Background: an optimization exercise with open tools, aiming at small area, a short achievable clock period and few clock cycles per item. Do not read the settings as production practice.
Where RTL was checked, it was by simulation tests only, not by an equivalence proof against the original.
The series may have gaps, and a smaller design here may also do less where the tests do not look.
For run 15, only the layout was checked, not whether the RTL still works.

## flow/flow/run.sh

```bash
#!/bin/bash
# The standard layout, with plain buf_1 cells as the port buffers (buffer_ports
# otherwise picks clkdlybuf4s50_1 delay cells). Every port is still buffered.
set -euo pipefail
export BUFFER_PORTS_ARGS="-buffer_cell sky130_fd_sc_hd__buf_1"
bash standard.sh > standard.log 2>&1
```

## flow/standard.sh

```bash
#!/bin/bash
# synth_recipe.tcl (not shown) runs the flow's synth.tcl, then flattens the netlist and writes it again
# the make line also repeats each setting of config.mk as NAME=value (left out here)
make -C /OpenROAD-flow-scripts/flow DESIGN_CONFIG=/design/flow/config.mk WORK_HOME=/design/flow/orfs CLKGATE_MAP_FILE= SYNTH_SCRIPT=/design/flow/synth_recipe.tcl "${@:-finish}"
```

## flow/config.mk

```make
export PLATFORM = sky130hd
export DESIGN_NAME = murmur_multi
export DESIGN_NICKNAME = murmur_multi
export VERILOG_FILES = /design/flow/design.v
export SDC_FILE = /design/flow/constraint.sdc
export NUM_CORES = 4
export LEC_CHECK = 0
export CAP_MARGIN = 20
export CORE_MARGIN = 2
export CORE_UTILIZATION = 40
export SLEW_MARGIN = 20
export SYNTH_HIERARCHICAL = 1
export SYNTH_MINIMUM_KEEP_SIZE = 0
```

## flow/constraint.sdc

```tcl
create_clock -name core_clock -period 8.0 [get_ports {clk}]
set_input_delay 1.6000 -clock core_clock [delete_from_list [all_inputs] [get_ports {clk}]]
set_output_delay 1.6000 -clock core_clock [all_outputs]
set_load 0.01 [all_outputs]
```

## flow/design.v

```verilog
module murmur (
    input logic clk,
    input logic resetn,
    output logic in_ready,
    input logic [63:0] in_data,
    input logic in_valid,
    input logic in_last_processed,
    input logic [63:0] in_serialnum,
    input logic out_ready,
    output logic [95:0] out_data,
    output logic out_valid,
    output logic out_last_processed,
    output logic [63:0] out_serialnum
);
logic [31:0] h0, h1, h2, h3, h4;
logic [31:0] h2_q;
logic [63:0] data_q;
assign h0 = in_data[31:0] ^ (in_data[31:0] >> 16);
murmur_mul1 mul1 (.x(h0), .y(h1));
assign h2 = h1 ^ (h1 >> 13);
always_ff @(posedge clk) begin
    if (~resetn)
        out_valid <= 1'b0;
    else if (out_ready)
        out_valid <= in_valid;
end
always_ff @(posedge clk) begin
    if (out_ready) begin
        h2_q <= h2;
        data_q <= in_data;
        out_last_processed <= in_last_processed;
        out_serialnum <= in_serialnum;
    end
end
murmur_mul2 mul2 (.x(h2_q), .y(h3));
assign h4 = h3 ^ (h3 >> 16);
assign in_ready = out_ready;
assign out_data = {h4, data_q};
endmodule
module murmur_mul1 (
    input logic [31:0] x,
    output logic [31:0] y
);
logic [31:0] nx;
assign nx = ~x;
logic p_w1;
logic p_w2;
logic p_w3;
logic p_w4;
logic p_w6;
logic p_w7;
logic p_w8;
logic p_w9;
logic p_w11;
logic p_w12;
logic p_w14;
logic p_w15;
logic p_w17;
logic p_w18;
logic p_w20;
logic p_w21;
logic p_w23;
logic p_w24;
logic p_w26;
logic p_w27;
logic p_w29;
logic p_w30;
logic p_w32;
logic p_w33;
logic p_w35;
logic p_w36;
logic p_w38;
logic p_w39;
logic p_w41;
logic p_w42;
logic p_w44;
logic p_w45;
logic p_w47;
logic p_w48;
logic p_w50;
logic p_w51;
logic p_w53;
logic p_w54;
logic p_w56;
logic p_w57;
logic p_w59;
logic p_w60;
logic p_w62;
logic p_w63;
logic p_w65;
logic p_w66;
logic p_w68;
logic p_w69;
logic p_w71;
logic p_w72;
logic p_w74;
logic p_w75;
logic p_w77;
logic p_w78;
logic p_w80;
logic p_w81;
logic p_w83;
logic p_w84;
logic p_w86;
logic p_w87;
logic p_w89;
logic p_w90;
logic p_w91;
logic p_w92;
logic p_w94;
logic p_w95;
logic p_w97;
logic p_w98;
logic p_w100;
logic p_w101;
logic p_w103;
logic p_w104;
logic p_w106;
logic p_w107;
logic p_w109;
logic p_w110;
logic p_w112;
logic p_w113;
logic p_w115;
logic p_w116;
logic p_w118;
logic p_w119;
logic p_w121;
logic p_w122;
logic p_w124;
logic p_w125;
logic p_w127;
logic p_w128;
logic p_w130;
logic p_w131;
logic p_w133;
logic p_w134;
logic p_w136;
logic p_w137;
logic p_w139;
logic p_w140;
logic p_w142;
logic p_w143;
logic p_w145;
logic p_w146;
logic p_w148;
logic p_w149;
logic p_w150;
logic p_w151;
logic p_w153;
logic p_w154;
logic p_w156;
logic p_w157;
logic p_w159;
logic p_w160;
logic p_w162;
logic p_w163;
logic p_w165;
logic p_w166;
logic p_w168;
logic p_w169;
logic p_w171;
logic p_w172;
logic p_w174;
logic p_w175;
logic p_w177;
logic p_w178;
logic p_w180;
logic p_w181;
logic p_w183;
logic p_w184;
logic p_w185;
logic p_w186;
logic p_w188;
logic p_w189;
logic p_w191;
logic p_w192;
logic p_w194;
logic p_w195;
logic p_w197;
logic p_w198;
logic p_w200;
logic p_w201;
logic p_w203;
logic p_w204;
logic p_w206;
logic p_w207;
logic p_w209;
logic p_w210;
logic p_w212;
logic p_w213;
logic p_w215;
logic p_w216;
logic p_w218;
logic p_w219;
logic p_w221;
logic p_w222;
logic p_w224;
logic p_w225;
logic p_w227;
logic p_w228;
logic p_w230;
logic p_w231;
logic p_w233;
logic p_w234;
logic p_w236;
logic p_w237;
logic p_w239;
logic p_w240;
logic p_w242;
logic p_w243;
logic p_w245;
logic p_w246;
logic p_w248;
logic p_w249;
logic p_w251;
logic p_w252;
logic p_w254;
logic p_w255;
logic p_w257;
logic p_w258;
logic p_w260;
logic p_w261;
logic p_w263;
logic p_w264;
logic p_w266;
logic p_w267;
logic p_w269;
logic p_w270;
logic p_w272;
logic p_w273;
logic p_w275;
logic p_w276;
logic p_w278;
logic p_w279;
logic p_w281;
logic p_w282;
logic p_w284;
logic p_w285;
logic p_w287;
logic p_w288;
logic p_w289;
logic p_w290;
logic p_w292;
logic p_w293;
logic p_w295;
logic p_w296;
logic p_w298;
logic p_w299;
logic p_w301;
logic p_w302;
logic p_w304;
logic p_w305;
logic p_w307;
logic p_w308;
logic p_w310;
logic p_w311;
logic p_w313;
logic p_w314;
logic p_w316;
logic p_w317;
logic p_w319;
logic p_w320;
logic p_w322;
logic p_w323;
logic p_w325;
logic p_w326;
logic p_w328;
logic p_w329;
logic p_w331;
logic p_w332;
logic p_w334;
logic p_w335;
logic p_w337;
logic p_w338;
logic p_w340;
logic p_w341;
logic p_w343;
logic p_w344;
logic p_w346;
logic p_w347;
logic p_w349;
logic p_w350;
logic p_w352;
logic p_w353;
logic p_w355;
logic p_w356;
logic p_w358;
logic p_w359;
logic p_w361;
logic p_w362;
logic p_w364;
logic p_w365;
logic p_w367;
logic p_w368;
logic p_w370;
logic p_w371;
logic p_w373;
logic p_w374;
logic p_w376;
logic p_w377;
logic p_w379;
logic p_w380;
logic p_w382;
logic p_w383;
logic p_w385;
logic p_w386;
logic p_w388;
logic p_w389;
logic p_w391;
logic p_w392;
logic p_w394;
logic p_w395;
logic p_w397;
logic p_w398;
logic p_w400;
logic p_w401;
logic p_w403;
logic p_w404;
logic p_w406;
logic p_w407;
logic p_w409;
logic p_w410;
logic p_w412;
logic p_w413;
logic p_w415;
logic p_w416;
logic p_w418;
logic p_w419;
logic p_w421;
logic p_w422;
logic p_w424;
logic p_w425;
logic p_w427;
logic p_w428;
logic p_w430;
logic p_w431;
logic p_w433;
logic p_w434;
logic p_w436;
logic p_w437;
logic p_w439;
logic p_w440;
logic p_w442;
logic p_w443;
logic p_w445;
logic p_w446;
logic p_w448;
logic p_w449;
logic p_w451;
logic p_w452;
logic p_w454;
logic p_w455;
logic p_w457;
logic p_w458;
logic p_w460;
logic p_w461;
logic p_w463;
logic p_w464;
logic p_w466;
logic p_w467;
logic p_w469;
logic p_w470;
assign p_w1 = ~(nx[2] ^ nx[0]);
assign p_w2 = nx[2] | nx[0];
murmur_fa p_fa5 (.a(nx[3]), .b(nx[1]), .c(p_w2), .s(p_w3), .co(p_w4));
assign p_w6 = ~(nx[4] ^ nx[2]);
assign p_w7 = nx[4] | nx[2];
murmur_fa p_fa10 (.a(nx[0]), .b(p_w6), .c(p_w4), .s(p_w8), .co(p_w9));
murmur_fa p_fa13 (.a(nx[5]), .b(nx[3]), .c(nx[1]), .s(p_w11), .co(p_w12));
murmur_fa p_fa16 (.a(p_w7), .b(p_w11), .c(p_w9), .s(p_w14), .co(p_w15));
murmur_fa p_fa19 (.a(nx[6]), .b(nx[4]), .c(nx[2]), .s(p_w17), .co(p_w18));
murmur_fa p_fa22 (.a(p_w12), .b(p_w17), .c(p_w15), .s(p_w20), .co(p_w21));
murmur_fa p_fa25 (.a(x[0]), .b(nx[7]), .c(nx[5]), .s(p_w23), .co(p_w24));
murmur_fa p_fa28 (.a(nx[3]), .b(p_w18), .c(p_w23), .s(p_w26), .co(p_w27));
murmur_fa p_fa31 (.a(x[1]), .b(nx[8]), .c(nx[6]), .s(p_w29), .co(p_w30));
murmur_fa p_fa34 (.a(nx[4]), .b(p_w24), .c(p_w29), .s(p_w32), .co(p_w33));
murmur_fa p_fa37 (.a(x[2]), .b(x[0]), .c(nx[9]), .s(p_w35), .co(p_w36));
murmur_fa p_fa40 (.a(nx[7]), .b(nx[5]), .c(p_w30), .s(p_w38), .co(p_w39));
murmur_fa p_fa43 (.a(p_w35), .b(p_w33), .c(p_w38), .s(p_w41), .co(p_w42));
murmur_fa p_fa46 (.a(x[3]), .b(x[1]), .c(nx[10]), .s(p_w44), .co(p_w45));
murmur_fa p_fa49 (.a(nx[8]), .b(nx[6]), .c(p_w36), .s(p_w47), .co(p_w48));
murmur_fa p_fa52 (.a(p_w44), .b(p_w39), .c(p_w47), .s(p_w50), .co(p_w51));
murmur_fa p_fa55 (.a(x[4]), .b(x[2]), .c(x[0]), .s(p_w53), .co(p_w54));
murmur_fa p_fa58 (.a(nx[11]), .b(nx[9]), .c(nx[7]), .s(p_w56), .co(p_w57));
murmur_fa p_fa61 (.a(p_w53), .b(p_w45), .c(p_w56), .s(p_w59), .co(p_w60));
murmur_fa p_fa64 (.a(p_w48), .b(p_w59), .c(p_w51), .s(p_w62), .co(p_w63));
murmur_fa p_fa67 (.a(x[5]), .b(x[3]), .c(x[1]), .s(p_w65), .co(p_w66));
murmur_fa p_fa70 (.a(nx[12]), .b(nx[10]), .c(nx[8]), .s(p_w68), .co(p_w69));
murmur_fa p_fa73 (.a(p_w54), .b(p_w65), .c(p_w57), .s(p_w71), .co(p_w72));
murmur_fa p_fa76 (.a(p_w68), .b(p_w60), .c(p_w71), .s(p_w74), .co(p_w75));
murmur_fa p_fa79 (.a(x[6]), .b(x[4]), .c(x[2]), .s(p_w77), .co(p_w78));
murmur_fa p_fa82 (.a(nx[13]), .b(nx[11]), .c(nx[9]), .s(p_w80), .co(p_w81));
murmur_fa p_fa85 (.a(p_w66), .b(p_w77), .c(p_w69), .s(p_w83), .co(p_w84));
murmur_fa p_fa88 (.a(p_w80), .b(p_w72), .c(p_w83), .s(p_w86), .co(p_w87));
assign p_w89 = ~(x[7] ^ x[5]);
assign p_w90 = x[7] | x[5];
murmur_fa p_fa93 (.a(x[3]), .b(nx[14]), .c(nx[12]), .s(p_w91), .co(p_w92));
murmur_fa p_fa96 (.a(nx[10]), .b(nx[0]), .c(p_w78), .s(p_w94), .co(p_w95));
murmur_fa p_fa99 (.a(p_w89), .b(p_w81), .c(p_w91), .s(p_w97), .co(p_w98));
murmur_fa p_fa102 (.a(p_w94), .b(p_w84), .c(p_w97), .s(p_w100), .co(p_w101));
murmur_fa p_fa105 (.a(x[8]), .b(x[6]), .c(x[4]), .s(p_w103), .co(p_w104));
murmur_fa p_fa108 (.a(nx[15]), .b(nx[13]), .c(nx[11]), .s(p_w106), .co(p_w107));
murmur_fa p_fa111 (.a(nx[1]), .b(p_w90), .c(p_w103), .s(p_w109), .co(p_w110));
murmur_fa p_fa114 (.a(p_w92), .b(p_w106), .c(p_w95), .s(p_w112), .co(p_w113));
murmur_fa p_fa117 (.a(p_w109), .b(p_w98), .c(p_w112), .s(p_w115), .co(p_w116));
murmur_fa p_fa120 (.a(x[9]), .b(x[7]), .c(x[5]), .s(p_w118), .co(p_w119));
murmur_fa p_fa123 (.a(nx[16]), .b(nx[14]), .c(nx[12]), .s(p_w121), .co(p_w122));
murmur_fa p_fa126 (.a(nx[2]), .b(p_w104), .c(p_w118), .s(p_w124), .co(p_w125));
murmur_fa p_fa129 (.a(p_w107), .b(p_w121), .c(p_w110), .s(p_w127), .co(p_w128));
murmur_fa p_fa132 (.a(p_w124), .b(p_w113), .c(p_w127), .s(p_w130), .co(p_w131));
murmur_fa p_fa135 (.a(x[10]), .b(x[8]), .c(x[6]), .s(p_w133), .co(p_w134));
murmur_fa p_fa138 (.a(nx[17]), .b(nx[15]), .c(nx[13]), .s(p_w136), .co(p_w137));
murmur_fa p_fa141 (.a(nx[3]), .b(p_w119), .c(p_w133), .s(p_w139), .co(p_w140));
murmur_fa p_fa144 (.a(p_w122), .b(p_w136), .c(p_w125), .s(p_w142), .co(p_w143));
murmur_fa p_fa147 (.a(p_w139), .b(p_w128), .c(p_w142), .s(p_w145), .co(p_w146));
assign p_w148 = ~(x[11] ^ x[9]);
assign p_w149 = x[11] | x[9];
murmur_fa p_fa152 (.a(x[7]), .b(nx[18]), .c(nx[16]), .s(p_w150), .co(p_w151));
murmur_fa p_fa155 (.a(nx[14]), .b(nx[4]), .c(nx[0]), .s(p_w153), .co(p_w154));
murmur_fa p_fa158 (.a(p_w134), .b(p_w148), .c(p_w137), .s(p_w156), .co(p_w157));
murmur_fa p_fa161 (.a(p_w150), .b(p_w153), .c(p_w140), .s(p_w159), .co(p_w160));
murmur_fa p_fa164 (.a(p_w156), .b(p_w143), .c(p_w159), .s(p_w162), .co(p_w163));
murmur_fa p_fa167 (.a(x[12]), .b(x[10]), .c(x[8]), .s(p_w165), .co(p_w166));
murmur_fa p_fa170 (.a(nx[19]), .b(nx[17]), .c(nx[15]), .s(p_w168), .co(p_w169));
murmur_fa p_fa173 (.a(nx[5]), .b(nx[1]), .c(p_w149), .s(p_w171), .co(p_w172));
murmur_fa p_fa176 (.a(p_w165), .b(p_w151), .c(p_w154), .s(p_w174), .co(p_w175));
murmur_fa p_fa179 (.a(p_w168), .b(p_w171), .c(p_w157), .s(p_w177), .co(p_w178));
murmur_fa p_fa182 (.a(p_w174), .b(p_w160), .c(p_w177), .s(p_w180), .co(p_w181));
assign p_w183 = ~(x[13] ^ x[11]);
assign p_w184 = x[13] | x[11];
murmur_fa p_fa187 (.a(x[9]), .b(nx[20]), .c(nx[18]), .s(p_w185), .co(p_w186));
murmur_fa p_fa190 (.a(nx[16]), .b(nx[6]), .c(nx[2]), .s(p_w188), .co(p_w189));
murmur_fa p_fa193 (.a(nx[0]), .b(p_w166), .c(p_w183), .s(p_w191), .co(p_w192));
murmur_fa p_fa196 (.a(p_w169), .b(p_w185), .c(p_w188), .s(p_w194), .co(p_w195));
murmur_fa p_fa199 (.a(p_w172), .b(p_w191), .c(p_w175), .s(p_w197), .co(p_w198));
murmur_fa p_fa202 (.a(p_w194), .b(p_w178), .c(p_w197), .s(p_w200), .co(p_w201));
murmur_fa p_fa205 (.a(x[14]), .b(x[12]), .c(x[10]), .s(p_w203), .co(p_w204));
murmur_fa p_fa208 (.a(nx[21]), .b(nx[19]), .c(nx[17]), .s(p_w206), .co(p_w207));
murmur_fa p_fa211 (.a(nx[7]), .b(nx[3]), .c(nx[1]), .s(p_w209), .co(p_w210));
murmur_fa p_fa214 (.a(p_w184), .b(p_w203), .c(p_w186), .s(p_w212), .co(p_w213));
murmur_fa p_fa217 (.a(p_w189), .b(p_w206), .c(p_w209), .s(p_w215), .co(p_w216));
murmur_fa p_fa220 (.a(p_w192), .b(p_w195), .c(p_w212), .s(p_w218), .co(p_w219));
murmur_fa p_fa223 (.a(p_w215), .b(p_w198), .c(p_w218), .s(p_w221), .co(p_w222));
murmur_fa p_fa226 (.a(x[15]), .b(x[13]), .c(x[11]), .s(p_w224), .co(p_w225));
murmur_fa p_fa229 (.a(nx[22]), .b(nx[20]), .c(nx[18]), .s(p_w227), .co(p_w228));
murmur_fa p_fa232 (.a(nx[8]), .b(nx[4]), .c(nx[2]), .s(p_w230), .co(p_w231));
murmur_fa p_fa235 (.a(p_w204), .b(p_w224), .c(p_w207), .s(p_w233), .co(p_w234));
murmur_fa p_fa238 (.a(p_w210), .b(p_w227), .c(p_w230), .s(p_w236), .co(p_w237));
murmur_fa p_fa241 (.a(p_w213), .b(p_w216), .c(p_w233), .s(p_w239), .co(p_w240));
murmur_fa p_fa244 (.a(p_w236), .b(p_w219), .c(p_w239), .s(p_w242), .co(p_w243));
murmur_fa p_fa247 (.a(x[16]), .b(x[14]), .c(x[12]), .s(p_w245), .co(p_w246));
murmur_fa p_fa250 (.a(nx[23]), .b(nx[21]), .c(nx[19]), .s(p_w248), .co(p_w249));
murmur_fa p_fa253 (.a(nx[9]), .b(nx[5]), .c(nx[3]), .s(p_w251), .co(p_w252));
murmur_fa p_fa256 (.a(p_w225), .b(p_w245), .c(p_w228), .s(p_w254), .co(p_w255));
murmur_fa p_fa259 (.a(p_w231), .b(p_w248), .c(p_w251), .s(p_w257), .co(p_w258));
murmur_fa p_fa262 (.a(p_w234), .b(p_w237), .c(p_w254), .s(p_w260), .co(p_w261));
murmur_fa p_fa265 (.a(p_w257), .b(p_w240), .c(p_w260), .s(p_w263), .co(p_w264));
murmur_fa p_fa268 (.a(x[17]), .b(x[15]), .c(x[13]), .s(p_w266), .co(p_w267));
murmur_fa p_fa271 (.a(nx[24]), .b(nx[22]), .c(nx[20]), .s(p_w269), .co(p_w270));
murmur_fa p_fa274 (.a(nx[10]), .b(nx[6]), .c(nx[4]), .s(p_w272), .co(p_w273));
murmur_fa p_fa277 (.a(p_w246), .b(p_w266), .c(p_w249), .s(p_w275), .co(p_w276));
murmur_fa p_fa280 (.a(p_w252), .b(p_w269), .c(p_w272), .s(p_w278), .co(p_w279));
murmur_fa p_fa283 (.a(p_w255), .b(p_w258), .c(p_w275), .s(p_w281), .co(p_w282));
murmur_fa p_fa286 (.a(p_w278), .b(p_w261), .c(p_w281), .s(p_w284), .co(p_w285));
assign p_w287 = ~(x[18] ^ x[16]);
assign p_w288 = x[18] | x[16];
murmur_fa p_fa291 (.a(x[14]), .b(nx[25]), .c(nx[23]), .s(p_w289), .co(p_w290));
murmur_fa p_fa294 (.a(nx[21]), .b(nx[11]), .c(nx[7]), .s(p_w292), .co(p_w293));
murmur_fa p_fa297 (.a(nx[5]), .b(nx[0]), .c(p_w267), .s(p_w295), .co(p_w296));
murmur_fa p_fa300 (.a(p_w287), .b(p_w270), .c(p_w273), .s(p_w298), .co(p_w299));
murmur_fa p_fa303 (.a(p_w289), .b(p_w292), .c(p_w295), .s(p_w301), .co(p_w302));
murmur_fa p_fa306 (.a(p_w276), .b(p_w279), .c(p_w298), .s(p_w304), .co(p_w305));
murmur_fa p_fa309 (.a(p_w301), .b(p_w282), .c(p_w304), .s(p_w307), .co(p_w308));
murmur_fa p_fa312 (.a(x[19]), .b(x[17]), .c(x[15]), .s(p_w310), .co(p_w311));
murmur_fa p_fa315 (.a(nx[26]), .b(nx[24]), .c(nx[22]), .s(p_w313), .co(p_w314));
murmur_fa p_fa318 (.a(nx[12]), .b(nx[8]), .c(nx[6]), .s(p_w316), .co(p_w317));
murmur_fa p_fa321 (.a(nx[1]), .b(p_w288), .c(p_w310), .s(p_w319), .co(p_w320));
murmur_fa p_fa324 (.a(p_w290), .b(p_w293), .c(p_w313), .s(p_w322), .co(p_w323));
murmur_fa p_fa327 (.a(p_w316), .b(p_w296), .c(p_w319), .s(p_w325), .co(p_w326));
murmur_fa p_fa330 (.a(p_w299), .b(p_w322), .c(p_w302), .s(p_w328), .co(p_w329));
murmur_fa p_fa333 (.a(p_w325), .b(p_w305), .c(p_w328), .s(p_w331), .co(p_w332));
murmur_fa p_fa336 (.a(x[20]), .b(x[18]), .c(x[16]), .s(p_w334), .co(p_w335));
murmur_fa p_fa339 (.a(x[0]), .b(nx[27]), .c(nx[25]), .s(p_w337), .co(p_w338));
murmur_fa p_fa342 (.a(nx[23]), .b(nx[13]), .c(nx[9]), .s(p_w340), .co(p_w341));
murmur_fa p_fa345 (.a(nx[7]), .b(nx[2]), .c(p_w311), .s(p_w343), .co(p_w344));
murmur_fa p_fa348 (.a(p_w334), .b(p_w314), .c(p_w317), .s(p_w346), .co(p_w347));
murmur_fa p_fa351 (.a(p_w337), .b(p_w340), .c(p_w320), .s(p_w349), .co(p_w350));
murmur_fa p_fa354 (.a(p_w343), .b(p_w323), .c(p_w346), .s(p_w352), .co(p_w353));
murmur_fa p_fa357 (.a(p_w326), .b(p_w349), .c(p_w352), .s(p_w355), .co(p_w356));
murmur_fa p_fa360 (.a(p_w329), .b(p_w355), .c(p_w332), .s(p_w358), .co(p_w359));
murmur_fa p_fa363 (.a(x[21]), .b(x[19]), .c(x[17]), .s(p_w361), .co(p_w362));
murmur_fa p_fa366 (.a(x[1]), .b(nx[28]), .c(nx[26]), .s(p_w364), .co(p_w365));
murmur_fa p_fa369 (.a(nx[24]), .b(nx[14]), .c(nx[10]), .s(p_w367), .co(p_w368));
murmur_fa p_fa372 (.a(nx[8]), .b(nx[3]), .c(p_w335), .s(p_w370), .co(p_w371));
murmur_fa p_fa375 (.a(p_w361), .b(p_w338), .c(p_w341), .s(p_w373), .co(p_w374));
murmur_fa p_fa378 (.a(p_w364), .b(p_w367), .c(p_w344), .s(p_w376), .co(p_w377));
murmur_fa p_fa381 (.a(p_w370), .b(p_w347), .c(p_w373), .s(p_w379), .co(p_w380));
murmur_fa p_fa384 (.a(p_w350), .b(p_w376), .c(p_w353), .s(p_w382), .co(p_w383));
murmur_fa p_fa387 (.a(p_w379), .b(p_w382), .c(p_w356), .s(p_w385), .co(p_w386));
murmur_fa p_fa390 (.a(x[22]), .b(x[20]), .c(x[18]), .s(p_w388), .co(p_w389));
murmur_fa p_fa393 (.a(x[2]), .b(nx[29]), .c(nx[27]), .s(p_w391), .co(p_w392));
murmur_fa p_fa396 (.a(nx[25]), .b(nx[15]), .c(nx[11]), .s(p_w394), .co(p_w395));
murmur_fa p_fa399 (.a(nx[9]), .b(nx[4]), .c(p_w362), .s(p_w397), .co(p_w398));
murmur_fa p_fa402 (.a(p_w388), .b(p_w365), .c(p_w368), .s(p_w400), .co(p_w401));
murmur_fa p_fa405 (.a(p_w391), .b(p_w394), .c(p_w371), .s(p_w403), .co(p_w404));
murmur_fa p_fa408 (.a(p_w397), .b(p_w374), .c(p_w400), .s(p_w406), .co(p_w407));
murmur_fa p_fa411 (.a(p_w377), .b(p_w403), .c(p_w380), .s(p_w409), .co(p_w410));
murmur_fa p_fa414 (.a(p_w406), .b(p_w383), .c(p_w409), .s(p_w412), .co(p_w413));
murmur_fa p_fa417 (.a(x[23]), .b(x[21]), .c(x[19]), .s(p_w415), .co(p_w416));
murmur_fa p_fa420 (.a(x[3]), .b(nx[30]), .c(nx[28]), .s(p_w418), .co(p_w419));
murmur_fa p_fa423 (.a(nx[26]), .b(nx[16]), .c(nx[12]), .s(p_w421), .co(p_w422));
murmur_fa p_fa426 (.a(nx[10]), .b(nx[5]), .c(p_w389), .s(p_w424), .co(p_w425));
murmur_fa p_fa429 (.a(p_w415), .b(p_w392), .c(p_w395), .s(p_w427), .co(p_w428));
murmur_fa p_fa432 (.a(p_w418), .b(p_w421), .c(p_w398), .s(p_w430), .co(p_w431));
murmur_fa p_fa435 (.a(p_w424), .b(p_w401), .c(p_w427), .s(p_w433), .co(p_w434));
murmur_fa p_fa438 (.a(p_w404), .b(p_w430), .c(p_w407), .s(p_w436), .co(p_w437));
murmur_fa p_fa441 (.a(p_w433), .b(p_w410), .c(p_w436), .s(p_w439), .co(p_w440));
murmur_fa p_fa444 (.a(x[24]), .b(x[22]), .c(x[20]), .s(p_w442), .co(p_w443));
murmur_fa p_fa447 (.a(x[4]), .b(x[0]), .c(nx[31]), .s(p_w445), .co(p_w446));
murmur_fa p_fa450 (.a(nx[29]), .b(nx[27]), .c(nx[17]), .s(p_w448), .co(p_w449));
murmur_fa p_fa453 (.a(nx[13]), .b(nx[11]), .c(nx[6]), .s(p_w451), .co(p_w452));
murmur_fa p_fa456 (.a(p_w416), .b(p_w442), .c(p_w419), .s(p_w454), .co(p_w455));
murmur_fa p_fa459 (.a(p_w422), .b(p_w445), .c(p_w448), .s(p_w457), .co(p_w458));
murmur_fa p_fa462 (.a(p_w451), .b(p_w425), .c(p_w428), .s(p_w460), .co(p_w461));
murmur_fa p_fa465 (.a(p_w454), .b(p_w431), .c(p_w457), .s(p_w463), .co(p_w464));
murmur_fa p_fa468 (.a(p_w434), .b(p_w460), .c(p_w463), .s(p_w466), .co(p_w467));
murmur_fa p_fa471 (.a(p_w437), .b(p_w466), .c(p_w440), .s(p_w469), .co(p_w470));
assign y = {p_w469, p_w413, p_w386, p_w385, p_w358, p_w308, p_w285, p_w264, p_w243, p_w222, p_w201, p_w181, p_w163, p_w146, p_w131, p_w116, p_w101, p_w87, p_w75, p_w74, p_w62, p_w42, p_w41, p_w27, p_w26, p_w20, p_w14, p_w8, p_w3, p_w1, nx[1], 1'b1} + {1'b0, p_w439, p_w412, p_w359, 1'b0, p_w331, p_w307, p_w284, p_w263, p_w242, p_w221, p_w200, p_w180, p_w162, p_w145, p_w130, p_w115, p_w100, p_w86, p_w63, 1'b0, p_w50, 1'b0, p_w32, p_w21, 1'b0, 1'b0, 1'b0, 1'b0, 1'b0, 1'b0, nx[0]};
endmodule
module murmur_mul2 (
    input logic [31:0] x,
    output logic [31:0] y
);
logic [31:0] nx;
assign nx = ~x;
logic p_w1;
logic p_w2;
logic p_w3;
logic p_w4;
logic p_w6;
logic p_w7;
logic p_w9;
logic p_w10;
logic p_w12;
logic p_w13;
logic p_w15;
logic p_w16;
logic p_w18;
logic p_w19;
logic p_w21;
logic p_w22;
logic p_w24;
logic p_w25;
logic p_w26;
logic p_w27;
logic p_w29;
logic p_w30;
logic p_w32;
logic p_w33;
logic p_w35;
logic p_w36;
logic p_w38;
logic p_w39;
logic p_w41;
logic p_w42;
logic p_w44;
logic p_w45;
logic p_w47;
logic p_w48;
logic p_w50;
logic p_w51;
logic p_w52;
logic p_w53;
logic p_w55;
logic p_w56;
logic p_w58;
logic p_w59;
logic p_w61;
logic p_w62;
logic p_w64;
logic p_w65;
logic p_w67;
logic p_w68;
logic p_w70;
logic p_w71;
logic p_w73;
logic p_w74;
logic p_w75;
logic p_w76;
logic p_w78;
logic p_w79;
logic p_w81;
logic p_w82;
logic p_w84;
logic p_w85;
logic p_w87;
logic p_w88;
logic p_w90;
logic p_w91;
logic p_w93;
logic p_w94;
logic p_w96;
logic p_w97;
logic p_w99;
logic p_w100;
logic p_w102;
logic p_w103;
logic p_w104;
logic p_w105;
logic p_w107;
logic p_w108;
logic p_w110;
logic p_w111;
logic p_w113;
logic p_w114;
logic p_w116;
logic p_w117;
logic p_w119;
logic p_w120;
logic p_w122;
logic p_w123;
logic p_w125;
logic p_w126;
logic p_w128;
logic p_w129;
logic p_w131;
logic p_w132;
logic p_w134;
logic p_w135;
logic p_w137;
logic p_w138;
logic p_w140;
logic p_w141;
logic p_w143;
logic p_w144;
logic p_w146;
logic p_w147;
logic p_w149;
logic p_w150;
logic p_w152;
logic p_w153;
logic p_w155;
logic p_w156;
logic p_w158;
logic p_w159;
logic p_w161;
logic p_w162;
logic p_w164;
logic p_w165;
logic p_w167;
logic p_w168;
logic p_w170;
logic p_w171;
logic p_w173;
logic p_w174;
logic p_w176;
logic p_w177;
logic p_w179;
logic p_w180;
logic p_w181;
logic p_w182;
logic p_w184;
logic p_w185;
logic p_w187;
logic p_w188;
logic p_w190;
logic p_w191;
logic p_w193;
logic p_w194;
logic p_w196;
logic p_w197;
logic p_w199;
logic p_w200;
logic p_w202;
logic p_w203;
logic p_w205;
logic p_w206;
logic p_w208;
logic p_w209;
logic p_w211;
logic p_w212;
logic p_w214;
logic p_w215;
logic p_w217;
logic p_w218;
logic p_w220;
logic p_w221;
logic p_w223;
logic p_w224;
logic p_w226;
logic p_w227;
logic p_w228;
logic p_w229;
logic p_w231;
logic p_w232;
logic p_w234;
logic p_w235;
logic p_w237;
logic p_w238;
logic p_w240;
logic p_w241;
logic p_w243;
logic p_w244;
logic p_w246;
logic p_w247;
logic p_w249;
logic p_w250;
logic p_w252;
logic p_w253;
logic p_w255;
logic p_w256;
logic p_w258;
logic p_w259;
logic p_w261;
logic p_w262;
logic p_w264;
logic p_w265;
logic p_w267;
logic p_w268;
logic p_w270;
logic p_w271;
logic p_w273;
logic p_w274;
logic p_w276;
logic p_w277;
logic p_w279;
logic p_w280;
logic p_w281;
logic p_w282;
logic p_w284;
logic p_w285;
logic p_w287;
logic p_w288;
logic p_w290;
logic p_w291;
logic p_w293;
logic p_w294;
logic p_w296;
logic p_w297;
logic p_w299;
logic p_w300;
logic p_w302;
logic p_w303;
logic p_w305;
logic p_w306;
logic p_w308;
logic p_w309;
logic p_w311;
logic p_w312;
logic p_w314;
logic p_w315;
logic p_w317;
logic p_w318;
logic p_w320;
logic p_w321;
logic p_w323;
logic p_w324;
logic p_w326;
logic p_w327;
logic p_w329;
logic p_w330;
logic p_w332;
logic p_w333;
logic p_w335;
logic p_w336;
logic p_w338;
logic p_w339;
logic p_w341;
logic p_w342;
logic p_w344;
logic p_w345;
logic p_w347;
logic p_w348;
logic p_w350;
logic p_w351;
logic p_w353;
logic p_w354;
logic p_w356;
logic p_w357;
logic p_w359;
logic p_w360;
logic p_w362;
logic p_w363;
logic p_w365;
logic p_w366;
logic p_w368;
logic p_w369;
logic p_w371;
logic p_w372;
logic p_w374;
logic p_w375;
logic p_w377;
logic p_w378;
logic p_w380;
logic p_w381;
logic p_w383;
logic p_w384;
logic p_w386;
logic p_w387;
logic p_w389;
logic p_w390;
logic p_w392;
logic p_w393;
logic p_w395;
logic p_w396;
logic p_w398;
logic p_w399;
logic p_w401;
logic p_w402;
logic p_w404;
logic p_w405;
logic p_w407;
logic p_w408;
logic p_w410;
logic p_w411;
logic p_w413;
logic p_w414;
logic p_w416;
logic p_w417;
logic p_w419;
logic p_w420;
logic p_w422;
logic p_w423;
logic p_w425;
logic p_w426;
logic p_w428;
logic p_w429;
logic p_w431;
logic p_w432;
logic p_w434;
logic p_w435;
logic p_w437;
logic p_w438;
logic p_w440;
logic p_w441;
logic p_w443;
logic p_w444;
logic p_w446;
logic p_w447;
logic p_w449;
logic p_w450;
logic p_w452;
logic p_w453;
logic p_w455;
logic p_w456;
logic p_w458;
logic p_w459;
logic p_w461;
logic p_w462;
logic p_w464;
logic p_w465;
logic p_w467;
logic p_w468;
logic p_w470;
logic p_w471;
logic p_w472;
logic p_w473;
logic p_w475;
logic p_w476;
logic p_w478;
logic p_w479;
logic p_w481;
logic p_w482;
logic p_w484;
logic p_w485;
logic p_w487;
logic p_w488;
logic p_w490;
logic p_w491;
logic p_w493;
logic p_w494;
logic p_w496;
logic p_w497;
logic p_w499;
logic p_w500;
logic p_w502;
logic p_w503;
logic p_w505;
logic p_w506;
logic p_w508;
logic p_w509;
logic p_w511;
logic p_w512;
logic p_w514;
logic p_w515;
logic p_w517;
logic p_w518;
logic p_w520;
logic p_w521;
logic p_w523;
logic p_w524;
logic p_w526;
logic p_w527;
logic p_w529;
logic p_w530;
logic p_w532;
logic p_w533;
logic p_w535;
logic p_w536;
logic p_w538;
logic p_w539;
assign p_w1 = ~(x[4] ^ x[2]);
assign p_w2 = x[4] | x[2];
murmur_fa p_fa5 (.a(x[5]), .b(x[3]), .c(nx[1]), .s(p_w3), .co(p_w4));
murmur_fa p_fa8 (.a(x[6]), .b(x[4]), .c(x[0]), .s(p_w6), .co(p_w7));
murmur_fa p_fa11 (.a(nx[2]), .b(p_w6), .c(p_w4), .s(p_w9), .co(p_w10));
murmur_fa p_fa14 (.a(x[7]), .b(x[5]), .c(x[1]), .s(p_w12), .co(p_w13));
murmur_fa p_fa17 (.a(nx[3]), .b(p_w7), .c(p_w12), .s(p_w15), .co(p_w16));
murmur_fa p_fa20 (.a(x[8]), .b(x[6]), .c(x[2]), .s(p_w18), .co(p_w19));
murmur_fa p_fa23 (.a(nx[4]), .b(p_w13), .c(p_w18), .s(p_w21), .co(p_w22));
assign p_w24 = ~(x[9] ^ x[7]);
assign p_w25 = x[9] | x[7];
murmur_fa p_fa28 (.a(x[3]), .b(nx[5]), .c(nx[0]), .s(p_w26), .co(p_w27));
murmur_fa p_fa31 (.a(p_w19), .b(p_w24), .c(p_w26), .s(p_w29), .co(p_w30));
murmur_fa p_fa34 (.a(x[10]), .b(x[8]), .c(x[4]), .s(p_w32), .co(p_w33));
murmur_fa p_fa37 (.a(nx[6]), .b(nx[1]), .c(p_w25), .s(p_w35), .co(p_w36));
murmur_fa p_fa40 (.a(p_w32), .b(p_w27), .c(p_w35), .s(p_w38), .co(p_w39));
murmur_fa p_fa43 (.a(x[11]), .b(x[9]), .c(x[5]), .s(p_w41), .co(p_w42));
murmur_fa p_fa46 (.a(nx[7]), .b(nx[2]), .c(p_w33), .s(p_w44), .co(p_w45));
murmur_fa p_fa49 (.a(p_w41), .b(p_w36), .c(p_w44), .s(p_w47), .co(p_w48));
assign p_w50 = ~(x[12] ^ x[10]);
assign p_w51 = x[12] | x[10];
murmur_fa p_fa54 (.a(x[6]), .b(nx[8]), .c(nx[3]), .s(p_w52), .co(p_w53));
murmur_fa p_fa57 (.a(nx[0]), .b(p_w42), .c(p_w50), .s(p_w55), .co(p_w56));
murmur_fa p_fa60 (.a(p_w52), .b(p_w45), .c(p_w55), .s(p_w58), .co(p_w59));
murmur_fa p_fa63 (.a(x[13]), .b(x[11]), .c(x[7]), .s(p_w61), .co(p_w62));
murmur_fa p_fa66 (.a(nx[9]), .b(nx[4]), .c(nx[1]), .s(p_w64), .co(p_w65));
murmur_fa p_fa69 (.a(p_w51), .b(p_w61), .c(p_w53), .s(p_w67), .co(p_w68));
murmur_fa p_fa72 (.a(p_w64), .b(p_w56), .c(p_w67), .s(p_w70), .co(p_w71));
assign p_w73 = ~(x[14] ^ x[12]);
assign p_w74 = x[14] | x[12];
murmur_fa p_fa77 (.a(x[8]), .b(nx[10]), .c(nx[5]), .s(p_w75), .co(p_w76));
murmur_fa p_fa80 (.a(nx[2]), .b(nx[0]), .c(p_w62), .s(p_w78), .co(p_w79));
murmur_fa p_fa83 (.a(p_w73), .b(p_w65), .c(p_w75), .s(p_w81), .co(p_w82));
murmur_fa p_fa86 (.a(p_w78), .b(p_w68), .c(p_w81), .s(p_w84), .co(p_w85));
murmur_fa p_fa89 (.a(x[15]), .b(x[13]), .c(x[9]), .s(p_w87), .co(p_w88));
murmur_fa p_fa92 (.a(nx[11]), .b(nx[6]), .c(nx[3]), .s(p_w90), .co(p_w91));
murmur_fa p_fa95 (.a(nx[1]), .b(p_w74), .c(p_w87), .s(p_w93), .co(p_w94));
murmur_fa p_fa98 (.a(p_w76), .b(p_w90), .c(p_w79), .s(p_w96), .co(p_w97));
murmur_fa p_fa101 (.a(p_w93), .b(p_w82), .c(p_w96), .s(p_w99), .co(p_w100));
assign p_w102 = ~(x[16] ^ x[14]);
assign p_w103 = x[16] | x[14];
murmur_fa p_fa106 (.a(x[10]), .b(nx[12]), .c(nx[7]), .s(p_w104), .co(p_w105));
murmur_fa p_fa109 (.a(nx[4]), .b(nx[2]), .c(nx[0]), .s(p_w107), .co(p_w108));
murmur_fa p_fa112 (.a(p_w88), .b(p_w102), .c(p_w91), .s(p_w110), .co(p_w111));
murmur_fa p_fa115 (.a(p_w104), .b(p_w107), .c(p_w94), .s(p_w113), .co(p_w114));
murmur_fa p_fa118 (.a(p_w110), .b(p_w97), .c(p_w113), .s(p_w116), .co(p_w117));
murmur_fa p_fa121 (.a(x[17]), .b(x[15]), .c(x[11]), .s(p_w119), .co(p_w120));
murmur_fa p_fa124 (.a(nx[13]), .b(nx[8]), .c(nx[5]), .s(p_w122), .co(p_w123));
murmur_fa p_fa127 (.a(nx[3]), .b(nx[1]), .c(p_w103), .s(p_w125), .co(p_w126));
murmur_fa p_fa130 (.a(p_w119), .b(p_w105), .c(p_w108), .s(p_w128), .co(p_w129));
murmur_fa p_fa133 (.a(p_w122), .b(p_w125), .c(p_w111), .s(p_w131), .co(p_w132));
murmur_fa p_fa136 (.a(p_w128), .b(p_w114), .c(p_w131), .s(p_w134), .co(p_w135));
murmur_fa p_fa139 (.a(x[18]), .b(x[16]), .c(x[12]), .s(p_w137), .co(p_w138));
murmur_fa p_fa142 (.a(x[0]), .b(nx[14]), .c(nx[9]), .s(p_w140), .co(p_w141));
murmur_fa p_fa145 (.a(nx[6]), .b(nx[4]), .c(nx[2]), .s(p_w143), .co(p_w144));
murmur_fa p_fa148 (.a(p_w120), .b(p_w137), .c(p_w123), .s(p_w146), .co(p_w147));
murmur_fa p_fa151 (.a(p_w140), .b(p_w143), .c(p_w126), .s(p_w149), .co(p_w150));
murmur_fa p_fa154 (.a(p_w129), .b(p_w146), .c(p_w149), .s(p_w152), .co(p_w153));
murmur_fa p_fa157 (.a(p_w132), .b(p_w152), .c(p_w135), .s(p_w155), .co(p_w156));
murmur_fa p_fa160 (.a(x[19]), .b(x[17]), .c(x[13]), .s(p_w158), .co(p_w159));
murmur_fa p_fa163 (.a(x[1]), .b(nx[15]), .c(nx[10]), .s(p_w161), .co(p_w162));
murmur_fa p_fa166 (.a(nx[7]), .b(nx[5]), .c(nx[3]), .s(p_w164), .co(p_w165));
murmur_fa p_fa169 (.a(p_w138), .b(p_w158), .c(p_w141), .s(p_w167), .co(p_w168));
murmur_fa p_fa172 (.a(p_w144), .b(p_w161), .c(p_w164), .s(p_w170), .co(p_w171));
murmur_fa p_fa175 (.a(p_w147), .b(p_w167), .c(p_w150), .s(p_w173), .co(p_w174));
murmur_fa p_fa178 (.a(p_w170), .b(p_w153), .c(p_w173), .s(p_w176), .co(p_w177));
assign p_w179 = ~(x[20] ^ x[18]);
assign p_w180 = x[20] | x[18];
murmur_fa p_fa183 (.a(x[14]), .b(x[2]), .c(nx[16]), .s(p_w181), .co(p_w182));
murmur_fa p_fa186 (.a(nx[11]), .b(nx[8]), .c(nx[6]), .s(p_w184), .co(p_w185));
murmur_fa p_fa189 (.a(nx[4]), .b(nx[0]), .c(p_w159), .s(p_w187), .co(p_w188));
murmur_fa p_fa192 (.a(p_w179), .b(p_w162), .c(p_w165), .s(p_w190), .co(p_w191));
murmur_fa p_fa195 (.a(p_w181), .b(p_w184), .c(p_w187), .s(p_w193), .co(p_w194));
murmur_fa p_fa198 (.a(p_w168), .b(p_w171), .c(p_w190), .s(p_w196), .co(p_w197));
murmur_fa p_fa201 (.a(p_w193), .b(p_w174), .c(p_w196), .s(p_w199), .co(p_w200));
murmur_fa p_fa204 (.a(x[21]), .b(x[19]), .c(x[15]), .s(p_w202), .co(p_w203));
murmur_fa p_fa207 (.a(x[3]), .b(nx[17]), .c(nx[12]), .s(p_w205), .co(p_w206));
murmur_fa p_fa210 (.a(nx[9]), .b(nx[7]), .c(nx[5]), .s(p_w208), .co(p_w209));
murmur_fa p_fa213 (.a(nx[1]), .b(p_w180), .c(p_w202), .s(p_w211), .co(p_w212));
murmur_fa p_fa216 (.a(p_w182), .b(p_w185), .c(p_w205), .s(p_w214), .co(p_w215));
murmur_fa p_fa219 (.a(p_w208), .b(p_w188), .c(p_w211), .s(p_w217), .co(p_w218));
murmur_fa p_fa222 (.a(p_w191), .b(p_w214), .c(p_w194), .s(p_w220), .co(p_w221));
murmur_fa p_fa225 (.a(p_w217), .b(p_w197), .c(p_w220), .s(p_w223), .co(p_w224));
assign p_w226 = ~(x[22] ^ x[20]);
assign p_w227 = x[22] | x[20];
murmur_fa p_fa230 (.a(x[16]), .b(x[4]), .c(nx[18]), .s(p_w228), .co(p_w229));
murmur_fa p_fa233 (.a(nx[13]), .b(nx[10]), .c(nx[8]), .s(p_w231), .co(p_w232));
murmur_fa p_fa236 (.a(nx[6]), .b(nx[2]), .c(nx[0]), .s(p_w234), .co(p_w235));
murmur_fa p_fa239 (.a(p_w203), .b(p_w226), .c(p_w206), .s(p_w237), .co(p_w238));
murmur_fa p_fa242 (.a(p_w209), .b(p_w228), .c(p_w231), .s(p_w240), .co(p_w241));
murmur_fa p_fa245 (.a(p_w234), .b(p_w212), .c(p_w215), .s(p_w243), .co(p_w244));
murmur_fa p_fa248 (.a(p_w237), .b(p_w240), .c(p_w218), .s(p_w246), .co(p_w247));
murmur_fa p_fa251 (.a(p_w243), .b(p_w221), .c(p_w246), .s(p_w249), .co(p_w250));
murmur_fa p_fa254 (.a(x[23]), .b(x[21]), .c(x[17]), .s(p_w252), .co(p_w253));
murmur_fa p_fa257 (.a(x[5]), .b(nx[19]), .c(nx[14]), .s(p_w255), .co(p_w256));
murmur_fa p_fa260 (.a(nx[11]), .b(nx[9]), .c(nx[7]), .s(p_w258), .co(p_w259));
murmur_fa p_fa263 (.a(nx[3]), .b(nx[1]), .c(p_w227), .s(p_w261), .co(p_w262));
murmur_fa p_fa266 (.a(p_w252), .b(p_w229), .c(p_w232), .s(p_w264), .co(p_w265));
murmur_fa p_fa269 (.a(p_w235), .b(p_w255), .c(p_w258), .s(p_w267), .co(p_w268));
murmur_fa p_fa272 (.a(p_w261), .b(p_w238), .c(p_w241), .s(p_w270), .co(p_w271));
murmur_fa p_fa275 (.a(p_w264), .b(p_w267), .c(p_w244), .s(p_w273), .co(p_w274));
murmur_fa p_fa278 (.a(p_w270), .b(p_w247), .c(p_w273), .s(p_w276), .co(p_w277));
assign p_w279 = ~(x[24] ^ x[22]);
assign p_w280 = x[24] | x[22];
murmur_fa p_fa283 (.a(x[18]), .b(x[6]), .c(nx[20]), .s(p_w281), .co(p_w282));
murmur_fa p_fa286 (.a(nx[15]), .b(nx[12]), .c(nx[10]), .s(p_w284), .co(p_w285));
murmur_fa p_fa289 (.a(nx[8]), .b(nx[4]), .c(nx[2]), .s(p_w287), .co(p_w288));
murmur_fa p_fa292 (.a(nx[0]), .b(p_w253), .c(p_w279), .s(p_w290), .co(p_w291));
murmur_fa p_fa295 (.a(p_w256), .b(p_w259), .c(p_w281), .s(p_w293), .co(p_w294));
murmur_fa p_fa298 (.a(p_w284), .b(p_w287), .c(p_w262), .s(p_w296), .co(p_w297));
murmur_fa p_fa301 (.a(p_w290), .b(p_w265), .c(p_w268), .s(p_w299), .co(p_w300));
murmur_fa p_fa304 (.a(p_w293), .b(p_w296), .c(p_w271), .s(p_w302), .co(p_w303));
murmur_fa p_fa307 (.a(p_w299), .b(p_w274), .c(p_w302), .s(p_w305), .co(p_w306));
murmur_fa p_fa310 (.a(x[25]), .b(x[23]), .c(x[19]), .s(p_w308), .co(p_w309));
murmur_fa p_fa313 (.a(x[7]), .b(nx[21]), .c(nx[16]), .s(p_w311), .co(p_w312));
murmur_fa p_fa316 (.a(nx[13]), .b(nx[11]), .c(nx[9]), .s(p_w314), .co(p_w315));
murmur_fa p_fa319 (.a(nx[5]), .b(nx[3]), .c(nx[1]), .s(p_w317), .co(p_w318));
murmur_fa p_fa322 (.a(p_w280), .b(p_w308), .c(p_w282), .s(p_w320), .co(p_w321));
murmur_fa p_fa325 (.a(p_w285), .b(p_w288), .c(p_w311), .s(p_w323), .co(p_w324));
murmur_fa p_fa328 (.a(p_w314), .b(p_w317), .c(p_w291), .s(p_w326), .co(p_w327));
murmur_fa p_fa331 (.a(p_w294), .b(p_w320), .c(p_w297), .s(p_w329), .co(p_w330));
murmur_fa p_fa334 (.a(p_w323), .b(p_w326), .c(p_w300), .s(p_w332), .co(p_w333));
murmur_fa p_fa337 (.a(p_w329), .b(p_w303), .c(p_w332), .s(p_w335), .co(p_w336));
murmur_fa p_fa340 (.a(x[26]), .b(x[24]), .c(x[20]), .s(p_w338), .co(p_w339));
murmur_fa p_fa343 (.a(x[8]), .b(x[0]), .c(nx[22]), .s(p_w341), .co(p_w342));
murmur_fa p_fa346 (.a(nx[17]), .b(nx[14]), .c(nx[12]), .s(p_w344), .co(p_w345));
murmur_fa p_fa349 (.a(nx[10]), .b(nx[6]), .c(nx[4]), .s(p_w347), .co(p_w348));
murmur_fa p_fa352 (.a(nx[2]), .b(p_w309), .c(p_w338), .s(p_w350), .co(p_w351));
murmur_fa p_fa355 (.a(p_w312), .b(p_w315), .c(p_w318), .s(p_w353), .co(p_w354));
murmur_fa p_fa358 (.a(p_w341), .b(p_w344), .c(p_w347), .s(p_w356), .co(p_w357));
murmur_fa p_fa361 (.a(p_w350), .b(p_w321), .c(p_w324), .s(p_w359), .co(p_w360));
murmur_fa p_fa364 (.a(p_w353), .b(p_w356), .c(p_w327), .s(p_w362), .co(p_w363));
murmur_fa p_fa367 (.a(p_w330), .b(p_w359), .c(p_w362), .s(p_w365), .co(p_w366));
murmur_fa p_fa370 (.a(p_w333), .b(p_w365), .c(p_w336), .s(p_w368), .co(p_w369));
murmur_fa p_fa373 (.a(x[27]), .b(x[25]), .c(x[21]), .s(p_w371), .co(p_w372));
murmur_fa p_fa376 (.a(x[9]), .b(x[1]), .c(nx[23]), .s(p_w374), .co(p_w375));
murmur_fa p_fa379 (.a(nx[18]), .b(nx[15]), .c(nx[13]), .s(p_w377), .co(p_w378));
murmur_fa p_fa382 (.a(nx[11]), .b(nx[7]), .c(nx[5]), .s(p_w380), .co(p_w381));
murmur_fa p_fa385 (.a(nx[3]), .b(p_w339), .c(p_w371), .s(p_w383), .co(p_w384));
murmur_fa p_fa388 (.a(p_w342), .b(p_w345), .c(p_w348), .s(p_w386), .co(p_w387));
murmur_fa p_fa391 (.a(p_w374), .b(p_w377), .c(p_w380), .s(p_w389), .co(p_w390));
murmur_fa p_fa394 (.a(p_w351), .b(p_w383), .c(p_w354), .s(p_w392), .co(p_w393));
murmur_fa p_fa397 (.a(p_w357), .b(p_w386), .c(p_w389), .s(p_w395), .co(p_w396));
murmur_fa p_fa400 (.a(p_w360), .b(p_w392), .c(p_w363), .s(p_w398), .co(p_w399));
murmur_fa p_fa403 (.a(p_w395), .b(p_w366), .c(p_w398), .s(p_w401), .co(p_w402));
murmur_fa p_fa406 (.a(x[28]), .b(x[26]), .c(x[22]), .s(p_w404), .co(p_w405));
murmur_fa p_fa409 (.a(x[10]), .b(x[2]), .c(nx[24]), .s(p_w407), .co(p_w408));
murmur_fa p_fa412 (.a(nx[19]), .b(nx[16]), .c(nx[14]), .s(p_w410), .co(p_w411));
murmur_fa p_fa415 (.a(nx[12]), .b(nx[8]), .c(nx[6]), .s(p_w413), .co(p_w414));
murmur_fa p_fa418 (.a(nx[4]), .b(p_w372), .c(p_w404), .s(p_w416), .co(p_w417));
murmur_fa p_fa421 (.a(p_w375), .b(p_w378), .c(p_w381), .s(p_w419), .co(p_w420));
murmur_fa p_fa424 (.a(p_w407), .b(p_w410), .c(p_w413), .s(p_w422), .co(p_w423));
murmur_fa p_fa427 (.a(p_w384), .b(p_w416), .c(p_w387), .s(p_w425), .co(p_w426));
murmur_fa p_fa430 (.a(p_w390), .b(p_w419), .c(p_w422), .s(p_w428), .co(p_w429));
murmur_fa p_fa433 (.a(p_w393), .b(p_w425), .c(p_w396), .s(p_w431), .co(p_w432));
murmur_fa p_fa436 (.a(p_w428), .b(p_w399), .c(p_w431), .s(p_w434), .co(p_w435));
murmur_fa p_fa439 (.a(x[29]), .b(x[27]), .c(x[23]), .s(p_w437), .co(p_w438));
murmur_fa p_fa442 (.a(x[11]), .b(x[3]), .c(nx[25]), .s(p_w440), .co(p_w441));
murmur_fa p_fa445 (.a(nx[20]), .b(nx[17]), .c(nx[15]), .s(p_w443), .co(p_w444));
murmur_fa p_fa448 (.a(nx[13]), .b(nx[9]), .c(nx[7]), .s(p_w446), .co(p_w447));
murmur_fa p_fa451 (.a(nx[5]), .b(p_w405), .c(p_w437), .s(p_w449), .co(p_w450));
murmur_fa p_fa454 (.a(p_w408), .b(p_w411), .c(p_w414), .s(p_w452), .co(p_w453));
murmur_fa p_fa457 (.a(p_w440), .b(p_w443), .c(p_w446), .s(p_w455), .co(p_w456));
murmur_fa p_fa460 (.a(p_w417), .b(p_w449), .c(p_w420), .s(p_w458), .co(p_w459));
murmur_fa p_fa463 (.a(p_w423), .b(p_w452), .c(p_w455), .s(p_w461), .co(p_w462));
murmur_fa p_fa466 (.a(p_w426), .b(p_w458), .c(p_w429), .s(p_w464), .co(p_w465));
murmur_fa p_fa469 (.a(p_w461), .b(p_w432), .c(p_w464), .s(p_w467), .co(p_w468));
assign p_w470 = ~(x[30] ^ x[28]);
assign p_w471 = x[30] | x[28];
murmur_fa p_fa474 (.a(x[24]), .b(x[12]), .c(x[4]), .s(p_w472), .co(p_w473));
murmur_fa p_fa477 (.a(nx[26]), .b(nx[21]), .c(nx[18]), .s(p_w475), .co(p_w476));
murmur_fa p_fa480 (.a(nx[16]), .b(nx[14]), .c(nx[10]), .s(p_w478), .co(p_w479));
murmur_fa p_fa483 (.a(nx[8]), .b(nx[6]), .c(nx[0]), .s(p_w481), .co(p_w482));
murmur_fa p_fa486 (.a(p_w438), .b(p_w470), .c(p_w472), .s(p_w484), .co(p_w485));
murmur_fa p_fa489 (.a(p_w441), .b(p_w444), .c(p_w447), .s(p_w487), .co(p_w488));
murmur_fa p_fa492 (.a(p_w475), .b(p_w478), .c(p_w481), .s(p_w490), .co(p_w491));
murmur_fa p_fa495 (.a(p_w450), .b(p_w484), .c(p_w453), .s(p_w493), .co(p_w494));
murmur_fa p_fa498 (.a(p_w456), .b(p_w487), .c(p_w490), .s(p_w496), .co(p_w497));
murmur_fa p_fa501 (.a(p_w459), .b(p_w493), .c(p_w462), .s(p_w499), .co(p_w500));
murmur_fa p_fa504 (.a(p_w496), .b(p_w465), .c(p_w499), .s(p_w502), .co(p_w503));
murmur_fa p_fa507 (.a(x[31]), .b(x[29]), .c(x[25]), .s(p_w505), .co(p_w506));
murmur_fa p_fa510 (.a(x[13]), .b(x[5]), .c(nx[27]), .s(p_w508), .co(p_w509));
murmur_fa p_fa513 (.a(nx[22]), .b(nx[19]), .c(nx[17]), .s(p_w511), .co(p_w512));
murmur_fa p_fa516 (.a(nx[15]), .b(nx[11]), .c(nx[9]), .s(p_w514), .co(p_w515));
murmur_fa p_fa519 (.a(nx[7]), .b(nx[1]), .c(p_w471), .s(p_w517), .co(p_w518));
murmur_fa p_fa522 (.a(p_w473), .b(p_w505), .c(p_w476), .s(p_w520), .co(p_w521));
murmur_fa p_fa525 (.a(p_w479), .b(p_w482), .c(p_w508), .s(p_w523), .co(p_w524));
murmur_fa p_fa528 (.a(p_w511), .b(p_w514), .c(p_w485), .s(p_w526), .co(p_w527));
murmur_fa p_fa531 (.a(p_w517), .b(p_w488), .c(p_w491), .s(p_w529), .co(p_w530));
murmur_fa p_fa534 (.a(p_w520), .b(p_w523), .c(p_w526), .s(p_w532), .co(p_w533));
murmur_fa p_fa537 (.a(p_w494), .b(p_w497), .c(p_w529), .s(p_w535), .co(p_w536));
murmur_fa p_fa540 (.a(p_w532), .b(p_w500), .c(p_w535), .s(p_w538), .co(p_w539));
assign y = {p_w503, p_w468, p_w435, p_w402, p_w401, p_w368, p_w306, p_w277, p_w250, p_w224, p_w200, p_w177, p_w176, p_w155, p_w117, p_w100, p_w85, p_w71, p_w59, p_w48, p_w39, p_w30, p_w22, p_w16, p_w15, p_w9, p_w2, nx[0], x[3], x[2], x[1], x[0]} + {p_w538, p_w502, p_w467, p_w434, p_w369, 1'b0, p_w335, p_w305, p_w276, p_w249, p_w223, p_w199, p_w156, 1'b0, p_w134, p_w116, p_w99, p_w84, p_w70, p_w58, p_w47, p_w38, p_w29, p_w21, p_w10, 1'b0, p_w3, p_w1, x[1], x[0], 1'b0, 1'b0};
endmodule
module murmur_fa (
    input logic a,
    input logic b,
    input logic c,
    output logic s,
    output logic co
);
assign s = a ^ b ^ c;
assign co = (a & b) | (a & c) | (b & c);
endmodule
module murmur_multi#(
    parameter NUM_HASHER = 4
)(
    input logic clk,
    input logic resetn,
    output logic [NUM_HASHER-1:0] in_ready,
    input logic [NUM_HASHER-1:0] [63:0] in_data,
    input logic [NUM_HASHER-1:0] in_valid,
    input logic [NUM_HASHER-1:0] in_last_processed,
    input logic [NUM_HASHER-1:0] [63:0] in_serialnum,
    input logic [NUM_HASHER-1:0] out_ready,
    output logic [NUM_HASHER-1:0] [63:0] out_tuple,
    output logic [NUM_HASHER-1:0] [31:0] out_tag,
    output logic [NUM_HASHER-1:0] out_valid,
    output logic [NUM_HASHER-1:0] out_last_processed,
    output logic [NUM_HASHER-1:0] [63:0] out_serialnum
    );
for (genvar i = 0; i < NUM_HASHER; i = i + 1) begin : lane
    logic [95:0] out_data;
    murmur murmur_inst (
            .clk(clk),
            .resetn(resetn),
            .in_ready(in_ready[i]),
            .in_data(in_data[i]),
            .in_valid(in_valid[i]),
            .in_last_processed(in_last_processed[i]),
            .in_serialnum(in_serialnum[i]),
            .out_ready(out_ready[i]),
            .out_valid(out_valid[i]),
            .out_data(out_data),
            .out_last_processed(out_last_processed[i]),
            .out_serialnum(out_serialnum[i])
        );
    assign out_tuple[i] = out_data[63:0];
    assign out_tag[i] = out_data[95:64];
end
endmodule
```

==> results.rst, run 1 <==
.. list-table::
   :header-rows: 1

   * - Metric
     - Value
   * - Pin count of the biggest net entering global routing
     - 75
   * - Outcome
     - no timing/DRC/antenna violations
   * - Die span in x
     - 395 um
   * - Comb_multi_in
     - ~3,100
   * - Clkbuf count
     - 93
   * - Max capacitance violation total
     - 0
   * - Setup slack of the worst register-to-register path
     - roughly 7.4 ns
   * - Start point of the worst min-delay path
     - lane[0].murmur_inst.out_valid
   * - Number of global-route vias before repair
     - 43,500
   * - Synth Flop Type
     - sky130_fd_sc_hd__edfxtp_1
   * - Share of final-layout standard cells stronger than drive strength 1
     - under 10%
   * - Worst hold-check path type
     - flip-flop to flip-flop
   * - Antenna fix cells
     - 3
   * - Detailed-route vias per instance
     - approximately 5.2
   * - Startpoint of the worst-slack reg-to-reg timing path
     - lane[2].murmur_inst.out_valid
   * - Levels on crit path
     - 16
   * - H-tree lvl count
     - 3
   * - Area fraction in compound gates after synthesis
     - under 10%
   * - Nonclk inv count
     - 416
   * - Commonest non-fill, non-tap cell in the layout
     - sky130_fd_sc_hd__fa_1
   * - Post-DRT Antenna Nets
     - 0
   * - Via count
     - just over 40,000
   * - Most frequent cells in the layout
     - sky130_fd_sc_hd__fa_1 (1,311), sky130_fd_sc_hd__buf_1 (1,173), sky130_fd_sc_hd__edfxtp_1 (644)
   * - FFs & Latches
     - about 650
   * - # rows
     - 143
   * - Data required time at the worst endpoint
     - 6.40 ns
   * - Most numerous cell on the critical path
     - sky130_fd_sc_hd__fa_1
   * - Share of the yosys chip area belonging to registers
     - about a third
   * - Mean area per synthesized cell
     - between 10 and 15 um^2
   * - Portion of the layout cell area used by non-clock buffers
     - slightly below 9%
   * - Mux cell area share after synthesis
     - less than 1%
   * - Final nets
     - slightly below 8,000
   * - CP max stage delay
     - about 0.59 ns
   * - Post-DP Area
     - 68,400 um^2
   * - Max-area cell class
     - multi-input gates
   * - Final std cell area, no fill
     - between 70,000 and 80,000 um^2
   * - Area used by sequential logic in the layout
     - 19,400 um^2
   * - Cell class contributing the biggest share of worst-path delay
     - adder cells
   * - Count of different cell masters after synthesis
     - slightly above 60
   * - Slew at the pin closest to its max-slew limit
     - approximately 0.94 ns
   * - Die H
     - around 400 um
   * - Top cells by area, synth
     - sky130_fd_sc_hd__fa_1 (43%), sky130_fd_sc_hd__edfxtp_1 (32%), sky130_fd_sc_hd__ha_1 (5.2%)
   * - Clock transition at the register clock pins on the worst setup and hold paths after CTS
     - around 0.060 ns
   * - Setup tns final
     - 0 ns
   * - Final instance count without filler cells
     - roughly 8,000
   * - Wirelength, routed
     - 205,000 um
   * - Buffers from clock root to sink, at most
     - 3
   * - Num CTS Buffers
     - 76
   * - Type of origin of the critical path
     - flip-flop
   * - Worst setup path start
     - lane[1].murmur_inst.h2_q[11]
   * - #FFs+latches synth
     - ~650
   * - Leading area contributor after synthesis
     - sky130_fd_sc_hd__fa_1
   * - Routed len/inst
     - 26.3 um
   * - Number of optimization iterations in the first detailed-route pass
     - 8
   * - Buf/Inv on CP
     - 3
   * - Syn Inst Count
     - about 4,200
   * - Aggregate global routing overflow
     - 0
   * - Number of setup violations in the final report
     - 0
   * - Minimum clock period after layout
     - 7.77 ns
   * - Initial antenna violation count
     - 18
   * - Final slew viol count
     - 0
   * - Setup repair after global routing missed its margin
     - true
   * - Root buf cell
     - sky130_fd_sc_hd__clkbuf_16
   * - Global-route wire length before repair
     - between 200,000 and 300,000 um
   * - Area of the multi-input gates
     - 40,000 um^2
   * - Final period util
     - a little over nine tenths
   * - Final Wtd Congestion
     - slightly below 1
   * - Hold Slack
     - between 0.5 and 0.6 ns
   * - Cell area after technology mapping
     - between 60,000 and 70,000 um^2
   * - DR iter-0 viols
     - between 3,000 and 4,000
   * - Worst slew margin relative to its limit
     - roughly 37%
   * - Total of hold buffers inserted after clock tree synthesis
     - 0
   * - Count of flip-flops with a built-in enable after synthesis
     - approximately 640
   * - Buffer count from post-CTS setup fixing
     - 1
   * - Max Clk Rate
     - 129 MHz
   * - DRC Markers
     - 0
   * - Combinational family with the most area after synthesis
     - adder cells
   * - Initial Util
     - 40.3%
   * - Crit path DAT
     - a little over 6 ns
   * - Number of synthesis warnings
     - 7
   * - Final HPWL DP
     - between 150,000 and 200,000 um
   * - Clock tree from TritonCTS
     - done
   * - Final clock-cell share
     - under 10%
   * - Worst r2r path cells
     - 2
   * - Area added between synthesis and finish
     - 18.4%
   * - Hold depth
     - 2
   * - Crit Path Class
     - flip-flop to primary output
   * - Async SR Flop Fraction
     - 0%
   * - Endpoint kind of the worst setup timing path
     - primary output
   * - Cells after DPL
     - between 7,000 and 8,000
   * - Clock latency (worst-skew pair)
     - between 0.7 and 0.8 ns
   * - Largest fanout on the critical path
     - 8
   * - Fin worst setup slack
     - about 0.23 ns
   * - Worst clock skew
     - 0 ns
   * - Proportion of cell area occupied by multi-input gates
     - 55.1%
   * - End of the worst register-to-register path
     - lane[2].murmur_inst.out_valid
   * - Hold violation count in the final report
     - 0
   * - Worst setup path endpoint
     - out_tag[46]
   * - Adder-cell area share of the yosys netlist
     - 48.1%
   * - Tap cells
     - 2,030
   * - Full die area
     - about 160,000 um^2
   * - Count of non-CTS buffers in the layout
     - approximately 1,400
   * - Post_cts resized
     - 4
   * - Pre-CTS setup slack
     - 0.729 ns
   * - Post-synth top area share
     - roughly 43%
   * - Clock sink total
     - around 650
   * - Sequence of cells on the critical path
     - clkinvlp_4 > buf_4 > fa_1 > fa_1 > fa_1 > fa_1 > fa_1 > ha_1 > a21o_1 > a21oi_1 > nor2b_1 > nand4_1 > and4_1 > a211oi_1 > xor2_1 > buf_1
Testbench counts for the RTL of run 1, summed over its fixed seeds: cycles 12,008, items 48,000.
## run 1: registers in the layout, summed over array words and instances, names as in the netlist
signal and cells:
lane.murmur_inst.out_last_processed 4, lane.murmur_inst.data_q 256, lane.murmur_inst.h2_q 128, lane.murmur_inst.out_serialnum 256, lane.murmur_inst.out_valid 4
## run 1: per-module statistics from Yosys (local to each module, per instance), a selection
module / cell area (um^2) / times used
murmur_mul1: 1540 / 4
murmur: 5330 / 4
murmur_fa: 20.0 / 1308
murmur_mul2: 1910 / 4
## run 1: routing by layer
layer / part of all wire [%] / global-route usage, %
met5: 0.044 / 0
met4: 4.3 / 9.63
met3: 8.1 / 6.71
met2: 48 / 41.9
met1: 40 / 33.8
## run 1: cells in the mapped netlist (all sizes together) (20+ instances only)
cell type / instances
nand2: 172
fa: 1312
nand3: 60
nor2b: 28
clkbuf: 32
o211ai: 24
nor3: 36
o21ai: 88
buf: 28
nand4: 36
xor2: 280
a211oi: 32
and3: 24
a21oi: 196
edfxtp: 644
xnor2: 140
o31ai: 20
a31oi: 44
inv: 416
o21a: 24
ha: 256
nor2: 100
a21o: 80
==> run_1/io_fan.png <==
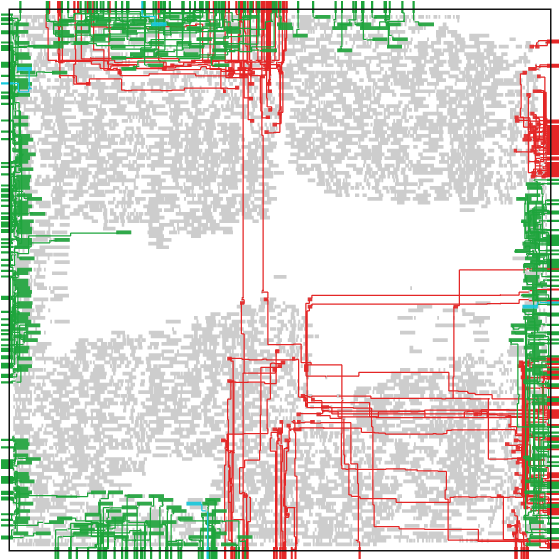
| port | colour | direction | edge | end cells | buffers | wire |
|---|---|---|---|---|---|---|
| `in_serialnum` | green | input | 86 left, 66 top, 64 right, 40 bottom | 256 | 256 | 9,720 um |
| `out_tag` | red | output | 71 right, 34 top, 23 bottom | 128 | 131 | 11,100 um |
| `out_last_processed` | cyan | output | 1 right, 1 left, 1 top, 1 bottom | 4 | 4 | 113 um |
input/output buffers: 1,177
count of boundary I/O pins: 1,178

==> run_1/placement.png <==
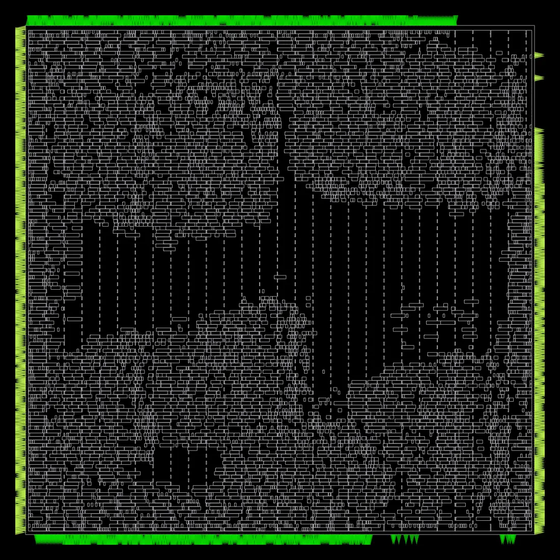
Core Region: 152,000 um^2
proportion of cell area occupied by registers: 26.8%
number of filler cells placed in the layout: 13,800
Finished Core Util: 47.7%

==> run_1/congestion.png <==
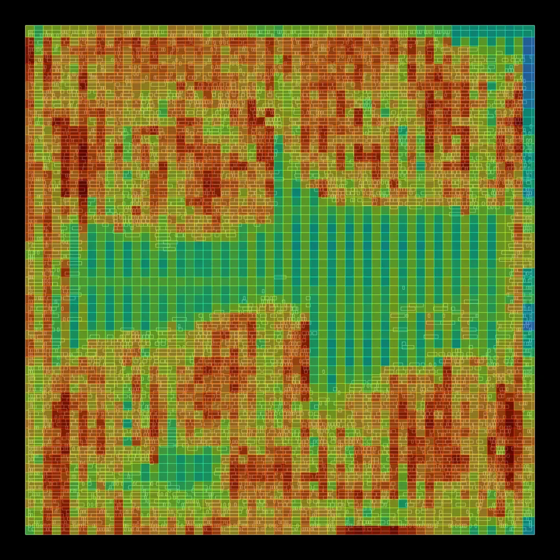
met2 Resource Use GR: 41.9%
total routing resource utilization after global routing: 26.0%

==> run 2, diff against run 1 <==
--- a/flow/design.v
+++ b/flow/design.v
@@ -361,6 +361,184 @@
 logic p_w467;
 logic p_w469;
 logic p_w470;
+logic p_w472;
+logic p_w473;
+logic p_w474;
+logic p_w475;
+logic p_w476;
+logic p_w477;
+logic p_w478;
+logic p_w479;
+logic p_w480;
+logic p_w481;
+logic p_w482;
+logic p_w483;
+logic p_w484;
+logic p_w485;
+logic p_w486;
+logic p_w487;
+logic p_w488;
+logic p_w489;
+logic p_w490;
+logic p_w491;
+logic p_w492;
+logic p_w493;
+logic p_w494;
+logic p_w495;
+logic p_w496;
+logic p_w497;
+logic p_w498;
+logic p_w499;
+logic p_w500;
+logic p_w501;
+logic p_w502;
+logic p_w503;
+logic p_w504;
+logic p_w505;
+logic p_w506;
+logic p_w507;
+logic p_w508;
+logic p_w509;
+logic p_w510;
+logic p_w511;
+logic p_w512;
+logic p_w513;
+logic p_w514;
+logic p_w515;
+logic p_w516;
+logic p_w517;
+logic p_w518;
+logic p_w519;
+logic p_w520;
+logic p_w521;
+logic p_w522;
+logic p_w523;
+logic p_w524;
+logic p_w525;
+logic p_w526;
+logic p_w527;
+logic p_w528;
+logic p_w529;
+logic p_w530;
+logic p_w531;
+logic p_w532;
+logic p_w533;
+logic p_w534;
+logic p_w535;
+logic p_w536;
+logic p_w537;
+logic p_w538;
+logic p_w539;
+logic p_w540;
+logic p_w541;
+logic p_w542;
+logic p_w543;
+logic p_w544;
+logic p_w545;
+logic p_w546;
+logic p_w547;
+logic p_w548;
+logic p_w549;
+logic p_w550;
+logic p_w551;
+logic p_w552;
+logic p_w553;
+logic p_w554;
+logic p_w555;
+logic p_w556;
+logic p_w557;
+logic p_w558;
+logic p_w559;
+logic p_w560;
+logic p_w561;
+logic p_w562;
+logic p_w563;
+logic p_w564;
+logic p_w565;
+logic p_w566;
+logic p_w567;
+logic p_w568;
+logic p_w569;
+logic p_w570;
+logic p_w571;
+logic p_w572;
+logic p_w573;
+logic p_w574;
+logic p_w575;
+logic p_w576;
+logic p_w577;
+logic p_w578;
+logic p_w579;
+logic p_w580;
+logic p_w581;
+logic p_w582;
+logic p_w583;
+logic p_w584;
+logic p_w585;
+logic p_w586;
+logic p_w587;
+logic p_w588;
+logic p_w589;
+logic p_w590;
+logic p_w591;
+logic p_w592;
+logic p_w593;
+logic p_w594;
+logic p_w595;
+logic p_w596;
+logic p_w597;
+logic p_w598;
+logic p_w599;
+logic p_w600;
+logic p_w601;
+logic p_w602;
+logic p_w603;
+logic p_w604;
+logic p_w605;
+logic p_w606;
+logic p_w607;
+logic p_w608;
+logic p_w609;
+logic p_w610;
+logic p_w611;
+logic p_w612;
+logic p_w613;
+logic p_w614;
+logic p_w615;
+logic p_w616;
+logic p_w617;
+logic p_w618;
+logic p_w619;
+logic p_w620;
+logic p_w621;
+logic p_w622;
+logic p_w623;
+logic p_w624;
+logic p_w625;
+logic p_w626;
+logic p_w627;
+logic p_w628;
+logic p_w629;
+logic p_w630;
+logic p_w631;
+logic p_w632;
+logic p_w633;
+logic p_w634;
+logic p_w635;
+logic p_w636;
+logic p_w637;
+logic p_w638;
+logic p_w639;
+logic p_w640;
+logic p_w641;
+logic p_w642;
+logic p_w643;
+logic p_w644;
+logic p_w645;
+logic p_w646;
+logic p_w647;
+logic p_w648;
+logic p_w649;
 assign p_w1 = ~(nx[2] ^ nx[0]);
 assign p_w2 = nx[2] | nx[0];
 murmur_fa p_fa5 (.a(nx[3]), .b(nx[1]), .c(p_w2), .s(p_w3), .co(p_w4));
@@ -526,7 +704,185 @@
 murmur_fa p_fa465 (.a(p_w454), .b(p_w431), .c(p_w457), .s(p_w463), .co(p_w464));
 murmur_fa p_fa468 (.a(p_w434), .b(p_w460), .c(p_w463), .s(p_w466), .co(p_w467));
 murmur_fa p_fa471 (.a(p_w437), .b(p_w466), .c(p_w440), .s(p_w469), .co(p_w470));
-assign y = {p_w469, p_w413, p_w386, p_w385, p_w358, p_w308, p_w285, p_w264, p_w243, p_w222, p_w201, p_w181, p_w163, p_w146, p_w131, p_w116, p_w101, p_w87, p_w75, p_w74, p_w62, p_w42, p_w41, p_w27, p_w26, p_w20, p_w14, p_w8, p_w3, p_w1, nx[1], 1'b1} + {1'b0, p_w439, p_w412, p_w359, 1'b0, p_w331, p_w307, p_w284, p_w263, p_w242, p_w221, p_w200, p_w180, p_w162, p_w145, p_w130, p_w115, p_w100, p_w86, p_w63, 1'b0, p_w50, 1'b0, p_w32, p_w21, 1'b0, 1'b0, 1'b0, 1'b0, 1'b0, 1'b0, nx[0]};
+assign p_w472 = 1'b1 & nx[0];
+assign p_w473 = 1'b1 ^ nx[0];
+assign p_w474 = nx[1] & 1'b0;
+assign p_w475 = nx[1] ^ 1'b0;
+assign p_w476 = p_w1 & 1'b0;
+assign p_w477 = p_w1 ^ 1'b0;
+assign p_w478 = p_w3 & 1'b0;
+assign p_w479 = p_w3 ^ 1'b0;
+assign p_w480 = p_w8 & 1'b0;
+assign p_w481 = p_w8 ^ 1'b0;
+assign p_w482 = p_w14 & 1'b0;
+assign p_w483 = p_w14 ^ 1'b0;
+assign p_w484 = p_w20 & 1'b0;
+assign p_w485 = p_w20 ^ 1'b0;
+assign p_w486 = p_w26 & p_w21;
+assign p_w487 = p_w26 ^ p_w21;
+assign p_w488 = p_w27 & p_w32;
+assign p_w489 = p_w27 ^ p_w32;
+assign p_w490 = p_w41 & 1'b0;
+assign p_w491 = p_w41 ^ 1'b0;
+assign p_w492 = p_w42 & p_w50;
+assign p_w493 = p_w42 ^ p_w50;
+assign p_w494 = p_w62 & 1'b0;
+assign p_w495 = p_w62 ^ 1'b0;
+assign p_w496 = p_w74 & p_w63;
+assign p_w497 = p_w74 ^ p_w63;
+assign p_w498 = p_w75 & p_w86;
+assign p_w499 = p_w75 ^ p_w86;
+assign p_w500 = p_w87 & p_w100;
+assign p_w501 = p_w87 ^ p_w100;
+assign p_w502 = p_w101 & p_w115;
+assign p_w503 = p_w101 ^ p_w115;
+assign p_w504 = p_w116 & p_w130;
+assign p_w505 = p_w116 ^ p_w130;
+assign p_w506 = p_w131 & p_w145;
+assign p_w507 = p_w131 ^ p_w145;
+assign p_w508 = p_w146 & p_w162;
+assign p_w509 = p_w146 ^ p_w162;
+assign p_w510 = p_w163 & p_w180;
+assign p_w511 = p_w163 ^ p_w180;
+assign p_w512 = p_w181 & p_w200;
+assign p_w513 = p_w181 ^ p_w200;
+assign p_w514 = p_w201 & p_w221;
+assign p_w515 = p_w201 ^ p_w221;
+assign p_w516 = p_w222 & p_w242;
+assign p_w517 = p_w222 ^ p_w242;
+assign p_w518 = p_w243 & p_w263;
+assign p_w519 = p_w243 ^ p_w263;
+assign p_w520 = p_w264 & p_w284;
+assign p_w521 = p_w264 ^ p_w284;
+assign p_w522 = p_w285 & p_w307;
+assign p_w523 = p_w285 ^ p_w307;
+assign p_w524 = p_w308 & p_w331;
+assign p_w525 = p_w308 ^ p_w331;
+assign p_w526 = p_w358 & 1'b0;
+assign p_w527 = p_w358 ^ 1'b0;
+assign p_w528 = p_w385 & p_w359;
+assign p_w529 = p_w385 ^ p_w359;
+assign p_w530 = p_w386 & p_w412;
+assign p_w531 = p_w386 ^ p_w412;
+assign p_w532 = p_w413 & p_w439;
+assign p_w533 = p_w413 ^ p_w439;
+assign p_w534 = p_w469 & 1'b0;
+assign p_w535 = p_w469 ^ 1'b0;
+assign p_w536 = p_w474 | (p_w475 & p_w472);
+assign p_w537 = p_w475 & p_w473;
+assign p_w538 = p_w478 | (p_w479 & p_w476);
+assign p_w539 = p_w479 & p_w477;
+assign p_w540 = p_w482 | (p_w483 & p_w480);
+assign p_w541 = p_w483 & p_w481;
+assign p_w542 = p_w486 | (p_w487 & p_w484);
+assign p_w543 = p_w487 & p_w485;
+assign p_w544 = p_w490 | (p_w491 & p_w488);
+assign p_w545 = p_w491 & p_w489;
+assign p_w546 = p_w494 | (p_w495 & p_w492);
+assign p_w547 = p_w495 & p_w493;
+assign p_w548 = p_w498 | (p_w499 & p_w496);
+assign p_w549 = p_w499 & p_w497;
+assign p_w550 = p_w502 | (p_w503 & p_w500);
+assign p_w551 = p_w503 & p_w501;
+assign p_w552 = p_w506 | (p_w507 & p_w504);
+assign p_w553 = p_w507 & p_w505;
+assign p_w554 = p_w510 | (p_w511 & p_w508);
+assign p_w555 = p_w511 & p_w509;
+assign p_w556 = p_w514 | (p_w515 & p_w512);
+assign p_w557 = p_w515 & p_w513;
+assign p_w558 = p_w518 | (p_w519 & p_w516);
+assign p_w559 = p_w519 & p_w517;
+assign p_w560 = p_w522 | (p_w523 & p_w520);
+assign p_w561 = p_w523 & p_w521;
+assign p_w562 = p_w526 | (p_w527 & p_w524);
+assign p_w563 = p_w527 & p_w525;
+assign p_w564 = p_w530 | (p_w531 & p_w528);
+assign p_w565 = p_w531 & p_w529;
+assign p_w566 = p_w534 | (p_w535 & p_w532);
+assign p_w567 = p_w535 & p_w533;
+assign p_w568 = p_w538 | (p_w539 & p_w536);
+assign p_w569 = p_w539 & p_w537;
+assign p_w570 = p_w542 | (p_w543 & p_w540);
+assign p_w571 = p_w543 & p_w541;
+assign p_w572 = p_w546 | (p_w547 & p_w544);
+assign p_w573 = p_w547 & p_w545;
+assign p_w574 = p_w550 | (p_w551 & p_w548);
+assign p_w575 = p_w551 & p_w549;
+assign p_w576 = p_w554 | (p_w555 & p_w552);
+assign p_w577 = p_w555 & p_w553;
+assign p_w578 = p_w558 | (p_w559 & p_w556);
+assign p_w579 = p_w559 & p_w557;
+assign p_w580 = p_w562 | (p_w563 & p_w560);
+assign p_w581 = p_w563 & p_w561;
+assign p_w582 = p_w566 | (p_w567 & p_w564);
+assign p_w583 = p_w567 & p_w565;
+assign p_w584 = p_w570 | (p_w571 & p_w568);
+assign p_w585 = p_w571 & p_w569;
+assign p_w586 = p_w574 | (p_w575 & p_w572);
+assign p_w587 = p_w575 & p_w573;
+assign p_w588 = p_w578 | (p_w579 & p_w576);
+assign p_w589 = p_w579 & p_w577;
+assign p_w590 = p_w582 | (p_w583 & p_w580);
+assign p_w591 = p_w583 & p_w581;
+assign p_w592 = p_w586 | (p_w587 & p_w584);
+assign p_w593 = p_w587 & p_w585;
+assign p_w594 = p_w590 | (p_w591 & p_w588);
+assign p_w595 = p_w591 & p_w589;
+assign p_w596 = p_w594 | (p_w595 & p_w592);
+assign p_w597 = p_w595 & p_w593;
+assign p_w598 = p_w588 | (p_w589 & p_w592);
+assign p_w599 = p_w589 & p_w593;
+assign p_w600 = p_w572 | (p_w573 & p_w584);
+assign p_w601 = p_w573 & p_w585;
+assign p_w602 = p_w576 | (p_w577 & p_w592);
+assign p_w603 = p_w577 & p_w593;
+assign p_w604 = p_w580 | (p_w581 & p_w598);
+assign p_w605 = p_w581 & p_w599;
+assign p_w606 = p_w540 | (p_w541 & p_w568);
+assign p_w607 = p_w541 & p_w569;
+assign p_w608 = p_w544 | (p_w545 & p_w584);
+assign p_w609 = p_w545 & p_w585;
+assign p_w610 = p_w548 | (p_w549 & p_w600);
+assign p_w611 = p_w549 & p_w601;
+assign p_w612 = p_w552 | (p_w553 & p_w592);
+assign p_w613 = p_w553 & p_w593;
+assign p_w614 = p_w556 | (p_w557 & p_w602);
+assign p_w615 = p_w557 & p_w603;
+assign p_w616 = p_w560 | (p_w561 & p_w598);
+assign p_w617 = p_w561 & p_w599;
+assign p_w618 = p_w564 | (p_w565 & p_w604);
+assign p_w619 = p_w565 & p_w605;
+assign p_w620 = p_w476 | (p_w477 & p_w536);
+assign p_w621 = p_w477 & p_w537;
+assign p_w622 = p_w480 | (p_w481 & p_w568);
+assign p_w623 = p_w481 & p_w569;
+assign p_w624 = p_w484 | (p_w485 & p_w606);
+assign p_w625 = p_w485 & p_w607;
+assign p_w626 = p_w488 | (p_w489 & p_w584);
+assign p_w627 = p_w489 & p_w585;
+assign p_w628 = p_w492 | (p_w493 & p_w608);
+assign p_w629 = p_w493 & p_w609;
+assign p_w630 = p_w496 | (p_w497 & p_w600);
+assign p_w631 = p_w497 & p_w601;
+assign p_w632 = p_w500 | (p_w501 & p_w610);
+assign p_w633 = p_w501 & p_w611;
+assign p_w634 = p_w504 | (p_w505 & p_w592);
+assign p_w635 = p_w505 & p_w593;
+assign p_w636 = p_w508 | (p_w509 & p_w612);
+assign p_w637 = p_w509 & p_w613;
+assign p_w638 = p_w512 | (p_w513 & p_w602);
+assign p_w639 = p_w513 & p_w603;
+assign p_w640 = p_w516 | (p_w517 & p_w614);
+assign p_w641 = p_w517 & p_w615;
+assign p_w642 = p_w520 | (p_w521 & p_w598);
+assign p_w643 = p_w521 & p_w599;
+assign p_w644 = p_w524 | (p_w525 & p_w616);
+assign p_w645 = p_w525 & p_w617;
+assign p_w646 = p_w528 | (p_w529 & p_w604);
+assign p_w647 = p_w529 & p_w605;
+assign p_w648 = p_w532 | (p_w533 & p_w618);
+assign p_w649 = p_w533 & p_w619;
+assign y = {(p_w535 ^ p_w648), (p_w533 ^ p_w618), (p_w531 ^ p_w646), (p_w529 ^ p_w604), (p_w527 ^ p_w644), (p_w525 ^ p_w616), (p_w523 ^ p_w642), (p_w521 ^ p_w598), (p_w519 ^ p_w640), (p_w517 ^ p_w614), (p_w515 ^ p_w638), (p_w513 ^ p_w602), (p_w511 ^ p_w636), (p_w509 ^ p_w612), (p_w507 ^ p_w634), (p_w505 ^ p_w592), (p_w503 ^ p_w632), (p_w501 ^ p_w610), (p_w499 ^ p_w630), (p_w497 ^ p_w600), (p_w495 ^ p_w628), (p_w493 ^ p_w608), (p_w491 ^ p_w626), (p_w489 ^ p_w584), (p_w487 ^ p_w624), (p_w485 ^ p_w606), (p_w483 ^ p_w622), (p_w481 ^ p_w568), (p_w479 ^ p_w620), (p_w477 ^ p_w536), (p_w475 ^ p_w472), p_w473};
 endmodule
 module murmur_mul2 (
     input logic [31:0] x,
--- a/flow/config.mk
+++ b/flow/config.mk
@@ -7,7 +7,10 @@
 export LEC_CHECK = 0
 export CAP_MARGIN = 20
 export CORE_MARGIN = 2
-export CORE_UTILIZATION = 40
+export CORE_UTILIZATION = 65
+export CTS_BUF_LIST = sky130_fd_sc_hd__clkbuf_8
+export CTS_CLUSTER_SIZE = 30
+export SETUP_SLACK_MARGIN = 0.8
 export SLEW_MARGIN = 20
 export SYNTH_HIERARCHICAL = 1
 export SYNTH_MINIMUM_KEEP_SIZE = 0
==> run 2 against run 1 <==
The flow now stops in I/O pin placement (3_2_place_iop). Synthesized cell count decreased by 7.5%. Synthesized area fell by 2.2%.
==> results.rst, run 2 <==
.. list-table::
   :header-rows: 1

   * - Metric
     - Value
   * - # rows
     - 111 (-22%)
   * - Initial Util
     - 65.5% (+25 points)
   * - Count of different cell masters after synthesis
     - 56 (-9.7%)
   * - Share of the yosys chip area belonging to registers
     - 32.4% (+0.70 points)
   * - Outcome
     - aborted with a tool error
   * - Most repeated cell in the gate-level netlist after synthesis
     - sky130_fd_sc_hd__fa_1
   * - Number of synthesis warnings
     - 7 (unchanged)
   * - Mean area per synthesized cell
     - 15.3 um^2 (+5.7%)
   * - Top post-synthesis cells by count
     - sky130_fd_sc_hd__fa_1 (1,360), sky130_fd_sc_hd__edfxtp_1 (644), sky130_fd_sc_hd__inv_1 (448)
   * - Post-synth top area share
     - 45.4% (+2.6 points)
   * - Die H
     - 308 um (-22%)
   * - Async SR Flop Fraction
     - 0% (unchanged)
   * - #FFs+latches synth
     - 648 (unchanged)
   * - Syn Inst Count
     - 3,924 (-7.5%)
   * - Stage at which the run stopped
     - I/O pin placement (3_2_place_iop)
   * - Cell area after technology mapping
     - 60,000 um^2 (-2.2%)
   * - Die span in x
     - 308 um (-22%)
   * - Count of flip-flops with a built-in enable after synthesis
     - 644 (unchanged)
   * - Synth Flop Type
     - sky130_fd_sc_hd__edfxtp_1
   * - Leading area contributor after synthesis
     - sky130_fd_sc_hd__fa_1
   * - Top cells by area, synth
     - sky130_fd_sc_hd__fa_1 (45%), sky130_fd_sc_hd__edfxtp_1 (32%), sky130_fd_sc_hd__ha_1 (5.5%)
   * - Stop err
     - [ERROR PPL-0024] Number of IO pins (1178) exceeds maximum number of available positions (1110). Increase the die perimeter from 1230.86um to 1602.08um.
Testbench counts for the RTL of run 2, summed over its fixed seeds: cycles 12,008, items 48,000.
run 2: cells by family after synthesis:
kind of cell    synth area share (%)
fa+ha+maj                       50.9
flops                           32.4
buf+inv                         3.13
simple gates                    3.54
compound gates                  4.51
xor+xnor                        5.38
mux                            0.142
run 2: Yosys stat by module (local to each module, per instance), a selection:
module | cells inside | flops+latches | area, um^2
murmur_fa | 1 | 0 | 20.0
murmur_mul2 | 268 | 0 | 1810
murmur_mul1 | 170 | 0 | 1310
murmur | 216 | 162 | 5330
==> run 3, diff against run 2 <==
--- a/flow/config.mk
+++ b/flow/config.mk
@@ -7,7 +7,7 @@
 export LEC_CHECK = 0
 export CAP_MARGIN = 20
 export CORE_MARGIN = 2
-export CORE_UTILIZATION = 65
+export CORE_UTILIZATION = 55
 export CTS_BUF_LIST = sky130_fd_sc_hd__clkbuf_8
 export CTS_CLUSTER_SIZE = 30
 export SETUP_SLACK_MARGIN = 0.8
==> run_3/io_fan.png <==
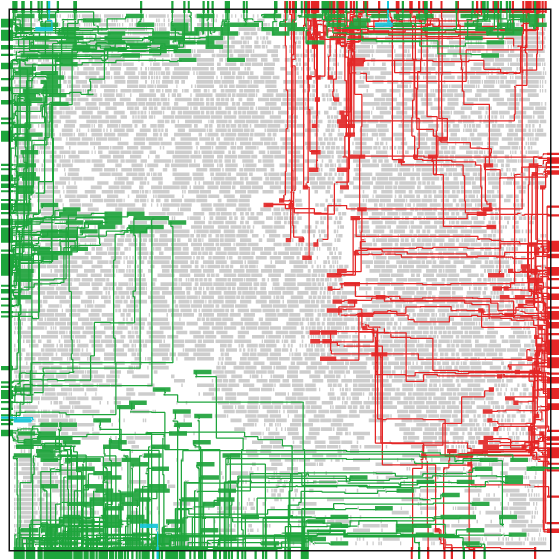
| port | colour | direction | edge | end cells | buffers | wire |
|---|---|---|---|---|---|---|
| `out_last_processed` | cyan | output | 2 top, 1 left, 1 bottom | 4 | 4 | 56.7 um |
| `out_tag` | red | output | 73 right, 49 top, 6 bottom | 128 | 153 | 12,100 um |
| `in_serialnum` | green | input | 117 bottom, 84 left, 54 top, 1 right | 256 | 256 | 18,000 um |

==> run_3/congestion.png <==
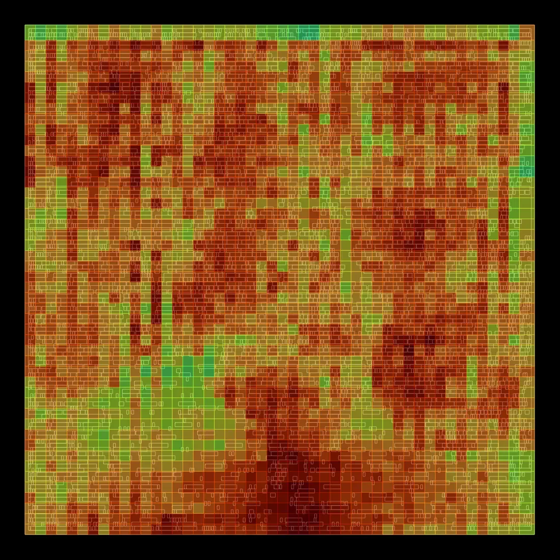
GR Util met3: 37.2%
met1 usage in global routing: 55.6%
busiest layer in global routing: met2
met2 Resource Use GR: 58.7%
routed len/inst: 35.3 um

==> run 3 against run 2 <==
Now clean on timing, DRC and antenna. Synthesized cell count unchanged. Synthesized area unchanged.
==> results.rst, run 3 <==
.. list-table::
   :header-rows: 1

   * - Metric
     - Value
   * - Largest registers
     - lane.murmur_inst.data_q: 256 flops, lane.murmur_inst.out_serialnum: 256 flops, lane.murmur_inst.h2_q: 128 flops
   * - Core Region
     - approximately 110,000 um^2
   * - Mux cell area share after synthesis
     - 0.142% (unchanged)
   * - Count of different cell masters after synthesis
     - 56 (unchanged)
   * - Setup repair after global routing missed its margin
     - true
   * - Mean area per synthesized cell
     - 15.3 um^2 (unchanged)
   * - Hold violation count in the final report
     - 0
   * - Die H
     - 334 um (+8.6%)
   * - Met3 wire len
     - 55,100 um
   * - Post-synth top area share
     - 45.4% (unchanged)
   * - H-tree lvl count
     - 3
   * - Final slew viol count
     - 0
   * - Share of the yosys chip area belonging to registers
     - 32.4% (unchanged)
   * - Count of flip-flops with a built-in enable after synthesis
     - 644 (unchanged)
   * - Worst setup path start
     - lane[1].murmur_inst.h2_q[15]
   * - Post-synthesis xor/xnor area fraction
     - 5.38% (unchanged)
   * - DRT met1 WL
     - 87,400 um
   * - Initial Util
     - 55.2% (-10 points)
   * - Area fraction in compound gates after synthesis
     - 4.51% (unchanged)
   * - Synth Flop Type
     - sky130_fd_sc_hd__edfxtp_1
   * - Post-DRT Antenna Nets
     - 0
   * - Area added between synthesis and finish
     - 23.6%
   * - CP max stage delay
     - roughly 0.59 ns
   * - Final HPWL DP
     - between 200,000 and 250,000 um
   * - #FFs+latches synth
     - 648 (unchanged)
   * - Outcome
     - no timing/DRC/antenna violations
   * - Setup tns final
     - 0 ns
   * - Crit path DAT
     - 5.74 ns
   * - Worst slew margin relative to its limit
     - 21.8%
   * - Worst setup path endpoint
     - out_tag[46]
   * - Worst clock skew
     - 0 ns
   * - DR iter-0 viols
     - approximately 4,700
   * - Top post-synthesis cells by count
     - sky130_fd_sc_hd__fa_1 (1,360), sky130_fd_sc_hd__edfxtp_1 (644), sky130_fd_sc_hd__inv_1 (448)
   * - End of the worst register-to-register path
     - lane[3].murmur_inst.out_valid
   * - Full die area
     - ~110,000 um^2
   * - Buffers from clock root to sink, at most
     - 3
   * - Hold Slack
     - about 0.53 ns
   * - Cell area after technology mapping
     - 60,000 um^2 (unchanged)
   * - Top cells by area, synth
     - sky130_fd_sc_hd__fa_1 (45%), sky130_fd_sc_hd__edfxtp_1 (32%), sky130_fd_sc_hd__ha_1 (5.5%)
   * - Num CTS Buffers
     - about 110
   * - Async SR Flop Fraction
     - 0% (unchanged)
   * - Combinational family with the most area after synthesis
     - adder cells
   * - Adder-cell area share of the yosys netlist
     - 50.9% (unchanged)
   * - Post-Synth Simple-Gate Area
     - 3.54% (unchanged)
   * - Clock tree from TritonCTS
     - done
   * - Initial antenna violation count
     - between 40 and 50
   * - Most repeated cell in the gate-level netlist after synthesis
     - sky130_fd_sc_hd__fa_1
   * - Die span in x
     - 334 um (+8.6%)
   * - Clock latency (worst-skew pair)
     - approximately 0.78 ns
   * - Final nets
     - approximately 7,800
   * - End point of the worst hold path
     - lane[2].murmur_inst.out_valid
   * - Buffer count from post-CTS setup fixing
     - 276
   * - Largest fanout on the critical path
     - 3
   * - Data required time at the worst endpoint
     - between 6 and 7 ns
   * - # rows
     - 121 (+9.0%)
   * - Max Clk Rate
     - ~140 MHz
   * - Global-route wire length before repair
     - 340,000 um
   * - Hold depth
     - 2
   * - Most numerous cell on the critical path
     - sky130_fd_sc_hd__fa_1
   * - Number of synthesis warnings
     - 7 (unchanged)
   * - Leading area contributor after synthesis
     - sky130_fd_sc_hd__fa_1
   * - Syn Inst Count
     - 3,924 (unchanged)
   * - Aggregate global routing overflow
     - 0
==> run_3/layer_met3.png <==
Scale bar: 100 um.
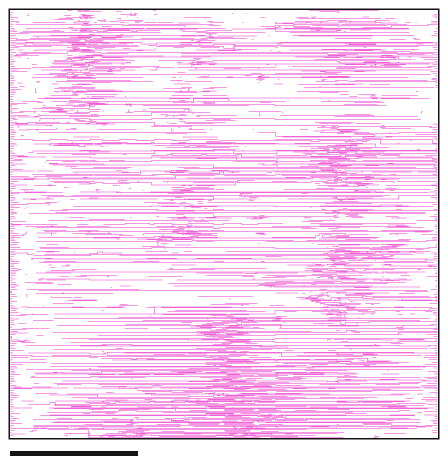
share of all routed wire: 22%
wire length on this layer: 55.1 mm
nets with wire on the layer: 1,448
main direction: horizontal
longest straight run: 308 um
via count: 42,300
wirelength, routed: 253,000 um

==> run_3/logic_types.png <==
Scale bar: 100 um.
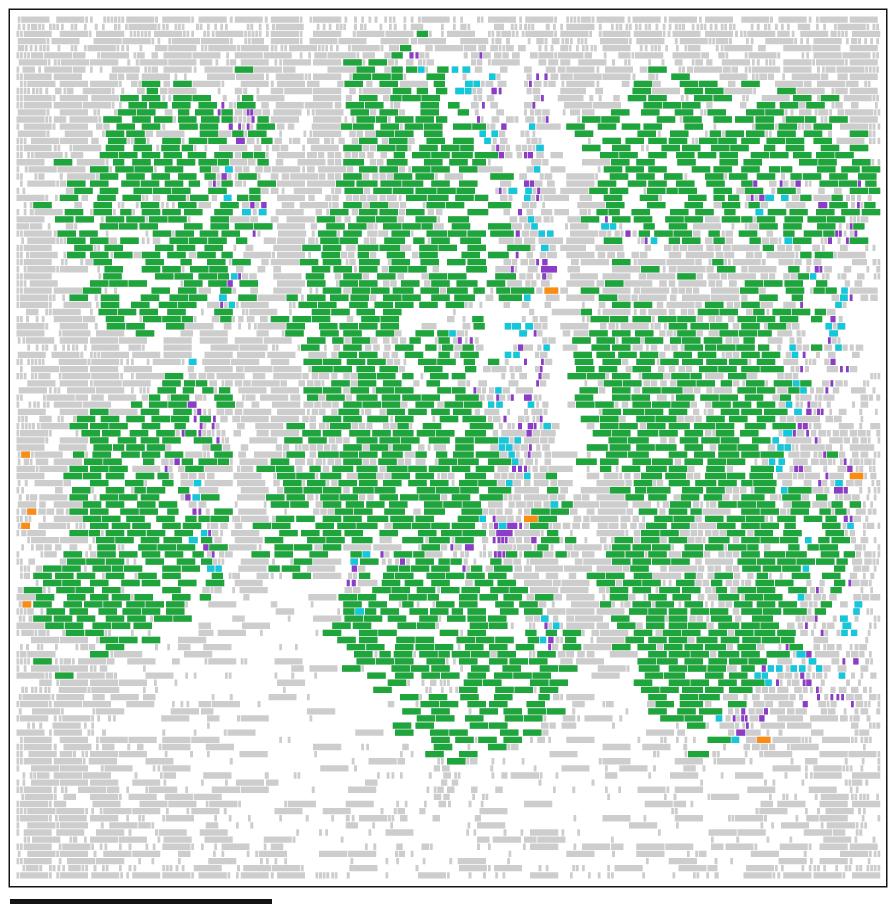
| family | colour | cells |
|---|---|---|
| mux cells | orange | 8 |
| non-inverting ao/oa cells | cyan | 120 |
| fa/ha/maj cells | green | 1,624 |
| nand cells | purple | 192 |

==> run 3: cell counts after synthesis <==
Identical to the previous run, type by type.
==> run 3: worst reg2reg max path, cell delays in order, from the launching register on <==
cell and delay, ns:
sky130_fd_sc_hd__dfxtp_1 0.35, sky130_fd_sc_hd__mux2i_1 0.08, sky130_fd_sc_hd__nor2b_1 0.13
==> run 3: metrics by stage <==
| step | worst slack, ns | instances | util, % | instance area, um^2 |
|---|---|---|---|---|
| global placement | 0.652 | 6570 | 61.4 | 66700 |
| floorplan | 1.39 | 3924 | - | 60000 |
| finish | 0.658 | 7170 | 68.3 | 74100 |
| CTS | 0.611 | 7045 | 66.9 | 72600 |
| detailed placement | 0.615 | 6570 | 61.4 | 66700 |
| global route | 0.550 | 7160 | 68.3 | 74100 |
==> run 3: area by class of cell <==
type | instances | area (um^2) | area share, %
antenna | 41 | 103 | 0.138
clock buffer | 110 | 1510 | 2.04
clock inverter | 89 | 674 | 0.910
inverter | 448 | 1890 | 2.56
multi-input combinational | 2792 | 40500 | 54.7
sequential | 648 | 19400 | 26.2
tap | 1414 | 1770 | 2.39
timing repair buffer | 1628 | 8240 | 11.1
==> run_3/metal_density.png <==
33 x 33 tiles, from dark blue (low) to red (high), scaled to the fullest tile. Values are wire area over tile area, all layers added.
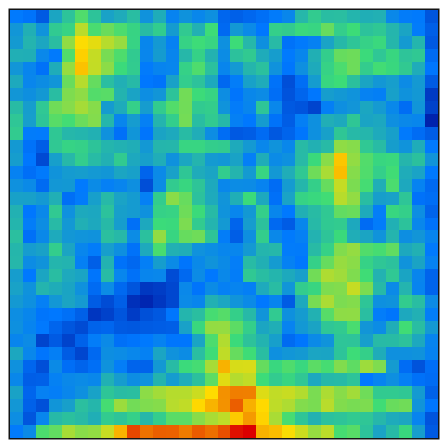

==> run 4, diff against run 3 <==
--- a/flow/config.mk
+++ b/flow/config.mk
@@ -8,8 +8,6 @@
 export CAP_MARGIN = 20
 export CORE_MARGIN = 2
 export CORE_UTILIZATION = 55
-export CTS_BUF_LIST = sky130_fd_sc_hd__clkbuf_8
-export CTS_CLUSTER_SIZE = 30
 export SETUP_SLACK_MARGIN = 0.8
 export SLEW_MARGIN = 20
 export SYNTH_HIERARCHICAL = 1
==> run_4/metal_density.png <==
33 x 33 tiles, from dark blue (low) to red (high), scaled to the fullest tile. Values are wire area over tile area, all layers added.
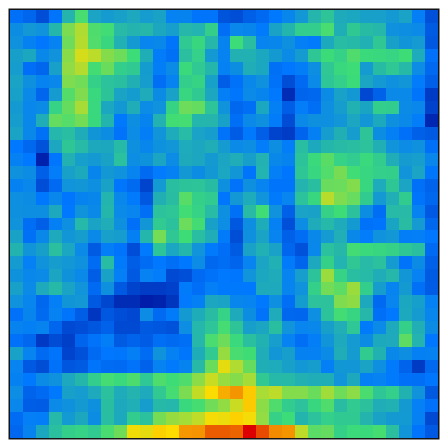
densest ninth of the die: bottom middle
fullest tile: 1.2
tiles over half the peak: 12%

==> run_4/placement.png <==
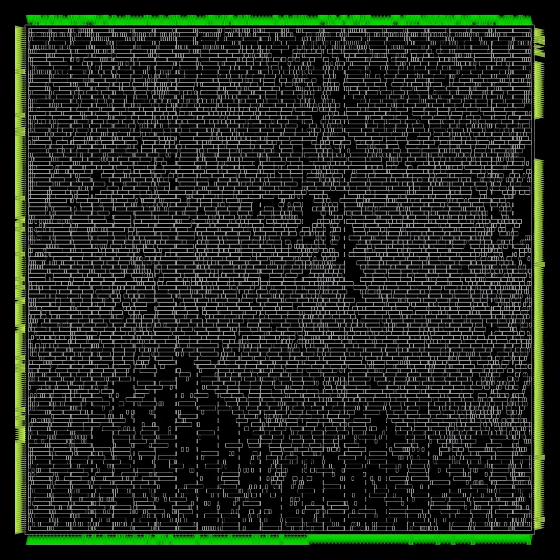
# rows: 121
tap cells: 1,414
Core Region: 109,000 um^2
FFs & Latches: 648

==> run 4 against run 3 <==
Sequential share of layout area up 0.21 points. Synthesized cell count is the same. Fmax fell by 0.22%. Global-route usage decreased by 0.35 points. Final cell count is 1.5% lower. Die area is the same. Final area decreased by 0.78%. Setup slack got worse by 0.016 ns. Wire length down 0.99%. Register-to-register slack about the same. Largest cell class unchanged.
==> results.rst, run 4 <==
.. list-table::
   :header-rows: 1

   * - Metric
     - Value
   * - Number of global-route vias before repair
     - between 40,000 and 50,000
   * - Count of different cell masters after synthesis
     - 56 (unchanged)
   * - Clock latency (worst-skew pair)
     - 0.65 ns (-0.13 ns)
   * - Antenna fix cells
     - 32 (-22%)
   * - Type of origin of the critical path
     - flip-flop
   * - Worst hold-check path type
     - flip-flop to flip-flop
   * - Syn Inst Count
     - 3,924 (unchanged)
   * - Mean area per synthesized cell
     - 15.3 um^2 (unchanged)
   * - Comb_multi_in
     - 2,792 (unchanged)
   * - Worst setup path start
     - lane[1].murmur_inst.h2_q[15]
   * - Count of flip-flops with a built-in enable after synthesis
     - 644 (unchanged)
   * - End of the worst register-to-register path
     - lane[3].murmur_inst.out_valid
   * - Number of synthesis warnings
     - 7 (unchanged)
   * - Leading area contributor after synthesis
     - sky130_fd_sc_hd__fa_1
   * - Global-route wire length before repair
     - 338,000 um (-0.69%)
   * - Wirelength, routed
     - 251,000 um (-0.99%)
   * - Cells after DPL
     - 6,570 (unchanged)
   * - Cell area after technology mapping
     - 60,000 um^2 (unchanged)
   * - H-tree lvl count
     - 3 (unchanged)
   * - Most repeated cell in the gate-level netlist after synthesis
     - sky130_fd_sc_hd__fa_1
   * - Max-area cell class
     - multi-input gates
   * - Final clock-cell share
     - 3.18% (+0.23 points)
   * - Count of non-CTS buffers in the layout
     - 1,599 (-1.8%)
   * - End point of the worst hold path
     - lane[2].murmur_inst.out_valid
   * - Post-DRT Antenna Nets
     - 0 (unchanged)
   * - Outcome
     - no timing/DRC/antenna violations
   * - Buffers from clock root to sink, at most
     - 3 (unchanged)
   * - CP max stage delay
     - 0.60 ns (about the same)
   * - Worst setup path endpoint
     - out_tag[47]
   * - Data required time at the worst endpoint
     - 6.40 ns (about the same)
   * - Num CTS Buffers
     - 72 (-34%)
   * - Most numerous cell on the critical path
     - sky130_fd_sc_hd__fa_1
   * - Area of the multi-input gates
     - 40,100 um^2 (-0.99%)
   * - Synth Flop Type
     - sky130_fd_sc_hd__edfxtp_1
   * - Setup repair after global routing missed its margin
     - true
   * - Max Clk Rate
     - 136 MHz (-0.22%)
   * - Fin worst setup slack
     - 0.642 ns (-0.0161 ns)
   * - Post-synth top area share
     - 45.4% (unchanged)
   * - Pre-CTS setup slack
     - 0.615 ns (unchanged)
   * - Portion of the layout cell area used by non-clock buffers
     - 10.8% (-0.33 points)
   * - Proportion of cell area occupied by registers
     - 26.4% (+0.21 points)
   * - Setup tns final
     - 0 ns (unchanged)
   * - Clkbuf count
     - 80 (-27%)
   * - Final HPWL DP
     - 214,000 um (unchanged)
   * - Share of the yosys chip area belonging to registers
     - 32.4% (unchanged)
   * - Root buf cell
     - sky130_fd_sc_hd__clkbuf_16
   * - Die H
     - 334 um (unchanged)
   * - Nonclk inv count
     - 448 (unchanged)
   * - Final std cell area, no fill
     - 73,600 um^2 (-0.78%)
   * - Async SR Flop Fraction
     - 0% (unchanged)
   * - Largest registers
     - lane.murmur_inst.data_q: 256 flops, lane.murmur_inst.out_serialnum: 256 flops, lane.murmur_inst.h2_q: 128 flops
   * - Top post-synthesis cells by count
     - sky130_fd_sc_hd__fa_1 (1,360), sky130_fd_sc_hd__edfxtp_1 (644), sky130_fd_sc_hd__inv_1 (448)
   * - Initial Util
     - 55.2% (unchanged)
   * - #FFs+latches synth
     - 648 (unchanged)
   * - Routed len/inst
     - 35.5 um (+0.50%)
   * - Top cells by area, synth
     - sky130_fd_sc_hd__fa_1 (45%), sky130_fd_sc_hd__edfxtp_1 (32%), sky130_fd_sc_hd__ha_1 (5.5%)
   * - Worst clock skew
     - 0 ns (unchanged)
   * - Die span in x
     - 334 um (unchanged)
   * - Area added between synthesis and finish
     - 22.7%
   * - Largest fanout on the critical path
     - 6 (+3)
   * - Full die area
     - 112,000 um^2 (unchanged)
   * - Final instance count without filler cells
     - 7,064 (-1.5%)
   * - Aggregate global routing overflow
     - 0 (unchanged)
   * - Initial antenna violation count
     - 53 (+15%)
   * - Hold Slack
     - 0.523 ns (-0.00350 ns)
   * - Final nets
     - 7,711 (-0.85%)
   * - Proportion of cell area occupied by multi-input gates
     - 54.6% (-0.11 points)
   * - Post-DP Area
     - 66,700 um^2 (unchanged)
   * - Finished Core Util
     - 67.8% (-0.54 points)
   * - Hold violation count in the final report
     - 0 (unchanged)
   * - Final slew viol count
     - 0 (unchanged)
   * - Area used by sequential logic in the layout
     - 19,400 um^2 (unchanged)
   * - DR iter-0 viols
     - 4,831 (+2.0%)
   * - Worst slew margin relative to its limit
     - 26.0% (+4.2 points)
   * - Cell class contributing the biggest share of worst-path delay
     - adder cells
   * - Hold depth
     - 2 (unchanged)
   * - Crit path DAT
     - 5.76 ns (+0.02 ns)
   * - Clock tree from TritonCTS
     - done
   * - Via count
     - 41,800 (-1.1%)
==> run_4/congestion.png <==
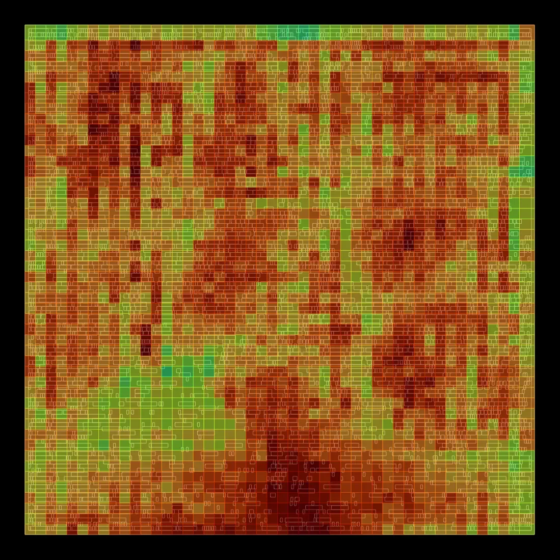
met1 usage in global routing: 55.9%
total routing resource utilization after global routing: 45.1%

==> run_4/io_fan.png <==
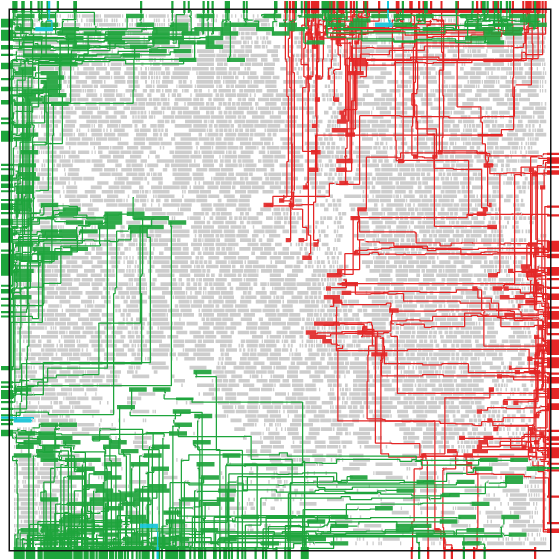
| port | colour | direction | edge | end cells | buffers | wire |
|---|---|---|---|---|---|---|
| `in_serialnum` | green | input | 117 bottom, 84 left, 54 top, 1 right | 256 | 256 | 17,900 um |
| `out_tag` | red | output | 73 right, 49 top, 6 bottom | 128 | 147 | 12,100 um |
| `out_last_processed` | cyan | output | 2 top, 1 left, 1 bottom | 4 | 4 | 54.2 um |

[run 4: cell counts after synthesis]
No cell type changed its count.
[run 4: logic make-up (layout without fill, tap and decap cells)]
group / after synthesis / count (layout) / share of synthesized area (%)
and+or+nand+nor: 404 / 404 / 3.54
xor gates and xnor gates: 368 / 368 / 5.38
AOI/OAI and AO/OA: 388 / 388 / 4.51
muxes: 8 / 8 / 0.142
adders and majority gates: 1624 / 1624 / 50.9
DFF: 648 / 648 / 32.4
buffers and inverters: 484 / 2178 / 3.13
other: 0 / 32 / 0
[run 4: Yosys stat by module (local to each module, per instance), excerpt]
module | times used | area [um^2] | cells
murmur_mul2 | 4 | 1810 | 268
murmur_mul1 | 4 | 1310 | 170
murmur | 4 | 5330 | 216
murmur_fa | 1308 | 20.0 | 1
[run 4: metal layers]
layer	up-vias	part of all wire, %	global-route usage (%)	routed length, um
li1	16300	-	-	-
met1	21800	35	55.9	87800
met2	3214	39	58.2	98400
met3	486	21	36.4	53700
met4	30	3.9	14.3	9720
met5	-	0.35	7.43	870
[run 4: repair_timing]
action,in CTS,in global routing
endpoints found under the setup margin,90,70
gates resized for setup,238,202
setup buffers,246,85
pin swaps,39,105
==> run_4/logic_types.png <==
Scale bar: 100 um.
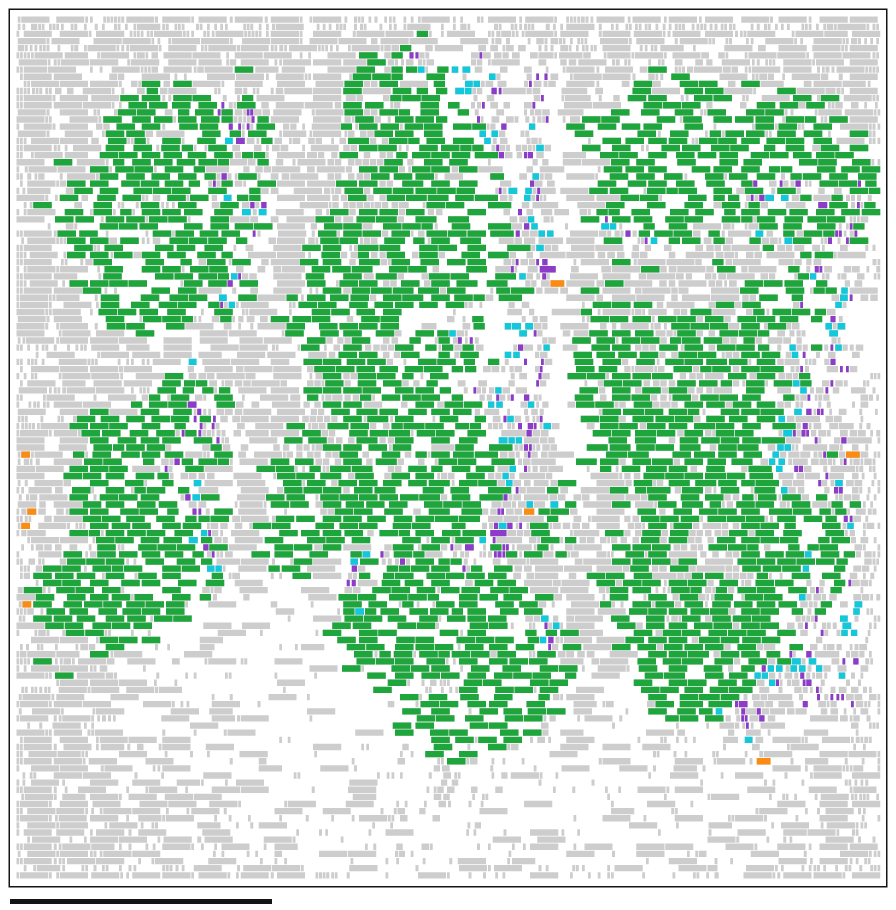

==> run 5, diff against run 4 <==
--- a/flow/config.mk
+++ b/flow/config.mk
@@ -8,7 +8,8 @@
 export CAP_MARGIN = 20
 export CORE_MARGIN = 2
 export CORE_UTILIZATION = 55
-export SETUP_SLACK_MARGIN = 0.8
+export SETUP_SLACK_MARGIN = 0.6
 export SLEW_MARGIN = 20
 export SYNTH_HIERARCHICAL = 1
 export SYNTH_MINIMUM_KEEP_SIZE = 0
+export TNS_END_PERCENT = 10
==> run_5/logic_types.png <==
Scale bar: 100 um.
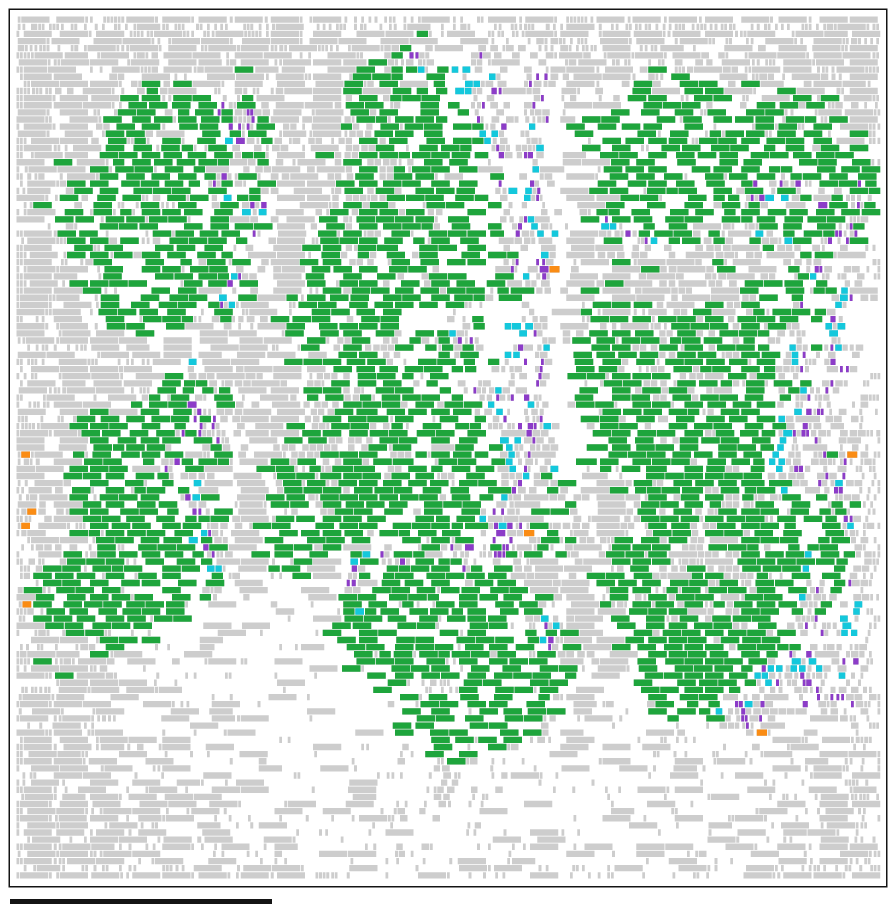
| family | colour | cells |
|---|---|---|
| non-inverting ao/oa cells | cyan | 120 |
| mux cells | orange | 8 |
| nand cells | purple | 192 |
| fa/ha/maj cells | green | 1,624 |
proportion of cell area occupied by multi-input gates: 54.6%
final instance count without filler cells: 6,994

==> run_5/io_fan.png <==
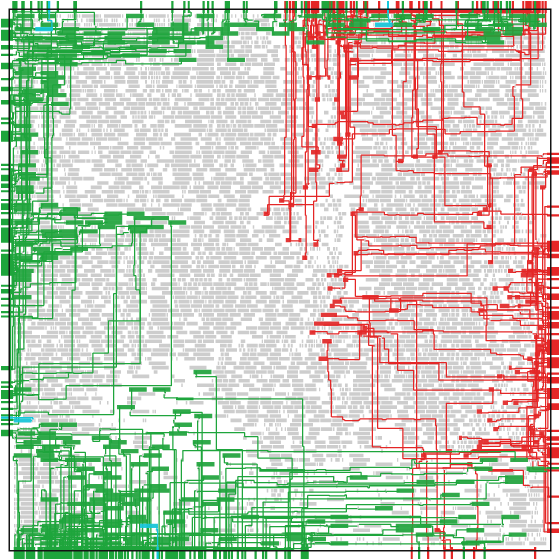
| port | colour | direction | edge | end cells | buffers | wire |
|---|---|---|---|---|---|---|
| `out_last_processed` | cyan | output | 2 top, 1 left, 1 bottom | 4 | 4 | 55.9 um |
| `out_tag` | red | output | 73 right, 49 top, 6 bottom | 128 | 140 | 12,200 um |
| `in_serialnum` | green | input | 117 bottom, 84 left, 54 top, 1 right | 256 | 256 | 17,800 um |

==> run_5/placement.png <==
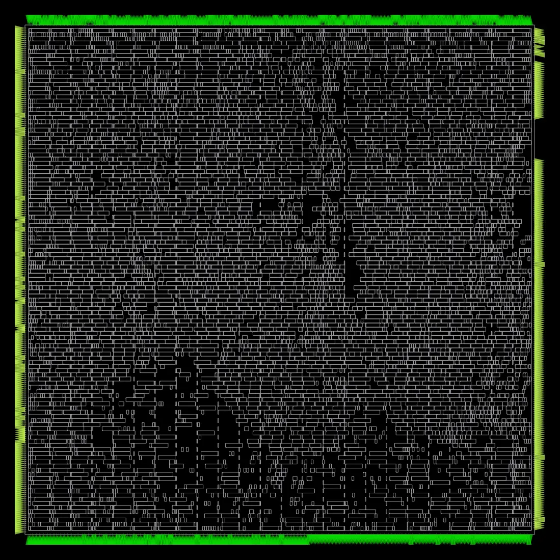
number of filler cells placed in the layout: 7,940
Finished Core Util: 66.2%
proportion of cell area occupied by registers: 27.0%

==> run_5/metal_density.png <==
33 x 33 tiles, from dark blue (low) to red (high), scaled to the fullest tile. Values are wire area over tile area, all layers added.
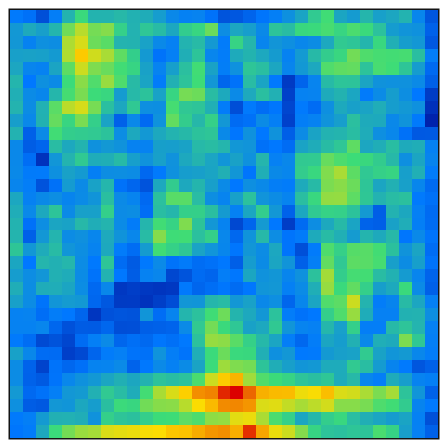
routed len/inst: 35.4 um
total routing resource utilization after global routing: 44.8%
via count: 41,300
wirelength, routed: 247,000 um

==> run 5 against run 4 <==
Final area fell by 2.3%. Register-to-register slack barely moved. Clock-buffer cell count did not move. Non-clock buffer count fell by 79. Clock skew did not move. Die area did not move. Global-route usage fell by 0.33 points. Critical path type unchanged. Largest cell class unchanged.
==> results.rst, run 5 <==
.. list-table::
   :header-rows: 1

   * - Metric
     - Value
   * - Outcome
     - no timing/DRC/antenna violations
   * - Area fraction in compound gates after synthesis
     - 4.51% (unchanged)
   * - Type of origin of the critical path
     - flip-flop
   * - Met2 wire length
     - 96,000 um (-2.4%)
   * - Global-route wire length before repair
     - 335,000 um (-0.82%)
   * - Clock tree from TritonCTS
     - done
   * - Buf/Inv on CP
     - 2
   * - DRC Markers
     - 0
   * - Final std cell area, no fill
     - 71,900 um^2 (-2.3%)
   * - Num CTS Buffers
     - 72 (unchanged)
   * - Number of global-route vias before repair
     - 42,800 (-1.0%)
   * - Buffers from clock root to sink, at most
     - 3 (unchanged)
   * - DR iter-0 viols
     - 5,042 (+4.4%)
   * - Pre-CTS setup slack
     - 0.615 ns (unchanged)
   * - Syn Inst Count
     - 3,924 (unchanged)
   * - #FFs+latches synth
     - 648 (unchanged)
   * - Worst slew margin relative to its limit
     - 26.7% (+0.72 points)
   * - Mean area per synthesized cell
     - 15.3 um^2 (unchanged)
   * - Clock sink total
     - about 650
   * - Final nets
     - 7,632 (-1.0%)
   * - Post-DP Area
     - 66,700 um^2 (unchanged)
   * - Most frequent cells in the layout
     - sky130_fd_sc_hd__fa_1 (1,348), sky130_fd_sc_hd__buf_1 (1,165), sky130_fd_sc_hd__edfxtp_1 (644)
   * - Setup repair after global routing missed its margin
     - true
   * - Final Wtd Congestion
     - approximately 1.3
   * - Leading area contributor after synthesis
     - sky130_fd_sc_hd__fa_1
   * - Adder-cell area share of the yosys netlist
     - 50.9% (unchanged)
   * - Max Clk Rate
     - 134 MHz (-1.4%)
   * - Hold depth
     - 2 (unchanged)
   * - Largest registers
     - lane.murmur_inst.data_q: 256 flops, lane.murmur_inst.out_serialnum: 256 flops, lane.murmur_inst.h2_q: 128 flops
   * - Count of flip-flops with a built-in enable after synthesis
     - 644 (unchanged)
   * - Hold violation count in the final report
     - 0 (unchanged)
   * - Slowest stage cell, crit path
     - sky130_fd_sc_hd__edfxtp_1
   * - Busiest layer in global routing
     - met2
   * - Hold Slack
     - 0.526 ns (+0.00264 ns)
   * - Top cells by area, synth
     - sky130_fd_sc_hd__fa_1 (45%), sky130_fd_sc_hd__edfxtp_1 (32%), sky130_fd_sc_hd__ha_1 (5.5%)
   * - Worst r2r path cells
     - 2
   * - Cell area after technology mapping
     - 60,000 um^2 (unchanged)
   * - Mux cell area share after synthesis
     - 0.142% (unchanged)
   * - Start point of the worst min-delay path
     - lane[2].murmur_inst.out_valid
   * - Largest fanout on the critical path
     - 7 (+1)
   * - CP max stage delay
     - 0.51 ns (-0.09 ns)
   * - Count of boundary I/O pins
     - roughly 1,200
   * - Final period util
     - 93.3%
   * - Die span in x
     - 334 um (unchanged)
   * - Worst hold-check path type
     - flip-flop to flip-flop
   * - Worst setup path endpoint
     - out_tag[41]
   * - End of the worst register-to-register path
     - lane[3].murmur_inst.out_valid
   * - Met2 Resource Use GR
     - 57.5% (-0.68 points)
   * - Fin worst setup slack
     - 0.538 ns (-0.104 ns)
   * - Input/output buffers
     - 1,177
   * - H-tree lvl count
     - 3 (unchanged)
   * - Slew at the pin closest to its max-slew limit
     - 1.10 ns
   * - Detailed-route vias per instance
     - between 5 and 6
   * - Die H
     - 334 um (unchanged)
   * - Combinational family with the most area after synthesis
     - adder cells
   * - Share of the yosys chip area belonging to registers
     - 32.4% (unchanged)
   * - Async SR Flop Fraction
     - 0% (unchanged)
   * - Post-synth top area share
     - 45.4% (unchanged)
   * - Final slew viol count
     - 0 (unchanged)
   * - Aggregate global routing overflow
     - 0 (unchanged)
   * - Cells after DPL
     - 6,570 (unchanged)
   * - Commonest non-fill, non-tap cell in the layout
     - sky130_fd_sc_hd__fa_1
   * - Data required time at the worst endpoint
     - 6.40 ns (about the same)
   * - Pin count of the biggest net entering global routing
     - roughly 160
   * - Cell class contributing the biggest share of worst-path delay
     - adder cells
   * - Count of different cell masters after synthesis
     - 56 (unchanged)
   * - Worst clock skew
     - 0 ns (unchanged)
   * - Final HPWL DP
     - 214,000 um (unchanged)
   * - DRT met1 WL
     - 88,200 um (+0.49%)
   * - Core Region
     - 109,000 um^2 (unchanged)
   * - Top post-synthesis cells by count
     - sky130_fd_sc_hd__fa_1 (1,360), sky130_fd_sc_hd__edfxtp_1 (644), sky130_fd_sc_hd__inv_1 (448)
   * - Highest metal layer with signal wires
     - met5
   * - Sequence of cells on the critical path
     - buf_4 > fa_1 > fa_2 > fa_1 > fa_1 > fa_1 > ha_1 > and2_2 > a21oi_1 > o21ai_1 > a221oi_4 > o21ai_2 > xor2_1 > xor2_1 > buf_1
   * - Post-synthesis xor/xnor area fraction
     - 5.38% (unchanged)
   * - GR Util met3
     - 36.0% (-0.37 points)
   * - Number of synthesis warnings
     - 7 (unchanged)
   * - Number of optimization iterations in the first detailed-route pass
     - 5
   * - Full die area
     - 112,000 um^2 (unchanged)
   * - Clock transition at the register clock pins on the worst setup and hold paths after CTS
     - about 0.06 ns
   * - Number of setup violations in the final report
     - 0
   * - Area added between synthesis and finish
     - 19.9%
   * - Max capacitance violation total
     - 0
   * - Crit path DAT
     - 5.86 ns (+0.10 ns)
   * - Crit Path Class
     - flip-flop to primary output
   * - Initial Util
     - 55.2% (unchanged)
   * - Post-DRT Antenna Nets
     - 0 (unchanged)
   * - Clock latency (worst-skew pair)
     - 0.65 ns (about the same)
   * - Post-Synth Simple-Gate Area
     - 3.54% (unchanged)
   * - # rows
     - 121 (unchanged)
   * - End point of the worst hold path
     - lane[2].murmur_inst.out_valid
   * - Minimum clock period after layout
     - approximately 7.5 ns
   * - Share of final-layout standard cells stronger than drive strength 1
     - between 10% and 20%
   * - Levels on crit path
     - 15
   * - Most numerous cell on the critical path
     - sky130_fd_sc_hd__fa_1
   * - Most repeated cell in the gate-level netlist after synthesis
     - sky130_fd_sc_hd__fa_1
   * - Startpoint of the worst-slack reg-to-reg timing path
     - lane[3].murmur_inst.out_valid
   * - Setup slack of the worst register-to-register path
     - approximately 7.4 ns
   * - Setup tns final
     - 0 ns (unchanged)
   * - Synth Flop Type
     - sky130_fd_sc_hd__edfxtp_1
   * - Initial antenna violation count
     - 58 (+9.4%)
   * - Worst setup path start
     - lane[1].murmur_inst.h2_q[13]
   * - Endpoint kind of the worst setup timing path
     - primary output
   * - Met3 wire len
     - 52,800 um (-1.7%)
   * - Met1 usage in global routing
     - 55.9% (about the same)
   * - Root buf cell
     - sky130_fd_sc_hd__clkbuf_16
[run 5: repair_timing]
| action | 4_1_cts | 5_1_grt |
|---|---|---|
| setup endpoints to repair | 64 | 54 |
| gates resized for setup | 101 | 99 |
| buffers inserted | 192 | 60 |
| pin swaps | 6 | 20 |
| hold buffers | 0 | 0 |
[run 5: Yosys stat by module, one instance, submodules excluded, excerpt]
module       times used  area (um^2)  cells
murmur                4         5330    216
murmur_mul2           4         1810    268
murmur_fa          1308         20.0      1
murmur_mul1           4         1310    170
[run 5: cell type report]
cell class / instances / area [um^2]
Multi-Input combinational cell: 2792 / 39200
Inverter: 448 / 1890
Clock buffer: 80 / 1850
Tap cell: 1414 / 1770
Antenna cell: 41 / 103
Timing Repair Buffer: 1520 / 7150
Clock inverter: 51 / 485
Fill cell: 7940 / 36700
Sequential cell: 648 / 19400
==> run_5/layer_met3.png <==
Scale bar: 100 um.
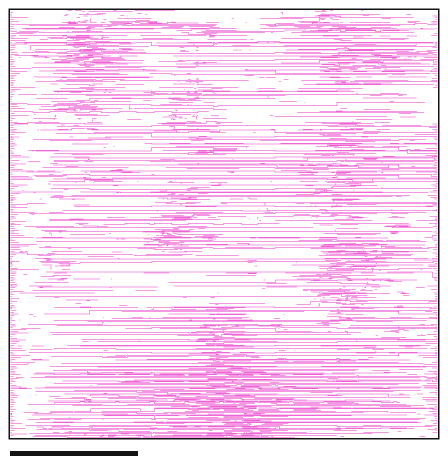

==> run 6, diff against run 5 <==
--- a/flow/config.mk
+++ b/flow/config.mk
@@ -12,4 +12,3 @@
 export SLEW_MARGIN = 20
 export SYNTH_HIERARCHICAL = 1
 export SYNTH_MINIMUM_KEEP_SIZE = 0
-export TNS_END_PERCENT = 10
==> run_6/layer_met3.png <==
Scale bar: 100 um.
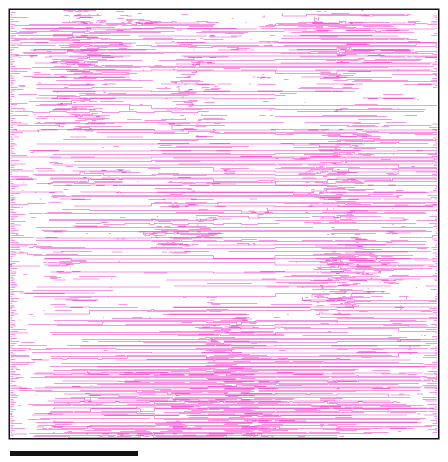
main direction: horizontal
share of all routed wire: 22%
nets with wire on the layer: 1,375
wire length on this layer: 53.9 mm
longest straight run: 303 um

==> run_6/io_fan.png <==
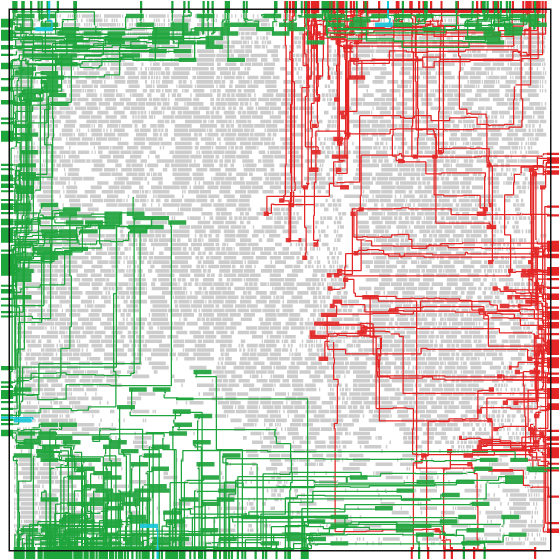

==> run 6 against run 5 <==
Die area unchanged. Hold slack about the same. Setup slack better by 0.084 ns. Sequential share of layout area down 0.096 points.
==> results.rst, run 6 <==
.. list-table::
   :header-rows: 1

   * - Metric
     - Value
   * - Combinational family with the most area after synthesis
     - adder cells
   * - Clock transition at the register clock pins on the worst setup and hold paths after CTS
     - 0.06 ns (about the same)
   * - Area added between synthesis and finish
     - 20.3%
   * - Aggregate global routing overflow
     - 0 (unchanged)
   * - Detailed-route vias per instance
     - 5.93 (+0.47%)
   * - Worst setup path endpoint
     - out_tag[126]
   * - Post-DRT Antenna Nets
     - 0 (unchanged)
   * - Outcome
     - no timing/DRC/antenna violations
   * - Area fraction in compound gates after synthesis
     - 4.51% (unchanged)
   * - Cell class contributing the biggest share of worst-path delay
     - adder cells
   * - Largest fanout on the critical path
     - 4 (-3)
   * - Pin count of the biggest net entering global routing
     - 163 (unchanged)
   * - Count of flip-flops with a built-in enable after synthesis
     - 644 (unchanged)
   * - Post_cts resized
     - 113 (+12%)
   * - Die span in x
     - 334 um (unchanged)
   * - Final period util
     - 92.2% (-1.0 points)
   * - Minimum clock period after layout
     - 7.38 ns (-0.0839 ns)
   * - Clock tree from TritonCTS
     - done
   * - Share of the yosys chip area belonging to registers
     - 32.4% (unchanged)
   * - Total routing resource utilization after global routing
     - 44.8% (about the same)
   * - Number of setup violations in the final report
     - 0 (unchanged)
   * - Data required time at the worst endpoint
     - 6.40 ns (about the same)
   * - Worst hold-check path type
     - flip-flop to flip-flop
   * - Setup slack of the worst register-to-register path
     - 7.38 ns (about the same)
   * - # rows
     - 121 (unchanged)
   * - Initial antenna violation count
     - 59 (+1.7%)
   * - Setup tns final
     - 0 ns (unchanged)
   * - Leading area contributor after synthesis
     - sky130_fd_sc_hd__fa_1
   * - Final Wtd Congestion
     - 1.25 (unchanged)
   * - Met1 usage in global routing
     - 55.6% (-0.36 points)
   * - Number of synthesis warnings
     - 7 (unchanged)
   * - Type of origin of the critical path
     - flip-flop
   * - Root buf cell
     - sky130_fd_sc_hd__clkbuf_16
   * - Share of final-layout standard cells stronger than drive strength 1
     - 12.8% (+0.63 points)
   * - Top cells by area, synth
     - sky130_fd_sc_hd__fa_1 (45%), sky130_fd_sc_hd__edfxtp_1 (32%), sky130_fd_sc_hd__ha_1 (5.5%)
   * - Final HPWL DP
     - 214,000 um (unchanged)
   * - Most repeated cell in the gate-level netlist after synthesis
     - sky130_fd_sc_hd__fa_1
   * - Syn Inst Count
     - 3,924 (unchanged)
   * - Final slew viol count
     - 0 (unchanged)
   * - Crit Path Class
     - flip-flop to primary output
   * - Async SR Flop Fraction
     - 0% (unchanged)
   * - Post-synthesis xor/xnor area fraction
     - 5.38% (unchanged)
   * - Adder-cell area share of the yosys netlist
     - 50.9% (unchanged)
   * - Slew at the pin closest to its max-slew limit
     - 1.11 ns (+0.0144 ns)
   * - Count of different cell masters after synthesis
     - 56 (unchanged)
   * - Most frequent cells in the layout
     - sky130_fd_sc_hd__fa_1 (1,339), sky130_fd_sc_hd__buf_1 (1,160), sky130_fd_sc_hd__edfxtp_1 (644)
   * - Slowest stage cell, crit path
     - sky130_fd_sc_hd__edfxtp_1
   * - Crit path DAT
     - 5.78 ns (-0.08 ns)
   * - Hold violation count in the final report
     - 0 (unchanged)
   * - Post-DP Area
     - 66,700 um^2 (unchanged)
   * - Buffer count from post-CTS setup fixing
     - 203 (+5.7%)
   * - Synth Flop Type
     - sky130_fd_sc_hd__edfxtp_1
   * - Global-route wire length before repair
     - 335,000 um (+0.13%)
   * - Mean area per synthesized cell
     - 15.3 um^2 (unchanged)
   * - Total of hold buffers inserted after clock tree synthesis
     - 0 (unchanged)
   * - Highest metal layer with signal wires
     - met5
   * - Max Clk Rate
     - 136 MHz (+1.1%)
   * - Worst r2r path cells
     - 2 (unchanged)
   * - Die H
     - 334 um (unchanged)
   * - Max capacitance violation total
     - 0 (unchanged)
   * - Core Region
     - 109,000 um^2 (unchanged)
   * - Met3 wire len
     - 53,900 um (+2.2%)
   * - Worst setup path start
     - lane[3].murmur_inst.h2_q[19]
   * - Levels on crit path
     - 16 (+1)
   * - Clock sink total
     - 648 (unchanged)
   * - Final std cell area, no fill
     - 72,100 um^2 (+0.36%)
   * - Worst clock skew
     - 0 ns (unchanged)
   * - Most numerous cell on the critical path
     - sky130_fd_sc_hd__fa_1
   * - Largest registers
     - lane.murmur_inst.data_q: 256 flops, lane.murmur_inst.out_serialnum: 256 flops, lane.murmur_inst.h2_q: 128 flops
   * - Busiest layer in global routing
     - met2
   * - Clock latency (worst-skew pair)
     - 0.65 ns (about the same)
   * - Setup repair after global routing missed its margin
     - true
   * - Mux cell area share after synthesis
     - 0.142% (unchanged)
   * - Startpoint of the worst-slack reg-to-reg timing path
     - lane[3].murmur_inst.out_valid
   * - Start point of the worst min-delay path
     - lane[2].murmur_inst.out_valid
   * - Buf/Inv on CP
     - 4 (+2)
   * - Hold Slack
     - 0.526 ns (+0.000312 ns)
   * - Sequence of cells on the critical path
     - buf_4 > inv_2 > fa_1 > fa_1 > fa_2 > fa_1 > fa_1 > fa_2 > ha_4 > and3_4 > and2_1 > nor2_1 > mux2_2 > a311oi_2 > buf_4 > buf_1
   * - End point of the worst hold path
     - lane[2].murmur_inst.out_valid
   * - Area used by sequential logic in the layout
     - 19,400 um^2 (unchanged)
==> run_6/placement.png <==
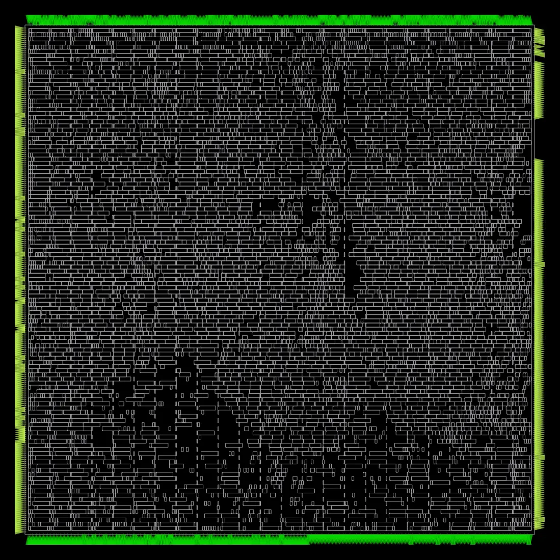
Finished Core Util: 66.5%
number of filler cells placed in the layout: 7,921

==> run_6/congestion.png <==
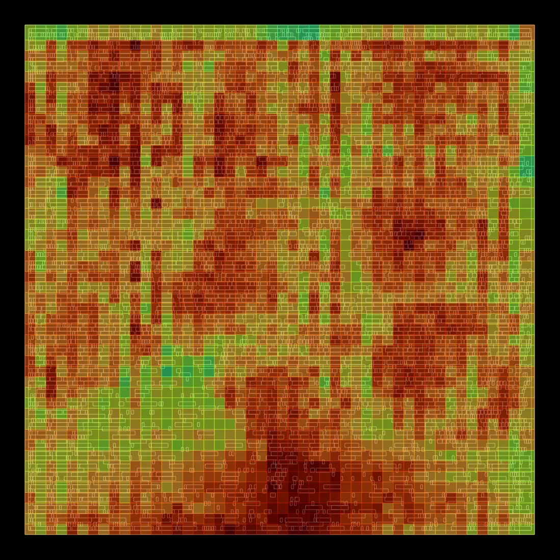
routed len/inst: 35.4 um
GR Util met3: 36.4%
met2 Resource Use GR: 57.5%

run 6: stage by stage:
stage | util [%] | setup WS [ns]
after floorplan | - | 1.39
after global routing | 66.4 | 0.503
after CTS | 65.5 | 0.540
after detailed placement | 61.4 | 0.615
after global placement | 61.4 | 0.652
final | 66.5 | 0.622
run 6: area by class of cell:
cell class | instances | area share (%)
clock inverter | 51 | 0.673
antenna | 38 | 0.132
tap | 1414 | 2.45
multi-input combinational | 2792 | 54.6
sequential | 648 | 26.9
timing repair buffer | 1527 | 10.0
clock buffer | 80 | 2.57
inverter | 448 | 2.62
run 6: worst min-delay path: stages, from the launching register on:
cell,delay (ns)
sky130_fd_sc_hd__dfxtp_1,0.33
sky130_fd_sc_hd__mux2i_1,0.07
sky130_fd_sc_hd__nor2b_1,0.10
==> run 7, diff against run 6 <==
--- a/flow/config.mk
+++ b/flow/config.mk
@@ -7,7 +7,7 @@
 export LEC_CHECK = 0
 export CAP_MARGIN = 20
 export CORE_MARGIN = 2
-export CORE_UTILIZATION = 55
+export CORE_UTILIZATION = 58
 export SETUP_SLACK_MARGIN = 0.6
 export SLEW_MARGIN = 20
 export SYNTH_HIERARCHICAL = 1
==> run 7 against run 6 <==
The run now fails in I/O pin placement (3_2_place_iop). Synthesized cell count unchanged. Synthesized area unchanged.
==> results.rst, run 7 <==
.. list-table::
   :header-rows: 1

   * - Metric
     - Value
   * - Top cells by area, synth
     - sky130_fd_sc_hd__fa_1 (45%), sky130_fd_sc_hd__edfxtp_1 (32%), sky130_fd_sc_hd__ha_1 (5.5%)
   * - #FFs+latches synth
     - roughly 650
   * - Share of the yosys chip area belonging to registers
     - 32.4% (unchanged)
   * - Number of synthesis warnings
     - 7 (unchanged)
   * - Post-synth top area share
     - between 40% and 50%
   * - Mean area per synthesized cell
     - 15.3 um^2 (unchanged)
   * - Initial Util
     - roughly 60%
   * - Most repeated cell in the gate-level netlist after synthesis
     - sky130_fd_sc_hd__fa_1
   * - Outcome
     - aborted with a tool error
   * - Count of different cell masters after synthesis
     - 56 (unchanged)
   * - Die span in x
     - 326 um (-2.6%)
   * - Stop err
     - [ERROR PPL-0024] Number of IO pins (1178) exceeds maximum number of available positions (1174). Increase the die perimeter from 1302.08um to 1602.08um.
   * - Die H
     - 326 um (-2.6%)
   * - Synth Flop Type
     - sky130_fd_sc_hd__edfxtp_1
   * - Syn Inst Count
     - 3,924 (unchanged)
   * - Top post-synthesis cells by count
     - sky130_fd_sc_hd__fa_1 (1,360), sky130_fd_sc_hd__edfxtp_1 (644), sky130_fd_sc_hd__inv_1 (448)
   * - # rows
     - 117 (-3.3%)
   * - Count of flip-flops with a built-in enable after synthesis
     - 644 (unchanged)
   * - Stage at which the run stopped
     - I/O pin placement (3_2_place_iop)
   * - Async SR Flop Fraction
     - 0% (unchanged)
   * - Cell area after technology mapping
     - 60,000 um^2
   * - Leading area contributor after synthesis
     - sky130_fd_sc_hd__fa_1
run 7: logic make-up after synthesis:
| group | after synthesis | synth area share (%) |
|---|---|---|
| flip-flops | 648 | 32.4 |
| multiplexers | 8 | 0.142 |
| AO/OA/AOI/OAI | 388 | 4.51 |
| AND/OR/NAND/NOR | 404 | 3.54 |
| adder cells (fa/ha/maj) | 1624 | 50.9 |
| XOR/XNOR | 368 | 5.38 |
| buffers and inverters | 484 | 3.13 |
run 7: modules after synthesis (local to each module, per instance), a selection:
module,area [um^2],times used,flip-flops and latches
murmur,5330,4,162
murmur_mul1,1310,4,0
murmur_fa,20.0,1308,0
murmur_mul2,1810,4,0
==> run 8, diff against run 7 <==
--- a/flow/config.mk
+++ b/flow/config.mk
@@ -7,8 +7,9 @@
 export LEC_CHECK = 0
 export CAP_MARGIN = 20
 export CORE_MARGIN = 2
-export CORE_UTILIZATION = 58
-export SETUP_SLACK_MARGIN = 0.6
+export CORE_UTILIZATION = 55
+export SETUP_SLACK_MARGIN = 0.9
 export SLEW_MARGIN = 20
 export SYNTH_HIERARCHICAL = 1
 export SYNTH_MINIMUM_KEEP_SIZE = 0
+export TNS_END_PERCENT = 10
==> run_8/placement.png <==
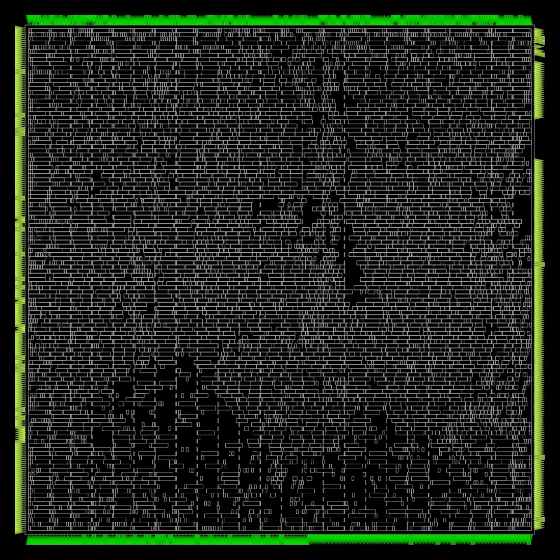
Finished Core Util: 67.3%
number of filler cells placed in the layout: 7,776
final instance count without filler cells: 7,045
proportion of cell area occupied by registers: 26.6%

==> run_8/logic_types.png <==
Scale bar: 100 um.
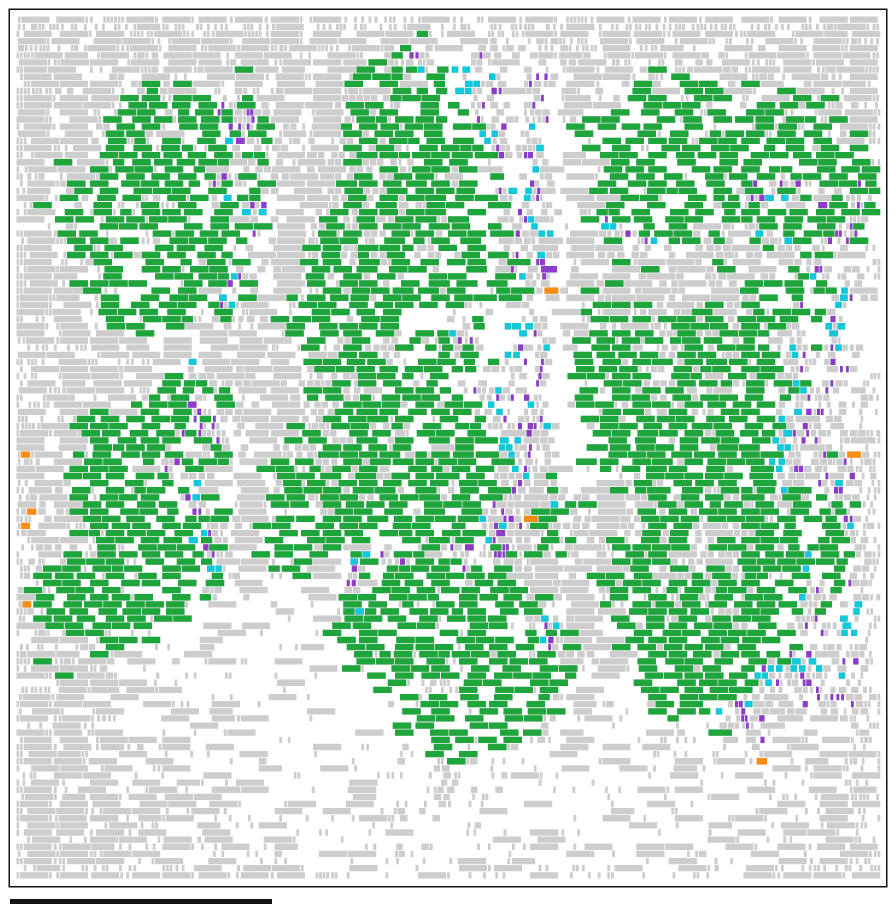
| family | colour | cells | most used |
|---|---|---|---|
| mux cells | orange | 8 | mux2i_1 |
| non-inverting ao/oa cells | cyan | 120 | a21o_1 |
| nand cells | purple | 192 | nand2_1 |
| fa/ha/maj cells | green | 1,624 | fa_1 |

==> run 8 against run 7 <==
The run now finishes clean. Synthesized area unchanged. Synthesized cell count is the same.
==> results.rst, run 8 <==
.. list-table::
   :header-rows: 1

   * - Metric
     - Value
   * - # rows
     - 121 (+3.4%)
   * - Top post-synthesis cells by count
     - sky130_fd_sc_hd__fa_1 (1,360), sky130_fd_sc_hd__edfxtp_1 (644), sky130_fd_sc_hd__inv_1 (448)
   * - Area used by sequential logic in the layout
     - between 15,000 and 20,000 um^2
   * - Clock transition at the register clock pins on the worst setup and hold paths after CTS
     - around 0.06 ns
   * - Hold Slack
     - about 0.53 ns
   * - Final nets
     - 7,674
   * - H-tree lvl count
     - 3
   * - CP max stage delay
     - about 0.53 ns
   * - Post-Synth Simple-Gate Area
     - 3.54% (unchanged)
   * - Antenna fix cells
     - 50
   * - Most frequent cells in the layout
     - sky130_fd_sc_hd__fa_1 (1,295), sky130_fd_sc_hd__buf_1 (1,156), sky130_fd_sc_hd__edfxtp_1 (644)
   * - DRC Markers
     - 0
   * - Area fraction in compound gates after synthesis
     - 4.51% (unchanged)
   * - Endpoint kind of the worst setup timing path
     - primary output
   * - Type of origin of the critical path
     - flip-flop
   * - Initial Util
     - 55.2% (-3.4 points)
   * - Post-synthesis xor/xnor area fraction
     - 5.38% (unchanged)
   * - Count of flip-flops with a built-in enable after synthesis
     - 644 (unchanged)
   * - Die span in x
     - 334 um (+2.7%)
   * - Minimum clock period after layout
     - 7.28 ns
   * - Syn Inst Count
     - 3,924 (unchanged)
   * - Share of the yosys chip area belonging to registers
     - 32.4% (unchanged)
   * - Mean area per synthesized cell
     - 15.3 um^2 (unchanged)
   * - Root buf cell
     - sky130_fd_sc_hd__clkbuf_16
   * - Aggregate global routing overflow
     - 0
   * - Max Clk Rate
     - 137 MHz
   * - Count of boundary I/O pins
     - 1,178
   * - Initial antenna violation count
     - 57
   * - Worst hold-check path type
     - flip-flop to flip-flop
   * - Sequence of cells on the critical path
     - clkinvlp_4 > fa_1 > fa_2 > fa_1 > fa_1 > fa_1 > ha_4 > and3_1 > and2_2 > a221oi_4 > nand2_2 > a311oi_4 > xor2_1 > buf_4 > buf_6
   * - Combinational family with the most area after synthesis
     - adder cells
   * - DR iter-0 viols
     - approximately 4,700
   * - Area added between synthesis and finish
     - 21.8%
   * - Cell area after technology mapping
     - 60,000 um^2 (unchanged)
   * - Outcome
     - no timing/DRC/antenna violations
   * - Number of global-route vias before repair
     - between 40,000 and 50,000
   * - Largest registers
     - lane.murmur_inst.data_q: 256 flops, lane.murmur_inst.out_serialnum: 256 flops, lane.murmur_inst.h2_q: 128 flops
   * - Final std cell area, no fill
     - 73,000 um^2
   * - Total of hold buffers inserted after clock tree synthesis
     - 0
   * - Met3 wire len
     - approximately 53,000 um
   * - GR Util met3
     - 35.9%
   * - FFs & Latches
     - about 650
   * - Setup tns final
     - 0 ns
   * - Adder-cell area share of the yosys netlist
     - 50.9% (unchanged)
   * - Count of different cell masters after synthesis
     - 56 (unchanged)
   * - Top cells by area, synth
     - sky130_fd_sc_hd__fa_1 (45%), sky130_fd_sc_hd__edfxtp_1 (32%), sky130_fd_sc_hd__ha_1 (5.5%)
   * - Synth Flop Type
     - sky130_fd_sc_hd__edfxtp_1
   * - Count of non-CTS buffers in the layout
     - 1,562
   * - Worst clock skew
     - 0 ns
   * - Max capacitance violation total
     - 0
   * - Die H
     - 334 um (+2.7%)
   * - Busiest layer in global routing
     - met2
   * - Async SR Flop Fraction
     - 0% (unchanged)
   * - Most repeated cell in the gate-level netlist after synthesis
     - sky130_fd_sc_hd__fa_1
   * - Number of synthesis warnings
     - 7 (unchanged)
   * - Final HPWL DP
     - approximately 210,000 um
   * - Leading area contributor after synthesis
     - sky130_fd_sc_hd__fa_1
   * - Number of optimization iterations in the first detailed-route pass
     - 6
   * - Share of final-layout standard cells stronger than drive strength 1
     - 15.0%
   * - Final Wtd Congestion
     - roughly 1.3
   * - Comb_multi_in
     - 2,792
   * - Crit path DAT
     - 5.68 ns
   * - Max-area cell class
     - multi-input gates
   * - Post-synth top area share
     - 45.4% (unchanged)
   * - Most numerous cell on the critical path
     - sky130_fd_sc_hd__fa_1
   * - Input/output buffers
     - about 1,200
   * - Portion of the layout cell area used by non-clock buffers
     - between 10% and 20%
   * - Mux cell area share after synthesis
     - 0.142% (unchanged)
   * - Slew at the pin closest to its max-slew limit
     - between 1 and 1.5 ns
   * - Clkbuf count
     - 80
   * - Tap cells
     - roughly 1,400
   * - Clock tree from TritonCTS
     - done
   * - Buf/Inv on CP
     - 3
   * - Pin count of the biggest net entering global routing
     - between 150 and 200
   * - #FFs+latches synth
     - 648 (unchanged)
   * - Nonclk inv count
     - 448
==> run_8/congestion.png <==
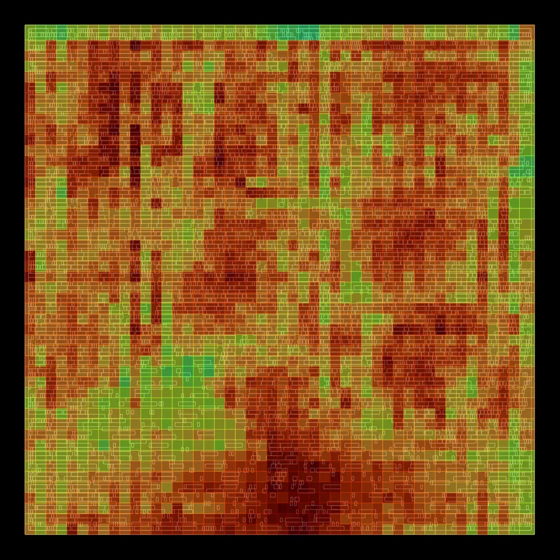
routed len/inst: 35.4 um
met1 usage in global routing: 56.4%
total routing resource utilization after global routing: 45.1%
met2 Resource Use GR: 58.4%

==> run_8/metal_density.png <==
33 x 33 tiles, from dark blue (low) to red (high), scaled to the fullest tile. Values are wire area over tile area, all layers added.
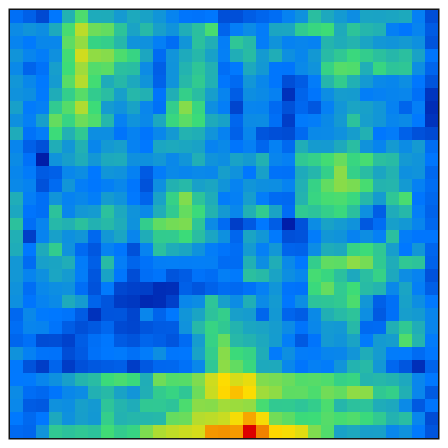
mean over tiles: 0.43
densest ninth of the die: bottom middle
fullest tile: 1.2
tiles over half the peak: 12%
via count: 41,800
wirelength, routed: 250,000 um

==> run 8: cell counts after synthesis <==
No cell type changed its count.
==> run 8: repair_timing <==
item | 4_1_cts | 5_1_grt
resized for setup | 265 | 104
buffers inserted | 254 | 40
pin swaps | 60 | 54
setup endpoints to repair | 98 | 85
==> run 8: path summary, 6_finish.rpt <==
kind | depth (start not counted) | start | slack [ns] | endpoint
min reg2reg | 2 | lane[2].murmur_inst.out_valid | 0.53 | lane[2].murmur_inst.out_valid
max | 15 | lane[1].murmur_inst.h2_q[13] | 0.72 | out_tag[46]
max reg2reg | 2 | lane[3].murmur_inst.out_valid | 7.38 | lane[3].murmur_inst.out_valid
min | 2 | lane[2].murmur_inst.out_valid | 0.53 | lane[2].murmur_inst.out_valid
==> run 8: per-module statistics from Yosys, one instance, submodules excluded, a selection <==
module,cell area (um^2),cells inside,flops+latches,times used
murmur_mul2,1810,268,0,4
murmur_fa,20.0,1,0,1308
murmur,5330,216,162,4
murmur_mul1,1310,170,0,4
==> run 8: logic make-up (layout without fill, tap and decap cells) <==
logic type	count (synthesis)	in the layout
compound gates	388	388
xor+xnor	368	368
fa+ha+maj	1624	1624
buf+inv	484	2141
flops	648	648
mux	8	8
other cells	0	50
simple gates	404	404
==> run_8/io_fan.png <==
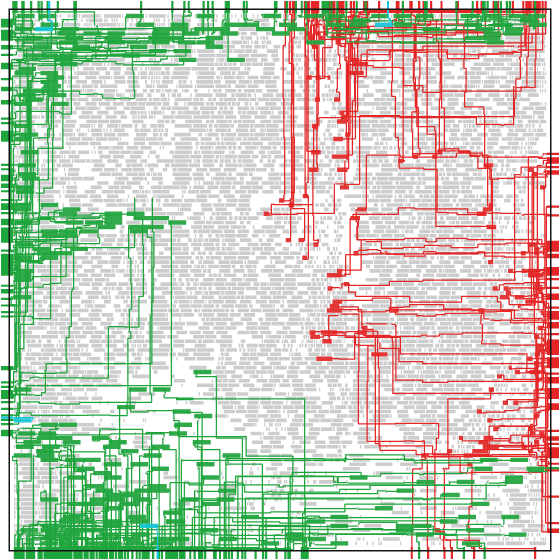

==> run 9, diff against run 8 <==
--- a/flow/design.v
+++ b/flow/design.v
@@ -1256,6 +1256,151 @@
 logic p_w536;
 logic p_w538;
 logic p_w539;
+logic p_w541;
+logic p_w542;
+logic p_w544;
+logic p_w545;
+logic p_w547;
+logic p_w548;
+logic p_w550;
+logic p_w551;
+logic p_w553;
+logic p_w554;
+logic p_w556;
+logic p_w557;
+logic p_w559;
+logic p_w560;
+logic p_w562;
+logic p_w563;
+logic p_w565;
+logic p_w566;
+logic p_w568;
+logic p_w569;
+logic p_w571;
+logic p_w572;
+logic p_w574;
+logic p_w575;
+logic p_w577;
+logic p_w578;
+logic p_w580;
+logic p_w581;
+logic p_w583;
+logic p_w584;
+logic p_w586;
+logic p_w587;
+logic p_w589;
+logic p_w590;
+logic p_w592;
+logic p_w593;
+logic p_w595;
+logic p_w596;
+logic p_w598;
+logic p_w599;
+logic p_w601;
+logic p_w602;
+logic p_w604;
+logic p_w605;
+logic p_w607;
+logic p_w608;
+logic p_w610;
+logic p_w611;
+logic p_w613;
+logic p_w614;
+logic p_w616;
+logic p_w617;
+logic p_w619;
+logic p_w620;
+logic p_w622;
+logic p_w624;
+logic p_w626;
+logic p_w628;
+logic p_w630;
+logic p_w632;
+logic p_w634;
+logic p_w636;
+logic p_w637;
+logic p_w639;
+logic p_w641;
+logic p_w642;
+logic p_w644;
+logic p_w646;
+logic p_w647;
+logic p_w649;
+logic p_w651;
+logic p_w652;
+logic p_w654;
+logic p_w656;
+logic p_w657;
+logic p_w659;
+logic p_w661;
+logic p_w662;
+logic p_w664;
+logic p_w666;
+logic p_w667;
+logic p_w669;
+logic p_w671;
+logic p_w672;
+logic p_w674;
+logic p_w676;
+logic p_w677;
+logic p_w679;
+logic p_w681;
+logic p_w682;
+logic p_w684;
+logic p_w686;
+logic p_w687;
+logic p_w689;
+logic p_w691;
+logic p_w692;
+logic p_w694;
+logic p_w696;
+logic p_w697;
+logic p_w699;
+logic p_w701;
+logic p_w702;
+logic p_w704;
+logic p_w705;
+logic p_w707;
+logic p_w709;
+logic p_w710;
+logic p_w712;
+logic p_w714;
+logic p_w715;
+logic p_w717;
+logic p_w719;
+logic p_w720;
+logic p_w722;
+logic p_w724;
+logic p_w725;
+logic p_w727;
+logic p_w728;
+logic p_w730;
+logic p_w732;
+logic p_w733;
+logic p_w735;
+logic p_w737;
+logic p_w738;
+logic p_w740;
+logic p_w742;
+logic p_w743;
+logic p_w745;
+logic p_w747;
+logic p_w748;
+logic p_w750;
+logic p_w751;
+logic p_w753;
+logic p_w755;
+logic p_w756;
+logic p_w758;
+logic p_w759;
+logic p_w761;
+logic p_w763;
+logic p_w764;
+logic p_w766;
+logic p_w767;
+logic p_w769;
+logic p_w770;
+logic p_w772;
 assign p_w1 = ~(x[4] ^ x[2]);
 assign p_w2 = x[4] | x[2];
 murmur_fa p_fa5 (.a(x[5]), .b(x[3]), .c(nx[1]), .s(p_w3), .co(p_w4));
@@ -1448,7 +1593,95 @@
 murmur_fa p_fa534 (.a(p_w520), .b(p_w523), .c(p_w526), .s(p_w532), .co(p_w533));
 murmur_fa p_fa537 (.a(p_w494), .b(p_w497), .c(p_w529), .s(p_w535), .co(p_w536));
 murmur_fa p_fa540 (.a(p_w532), .b(p_w500), .c(p_w535), .s(p_w538), .co(p_w539));
-assign y = {p_w503, p_w468, p_w435, p_w402, p_w401, p_w368, p_w306, p_w277, p_w250, p_w224, p_w200, p_w177, p_w176, p_w155, p_w117, p_w100, p_w85, p_w71, p_w59, p_w48, p_w39, p_w30, p_w22, p_w16, p_w15, p_w9, p_w2, nx[0], x[3], x[2], x[1], x[0]} + {p_w538, p_w502, p_w467, p_w434, p_w369, 1'b0, p_w335, p_w305, p_w276, p_w249, p_w223, p_w199, p_w156, 1'b0, p_w134, p_w116, p_w99, p_w84, p_w70, p_w58, p_w47, p_w38, p_w29, p_w21, p_w10, 1'b0, p_w3, p_w1, x[1], x[0], 1'b0, 1'b0};
+murmur_ha p_ha543 (.a(x[2]), .b(x[0]), .s(p_w542), .co(p_w541));
+murmur_ha p_ha546 (.a(x[3]), .b(x[1]), .s(p_w545), .co(p_w544));
+murmur_ha p_ha549 (.a(nx[0]), .b(p_w1), .s(p_w548), .co(p_w547));
+murmur_ha p_ha552 (.a(p_w2), .b(p_w3), .s(p_w551), .co(p_w550));
+murmur_ha p_ha555 (.a(p_w15), .b(p_w10), .s(p_w554), .co(p_w553));
+murmur_ha p_ha558 (.a(p_w16), .b(p_w21), .s(p_w557), .co(p_w556));
+murmur_ha p_ha561 (.a(p_w22), .b(p_w29), .s(p_w560), .co(p_w559));
+murmur_ha p_ha564 (.a(p_w30), .b(p_w38), .s(p_w563), .co(p_w562));
+murmur_ha p_ha567 (.a(p_w39), .b(p_w47), .s(p_w566), .co(p_w565));
+murmur_ha p_ha570 (.a(p_w48), .b(p_w58), .s(p_w569), .co(p_w568));
+murmur_ha p_ha573 (.a(p_w59), .b(p_w70), .s(p_w572), .co(p_w571));
+murmur_ha p_ha576 (.a(p_w71), .b(p_w84), .s(p_w575), .co(p_w574));
+murmur_ha p_ha579 (.a(p_w85), .b(p_w99), .s(p_w578), .co(p_w577));
+murmur_ha p_ha582 (.a(p_w100), .b(p_w116), .s(p_w581), .co(p_w580));
+murmur_ha p_ha585 (.a(p_w117), .b(p_w134), .s(p_w584), .co(p_w583));
+murmur_ha p_ha588 (.a(p_w176), .b(p_w156), .s(p_w587), .co(p_w586));
+murmur_ha p_ha591 (.a(p_w177), .b(p_w199), .s(p_w590), .co(p_w589));
+murmur_ha p_ha594 (.a(p_w200), .b(p_w223), .s(p_w593), .co(p_w592));
+murmur_ha p_ha597 (.a(p_w224), .b(p_w249), .s(p_w596), .co(p_w595));
+murmur_ha p_ha600 (.a(p_w250), .b(p_w276), .s(p_w599), .co(p_w598));
+murmur_ha p_ha603 (.a(p_w277), .b(p_w305), .s(p_w602), .co(p_w601));
+murmur_ha p_ha606 (.a(p_w306), .b(p_w335), .s(p_w605), .co(p_w604));
+murmur_ha p_ha609 (.a(p_w401), .b(p_w369), .s(p_w608), .co(p_w607));
+murmur_ha p_ha612 (.a(p_w402), .b(p_w434), .s(p_w611), .co(p_w610));
+murmur_ha p_ha615 (.a(p_w435), .b(p_w467), .s(p_w614), .co(p_w613));
+murmur_ha p_ha618 (.a(p_w468), .b(p_w502), .s(p_w617), .co(p_w616));
+murmur_ha p_ha621 (.a(p_w503), .b(p_w538), .s(p_w620), .co(p_w619));
+murmur_g p_gg623 (.gh(1'b0), .ph(x[1]), .gl(1'b0), .g(p_w622));
+murmur_g p_gg625 (.gh(p_w541), .ph(p_w542), .gl(p_w622), .g(p_w624));
+murmur_g p_gg627 (.gh(p_w544), .ph(p_w545), .gl(p_w624), .g(p_w626));
+murmur_g p_gg629 (.gh(p_w547), .ph(p_w548), .gl(p_w626), .g(p_w628));
+murmur_g p_gg631 (.gh(p_w550), .ph(p_w551), .gl(p_w628), .g(p_w630));
+murmur_g p_gg633 (.gh(1'b0), .ph(p_w9), .gl(p_w630), .g(p_w632));
+murmur_g p_gg635 (.gh(p_w553), .ph(p_w554), .gl(p_w632), .g(p_w634));
+murmur_pg p_pg638 (.gh(p_w556), .ph(p_w557), .gl(p_w553), .pl(p_w554), .g(p_w636), .p(p_w637));
+murmur_g p_gg640 (.gh(p_w636), .ph(p_w637), .gl(p_w632), .g(p_w639));
+murmur_pg p_pg643 (.gh(p_w559), .ph(p_w560), .gl(p_w556), .pl(p_w557), .g(p_w641), .p(p_w642));
+murmur_g p_gg645 (.gh(p_w641), .ph(p_w642), .gl(p_w634), .g(p_w644));
+murmur_pg p_pg648 (.gh(p_w562), .ph(p_w563), .gl(p_w559), .pl(p_w560), .g(p_w646), .p(p_w647));
+murmur_g p_gg650 (.gh(p_w646), .ph(p_w647), .gl(p_w639), .g(p_w649));
+murmur_pg p_pg653 (.gh(p_w565), .ph(p_w566), .gl(p_w562), .pl(p_w563), .g(p_w651), .p(p_w652));
+murmur_g p_gg655 (.gh(p_w651), .ph(p_w652), .gl(p_w644), .g(p_w654));
+murmur_pg p_pg658 (.gh(p_w568), .ph(p_w569), .gl(p_w565), .pl(p_w566), .g(p_w656), .p(p_w657));
+murmur_g p_gg660 (.gh(p_w656), .ph(p_w657), .gl(p_w649), .g(p_w659));
+murmur_pg p_pg663 (.gh(p_w571), .ph(p_w572), .gl(p_w568), .pl(p_w569), .g(p_w661), .p(p_w662));
+murmur_g p_gg665 (.gh(p_w661), .ph(p_w662), .gl(p_w654), .g(p_w664));
+murmur_pg p_pg668 (.gh(p_w574), .ph(p_w575), .gl(p_w571), .pl(p_w572), .g(p_w666), .p(p_w667));
+murmur_g p_gg670 (.gh(p_w666), .ph(p_w667), .gl(p_w659), .g(p_w669));
+murmur_pg p_pg673 (.gh(p_w577), .ph(p_w578), .gl(p_w574), .pl(p_w575), .g(p_w671), .p(p_w672));
+murmur_g p_gg675 (.gh(p_w671), .ph(p_w672), .gl(p_w664), .g(p_w674));
+murmur_pg p_pg678 (.gh(p_w580), .ph(p_w581), .gl(p_w671), .pl(p_w672), .g(p_w676), .p(p_w677));
+murmur_g p_gg680 (.gh(p_w676), .ph(p_w677), .gl(p_w664), .g(p_w679));
+murmur_pg p_pg683 (.gh(p_w583), .ph(p_w584), .gl(p_w580), .pl(p_w581), .g(p_w681), .p(p_w682));
+murmur_g p_gg685 (.gh(p_w681), .ph(p_w682), .gl(p_w674), .g(p_w684));
+murmur_pg p_pg688 (.gh(1'b0), .ph(p_w155), .gl(p_w583), .pl(p_w584), .g(p_w686), .p(p_w687));
+murmur_g p_gg690 (.gh(p_w686), .ph(p_w687), .gl(p_w679), .g(p_w689));
+murmur_pg p_pg693 (.gh(p_w586), .ph(p_w587), .gl(1'b0), .pl(p_w155), .g(p_w691), .p(p_w692));
+murmur_g p_gg695 (.gh(p_w691), .ph(p_w692), .gl(p_w684), .g(p_w694));
+murmur_pg p_pg698 (.gh(p_w589), .ph(p_w590), .gl(p_w586), .pl(p_w587), .g(p_w696), .p(p_w697));
+murmur_g p_gg700 (.gh(p_w696), .ph(p_w697), .gl(p_w689), .g(p_w699));
+murmur_pg p_pg703 (.gh(p_w592), .ph(p_w593), .gl(p_w589), .pl(p_w590), .g(p_w701), .p(p_w702));
+murmur_pg p_pg706 (.gh(p_w701), .ph(p_w702), .gl(p_w586), .pl(p_w587), .g(p_w704), .p(p_w705));
+murmur_g p_gg708 (.gh(p_w704), .ph(p_w705), .gl(p_w689), .g(p_w707));
+murmur_pg p_pg711 (.gh(p_w595), .ph(p_w596), .gl(p_w701), .pl(p_w702), .g(p_w709), .p(p_w710));
+murmur_g p_gg713 (.gh(p_w709), .ph(p_w710), .gl(p_w694), .g(p_w712));
+murmur_pg p_pg716 (.gh(p_w598), .ph(p_w599), .gl(p_w595), .pl(p_w596), .g(p_w714), .p(p_w715));
+murmur_g p_gg718 (.gh(p_w714), .ph(p_w715), .gl(p_w707), .g(p_w717));
+murmur_pg p_pg721 (.gh(p_w601), .ph(p_w602), .gl(p_w714), .pl(p_w715), .g(p_w719), .p(p_w720));
+murmur_g p_gg723 (.gh(p_w719), .ph(p_w720), .gl(p_w707), .g(p_w722));
+murmur_pg p_pg726 (.gh(p_w604), .ph(p_w605), .gl(p_w601), .pl(p_w602), .g(p_w724), .p(p_w725));
+murmur_pg p_pg729 (.gh(p_w724), .ph(p_w725), .gl(p_w714), .pl(p_w715), .g(p_w727), .p(p_w728));
+murmur_g p_gg731 (.gh(p_w727), .ph(p_w728), .gl(p_w707), .g(p_w730));
+murmur_pg p_pg734 (.gh(1'b0), .ph(p_w368), .gl(p_w724), .pl(p_w725), .g(p_w732), .p(p_w733));
+murmur_g p_gg736 (.gh(p_w732), .ph(p_w733), .gl(p_w717), .g(p_w735));
+murmur_pg p_pg739 (.gh(p_w607), .ph(p_w608), .gl(1'b0), .pl(p_w368), .g(p_w737), .p(p_w738));
+murmur_g p_gg741 (.gh(p_w737), .ph(p_w738), .gl(p_w730), .g(p_w740));
+murmur_pg p_pg744 (.gh(p_w610), .ph(p_w611), .gl(p_w737), .pl(p_w738), .g(p_w742), .p(p_w743));
+murmur_g p_gg746 (.gh(p_w742), .ph(p_w743), .gl(p_w730), .g(p_w745));
+murmur_pg p_pg749 (.gh(p_w613), .ph(p_w614), .gl(p_w610), .pl(p_w611), .g(p_w747), .p(p_w748));
+murmur_pg p_pg752 (.gh(p_w747), .ph(p_w748), .gl(p_w737), .pl(p_w738), .g(p_w750), .p(p_w751));
+murmur_g p_gg754 (.gh(p_w750), .ph(p_w751), .gl(p_w730), .g(p_w753));
+murmur_pg p_pg757 (.gh(p_w616), .ph(p_w617), .gl(p_w747), .pl(p_w748), .g(p_w755), .p(p_w756));
+murmur_pg p_pg760 (.gh(p_w755), .ph(p_w756), .gl(p_w737), .pl(p_w738), .g(p_w758), .p(p_w759));
+murmur_g p_gg762 (.gh(p_w758), .ph(p_w759), .gl(p_w730), .g(p_w761));
+murmur_pg p_pg765 (.gh(p_w619), .ph(p_w620), .gl(p_w616), .pl(p_w617), .g(p_w763), .p(p_w764));
+murmur_pg p_pg768 (.gh(p_w763), .ph(p_w764), .gl(p_w747), .pl(p_w748), .g(p_w766), .p(p_w767));
+murmur_pg p_pg771 (.gh(p_w766), .ph(p_w767), .gl(p_w737), .pl(p_w738), .g(p_w769), .p(p_w770));
+murmur_g p_gg773 (.gh(p_w769), .ph(p_w770), .gl(p_w730), .g(p_w772));
+assign y = {(p_w620 ^ p_w761), (p_w617 ^ p_w753), (p_w614 ^ p_w745), (p_w611 ^ p_w740), (p_w608 ^ p_w735), (p_w368 ^ p_w730), (p_w605 ^ p_w722), (p_w602 ^ p_w717), (p_w599 ^ p_w712), (p_w596 ^ p_w707), (p_w593 ^ p_w699), (p_w590 ^ p_w694), (p_w587 ^ p_w689), (p_w155 ^ p_w684), (p_w584 ^ p_w679), (p_w581 ^ p_w674), (p_w578 ^ p_w669), (p_w575 ^ p_w664), (p_w572 ^ p_w659), (p_w569 ^ p_w654), (p_w566 ^ p_w649), (p_w563 ^ p_w644), (p_w560 ^ p_w639), (p_w557 ^ p_w634), (p_w554 ^ p_w632), (p_w9 ^ p_w630), (p_w551 ^ p_w628), (p_w548 ^ p_w626), (p_w545 ^ p_w624), (p_w542 ^ p_w622), (x[1] ^ 1'b0), x[0]};
 endmodule
 module murmur_fa (
     input logic a,
@@ -1460,6 +1693,34 @@
 assign s = a ^ b ^ c;
 assign co = (a & b) | (a & c) | (b & c);
 endmodule
+module murmur_ha (
+    input logic a,
+    input logic b,
+    output logic s,
+    output logic co
+);
+assign s = a ^ b;
+assign co = a & b;
+endmodule
+module murmur_pg (
+    input logic gh,
+    input logic ph,
+    input logic gl,
+    input logic pl,
+    output logic g,
+    output logic p
+);
+assign g = gh | (ph & gl);
+assign p = ph & pl;
+endmodule
+module murmur_g (
+    input logic gh,
+    input logic ph,
+    input logic gl,
+    output logic g
+);
+assign g = gh | (ph & gl);
+endmodule
 module murmur_multi#(
     parameter NUM_HASHER = 4
 )(
--- a/flow/config.mk
+++ b/flow/config.mk
@@ -8,7 +8,7 @@
 export CAP_MARGIN = 20
 export CORE_MARGIN = 2
 export CORE_UTILIZATION = 55
-export SETUP_SLACK_MARGIN = 0.9
+export SETUP_SLACK_MARGIN = 0.6
 export SLEW_MARGIN = 20
 export SYNTH_HIERARCHICAL = 1
 export SYNTH_MINIMUM_KEEP_SIZE = 0
==> run_9/io_fan.png <==
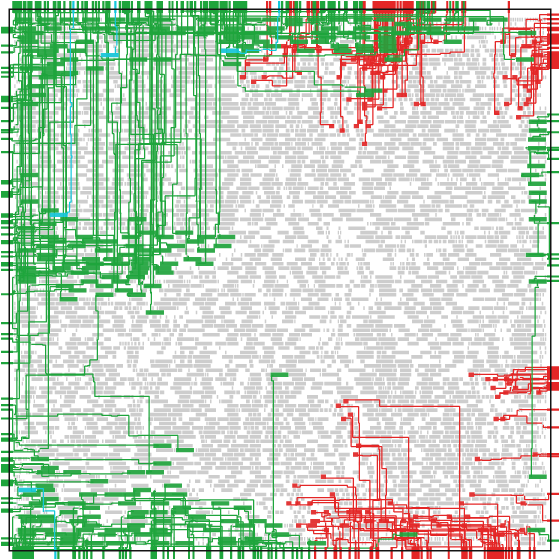
| port | colour | direction | edge | end cells | buffers | wire |
|---|---|---|---|---|---|---|
| `out_last_processed` | cyan | output | 3 top, 1 bottom | 4 | 4 | 261 um |
| `in_serialnum` | green | input | 121 top, 65 left, 56 bottom, 14 right | 256 | 256 | 18,200 um |
| `out_tag` | red | output | 48 bottom, 45 top, 35 right | 128 | 128 | 6,810 um |

==> run_9/logic_types.png <==
Scale bar: 100 um.
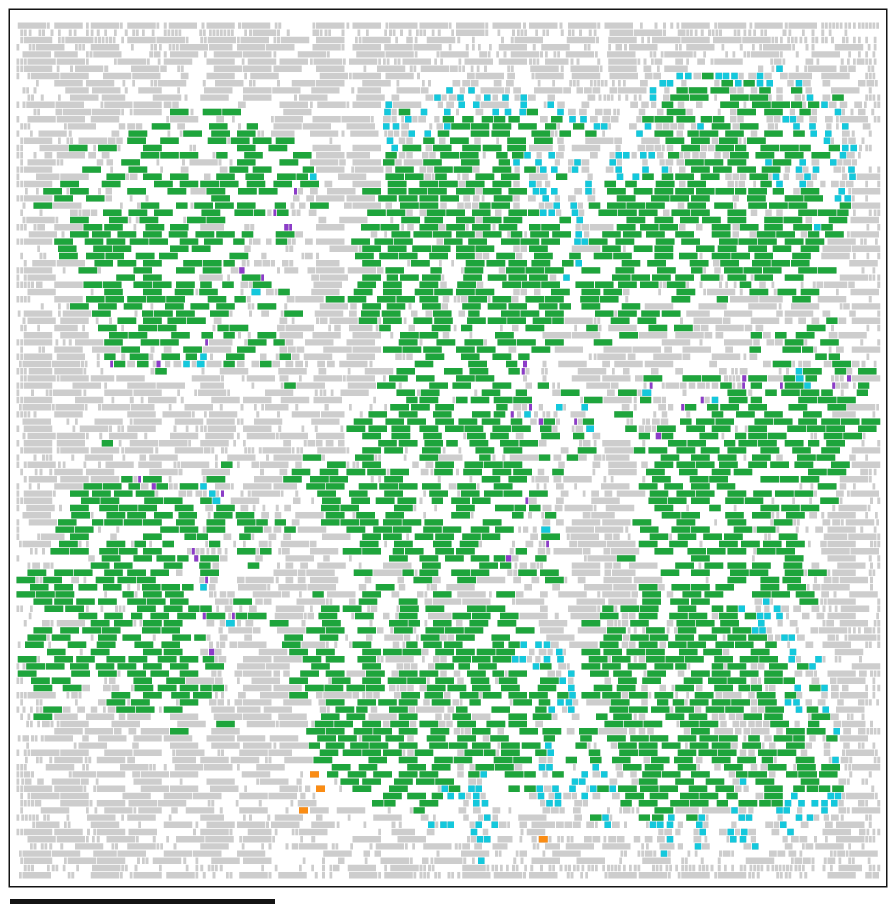
| family | colour | cells | most used |
|---|---|---|---|
| nand cells | purple | 36 | nand2_1 |
| mux cells | orange | 4 | mux2i_1 |
| non-inverting ao/oa cells | cyan | 248 | a21o_1 |
| fa/ha/maj cells | green | 1,620 | fa_1 |

==> run_9/congestion.png <==
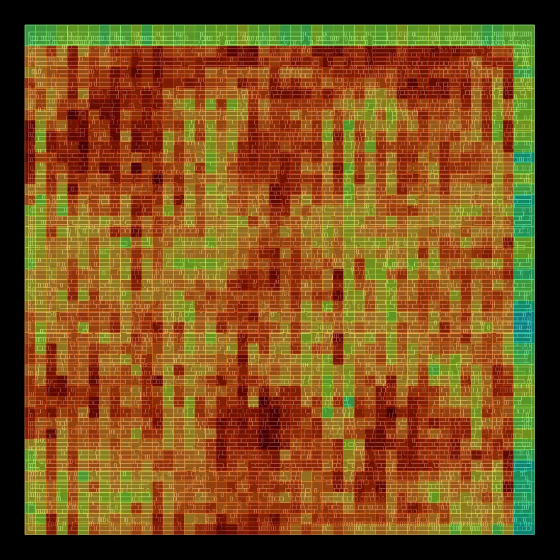
GR Util met3: 33.3%
met2 Resource Use GR: 59.3%
routed len/inst: 37.2 um

==> run_9/metal_density.png <==
33 x 33 tiles, from dark blue (low) to red (high), scaled to the fullest tile. Values are wire area over tile area, all layers added.
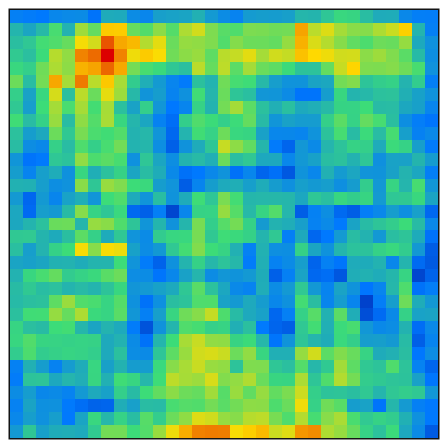
via count: 38,900
wirelength, routed: 249,000 um
total routing resource utilization after global routing: 46.2%

==> run 9 against run 8 <==
Still clean. Clock skew stayed put. Die area is 1.9% lower. Synthesized cell count is 6.6% lower. Final area is 4.2% lower. Hold slack better by 0.017 ns. Setup slack worse by 0.11 ns. Sequential share of layout area is 1.2 points higher. Register-to-register slack worse by 0.05 ns. Global-route usage is 1.1 points higher. Synthesized area is 2.0% lower. Critical path type unchanged. Highest routed layer unchanged.
==> results.rst, run 9 <==
.. list-table::
   :header-rows: 1

   * - Metric
     - Value
   * - Synth Flop Type
     - sky130_fd_sc_hd__edfxtp_1
   * - End of the worst register-to-register path
     - lane[0].murmur_inst.out_valid
   * - Share of final-layout standard cells stronger than drive strength 1
     - 9.45% (-5.5 points)
   * - Setup tns final
     - 0 ns (unchanged)
   * - Number of synthesis warnings
     - 7 (unchanged)
   * - Number of optimization iterations in the first detailed-route pass
     - 6 (unchanged)
   * - Nonclk inv count
     - 420 (-6.3%)
   * - Die H
     - 331 um (-0.97%)
   * - Minimum clock period after layout
     - 7.40 ns (+0.115 ns)
   * - Post-synth top area share
     - 46.2% (+0.77 points)
   * - Largest registers
     - lane.murmur_inst.data_q: 256 flops, lane.murmur_inst.out_serialnum: 256 flops, lane.murmur_inst.h2_q: 128 flops
   * - Leading area contributor after synthesis
     - sky130_fd_sc_hd__fa_1
   * - Aggregate global routing overflow
     - 0 (unchanged)
   * - Comb_multi_in
     - 2,604 (-6.7%)
   * - Endpoint kind of the worst setup timing path
     - primary output
   * - Tap cells
     - 1,391 (-1.6%)
   * - Count of boundary I/O pins
     - 1,178 (unchanged)
   * - Start point of the worst min-delay path
     - lane[1].murmur_inst.out_valid
   * - Slew at the pin closest to its max-slew limit
     - 1.07 ns (-0.0564 ns)
   * - End point of the worst hold path
     - lane[1].murmur_inst.out_valid
   * - Top post-synthesis cells by count
     - sky130_fd_sc_hd__fa_1 (1,356), sky130_fd_sc_hd__edfxtp_1 (644), sky130_fd_sc_hd__inv_1 (420)
   * - Area used by sequential logic in the layout
     - 19,400 um^2 (unchanged)
   * - Final HPWL DP
     - 219,000 um (+2.2%)
   * - CP max stage delay
     - 0.61 ns (+0.08 ns)
   * - Hold depth
     - 2 (unchanged)
   * - Count of non-CTS buffers in the layout
     - 1,473 (-5.7%)
   * - Setup slack of the worst register-to-register path
     - 7.33 ns (-0.05 ns)
   * - Count of flip-flops with a built-in enable after synthesis
     - 644 (unchanged)
   * - Levels on crit path
     - 13 (-2)
   * - Clkbuf count
     - 87 (+8.8%)
   * - Worst hold-check path type
     - flip-flop to flip-flop
   * - Share of the yosys chip area belonging to registers
     - 33.0% (+0.65 points)
   * - Syn Inst Count
     - 3,664 (-6.6%)
   * - Mean area per synthesized cell
     - 16.0 um^2 (+5.0%)
   * - Worst setup path endpoint
     - out_tag[93]
   * - DRC Markers
     - 0 (unchanged)
   * - Pin count of the biggest net entering global routing
     - 83 (-49%)
   * - Max capacitance violation total
     - 0 (unchanged)
   * - Outcome
     - no timing/DRC/antenna violations
   * - Final instance count without filler cells
     - 6,708 (-4.8%)
   * - H-tree lvl count
     - 3 (unchanged)
   * - Most numerous cell on the critical path
     - sky130_fd_sc_hd__fa_1
   * - Crit path DAT
     - 5.80 ns (+0.12 ns)
   * - Portion of the layout cell area used by non-clock buffers
     - 9.65% (-0.71 points)
   * - DR iter-0 viols
     - 4,174 (-11%)
   * - Count of different cell masters after synthesis
     - 38 (-32%)
   * - Finished Core Util
     - 66.2% (-1.1 points)
   * - Cell area after technology mapping
     - 58,800 um^2 (-2.0%)
   * - Most repeated cell in the gate-level netlist after synthesis
     - sky130_fd_sc_hd__fa_1
   * - Sequence of cells on the critical path
     - clkinvlp_4 > fa_1 > fa_1 > fa_1 > fa_1 > fa_1 > fa_1 > ha_1 > and2_1 > and2_1 > a21o_1 > xor2_1 > buf_1
   * - Die span in x
     - 331 um (-0.97%)
   * - Most frequent cells in the layout
     - sky130_fd_sc_hd__fa_1 (1,356), sky130_fd_sc_hd__buf_1 (1,173), sky130_fd_sc_hd__edfxtp_1 (644)
   * - Buf/Inv on CP
     - 2 (-1)
   * - Antenna fix cells
     - 36 (-28%)
   * - Root buf cell
     - sky130_fd_sc_hd__clkbuf_16
Testbench counts for the RTL of run 9, summed over its fixed seeds: cycles 12,008, items 48,000.
run 9: logic make-up after synthesis:
| logic type | synth area share, % |
|---|---|
| other | 0.0255 |
| flip-flops | 33.0 |
| AO/OA/AOI/OAI | 4.20 |
| XOR/XNOR | 5.72 |
| adder cells (fa/ha/maj) | 51.8 |
| AND/OR/NAND/NOR | 2.27 |
| multiplexers | 0.0681 |
| buffers and inverters | 2.89 |
run 9: worst register-to-register path: stages (launching register included):
cell	delay (ns)
sky130_fd_sc_hd__dfxtp_1	0.38
sky130_fd_sc_hd__mux2i_1	0.09
sky130_fd_sc_hd__nor2b_1	0.14
run 9: Yosys stat by module, one instance, submodules excluded, excerpt:
module	times used	cell area, um^2
murmur	4	5330
murmur_fa	1308	20.0
murmur_g	120	7.51
murmur_ha	108	12.5
murmur_mul1	4	1320
murmur_mul2	4	574
murmur_pg	108	13.8
run 9: metal layers:
metal	vias to the layer above	part of all wire, %	global-route usage [%]
li1	15100	-	-
met1	20500	34	55.8
met2	2776	40	59.3
met3	573	19	33.3
met4	46	6.9	26.1
met5	-	0.37	5.87
run 9: repair_timing:
item | CTS | global route
endpoints found under the setup margin | 31 | 29
gates resized for setup | 32 | 21
buffers inserted | 91 | 120
==> run_9/placement.png <==
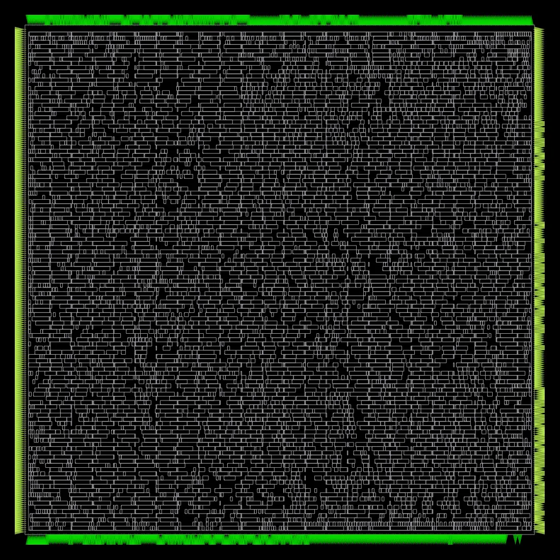

==> run 10, diff against run 9 <==
--- a/flow/config.mk
+++ b/flow/config.mk
@@ -8,7 +8,7 @@
 export CAP_MARGIN = 20
 export CORE_MARGIN = 2
 export CORE_UTILIZATION = 55
-export SETUP_SLACK_MARGIN = 0.6
+export SETUP_SLACK_MARGIN = 1.2
 export SLEW_MARGIN = 20
 export SYNTH_HIERARCHICAL = 1
 export SYNTH_MINIMUM_KEEP_SIZE = 0
==> run_10/placement.png <==
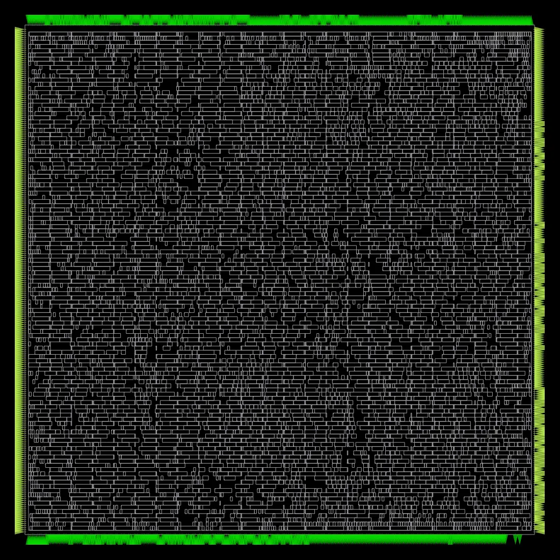
proportion of cell area occupied by registers: 27.1%
final instance count without filler cells: 6,796
Core Region: 106,000 um^2
Finished Core Util: 67.8%

==> run_10/metal_density.png <==
33 x 33 tiles, from dark blue (low) to red (high), scaled to the fullest tile. Values are wire area over tile area, all layers added.
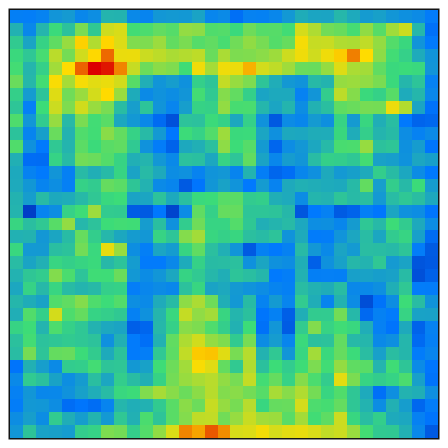
fullest tile: 1.0
mean over tiles: 0.44
tiles over half the peak: 31%
total routing resource utilization after global routing: 46.8%
wirelength, routed: 252,000 um

==> run_10/logic_types.png <==
Scale bar: 100 um.
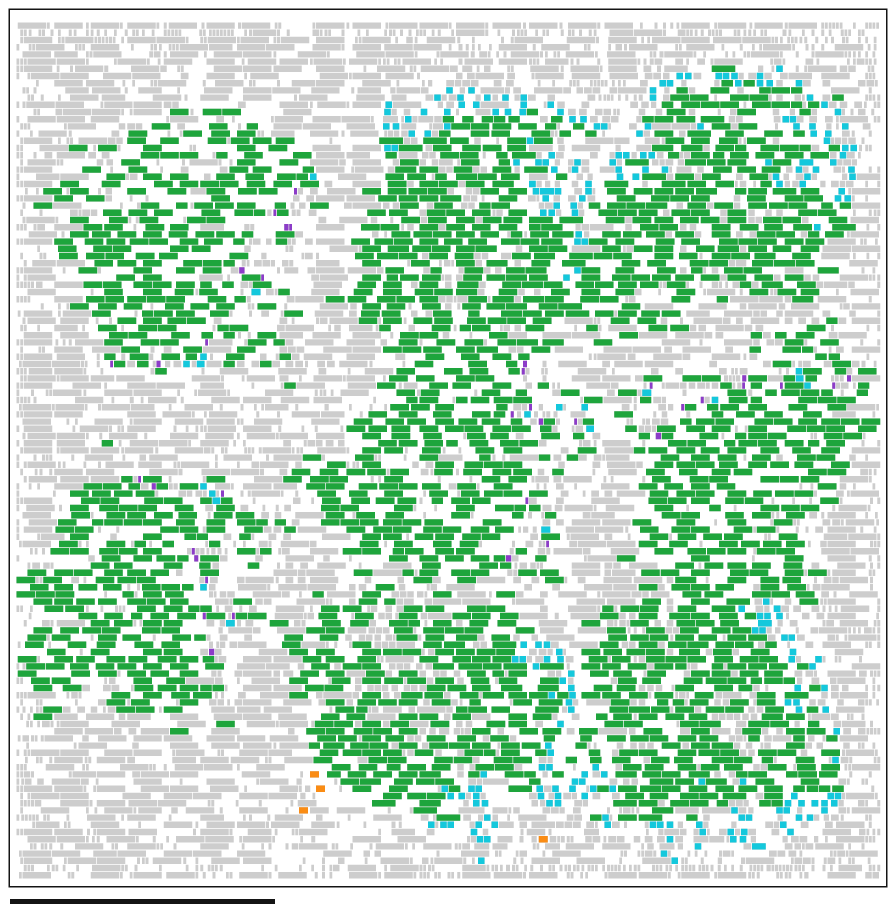
| family | colour | cells | most used |
|---|---|---|---|
| non-inverting ao/oa cells | cyan | 248 | a21o_1 |
| nand cells | purple | 36 | nand2_1 |
| fa/ha/maj cells | green | 1,620 | fa_1 |
| mux cells | orange | 4 | mux2i_1 |
commonest non-fill, non-tap cell in the layout: sky130_fd_sc_hd__fa_1
proportion of cell area occupied by multi-input gates: 53.9%

==> run_10/layer_met3.png <==
Scale bar: 100 um.
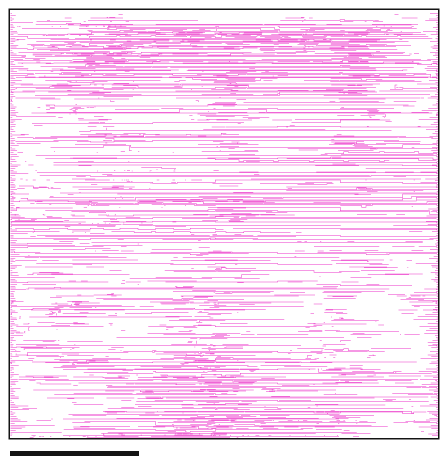
main direction: horizontal
wire length on this layer: 49.2 mm
GR Util met3: 34.4%
via count: 39,600

==> run 10 against run 9 <==
Final area grew 2.5%. Fmax increased by 4.3%. Setup slack better by 0.30 ns. Final cell count grew 1.3%. Synthesized cell count unchanged. Highest routed layer unchanged. Clock skew unchanged. Critical path depth grew 2. Wire length rose by 1.2%.
==> results.rst, run 10 <==
.. list-table::
   :header-rows: 1

   * - Metric
     - Value
   * - Clock tree from TritonCTS
     - done
   * - DR iter-0 viols
     - 4,143 (-0.74%)
   * - Post_cts resized
     - 216 (+580%)
   * - Final slew viol count
     - 0
   * - Final nets
     - 7,445
   * - Post-synth top area share
     - 46.2% (unchanged)
   * - Largest registers
     - lane.murmur_inst.data_q: 256 flops, lane.murmur_inst.out_serialnum: 256 flops, lane.murmur_inst.h2_q: 128 flops
   * - Pre-CTS setup slack
     - approximately 0.8 ns
   * - Initial Util
     - between 50% and 60%
   * - Fin worst setup slack
     - around 0.91 ns
   * - Mean area per synthesized cell
     - 16.0 um^2 (unchanged)
   * - Hold Slack
     - 0.546 ns
   * - Clock latency (worst-skew pair)
     - 0.68 ns
   * - Endpoint kind of the worst setup timing path
     - primary output
   * - Count of different cell masters after synthesis
     - 38 (unchanged)
   * - Cells after DPL
     - between 6,000 and 7,000
   * - Highest metal layer with signal wires
     - met5
   * - Buf/Inv on CP
     - 3 (+1)
   * - End of the worst register-to-register path
     - lane[0].murmur_inst.out_valid
   * - Die span in x
     - 331 um (unchanged)
   * - Die H
     - 331 um (unchanged)
   * - Post-DRT Antenna Nets
     - 0
   * - Minimum clock period after layout
     - 7.09 ns (-0.305 ns)
   * - Input/output buffers
     - approximately 1,200
   * - Levels on crit path
     - 15 (+2)
   * - Area of the multi-input gates
     - 38,600 um^2
   * - Aggregate global routing overflow
     - 0 (unchanged)
   * - CP max stage delay
     - 0.56 ns (-0.05 ns)
   * - Share of the yosys chip area belonging to registers
     - 33.0% (unchanged)
   * - Outcome
     - no timing/DRC/antenna violations
   * - Number of synthesis warnings
     - 7 (unchanged)
   * - Slowest stage cell, crit path
     - sky130_fd_sc_hd__fa_1
   * - Number of global-route vias before repair
     - 41,200
   * - Crit path DAT
     - 5.49 ns (-0.31 ns)
   * - Data required time at the worst endpoint
     - roughly 6.4 ns
   * - Final HPWL DP
     - 219,000 um (unchanged)
   * - Final std cell area, no fill
     - around 70,000 um^2
   * - Worst slew margin relative to its limit
     - about 29%
   * - Hold violation count in the final report
     - 0
   * - Buffers from clock root to sink, at most
     - 3
   * - Start point of the worst min-delay path
     - lane[1].murmur_inst.out_valid
   * - End point of the worst hold path
     - lane[1].murmur_inst.out_valid
   * - Worst r2r path cells
     - 2
   * - Post-DP Area
     - roughly 66,000 um^2
   * - Number of optimization iterations in the first detailed-route pass
     - 6 (unchanged)
   * - Area added between synthesis and finish
     - 22.0%
   * - Cell area after technology mapping
     - 58,800 um^2 (unchanged)
   * - Type of origin of the critical path
     - flip-flop
   * - Most repeated cell in the gate-level netlist after synthesis
     - sky130_fd_sc_hd__fa_1
   * - Slew at the pin closest to its max-slew limit
     - 1.07 ns (-0.000594 ns)
   * - Worst clock skew
     - 0 ns
   * - Startpoint of the worst-slack reg-to-reg timing path
     - lane[0].murmur_inst.out_valid
   * - DRT met1 WL
     - 84,600 um (+0.51%)
   * - Hold depth
     - 2 (unchanged)
   * - Number of setup violations in the final report
     - 0
   * - Most frequent cells in the layout
     - sky130_fd_sc_hd__fa_1 (1,288), sky130_fd_sc_hd__buf_1 (1,154), sky130_fd_sc_hd__edfxtp_1 (644)
   * - Top cells by area, synth
     - sky130_fd_sc_hd__fa_1 (46%), sky130_fd_sc_hd__edfxtp_1 (33%), sky130_fd_sc_hd__ha_1 (5.6%)
   * - Max Clk Rate
     - between 100 and 150 MHz
   * - Count of boundary I/O pins
     - 1,178 (unchanged)
   * - Worst setup path start
     - lane[1].murmur_inst.h2_q[6]
   * - Sequence of cells on the critical path
     - clkinvlp_4 > buf_6 > fa_1 > fa_1 > fa_2 > fa_1 > fa_1 > ha_4 > a21o_1 > a21o_1 > a21o_1 > a21o_1 > xor2_2 > xor2_1 > buf_2
   * - Final period util
     - between 80% and 90%
   * - Setup tns final
     - 0 ns (unchanged)
   * - Synth Flop Type
     - sky130_fd_sc_hd__edfxtp_1
   * - Detailed-route vias per instance
     - between 5 and 6
   * - Full die area
     - 110,000 um^2
   * - Pin count of the biggest net entering global routing
     - 83 (unchanged)
   * - # rows
     - 119
   * - Buffer count from post-CTS setup fixing
     - 257 (+180%)
   * - Number of filler cells placed in the layout
     - 7,768
   * - Met2 wire length
     - 100,000 um (+1.5%)
   * - Root buf cell
     - sky130_fd_sc_hd__clkbuf_16
   * - Count of flip-flops with a built-in enable after synthesis
     - 644 (unchanged)
   * - Syn Inst Count
     - 3,664 (unchanged)
   * - Worst setup path endpoint
     - out_tag[47]
   * - Top post-synthesis cells by count
     - sky130_fd_sc_hd__fa_1 (1,356), sky130_fd_sc_hd__edfxtp_1 (644), sky130_fd_sc_hd__inv_1 (420)
   * - Total of hold buffers inserted after clock tree synthesis
     - 0
   * - Num CTS Buffers
     - between 70 and 80
   * - Area used by sequential logic in the layout
     - 19,400 um^2 (unchanged)
   * - Async SR Flop Fraction
     - 0%
   * - Max capacitance violation total
     - 0 (unchanged)
   * - Routed len/inst
     - 37.1 um (about the same)
   * - Cell class contributing the biggest share of worst-path delay
     - adder cells
   * - Final Wtd Congestion
     - around 1.1
   * - Worst hold-check path type
     - flip-flop to flip-flop
   * - Setup slack of the worst register-to-register path
     - 7.35 ns (+0.02 ns)
   * - Crit Path Class
     - flip-flop to primary output
   * - Global-route wire length before repair
     - approximately 330,000 um
   * - DRC Markers
     - 0 (unchanged)
   * - Leading area contributor after synthesis
     - sky130_fd_sc_hd__fa_1
   * - Clock sink total
     - 648
   * - #FFs+latches synth
     - approximately 650
   * - Met3 wire len
     - 49,200 um (+1.8%)
   * - H-tree lvl count
     - 3 (unchanged)
   * - Setup repair after global routing missed its margin
     - true
   * - Share of final-layout standard cells stronger than drive strength 1
     - 14.2% (+4.8 points)
   * - Largest fanout on the critical path
     - 5
   * - Initial antenna violation count
     - 70
   * - Clock transition at the register clock pins on the worst setup and hold paths after CTS
     - 0.07 ns
## run 10: cell counts after synthesis
No cell type changed its count.
## run 10: logic make-up (layout without fill, tap and decap cells)
kind of cell | after synthesis | count (layout) | synth area share [%]
adders and majority gates | 1620 | 1620 | 51.8
DFF | 648 | 648 | 33.0
buffers and inverters | 436 | 2107 | 2.89
xor gates and xnor gates | 384 | 384 | 5.72
AOI/OAI and AO/OA | 340 | 340 | 4.20
and+or+nand+nor | 228 | 228 | 2.27
other | 4 | 74 | 0.0255
muxes | 4 | 4 | 0.0681
## run 10: layout make-up
cell class	instances	area share [%]
Antenna cell	46	0.161
Multi-Input combinational cell	2604	53.9
Clock buffer	87	2.68
Sequential cell	648	27.1
Clock inverter	49	0.700
Inverter	420	2.54
Timing Repair Buffer	1551	10.5
Tap cell	1391	2.43
## run 10: per-layer routing
layer / track usage (%) / vias up
met5: 6.39 / -
met4: 27.4 / 44
met3: 34.4 / 595
met2: 60.1 / 2823
met1: 55.7 / 21000
li1: - / 15200
==> run_10/congestion.png <==
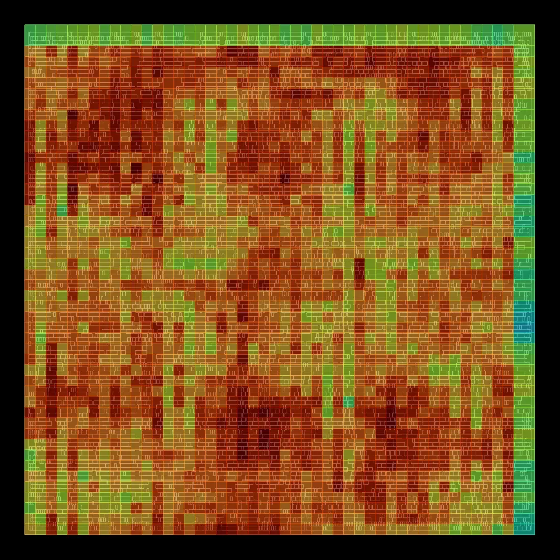

==> run 11, diff against run 10 <==
--- a/flow/config.mk
+++ b/flow/config.mk
@@ -8,7 +8,7 @@
 export CAP_MARGIN = 20
 export CORE_MARGIN = 2
 export CORE_UTILIZATION = 55
-export SETUP_SLACK_MARGIN = 1.2
+export SETUP_SLACK_MARGIN = 1.05
 export SLEW_MARGIN = 20
 export SYNTH_HIERARCHICAL = 1
 export SYNTH_MINIMUM_KEEP_SIZE = 0
==> run_11/congestion.png <==
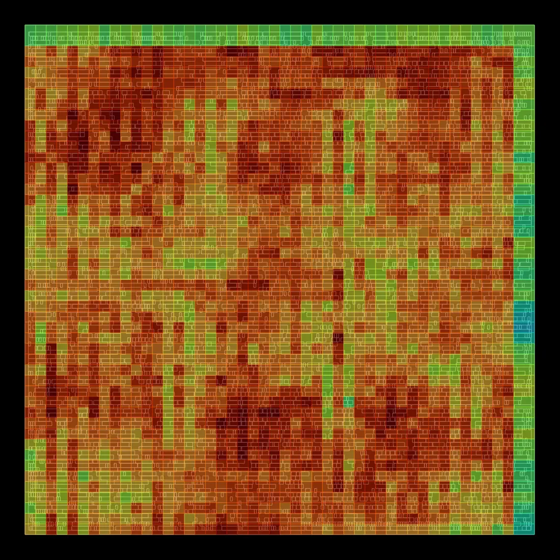
routed len/inst: 37.2 um
GR Util met3: 34.5%
met2 Resource Use GR: 59.9%
total routing resource utilization after global routing: 46.8%

==> run_11/logic_types.png <==
Scale bar: 100 um.
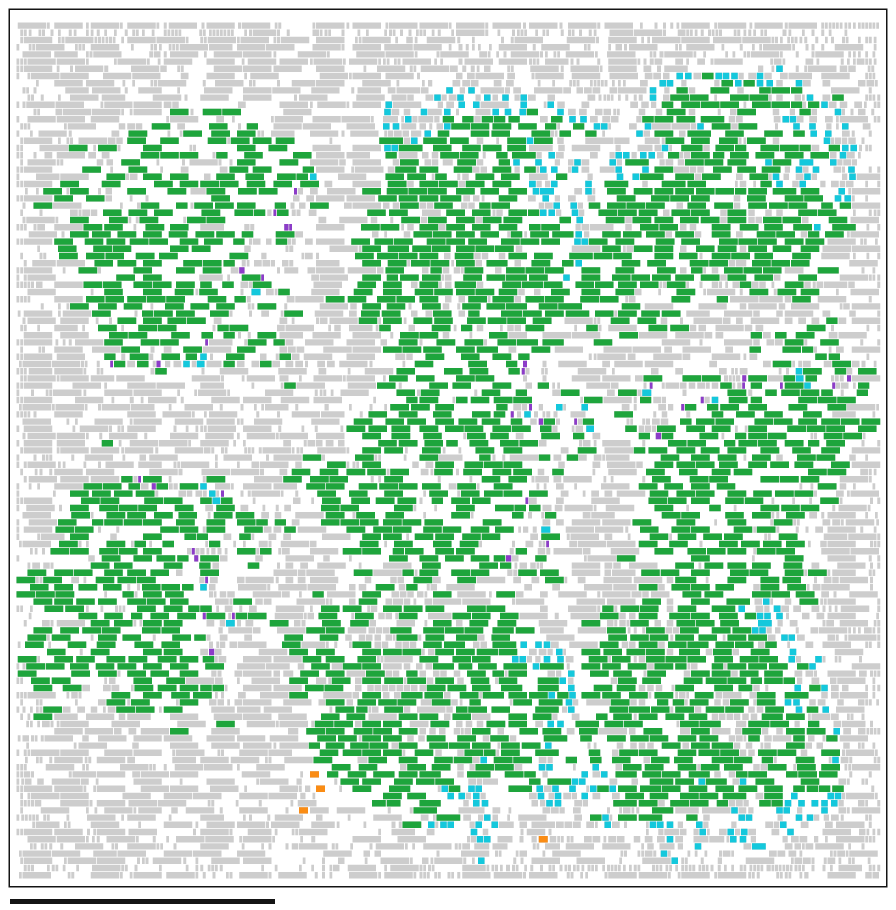
final instance count without filler cells: 6,772
proportion of cell area occupied by multi-input gates: 54.0%

==> run 11 against run 10 <==
Highest routed layer unchanged. Critical path type unchanged. Synthesized cell count is the same. First-iteration DRC count fell by 0.77%. Critical path depth is the same. Utilization shrank 0.20 points. Sequential share of layout area up 0.082 points. Global-route usage barely moved. Synthesized area stayed put.
==> results.rst, run 11 <==
.. list-table::
   :header-rows: 1

   * - Metric
     - Value
   * - Post_cts resized
     - 185 (-14%)
   * - Worst clock skew
     - 0 ns (unchanged)
   * - Clock transition at the register clock pins on the worst setup and hold paths after CTS
     - 0.07 ns (about the same)
   * - Commonest non-fill, non-tap cell in the layout
     - sky130_fd_sc_hd__fa_1
   * - Crit Path Class
     - flip-flop to primary output
   * - DR iter-0 viols
     - 4,111 (-0.77%)
   * - Post-DP Area
     - 65,600 um^2 (unchanged)
   * - Met2 wire length
     - 99,600 um (-0.45%)
   * - Setup slack of the worst register-to-register path
     - 7.34 ns (about the same)
   * - Endpoint kind of the worst setup timing path
     - primary output
   * - Post-synthesis xor/xnor area fraction
     - 5.72% (unchanged)
   * - Startpoint of the worst-slack reg-to-reg timing path
     - lane[0].murmur_inst.out_valid
   * - Met1 usage in global routing
     - 55.6% (-0.095 points)
   * - Async SR Flop Fraction
     - 0% (unchanged)
   * - Tap cells
     - 1,391 (unchanged)
   * - Met3 wire len
     - 49,900 um (+1.4%)
   * - Number of optimization iterations in the first detailed-route pass
     - 6 (unchanged)
   * - Post-Synth Simple-Gate Area
     - 2.27% (unchanged)
   * - Root buf cell
     - sky130_fd_sc_hd__clkbuf_16
   * - Share of the yosys chip area belonging to registers
     - 33.0% (unchanged)
   * - # rows
     - 119 (unchanged)
   * - Detailed-route vias per instance
     - 5.82 (-0.18%)
   * - Number of setup violations in the final report
     - 0 (unchanged)
   * - Top cells by area, synth
     - sky130_fd_sc_hd__fa_1 (46%), sky130_fd_sc_hd__edfxtp_1 (33%), sky130_fd_sc_hd__ha_1 (5.6%)
   * - End of the worst register-to-register path
     - lane[0].murmur_inst.out_valid
   * - Combinational family with the most area after synthesis
     - adder cells
   * - Total of hold buffers inserted after clock tree synthesis
     - 0 (unchanged)
   * - FFs & Latches
     - 648 (unchanged)
   * - Start point of the worst min-delay path
     - lane[1].murmur_inst.out_valid
   * - DRT met1 WL
     - 82,900 um (-1.9%)
   * - Proportion of cell area occupied by registers
     - 27.2% (+0.082 points)
   * - Post-synth top area share
     - 46.2% (unchanged)
   * - Comb_multi_in
     - 2,604 (unchanged)
   * - Busiest layer in global routing
     - met2
   * - Buffers from clock root to sink, at most
     - 3 (unchanged)
   * - Leading area contributor after synthesis
     - sky130_fd_sc_hd__fa_1
   * - Most repeated cell in the gate-level netlist after synthesis
     - sky130_fd_sc_hd__fa_1
   * - Full die area
     - 110,000 um^2 (unchanged)
   * - Mean area per synthesized cell
     - 16.0 um^2 (unchanged)
   * - #FFs+latches synth
     - 648 (unchanged)
   * - Portion of the layout cell area used by non-clock buffers
     - 10.4% (-0.12 points)
   * - Setup tns final
     - 0 ns (unchanged)
   * - Buffer count from post-CTS setup fixing
     - 243 (-5.4%)
   * - Final Wtd Congestion
     - 1.09 (unchanged)
   * - DRC Markers
     - 0 (unchanged)
   * - Final nets
     - 7,430 (-0.20%)
   * - Global-route wire length before repair
     - 335,000 um (about the same)
   * - Number of filler cells placed in the layout
     - 7,788 (+0.26%)
   * - Area fraction in compound gates after synthesis
     - 4.20% (unchanged)
   * - Final slew viol count
     - 0 (unchanged)
   * - Clock tree from TritonCTS
     - done
   * - End point of the worst hold path
     - lane[1].murmur_inst.out_valid
   * - Area added between synthesis and finish
     - 21.6%
   * - Crit path DAT
     - 5.49 ns (about the same)
   * - H-tree lvl count
     - 3 (unchanged)
   * - Initial antenna violation count
     - 69 (-1.4%)
   * - Area of the multi-input gates
     - 38,600 um^2 (-0.21%)
   * - Input/output buffers
     - 1,177 (unchanged)
   * - Number of global-route vias before repair
     - 41,200 (+0.053%)
   * - Fin worst setup slack
     - 0.905 ns (-0.00179 ns)
   * - Worst setup path endpoint
     - out_tag[15]
   * - Setup repair after global routing missed its margin
     - true
   * - Count of boundary I/O pins
     - 1,178 (unchanged)
   * - Data required time at the worst endpoint
     - 6.40 ns (about the same)
   * - Worst setup path start
     - lane[0].murmur_inst.h2_q[6]
   * - Adder-cell area share of the yosys netlist
     - 51.8% (unchanged)
   * - Die H
     - 331 um (unchanged)
   * - Syn Inst Count
     - 3,664 (unchanged)
   * - Worst r2r path cells
     - 2 (unchanged)
   * - Final std cell area, no fill
     - 71,500 um^2 (-0.30%)
   * - Clkbuf count
     - 87 (unchanged)
   * - Die span in x
     - 331 um (unchanged)
   * - Mux cell area share after synthesis
     - 0.0681% (unchanged)
   * - Area used by sequential logic in the layout
     - 19,400 um^2 (unchanged)
   * - Final period util
     - 88.7% (about the same)
   * - Worst hold-check path type
     - flip-flop to flip-flop
   * - Aggregate global routing overflow
     - 0 (unchanged)
   * - Largest fanout on the critical path
     - 3 (-2)
   * - Cells after DPL
     - 6,325 (unchanged)
   * - Core Region
     - 106,000 um^2 (unchanged)
   * - Minimum clock period after layout
     - 7.09 ns (+0.00179 ns)
   * - Final HPWL DP
     - 219,000 um (unchanged)
   * - Number of synthesis warnings
     - 7 (unchanged)
   * - Top post-synthesis cells by count
     - sky130_fd_sc_hd__fa_1 (1,356), sky130_fd_sc_hd__edfxtp_1 (644), sky130_fd_sc_hd__inv_1 (420)
   * - Max capacitance violation total
     - 0 (unchanged)
   * - Share of final-layout standard cells stronger than drive strength 1
     - 13.6% (-0.62 points)
   * - Pin count of the biggest net entering global routing
     - 83 (unchanged)
   * - Count of different cell masters after synthesis
     - 38 (unchanged)
   * - Worst slew margin relative to its limit
     - 28.4% (-0.25 points)
   * - Count of non-CTS buffers in the layout
     - 1,536 (-0.97%)
   * - Num CTS Buffers
     - 74 (unchanged)
   * - Outcome
     - no timing/DRC/antenna violations
   * - Nonclk inv count
     - 420 (unchanged)
   * - Hold Slack
     - 0.540 ns (-0.00607 ns)
   * - Most frequent cells in the layout
     - sky130_fd_sc_hd__fa_1 (1,302), sky130_fd_sc_hd__buf_1 (1,157), sky130_fd_sc_hd__edfxtp_1 (644)
   * - Finished Core Util
     - 67.6% (-0.20 points)
   * - Cell area after technology mapping
     - 58,800 um^2 (unchanged)
   * - Synth Flop Type
     - sky130_fd_sc_hd__edfxtp_1
   * - Highest metal layer with signal wires
     - met5
   * - Slew at the pin closest to its max-slew limit
     - 1.07 ns (+0.00382 ns)
   * - Antenna fix cells
     - 37 (-20%)
   * - Post-DRT Antenna Nets
     - 0 (unchanged)
   * - Max-area cell class
     - multi-input gates
==> run_11/layer_met3.png <==
Scale bar: 100 um.
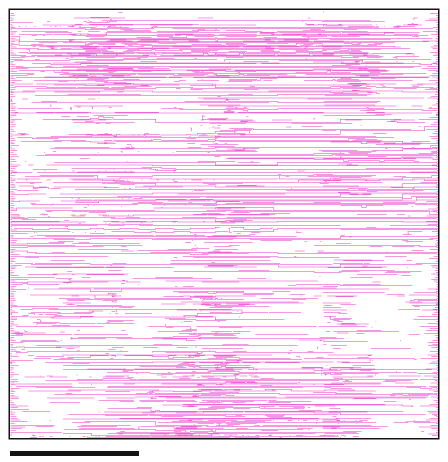
share of all routed wire: 20%
nets with wire on the layer: 1,289
main direction: horizontal

==> run_11/metal_density.png <==
33 x 33 tiles, from dark blue (low) to red (high), scaled to the fullest tile. Values are wire area over tile area, all layers added.
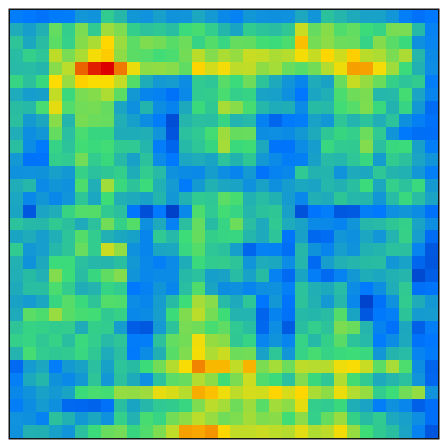
tiles over half the peak: 28%
fullest tile: 1.0
densest ninth of the die: bottom middle
mean over tiles: 0.45
via count: 39,400
wirelength, routed: 252,000 um

run 11: cell types whose count changed in the layout (fill, tap and decap cells not counted), sizes merged:
cell / change
buf: -13
clkbuf: -2
diode: -9
run 11: kinds of logic after synthesis:
family	Yosys count
flip-flops	648
AO/OA/AOI/OAI	340
buffers and inverters	436
AND/OR/NAND/NOR	228
XOR/XNOR	384
other	4
adder cells (fa/ha/maj)	1620
multiplexers	4
run 11: worst max-delay path: stages, from the launching register on:
cell and delay, ns:
sky130_fd_sc_hd__edfxtp_1 0.46, sky130_fd_sc_hd__clkinvlp_4 0.18, sky130_fd_sc_hd__buf_4 0.19, sky130_fd_sc_hd__fa_1 0.49, sky130_fd_sc_hd__fa_1 0.53, sky130_fd_sc_hd__fa_1 0.41
sky130_fd_sc_hd__fa_1 0.46, sky130_fd_sc_hd__fa_1 0.52, sky130_fd_sc_hd__ha_2 0.32, sky130_fd_sc_hd__a21o_1 0.19, sky130_fd_sc_hd__a21o_1 0.18, sky130_fd_sc_hd__a21o_1 0.15
sky130_fd_sc_hd__a21o_1 0.17, sky130_fd_sc_hd__xor2_2 0.21, sky130_fd_sc_hd__xor2_1 0.17, sky130_fd_sc_hd__buf_2 0.15
==> run_11/placement.png <==
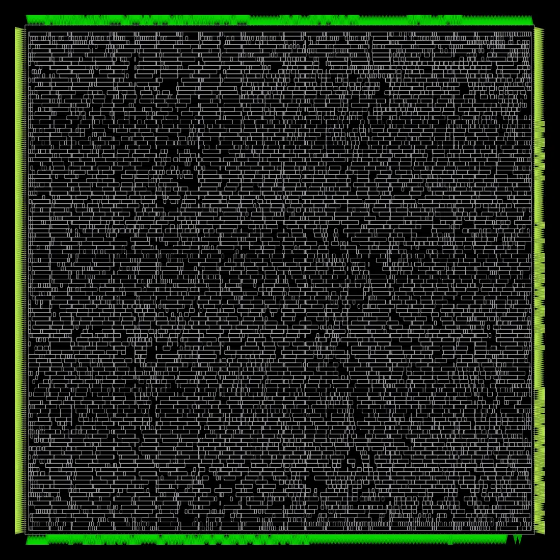

==> run 12, diff against run 11 <==
--- a/flow/config.mk
+++ b/flow/config.mk
@@ -7,8 +7,8 @@
 export LEC_CHECK = 0
 export CAP_MARGIN = 20
 export CORE_MARGIN = 2
-export CORE_UTILIZATION = 55
-export SETUP_SLACK_MARGIN = 1.05
+export CORE_UTILIZATION = 50
+export SETUP_SLACK_MARGIN = 0.9
 export SLEW_MARGIN = 20
 export SYNTH_HIERARCHICAL = 1
 export SYNTH_MINIMUM_KEEP_SIZE = 0
==> run_12/placement.png <==
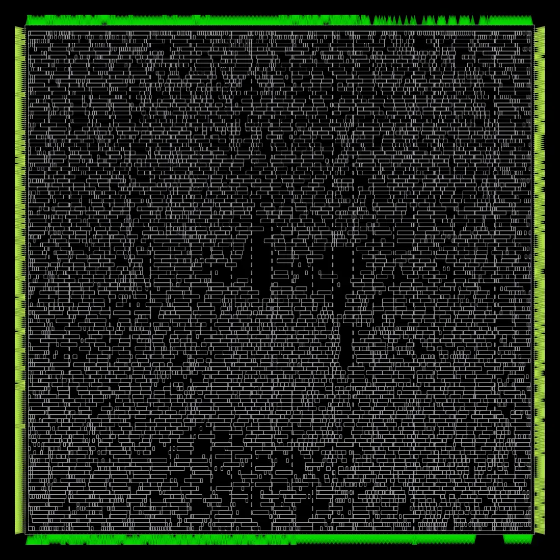
proportion of cell area occupied by registers: 27.1%
Finished Core Util: 61.5%
# rows: 125

==> run_12/metal_density.png <==
35 x 35 tiles, from dark blue (low) to red (high), scaled to the fullest tile. Values are wire area over tile area, all layers added.
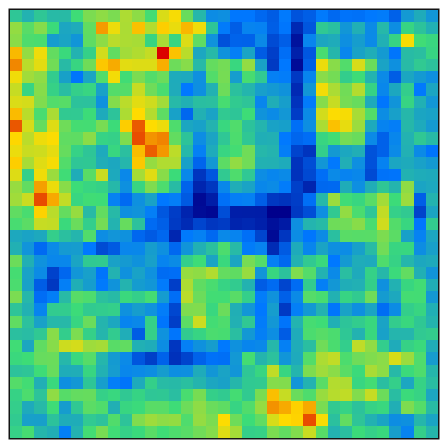
emptiest ninth of the die: middle
mean over tiles: 0.31
fullest tile: 0.71
nearly empty tiles: 0.30%
densest ninth of the die: top left
routed len/inst: 31.0 um
total routing resource utilization after global routing: 36.1%

==> run 12 against run 11 <==
Still clean. Sequential share of layout area about the same. Via count decreased by 5.0%. Clock-buffer cell count increased by 6. Non-clock buffer count increased by 22. Register-to-register slack improved by 0.06 ns. Fmax increased by 0.13%. Global-route usage decreased by 11 points. Critical path depth increased by 1. Die area increased by 9.9%. Critical endpoint is now out_tag[110]. Largest cell class unchanged. Highest routed layer unchanged.
==> results.rst, run 12 <==
.. list-table::
   :header-rows: 1

   * - Metric
     - Value
   * - Worst setup path start
     - lane[3].murmur_inst.h2_q[13]
   * - Via count
     - 37,500 (-5.0%)
   * - Post-DP Area
     - 65,800 um^2 (+0.33%)
   * - Leading area contributor after synthesis
     - sky130_fd_sc_hd__fa_1
   * - Full die area
     - 120,000 um^2 (+9.9%)
   * - Hold depth
     - 2
   * - Cell class contributing the biggest share of worst-path delay
     - adder cells
   * - Detailed-route vias per instance
     - 5.42 (-6.9%)
   * - Pin count of the biggest net entering global routing
     - 75 (-9.6%)
   * - Busiest layer in global routing
     - met2
   * - Most frequent cells in the layout
     - sky130_fd_sc_hd__fa_1 (1,316), sky130_fd_sc_hd__buf_1 (1,162), sky130_fd_sc_hd__edfxtp_1 (644)
   * - H-tree lvl count
     - 3 (unchanged)
   * - Synth Flop Type
     - sky130_fd_sc_hd__edfxtp_1
   * - Share of the yosys chip area belonging to registers
     - 33.0% (unchanged)
   * - Sequence of cells on the critical path
     - buf_4 > fa_1 > fa_1 > fa_1 > fa_1 > ha_4 > a21o_1 > a21o_1 > a21o_1 > a21o_1 > a21o_2 > a21o_4 > a21o_1 > xor2_2 > xor2_1 > buf_2
   * - Data required time at the worst endpoint
     - 6.40 ns (about the same)
   * - Count of boundary I/O pins
     - 1,178 (unchanged)
   * - Setup repair after global routing missed its margin
     - true
   * - Worst r2r path cells
     - 2 (unchanged)
   * - Area fraction in compound gates after synthesis
     - 4.20% (unchanged)
   * - Final Wtd Congestion
     - 1.03 (-5.0%)
   * - Combinational family with the most area after synthesis
     - adder cells
   * - Post_cts resized
     - 122 (-34%)
   * - Post-synth top area share
     - 46.2% (unchanged)
   * - Root buf cell
     - sky130_fd_sc_hd__clkbuf_16
   * - Commonest non-fill, non-tap cell in the layout
     - sky130_fd_sc_hd__fa_1
   * - Cell area after technology mapping
     - 58,800 um^2 (unchanged)
   * - Most numerous cell on the critical path
     - sky130_fd_sc_hd__a21o_1
   * - Slowest stage cell, crit path
     - sky130_fd_sc_hd__fa_1
   * - Levels on crit path
     - 16 (+1)
   * - Crit Path Class
     - flip-flop to primary output
   * - CP max stage delay
     - 0.54 ns (about the same)
   * - Largest fanout on the critical path
     - 5 (+2)
   * - Most repeated cell in the gate-level netlist after synthesis
     - sky130_fd_sc_hd__fa_1
   * - Aggregate global routing overflow
     - 0 (unchanged)
   * - Adder-cell area share of the yosys netlist
     - 51.8% (unchanged)
   * - Mux cell area share after synthesis
     - 0.0681% (unchanged)
   * - Mean area per synthesized cell
     - 16.0 um^2 (unchanged)
   * - Input/output buffers
     - 1,177 (unchanged)
   * - Async SR Flop Fraction
     - 0% (unchanged)
   * - Clock tree from TritonCTS
     - done
   * - Number of global-route vias before repair
     - 41,100 (-0.23%)
   * - Highest metal layer with signal wires
     - met5
   * - Final instance count without filler cells
     - 6,911 (+2.1%)
   * - Worst clock skew
     - 0 ns (unchanged)
   * - Max capacitance violation total
     - 0 (unchanged)
   * - Top post-synthesis cells by count
     - sky130_fd_sc_hd__fa_1 (1,356), sky130_fd_sc_hd__edfxtp_1 (644), sky130_fd_sc_hd__inv_1 (420)
   * - End point of the worst hold path
     - lane[0].murmur_inst.out_valid
   * - End of the worst register-to-register path
     - lane[2].murmur_inst.out_valid
   * - Slew at the pin closest to its max-slew limit
     - 1.01 ns (-0.0647 ns)
   * - Worst slew margin relative to its limit
     - 32.7% (+4.3 points)
   * - DRC Markers
     - 0 (unchanged)
   * - Worst hold-check path type
     - flip-flop to flip-flop
   * - Number of setup violations in the final report
     - 0 (unchanged)
   * - Crit path DAT
     - 5.49 ns (about the same)
   * - Wirelength, routed
     - 214,000 um (-15%)
   * - Number of optimization iterations in the first detailed-route pass
     - 5 (-1)
   * - Hold Slack
     - 0.512 ns (-0.0281 ns)
   * - Buffer count from post-CTS setup fixing
     - 232 (-4.5%)
   * - Endpoint kind of the worst setup timing path
     - primary output
   * - Met2 wire length
     - 101,000 um (+1.4%)
   * - Die H
     - 347 um (+4.8%)
   * - Core Region
     - 116,000 um^2 (+10%)
   * - Final nets
     - 7,453 (+0.31%)
   * - Total of hold buffers inserted after clock tree synthesis
     - 0 (unchanged)
   * - Buffers from clock root to sink, at most
     - 3 (unchanged)
   * - Top cells by area, synth
     - sky130_fd_sc_hd__fa_1 (46%), sky130_fd_sc_hd__edfxtp_1 (33%), sky130_fd_sc_hd__ha_1 (5.6%)
   * - Initial antenna violation count
     - 56 (-19%)
   * - Setup tns final
     - 0 ns (unchanged)
   * - Worst setup path endpoint
     - out_tag[110]
   * - Post-synthesis xor/xnor area fraction
     - 5.72% (unchanged)
   * - Start point of the worst min-delay path
     - lane[0].murmur_inst.out_valid
   * - Num CTS Buffers
     - 75 (+1.4%)
   * - Final period util
     - 88.6% (-0.12 points)
   * - Clock transition at the register clock pins on the worst setup and hold paths after CTS
     - 0.06 ns (about the same)
   * - DR iter-0 viols
     - 2,922 (-29%)
   * - DRT met1 WL
     - 77,600 um (-6.4%)
   * - Final slew viol count
     - 0 (unchanged)
   * - Share of final-layout standard cells stronger than drive strength 1
     - 13.2% (-0.45 points)
   * - Fin worst setup slack
     - 0.915 ns (+0.00948 ns)
   * - Count of different cell masters after synthesis
     - 38 (unchanged)
   * - Cells after DPL
     - 6,465 (+2.2%)
   * - Met3 wire len
     - 19,500 um (-61%)
   * - #FFs+latches synth
     - 648 (unchanged)
   * - Outcome
     - no timing/DRC/antenna violations
   * - Setup slack of the worst register-to-register path
     - 7.40 ns (+0.06 ns)
   * - Post-Synth Simple-Gate Area
     - 2.27% (unchanged)
   * - Syn Inst Count
     - 3,664 (unchanged)
   * - Die span in x
     - 347 um (+4.8%)
   * - Final HPWL DP
     - 183,000 um (-16%)
   * - Global-route wire length before repair
     - 301,000 um (-10%)
   * - Startpoint of the worst-slack reg-to-reg timing path
     - lane[2].murmur_inst.out_valid
   * - Post-DRT Antenna Nets
     - 0 (unchanged)
   * - Minimum clock period after layout
     - 7.09 ns (-0.00948 ns)
   * - Number of synthesis warnings
     - 7 (unchanged)
   * - Final std cell area, no fill
     - 71,600 um^2 (+0.16%)
   * - Area added between synthesis and finish
     - 21.8%
==> run_12/io_fan.png <==
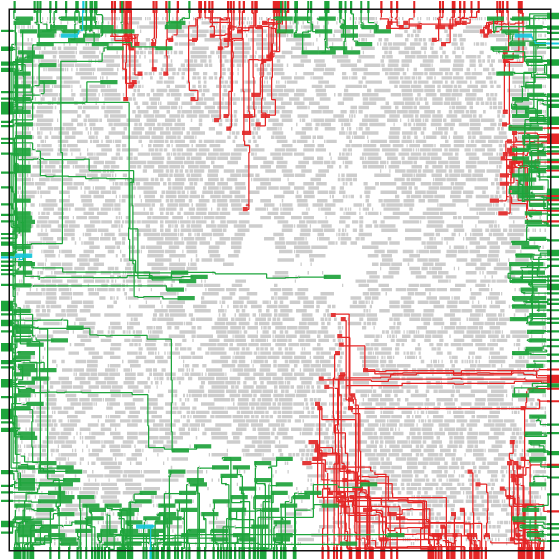
| port | colour | direction | edge | end cells | buffers | wire |
|---|---|---|---|---|---|---|
| `in_serialnum` | green | input | 78 bottom, 75 left, 71 right, 32 top | 256 | 256 | 10,100 um |
| `out_last_processed` | cyan | output | 1 bottom, 1 right, 1 left, 1 top | 4 | 4 | 67.3 um |
| `out_tag` | red | output | 55 bottom, 51 top, 22 right | 128 | 135 | 7,650 um |

==> run_12/congestion.png <==
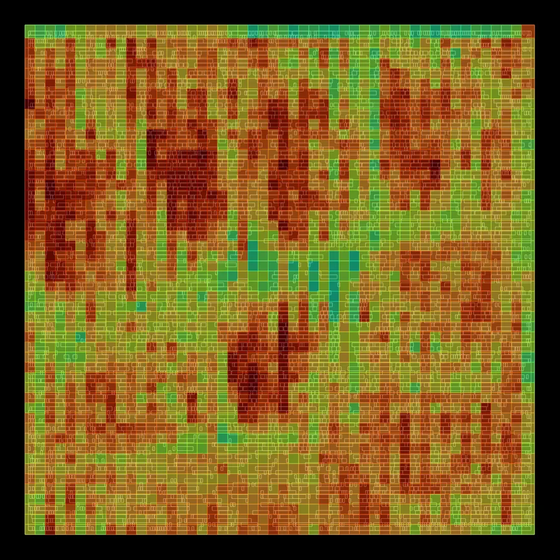
met2 Resource Use GR: 57.0%
GR Util met3: 10.7%
met1 usage in global routing: 44.3%

==> run 12: cell families after synthesis <==
logic type                 Yosys count
AOI/OAI and AO/OA                  340
xor gates and xnor gates           384
adders and majority gates         1620
buffers and inverters              436
DFF                                648
muxes                                4
other                                4
and+or+nand+nor                    228
==> run 12: cell type report <==
cell class | instances | area (um^2)
clock inverter | 44 | 587
tap | 1524 | 1910
clock buffer | 93 | 1980
inverter | 420 | 1810
antenna | 20 | 50.0
sequential | 648 | 19400
fill | 9202 | 44800
multi-input combinational | 2604 | 38400
timing repair buffer | 1558 | 7460
==> run 12: per-module statistics from Yosys (local to each module, per instance), excerpt <==
module	cell area (um^2)	flops+latches	cells
murmur_pg	13.8	0	2
murmur	5330	162	216
murmur_mul1	1320	0	172
murmur_fa	20.0	0	1
murmur_g	7.51	0	1
murmur_mul2	574	0	90
==> run 12: worst reg2reg max path, cell delays in order (launching register included) <==
cell and delay, ns:
sky130_fd_sc_hd__dfxtp_1 0.31, sky130_fd_sc_hd__mux2i_1 0.12, sky130_fd_sc_hd__nor2b_1 0.06
==> run_12/layer_met3.png <==
Scale bar: 100 um.
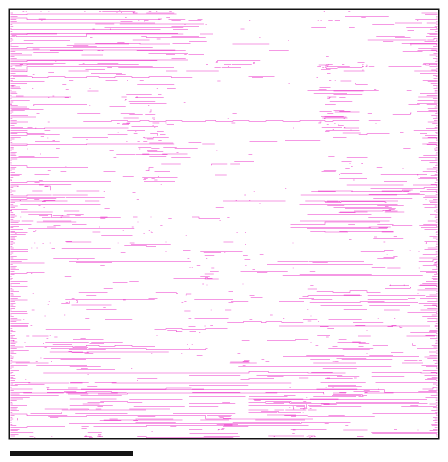

==> run 13, diff against run 12 <==
--- a/flow/config.mk
+++ b/flow/config.mk
@@ -7,7 +7,8 @@
 export LEC_CHECK = 0
 export CAP_MARGIN = 20
 export CORE_MARGIN = 2
-export CORE_UTILIZATION = 50
+export CORE_UTILIZATION = 55
+export PLACE_DENSITY = 0.5
 export SETUP_SLACK_MARGIN = 0.9
 export SLEW_MARGIN = 20
 export SYNTH_HIERARCHICAL = 1
==> run_13/layer_met3.png <==
Scale bar: 100 um.
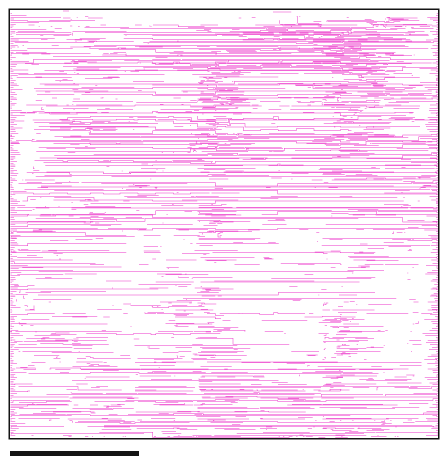
nets with wire on the layer: 1,249
wire length on this layer: 43.7 mm
via count: 39,400
wirelength, routed: 246,000 um
GR Util met3: 28.9%

==> run_13/logic_types.png <==
Scale bar: 100 um.
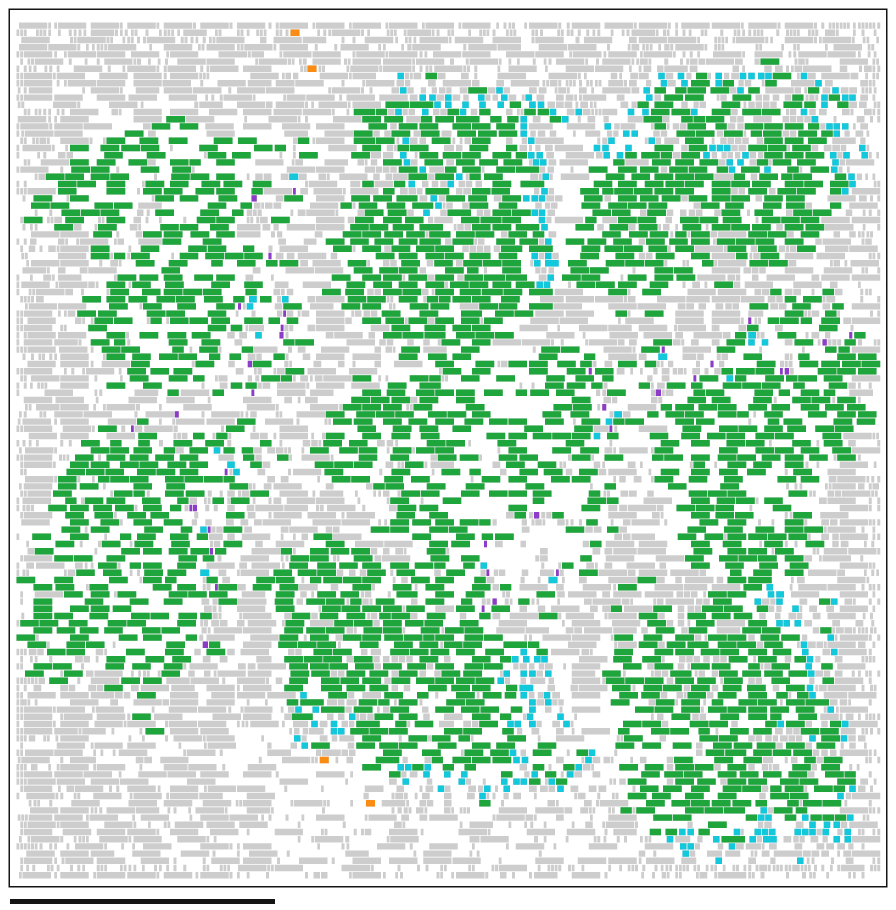
proportion of cell area occupied by multi-input gates: 53.9%
final instance count without filler cells: 6,751

==> run_13/placement.png <==
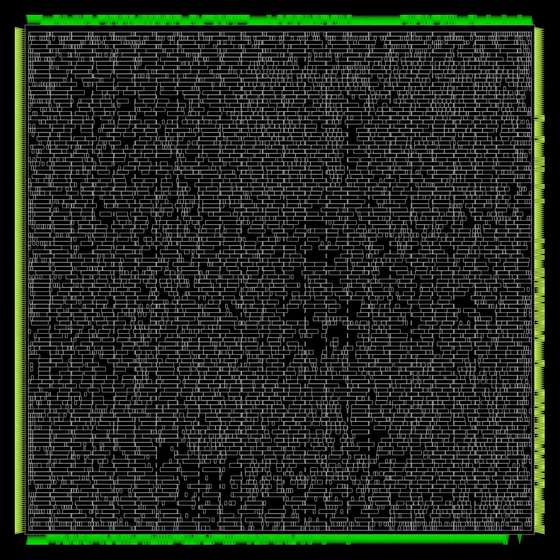
proportion of cell area occupied by registers: 27.3%
number of filler cells placed in the layout: 7,817
# rows: 119
tap cells: 1,391

==> run_13/io_fan.png <==
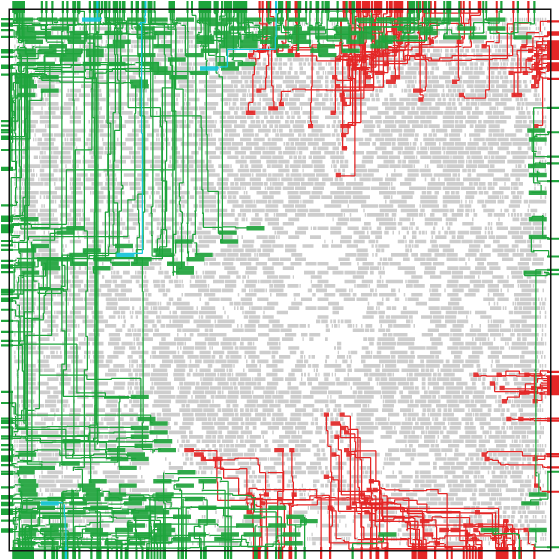
| port | colour | direction | edge | end cells | buffers | wire |
|---|---|---|---|---|---|---|
| `out_tag` | red | output | 48 bottom, 47 top, 33 right | 128 | 135 | 7,480 um |
| `out_last_processed` | cyan | output | 3 top, 1 bottom | 4 | 4 | 271 um |
| `in_serialnum` | green | input | 111 top, 72 left, 62 bottom, 11 right | 256 | 256 | 17,000 um |

==> run 13 against run 12 <==
Register-to-register slack worse by 0.05 ns. Final cell count is 2.3% lower. Global-route usage up 9.3 points. Via count increased by 5.1%. Critical path depth did not move. Synthesized area unchanged. Still clean on timing, DRC and antenna. Clock-buffer cell count shrank 2. Final area decreased by 0.82%. Die area fell by 9.0%. Wire length up 15%.
==> results.rst, run 13 <==
.. list-table::
   :header-rows: 1

   * - Metric
     - Value
   * - Number of global-route vias before repair
     - 40,500 (-1.5%)
   * - Post-synthesis xor/xnor area fraction
     - 5.72% (unchanged)
   * - Synth Flop Type
     - sky130_fd_sc_hd__edfxtp_1
   * - Nonclk inv count
     - 420 (unchanged)
   * - Share of final-layout standard cells stronger than drive strength 1
     - 12.3% (-0.84 points)
   * - FFs & Latches
     - 648 (unchanged)
   * - Share of the yosys chip area belonging to registers
     - 33.0% (unchanged)
   * - Area of the multi-input gates
     - 38,300 um^2 (-0.32%)
   * - Most numerous cell on the critical path
     - sky130_fd_sc_hd__fa_1
   * - Crit path DAT
     - 5.64 ns (+0.15 ns)
   * - Total of hold buffers inserted after clock tree synthesis
     - 0 (unchanged)
   * - Final std cell area, no fill
     - 71,000 um^2 (-0.82%)
   * - Fin worst setup slack
     - 0.758 ns (-0.157 ns)
   * - Portion of the layout cell area used by non-clock buffers
     - 10.2% (-0.21 points)
   * - Async SR Flop Fraction
     - 0% (unchanged)
   * - DRC Markers
     - 0 (unchanged)
   * - Top post-synthesis cells by count
     - sky130_fd_sc_hd__fa_1 (1,356), sky130_fd_sc_hd__edfxtp_1 (644), sky130_fd_sc_hd__inv_1 (420)
   * - Worst slew margin relative to its limit
     - 28.6% (-4.1 points)
   * - Commonest non-fill, non-tap cell in the layout
     - sky130_fd_sc_hd__fa_1
   * - Total routing resource utilization after global routing
     - 45.4% (+9.3 points)
   * - Worst clock skew
     - 0 ns (unchanged)
   * - Die span in x
     - 331 um (-4.6%)
   * - Area added between synthesis and finish
     - 20.8%
   * - Met3 wire len
     - 43,700 um (+120%)
   * - Leading area contributor after synthesis
     - sky130_fd_sc_hd__fa_1
   * - Buffers from clock root to sink, at most
     - 3 (unchanged)
   * - Cells after DPL
     - 6,322 (-2.2%)
   * - Syn Inst Count
     - 3,664 (unchanged)
   * - Crit Path Class
     - flip-flop to primary output
   * - Adder-cell area share of the yosys netlist
     - 51.8% (unchanged)
   * - Slowest stage cell, crit path
     - sky130_fd_sc_hd__edfxtp_1
   * - Post-DRT Antenna Nets
     - 0 (unchanged)
   * - Mean area per synthesized cell
     - 16.0 um^2 (unchanged)
   * - Buffer count from post-CTS setup fixing
     - 215 (-7.3%)
   * - Outcome
     - no timing/DRC/antenna violations
   * - #FFs+latches synth
     - 648 (unchanged)
   * - Top cells by area, synth
     - sky130_fd_sc_hd__fa_1 (46%), sky130_fd_sc_hd__edfxtp_1 (33%), sky130_fd_sc_hd__ha_1 (5.6%)
   * - DRT met1 WL
     - 85,100 um (+9.6%)
   * - Final nets
     - 7,416 (-0.50%)
   * - Setup slack of the worst register-to-register path
     - 7.35 ns (-0.05 ns)
   * - Data required time at the worst endpoint
     - 6.40 ns (about the same)
   * - Final HPWL DP
     - 213,000 um (+16%)
   * - Post-synth top area share
     - 46.2% (unchanged)
   * - Endpoint kind of the worst setup timing path
     - primary output
   * - CP max stage delay
     - 0.55 ns (about the same)
   * - Combinational family with the most area after synthesis
     - adder cells
   * - Clkbuf count
     - 91 (-2.2%)
   * - Final period util
     - 90.5% (+2.0 points)
   * - Antenna fix cells
     - 33 (+65%)
   * - Comb_multi_in
     - 2,604 (unchanged)
   * - Root buf cell
     - sky130_fd_sc_hd__clkbuf_16
   * - Worst r2r path cells
     - 2 (unchanged)
   * - Worst setup path endpoint
     - out_tag[78]
   * - Most repeated cell in the gate-level netlist after synthesis
     - sky130_fd_sc_hd__fa_1
   * - Setup tns final
     - 0 ns (unchanged)
   * - Worst setup path start
     - lane[2].murmur_inst.h2_q[8]
   * - Setup repair after global routing missed its margin
     - true
   * - End of the worst register-to-register path
     - lane[2].murmur_inst.out_valid
   * - Count of non-CTS buffers in the layout
     - 1,522 (-2.3%)
   * - Final Wtd Congestion
     - 1.04 (about the same)
   * - Met1 usage in global routing
     - 57.2% (+13 points)
   * - Num CTS Buffers
     - 74 (-1.3%)
   * - Core Region
     - 106,000 um^2 (-9.2%)
   * - Number of synthesis warnings
     - 7 (unchanged)
   * - Count of boundary I/O pins
     - 1,178 (unchanged)
   * - Mux cell area share after synthesis
     - 0.0681% (unchanged)
   * - Cell class contributing the biggest share of worst-path delay
     - adder cells
   * - Max-area cell class
     - multi-input gates
   * - Most frequent cells in the layout
     - sky130_fd_sc_hd__fa_1 (1,328), sky130_fd_sc_hd__buf_1 (1,163), sky130_fd_sc_hd__edfxtp_1 (644)
   * - Global-route wire length before repair
     - 326,000 um (+8.5%)
   * - Busiest layer in global routing
     - met2
   * - Cell area after technology mapping
     - 58,800 um^2 (unchanged)
   * - Final slew viol count
     - 0 (unchanged)
   * - Post_cts resized
     - 93 (-24%)
   * - Finished Core Util
     - 67.2% (+5.6 points)
   * - Clock transition at the register clock pins on the worst setup and hold paths after CTS
     - 0.07 ns (about the same)
   * - Met2 wire length
     - 98,800 um (-2.2%)
   * - Minimum clock period after layout
     - 7.24 ns (+0.157 ns)
   * - Final clock-cell share
     - 3.44% (-0.14 points)
   * - Number of setup violations in the final report
     - 0 (unchanged)
   * - Post-DP Area
     - 65,500 um^2 (-0.37%)
   * - Aggregate global routing overflow
     - 0 (unchanged)
   * - Startpoint of the worst-slack reg-to-reg timing path
     - lane[2].murmur_inst.out_valid
## run 13: worst min path at each step
stage | from | to | slack (ns) | cells past startpoint
after floorplan | lane[0].murmur_inst.out_valid | lane[0].murmur_inst.out_valid | 0.54 | 2
after global placement | lane[1].murmur_inst.out_valid | lane[1].murmur_inst.out_valid | 0.50 | 2
after detailed placement | lane[0].murmur_inst.out_valid | lane[0].murmur_inst.out_valid | 0.51 | 2
after CTS | lane[0].murmur_inst.out_valid | lane[0].murmur_inst.out_valid | 0.52 | 2
after global routing | lane[1].murmur_inst.out_valid | lane[1].murmur_inst.out_valid | 0.55 | 2
final | lane[0].murmur_inst.out_valid | lane[0].murmur_inst.out_valid | 0.53 | 2
## run 13: Yosys stat by module (local to each module, per instance), a selection
| module | cells inside | area [um^2] | copies in the design | flops+latches |
|---|---|---|---|---|
| murmur | 216 | 5330 | 4 | 162 |
| murmur_mul1 | 172 | 1320 | 4 | 0 |
| murmur_mul2 | 90 | 574 | 4 | 0 |
| murmur_fa | 1 | 20.0 | 1308 | 0 |
| murmur_pg | 2 | 13.8 | 108 | 0 |
| murmur_ha | 1 | 12.5 | 108 | 0 |
| murmur_g | 1 | 7.51 | 120 | 0 |
==> run_13/congestion.png <==
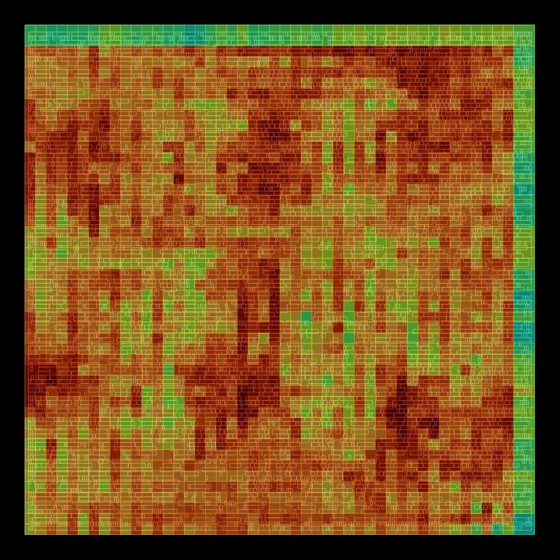

==> run 14, diff against run 13 <==
--- a/flow/config.mk
+++ b/flow/config.mk
@@ -8,7 +8,6 @@
 export CAP_MARGIN = 20
 export CORE_MARGIN = 2
 export CORE_UTILIZATION = 55
-export PLACE_DENSITY = 0.5
 export SETUP_SLACK_MARGIN = 0.9
 export SLEW_MARGIN = 20
 export SYNTH_HIERARCHICAL = 1
==> run_14/congestion.png <==
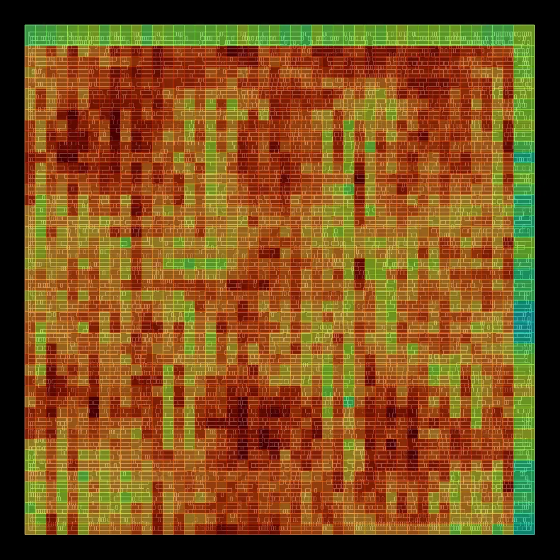
routed len/inst: 37.2 um
met1 usage in global routing: 55.8%
total routing resource utilization after global routing: 46.6%

==> run_14/layer_met3.png <==
Scale bar: 100 um.
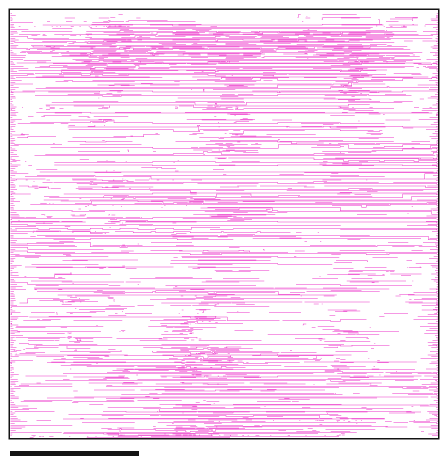
wirelength, routed: 252,000 um
GR Util met3: 34.0%

==> run 14 against run 13 <==
Critical path depth fell by 1. Synthesized cell count did not move. Fmax rose by 2.0%. Highest routed layer unchanged. Largest cell class unchanged. Critical endpoint is now out_tag[47]. Utilization rose by 0.23 points. Setup slack improved by 0.14 ns.
==> results.rst, run 14 <==
.. list-table::
   :header-rows: 1

   * - Metric
     - Value
   * - Outcome
     - no timing/DRC/antenna violations
   * - Initial Util
     - between 50% and 60%
   * - #FFs+latches synth
     - 648 (unchanged)
   * - Mean area per synthesized cell
     - 16.0 um^2 (unchanged)
   * - Data required time at the worst endpoint
     - 6.40 ns (about the same)
   * - Number of filler cells placed in the layout
     - 7,824 (+0.090%)
   * - Aggregate global routing overflow
     - 0 (unchanged)
   * - Most frequent cells in the layout
     - sky130_fd_sc_hd__fa_1 (1,318), sky130_fd_sc_hd__buf_1 (1,156), sky130_fd_sc_hd__edfxtp_1 (644)
   * - Buffers from clock root to sink, at most
     - 3 (unchanged)
   * - Final std cell area, no fill
     - 71,200 um^2 (+0.34%)
   * - Most repeated cell in the gate-level netlist after synthesis
     - sky130_fd_sc_hd__fa_1
   * - Endpoint kind of the worst setup timing path
     - primary output
   * - Mux cell area share after synthesis
     - 0.0681% (unchanged)
   * - Die span in x
     - 331 um (unchanged)
   * - Clock transition at the register clock pins on the worst setup and hold paths after CTS
     - 0.06 ns (about the same)
   * - Synth Flop Type
     - sky130_fd_sc_hd__edfxtp_1
   * - Setup repair after global routing missed its margin
     - true
   * - Largest registers
     - lane.murmur_inst.data_q: 256 flops, lane.murmur_inst.out_serialnum: 256 flops, lane.murmur_inst.h2_q: 128 flops
   * - End point of the worst hold path
     - lane[1].murmur_inst.out_valid
   * - Worst clock skew
     - 0 ns (unchanged)
   * - Startpoint of the worst-slack reg-to-reg timing path
     - lane[0].murmur_inst.out_valid
   * - Post-synthesis xor/xnor area fraction
     - 5.72% (unchanged)
   * - # rows
     - 119 (unchanged)
   * - Share of final-layout standard cells stronger than drive strength 1
     - 13.0% (+0.64 points)
   * - Number of setup violations in the final report
     - 0 (unchanged)
   * - Area added between synthesis and finish
     - 21.2%
   * - Commonest non-fill, non-tap cell in the layout
     - sky130_fd_sc_hd__fa_1
   * - Cell class contributing the biggest share of worst-path delay
     - adder cells
   * - Post_cts resized
     - 92 (-1.1%)
   * - Post-DRT Antenna Nets
     - 0 (unchanged)
   * - Worst setup path start
     - lane[1].murmur_inst.h2_q[8]
   * - Setup tns final
     - 0 ns (unchanged)
   * - Via count
     - 39,500 (+0.21%)
   * - Final Wtd Congestion
     - 1.09 (+5.2%)
   * - Number of global-route vias before repair
     - 40,900 (+0.94%)
   * - Core Region
     - 106,000 um^2 (unchanged)
   * - Worst slew margin relative to its limit
     - 29.2% (+0.61 points)
   * - Fin worst setup slack
     - 0.901 ns (+0.143 ns)
   * - Minimum clock period after layout
     - 7.10 ns (-0.143 ns)
   * - Number of synthesis warnings
     - 7 (unchanged)
   * - Adder-cell area share of the yosys netlist
     - 51.8% (unchanged)
   * - Global-route wire length before repair
     - 333,000 um (+2.1%)
   * - End of the worst register-to-register path
     - lane[0].murmur_inst.out_valid
   * - Pre-CTS setup slack
     - 0.785 ns
   * - Final slew viol count
     - 0 (unchanged)
   * - Cell area after technology mapping
     - 58,800 um^2 (unchanged)
   * - Final HPWL DP
     - 219,000 um (+2.9%)
   * - Count of boundary I/O pins
     - 1,178 (unchanged)
   * - Worst r2r path cells
     - 2 (unchanged)
   * - Share of the yosys chip area belonging to registers
     - 33.0% (unchanged)
   * - Leading area contributor after synthesis
     - sky130_fd_sc_hd__fa_1
   * - Worst setup path endpoint
     - out_tag[47]
   * - Setup slack of the worst register-to-register path
     - 7.34 ns (about the same)
   * - Top post-synthesis cells by count
     - sky130_fd_sc_hd__fa_1 (1,356), sky130_fd_sc_hd__edfxtp_1 (644), sky130_fd_sc_hd__inv_1 (420)
   * - Total of hold buffers inserted after clock tree synthesis
     - 0 (unchanged)
   * - Async SR Flop Fraction
     - 0% (unchanged)
   * - Slowest stage cell, crit path
     - sky130_fd_sc_hd__fa_1
   * - Busiest layer in global routing
     - met2
   * - Buffer count from post-CTS setup fixing
     - 196 (-8.8%)
   * - Hold depth
     - 2 (unchanged)
   * - Final nets
     - 7,418 (+0.027%)
   * - Syn Inst Count
     - 3,664 (unchanged)
   * - CP max stage delay
     - 0.58 ns (+0.03 ns)
   * - Crit path DAT
     - 5.50 ns (-0.14 ns)
   * - DRC Markers
     - 0 (unchanged)
   * - Root buf cell
     - sky130_fd_sc_hd__clkbuf_16
   * - Type of origin of the critical path
     - flip-flop
   * - Start point of the worst min-delay path
     - lane[1].murmur_inst.out_valid
   * - Most numerous cell on the critical path
     - sky130_fd_sc_hd__fa_1
   * - Post-DP Area
     - 65,600 um^2 (about the same)
   * - Top cells by area, synth
     - sky130_fd_sc_hd__fa_1 (46%), sky130_fd_sc_hd__edfxtp_1 (33%), sky130_fd_sc_hd__ha_1 (5.6%)
   * - Cells after DPL
     - 6,325 (+0.047%)
   * - Post-synth top area share
     - 46.2% (unchanged)
   * - Detailed-route vias per instance
     - slightly below 6
   * - Num CTS Buffers
     - 74 (unchanged)
   * - Max Clk Rate
     - about 140 MHz
   * - Crit Path Class
     - flip-flop to primary output
   * - Combinational family with the most area after synthesis
     - adder cells
   * - Final period util
     - 88.7% (-1.8 points)
==> run_14/io_fan.png <==
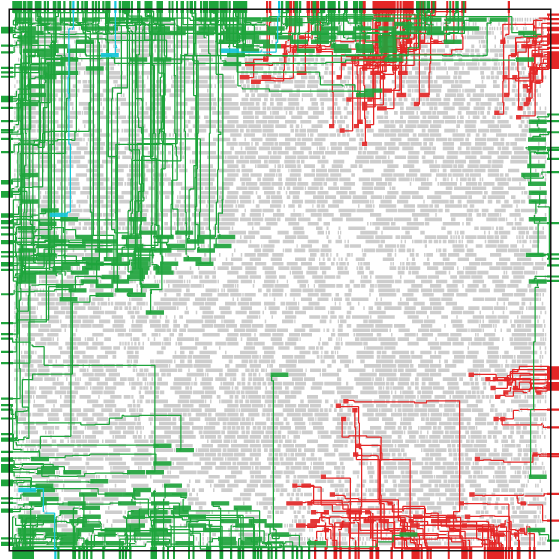
| port | colour | direction | edge | end cells | buffers | wire |
|---|---|---|---|---|---|---|
| `in_serialnum` | green | input | 121 top, 65 left, 56 bottom, 14 right | 256 | 256 | 18,200 um |
| `out_tag` | red | output | 48 bottom, 45 top, 35 right | 128 | 132 | 6,710 um |
| `out_last_processed` | cyan | output | 3 top, 1 bottom | 4 | 4 | 259 um |

==> run_14/logic_types.png <==
Scale bar: 100 um.
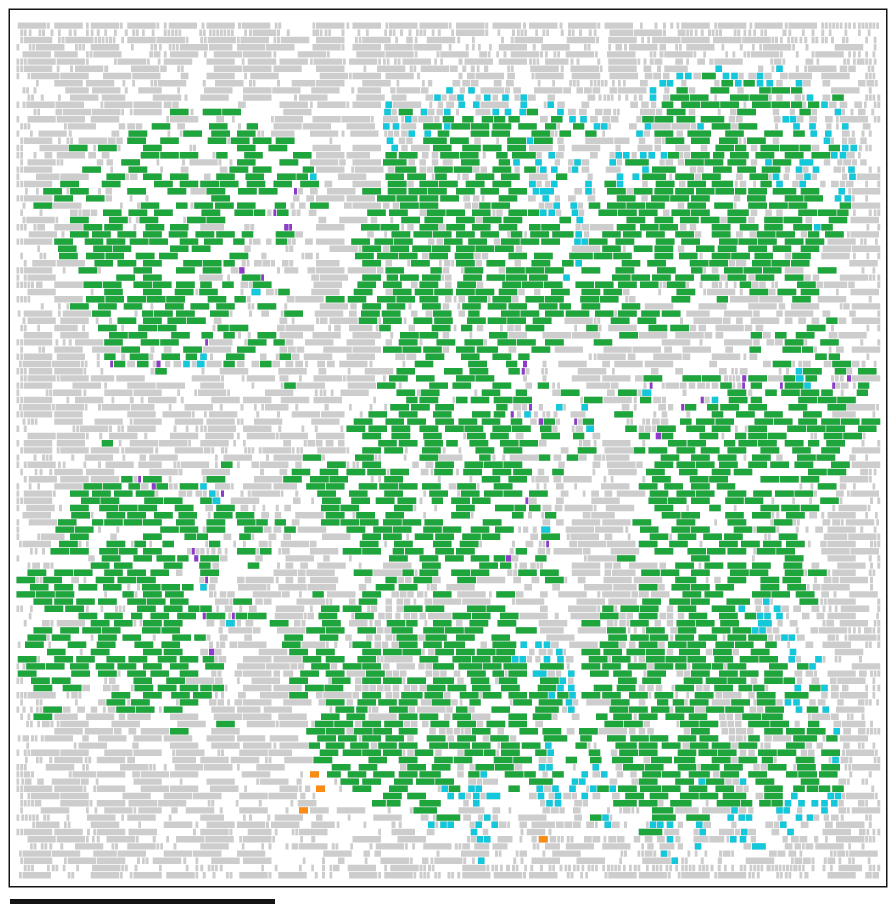
final instance count without filler cells: 6,764
proportion of cell area occupied by multi-input gates: 54.0%

## run 14: final cells by class
cell class                      instances  area, um^2  area share [%]
Tap cell                             1391        1740            2.44
Timing Repair Buffer                 1524        7270            10.2
Sequential cell                       648       19400            27.3
Multi-Input combinational cell       2604       38500            54.0
Clock buffer                           87        1920            2.70
Clock inverter                         49         502           0.704
Inverter                              420        1810            2.54
Antenna cell                           41         103           0.144
## run 14: per-layer routing
| layer | routed length [um] | share of wire [%] |
|---|---|---|
| met5 | 729 | 0.29 |
| met4 | 17800 | 7.1 |
| met3 | 48800 | 19 |
| met2 | 99700 | 40 |
| met1 | 84700 | 34 |
## run 14: stage by stage
step           utilization (%)  hold slack, ns
2_1_floorplan                -           0.538
6_report                  67.4           0.542
5_1_grt                   67.4           0.567
3_5_place_dp              62.0           0.522
4_1_cts                   66.2           0.536
3_3_place_gp              62.0           0.505
## run 14: per-module statistics from Yosys (local to each module, per instance), excerpt
module	flops+latches	cell area, um^2	cells inside	times used
murmur_g	0	7.51	1	120
murmur_fa	0	20.0	1	1308
murmur	162	5330	216	4
murmur_mul2	0	574	90	4
murmur_pg	0	13.8	2	108
murmur_ha	0	12.5	1	108
murmur_mul1	0	1320	172	4
==> run_14/placement.png <==
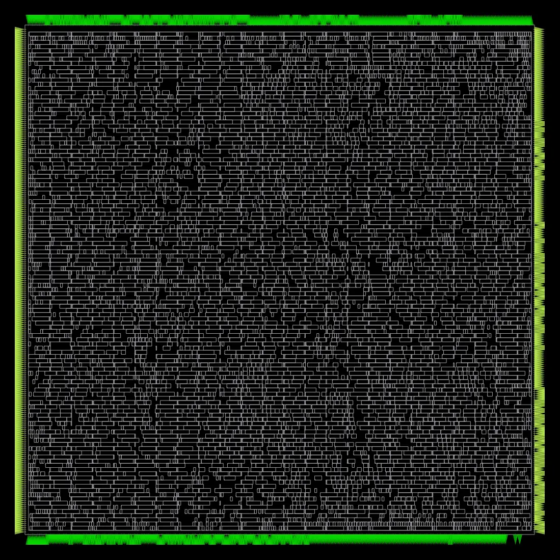

==> run 15: too many edits to list; what changed since run 14 <==
flow/design.v: 1760 -> 1500 lines; modules unchanged: 3
  murmur: edited, 39 -> 41 lines
  murmur_mul2: edited, 799 -> 565 lines
  removed: murmur_ha, murmur_pg, murmur_g
==> module murmur as of run 15 <==
module murmur (
    input logic clk,
    input logic resetn,
    output logic in_ready,
    input logic [63:0] in_data,
    input logic in_valid,
    input logic in_last_processed,
    input logic [63:0] in_serialnum,
    input logic out_ready,
    output logic [95:0] out_data,
    output logic out_valid,
    output logic out_last_processed,
    output logic [63:0] out_serialnum
);
logic [31:0] h0, h1, h2, h3, h4;
logic [31:0] h2_q;
logic [15:0] nh2_q;
logic [63:0] data_q;
assign h0 = in_data[31:0] ^ (in_data[31:0] >> 16);
murmur_mul1 mul1 (.x(h0), .y(h1));
assign h2 = h1 ^ (h1 >> 13);
always_ff @(posedge clk) begin
    if (~resetn)
        out_valid <= 1'b0;
    else if (out_ready)
        out_valid <= in_valid;
end
always_ff @(posedge clk) begin
    if (out_ready) begin
        h2_q <= h2;
        nh2_q <= ~h2[15:0];
        data_q <= in_data;
        out_last_processed <= in_last_processed;
        out_serialnum <= in_serialnum;
    end
end
murmur_mul2 mul2 (.x(h2_q), .nx({~h2_q[31:16], nh2_q}), .y(h3));
assign h4 = h3 ^ (h3 >> 16);
assign in_ready = out_ready;
assign out_data = {h4, data_q};
endmodule
==> run_15/placement.png <==
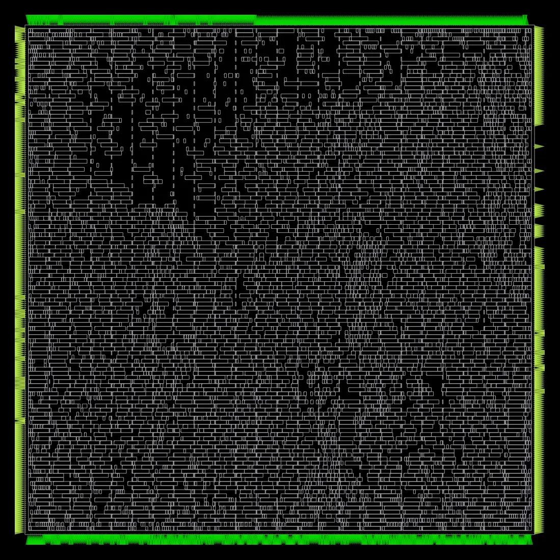
Core Region: 112,000 um^2
proportion of cell area occupied by registers: 28.8%
number of filler cells placed in the layout: 8,257
final instance count without filler cells: 7,163
Finished Core Util: 66.0%

==> run_15/congestion.png <==
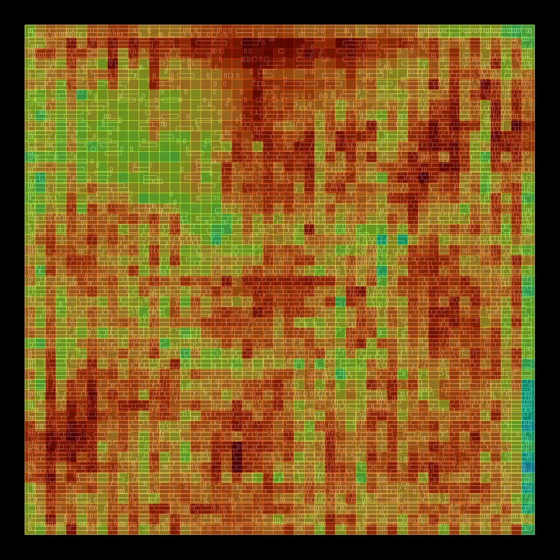
GR Util met3: 28.8%
met1 usage in global routing: 55.2%

==> run_15/layer_met3.png <==
Scale bar: 100 um.
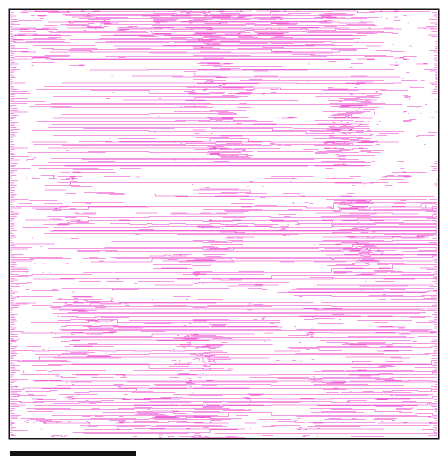
main direction: horizontal
longest straight run: 311 um
nets with wire on the layer: 1,300
wire length on this layer: 45.9 mm
wirelength, routed: 240,000 um
via count: 41,300

==> run_15/io_fan.png <==
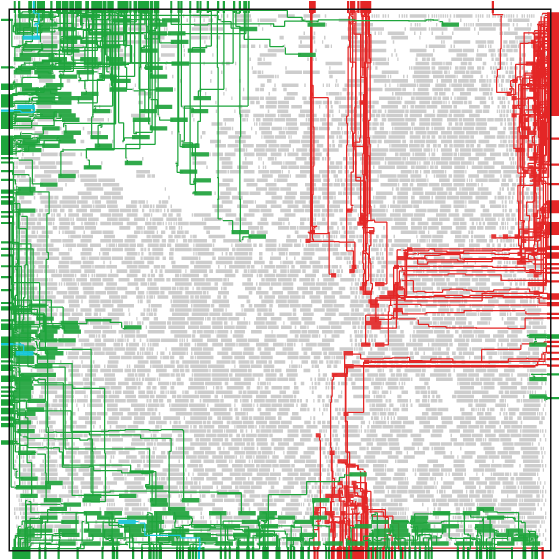
| port | colour | direction | edge | end cells | buffers | wire |
|---|---|---|---|---|---|---|
| `out_last_processed` | cyan | output | 2 left, 1 bottom, 1 top | 4 | 4 | 123 um |
| `in_serialnum` | green | input | 92 bottom, 84 left, 76 top, 4 right | 256 | 256 | 12,900 um |
| `out_tag` | red | output | 84 right, 27 bottom, 17 top | 128 | 139 | 10,300 um |

==> run 15 against run 14 <==
Global-route usage is 4.7 points lower. Final area up 4.0%. Synthesized cell count is 10% higher. Wire length is 4.7% lower. Clock skew unchanged. Hold slack worse by 0.016 ns. Final cell count is 5.9% higher. Largest cell class unchanged.
==> results.rst, run 15 <==
.. list-table::
   :header-rows: 1

   * - Metric
     - Value
   * - Outcome
     - no timing/DRC/antenna violations
   * - Full die area
     - around 120,000 um^2
   * - Num CTS Buffers
     - 79 (+6.8%)
   * - Buf/Inv on CP
     - 4
   * - Max capacitance violation total
     - 0
   * - Setup tns final
     - 0 ns (unchanged)
   * - Hold violation count in the final report
     - 0
   * - Worst slew margin relative to its limit
     - 26.2% (-3.0 points)
   * - DRC Markers
     - 0 (unchanged)
   * - Slew at the pin closest to its max-slew limit
     - 1.11 ns
   * - Slowest stage cell, crit path
     - sky130_fd_sc_hd__edfxtp_1
   * - Initial antenna violation count
     - 44
   * - Nonclk inv count
     - 508 (+21%)
   * - Clkbuf count
     - 92 (+5.7%)
   * - Final Wtd Congestion
     - 1.17 (+7.8%)
   * - Final period util
     - 90.0% (+1.3 points)
   * - CP max stage delay
     - 0.58 ns (about the same)
   * - Root buf cell
     - sky130_fd_sc_hd__clkbuf_16
   * - FFs & Latches
     - 712 (+9.9%)
   * - Detailed-route vias per instance
     - 5.77 (-1.1%)
   * - Max Clk Rate
     - 139 MHz (-1.4%)
   * - Area of the multi-input gates
     - 39,300 um^2 (+2.0%)
   * - Largest registers
     - lane.murmur_inst.data_q: 256 flops, lane.murmur_inst.out_serialnum: 256 flops, lane.murmur_inst.h2_q: 128 flops
   * - Most numerous cell on the critical path
     - sky130_fd_sc_hd__fa_1
   * - Clock tree from TritonCTS
     - done
   * - Worst clock skew
     - 0 ns (unchanged)
   * - Number of synthesis warnings
     - 7 (unchanged)
   * - Buffers from clock root to sink, at most
     - 3 (unchanged)
   * - Clock transition at the register clock pins on the worst setup and hold paths after CTS
     - 0.06 ns (about the same)
   * - Count of non-CTS buffers in the layout
     - 1,492 (-2.1%)
   * - Endpoint kind of the worst setup timing path
     - primary output
   * - Setup repair after global routing missed its margin
     - true
   * - Die span in x
     - 340 um (+2.7%)
   * - Final HPWL DP
     - 206,000 um (-5.7%)
   * - Input/output buffers
     - about 1,200
   * - Cell class contributing the biggest share of worst-path delay
     - adder cells
   * - Data required time at the worst endpoint
     - 6.40 ns (about the same)
   * - Pin count of the biggest net entering global routing
     - 145
   * - Routed len/inst
     - 33.5 um (-10%)
   * - Minimum clock period after layout
     - 7.20 ns (+0.104 ns)
   * - Comb_multi_in
     - 2,788 (+7.1%)
   * - Global-route wire length before repair
     - 329,000 um (-1.3%)
   * - Die H
     - roughly 340 um
   * - Crit Path Class
     - flip-flop to primary output
   * - DR iter-0 viols
     - about 4,200
   * - Total routing resource utilization after global routing
     - 41.9% (-4.7 points)
   * - Proportion of cell area occupied by multi-input gates
     - 53.0% (-1.0 points)
   * - Clock sink total
     - just over 700
   * - Crit path DAT
     - 5.60 ns (+0.10 ns)
   * - H-tree lvl count
     - 3
   * - Syn Inst Count
     - 4,048 (+10%)
   * - Worst hold-check path type
     - flip-flop to flip-flop
   * - Area used by sequential logic in the layout
     - 21,300 um^2 (+9.9%)
   * - # rows
     - 123 (+3.4%)
   * - Post-DRT Antenna Nets
     - 0 (unchanged)
   * - Commonest non-fill, non-tap cell in the layout
     - sky130_fd_sc_hd__fa_1
   * - Tap cells
     - 1,500 (+7.8%)
   * - Aggregate global routing overflow
     - 0 (unchanged)
   * - Clock latency (worst-skew pair)
     - approximately 0.67 ns
   * - Type of origin of the critical path
     - flip-flop
   * - Sequence of cells on the critical path
     - buf_4 > inv_1 > ha_1 > inv_1 > fa_1 > fa_1 > fa_1 > fa_1 > ha_4 > nand3_2 > nor4_1 > o21ai_1 > a41oi_2 > xor2_2 > xor2_2 > buf_2
   * - Number of setup violations in the final report
     - 0 (unchanged)
   * - Final slew viol count
     - 0 (unchanged)
   * - Final nets
     - 7,727 (+4.2%)
   * - Max-area cell class
     - multi-input gates
   * - Portion of the layout cell area used by non-clock buffers
     - 9.43% (-0.77 points)
   * - Number of optimization iterations in the first detailed-route pass
     - 6
   * - Final clock-cell share
     - 3.60% (+0.20 points)
   * - Initial Util
     - 55.2% (-0.36 points)
   * - Antenna fix cells
     - 18 (-56%)
   * - Count of boundary I/O pins
     - 1,178 (unchanged)
   * - Area added between synthesis and finish
     - 19.5%
   * - Number of global-route vias before repair
     - 42,700 (+4.5%)
   * - Cell area after technology mapping
     - 62,000 um^2 (+5.4%)
   * - Most frequent cells in the layout
     - sky130_fd_sc_hd__fa_1 (1,323), sky130_fd_sc_hd__buf_1 (1,159), sky130_fd_sc_hd__edfxtp_1 (708)
   * - Share of final-layout standard cells stronger than drive strength 1
     - 11.8% (-1.1 points)
   * - Largest fanout on the critical path
     - 5
   * - Mean area per synthesized cell
     - 15.3 um^2 (-4.6%)
run 15: metrics by stage:
stage	instances	hold WS [ns]	cell area, um^2	util, %	worst slack [ns]
after global routing	7155	0.560	74100	66.0	0.673
after CTS	7057	0.525	73000	65.1	0.745
after floorplan	4048	0.538	62000	-	1.48
after detailed placement	6738	0.509	68500	61.0	0.732
final	7163	0.526	74100	66.0	0.796
after global placement	6738	0.498	68500	61.0	0.853
run 15: final timing paths:
path,from,end,slack [ns],cells past startpoint
setup / recovery,lane[3].murmur_inst.h2_q[16],out_tag[109],0.80,16
hold / removal,lane[2].murmur_inst.out_valid,lane[2].murmur_inst.out_valid,0.53,2
setup reg to reg,lane[0].murmur_inst.out_valid,lane[0].murmur_inst.out_valid,7.40,2
hold reg to reg,lane[2].murmur_inst.out_valid,lane[2].murmur_inst.out_valid,0.53,2
run 15: layer usage:
metal	track usage [%]	wire length, um	up-vias
li1	-	-	16400
met1	55.2	88300	21600
met2	54.7	95300	2790
met3	28.8	45900	477
met4	14.2	9990	36
met5	1.18	466	-
run 15: repair_timing:
action,4_1_cts,5_1_grt
gates resized for setup,78,97
setup buffers,174,88
pin swaps,24,31
hold buffers,0,0
setup endpoints to repair,67,71
endpoints found under the hold margin,0,0

## what the ideal ports hide
The flow's constraints put no driver on any port. The routed layouts listed below were extracted and timed again, unchanged, in two steps. Step 1 assumes that a clkbuf_16 drives the clock port and a buf_2 every other input. Step 2 adds t to the input delays and takes it off the output delays; t is the mean of the earliest and latest rising clock arrival at the registers after step 1. Input paths then give back, and output paths get back, about the clock's delay inside the block. a / b / c = ideal / step 1 / step 2; a / b = the first two.
run | shift t [ns] | setup WS [ns] | worst data-port slew with drivers (ns)
run 1 | 0.767 | 0.228 / 0.143 / 0.910 | 0.20
run 3 | 0.875 | 0.658 / 0.574 / 0.664 | 0.29
run 4 | 0.734 | 0.642 / 0.557 / 0.671 | 0.30
run 5 | 0.736 | 0.538 / 0.452 / 0.690 | 0.28
run 6 | 0.730 | 0.622 / 0.535 / 0.704 | 0.28
run 8 | 0.740 | 0.717 / 0.630 / 0.667 | 0.31
run 9 | 0.749 | 0.602 / 0.517 / 0.645 | 0.24
run 10 | 0.748 | 0.907 / 0.825 / 0.676 | 0.23
run 11 | 0.746 | 0.905 / 0.819 / 0.646 | 0.24
run 12 | 0.760 | 0.915 / 0.830 / 0.568 | 0.33
run 13 | 0.752 | 0.758 / 0.674 / 0.577 | 0.29
run 14 | 0.746 | 0.901 / 0.817 / 0.680 | 0.23
run 15 | 0.731 | 0.796 / 0.722 / 0.647 | 0.34
After both steps every run listed still meets setup and hold. For run 12, which loses most, drivers alone change the setup slack by -0.085 ns; drivers and shift together by -0.347 ns.
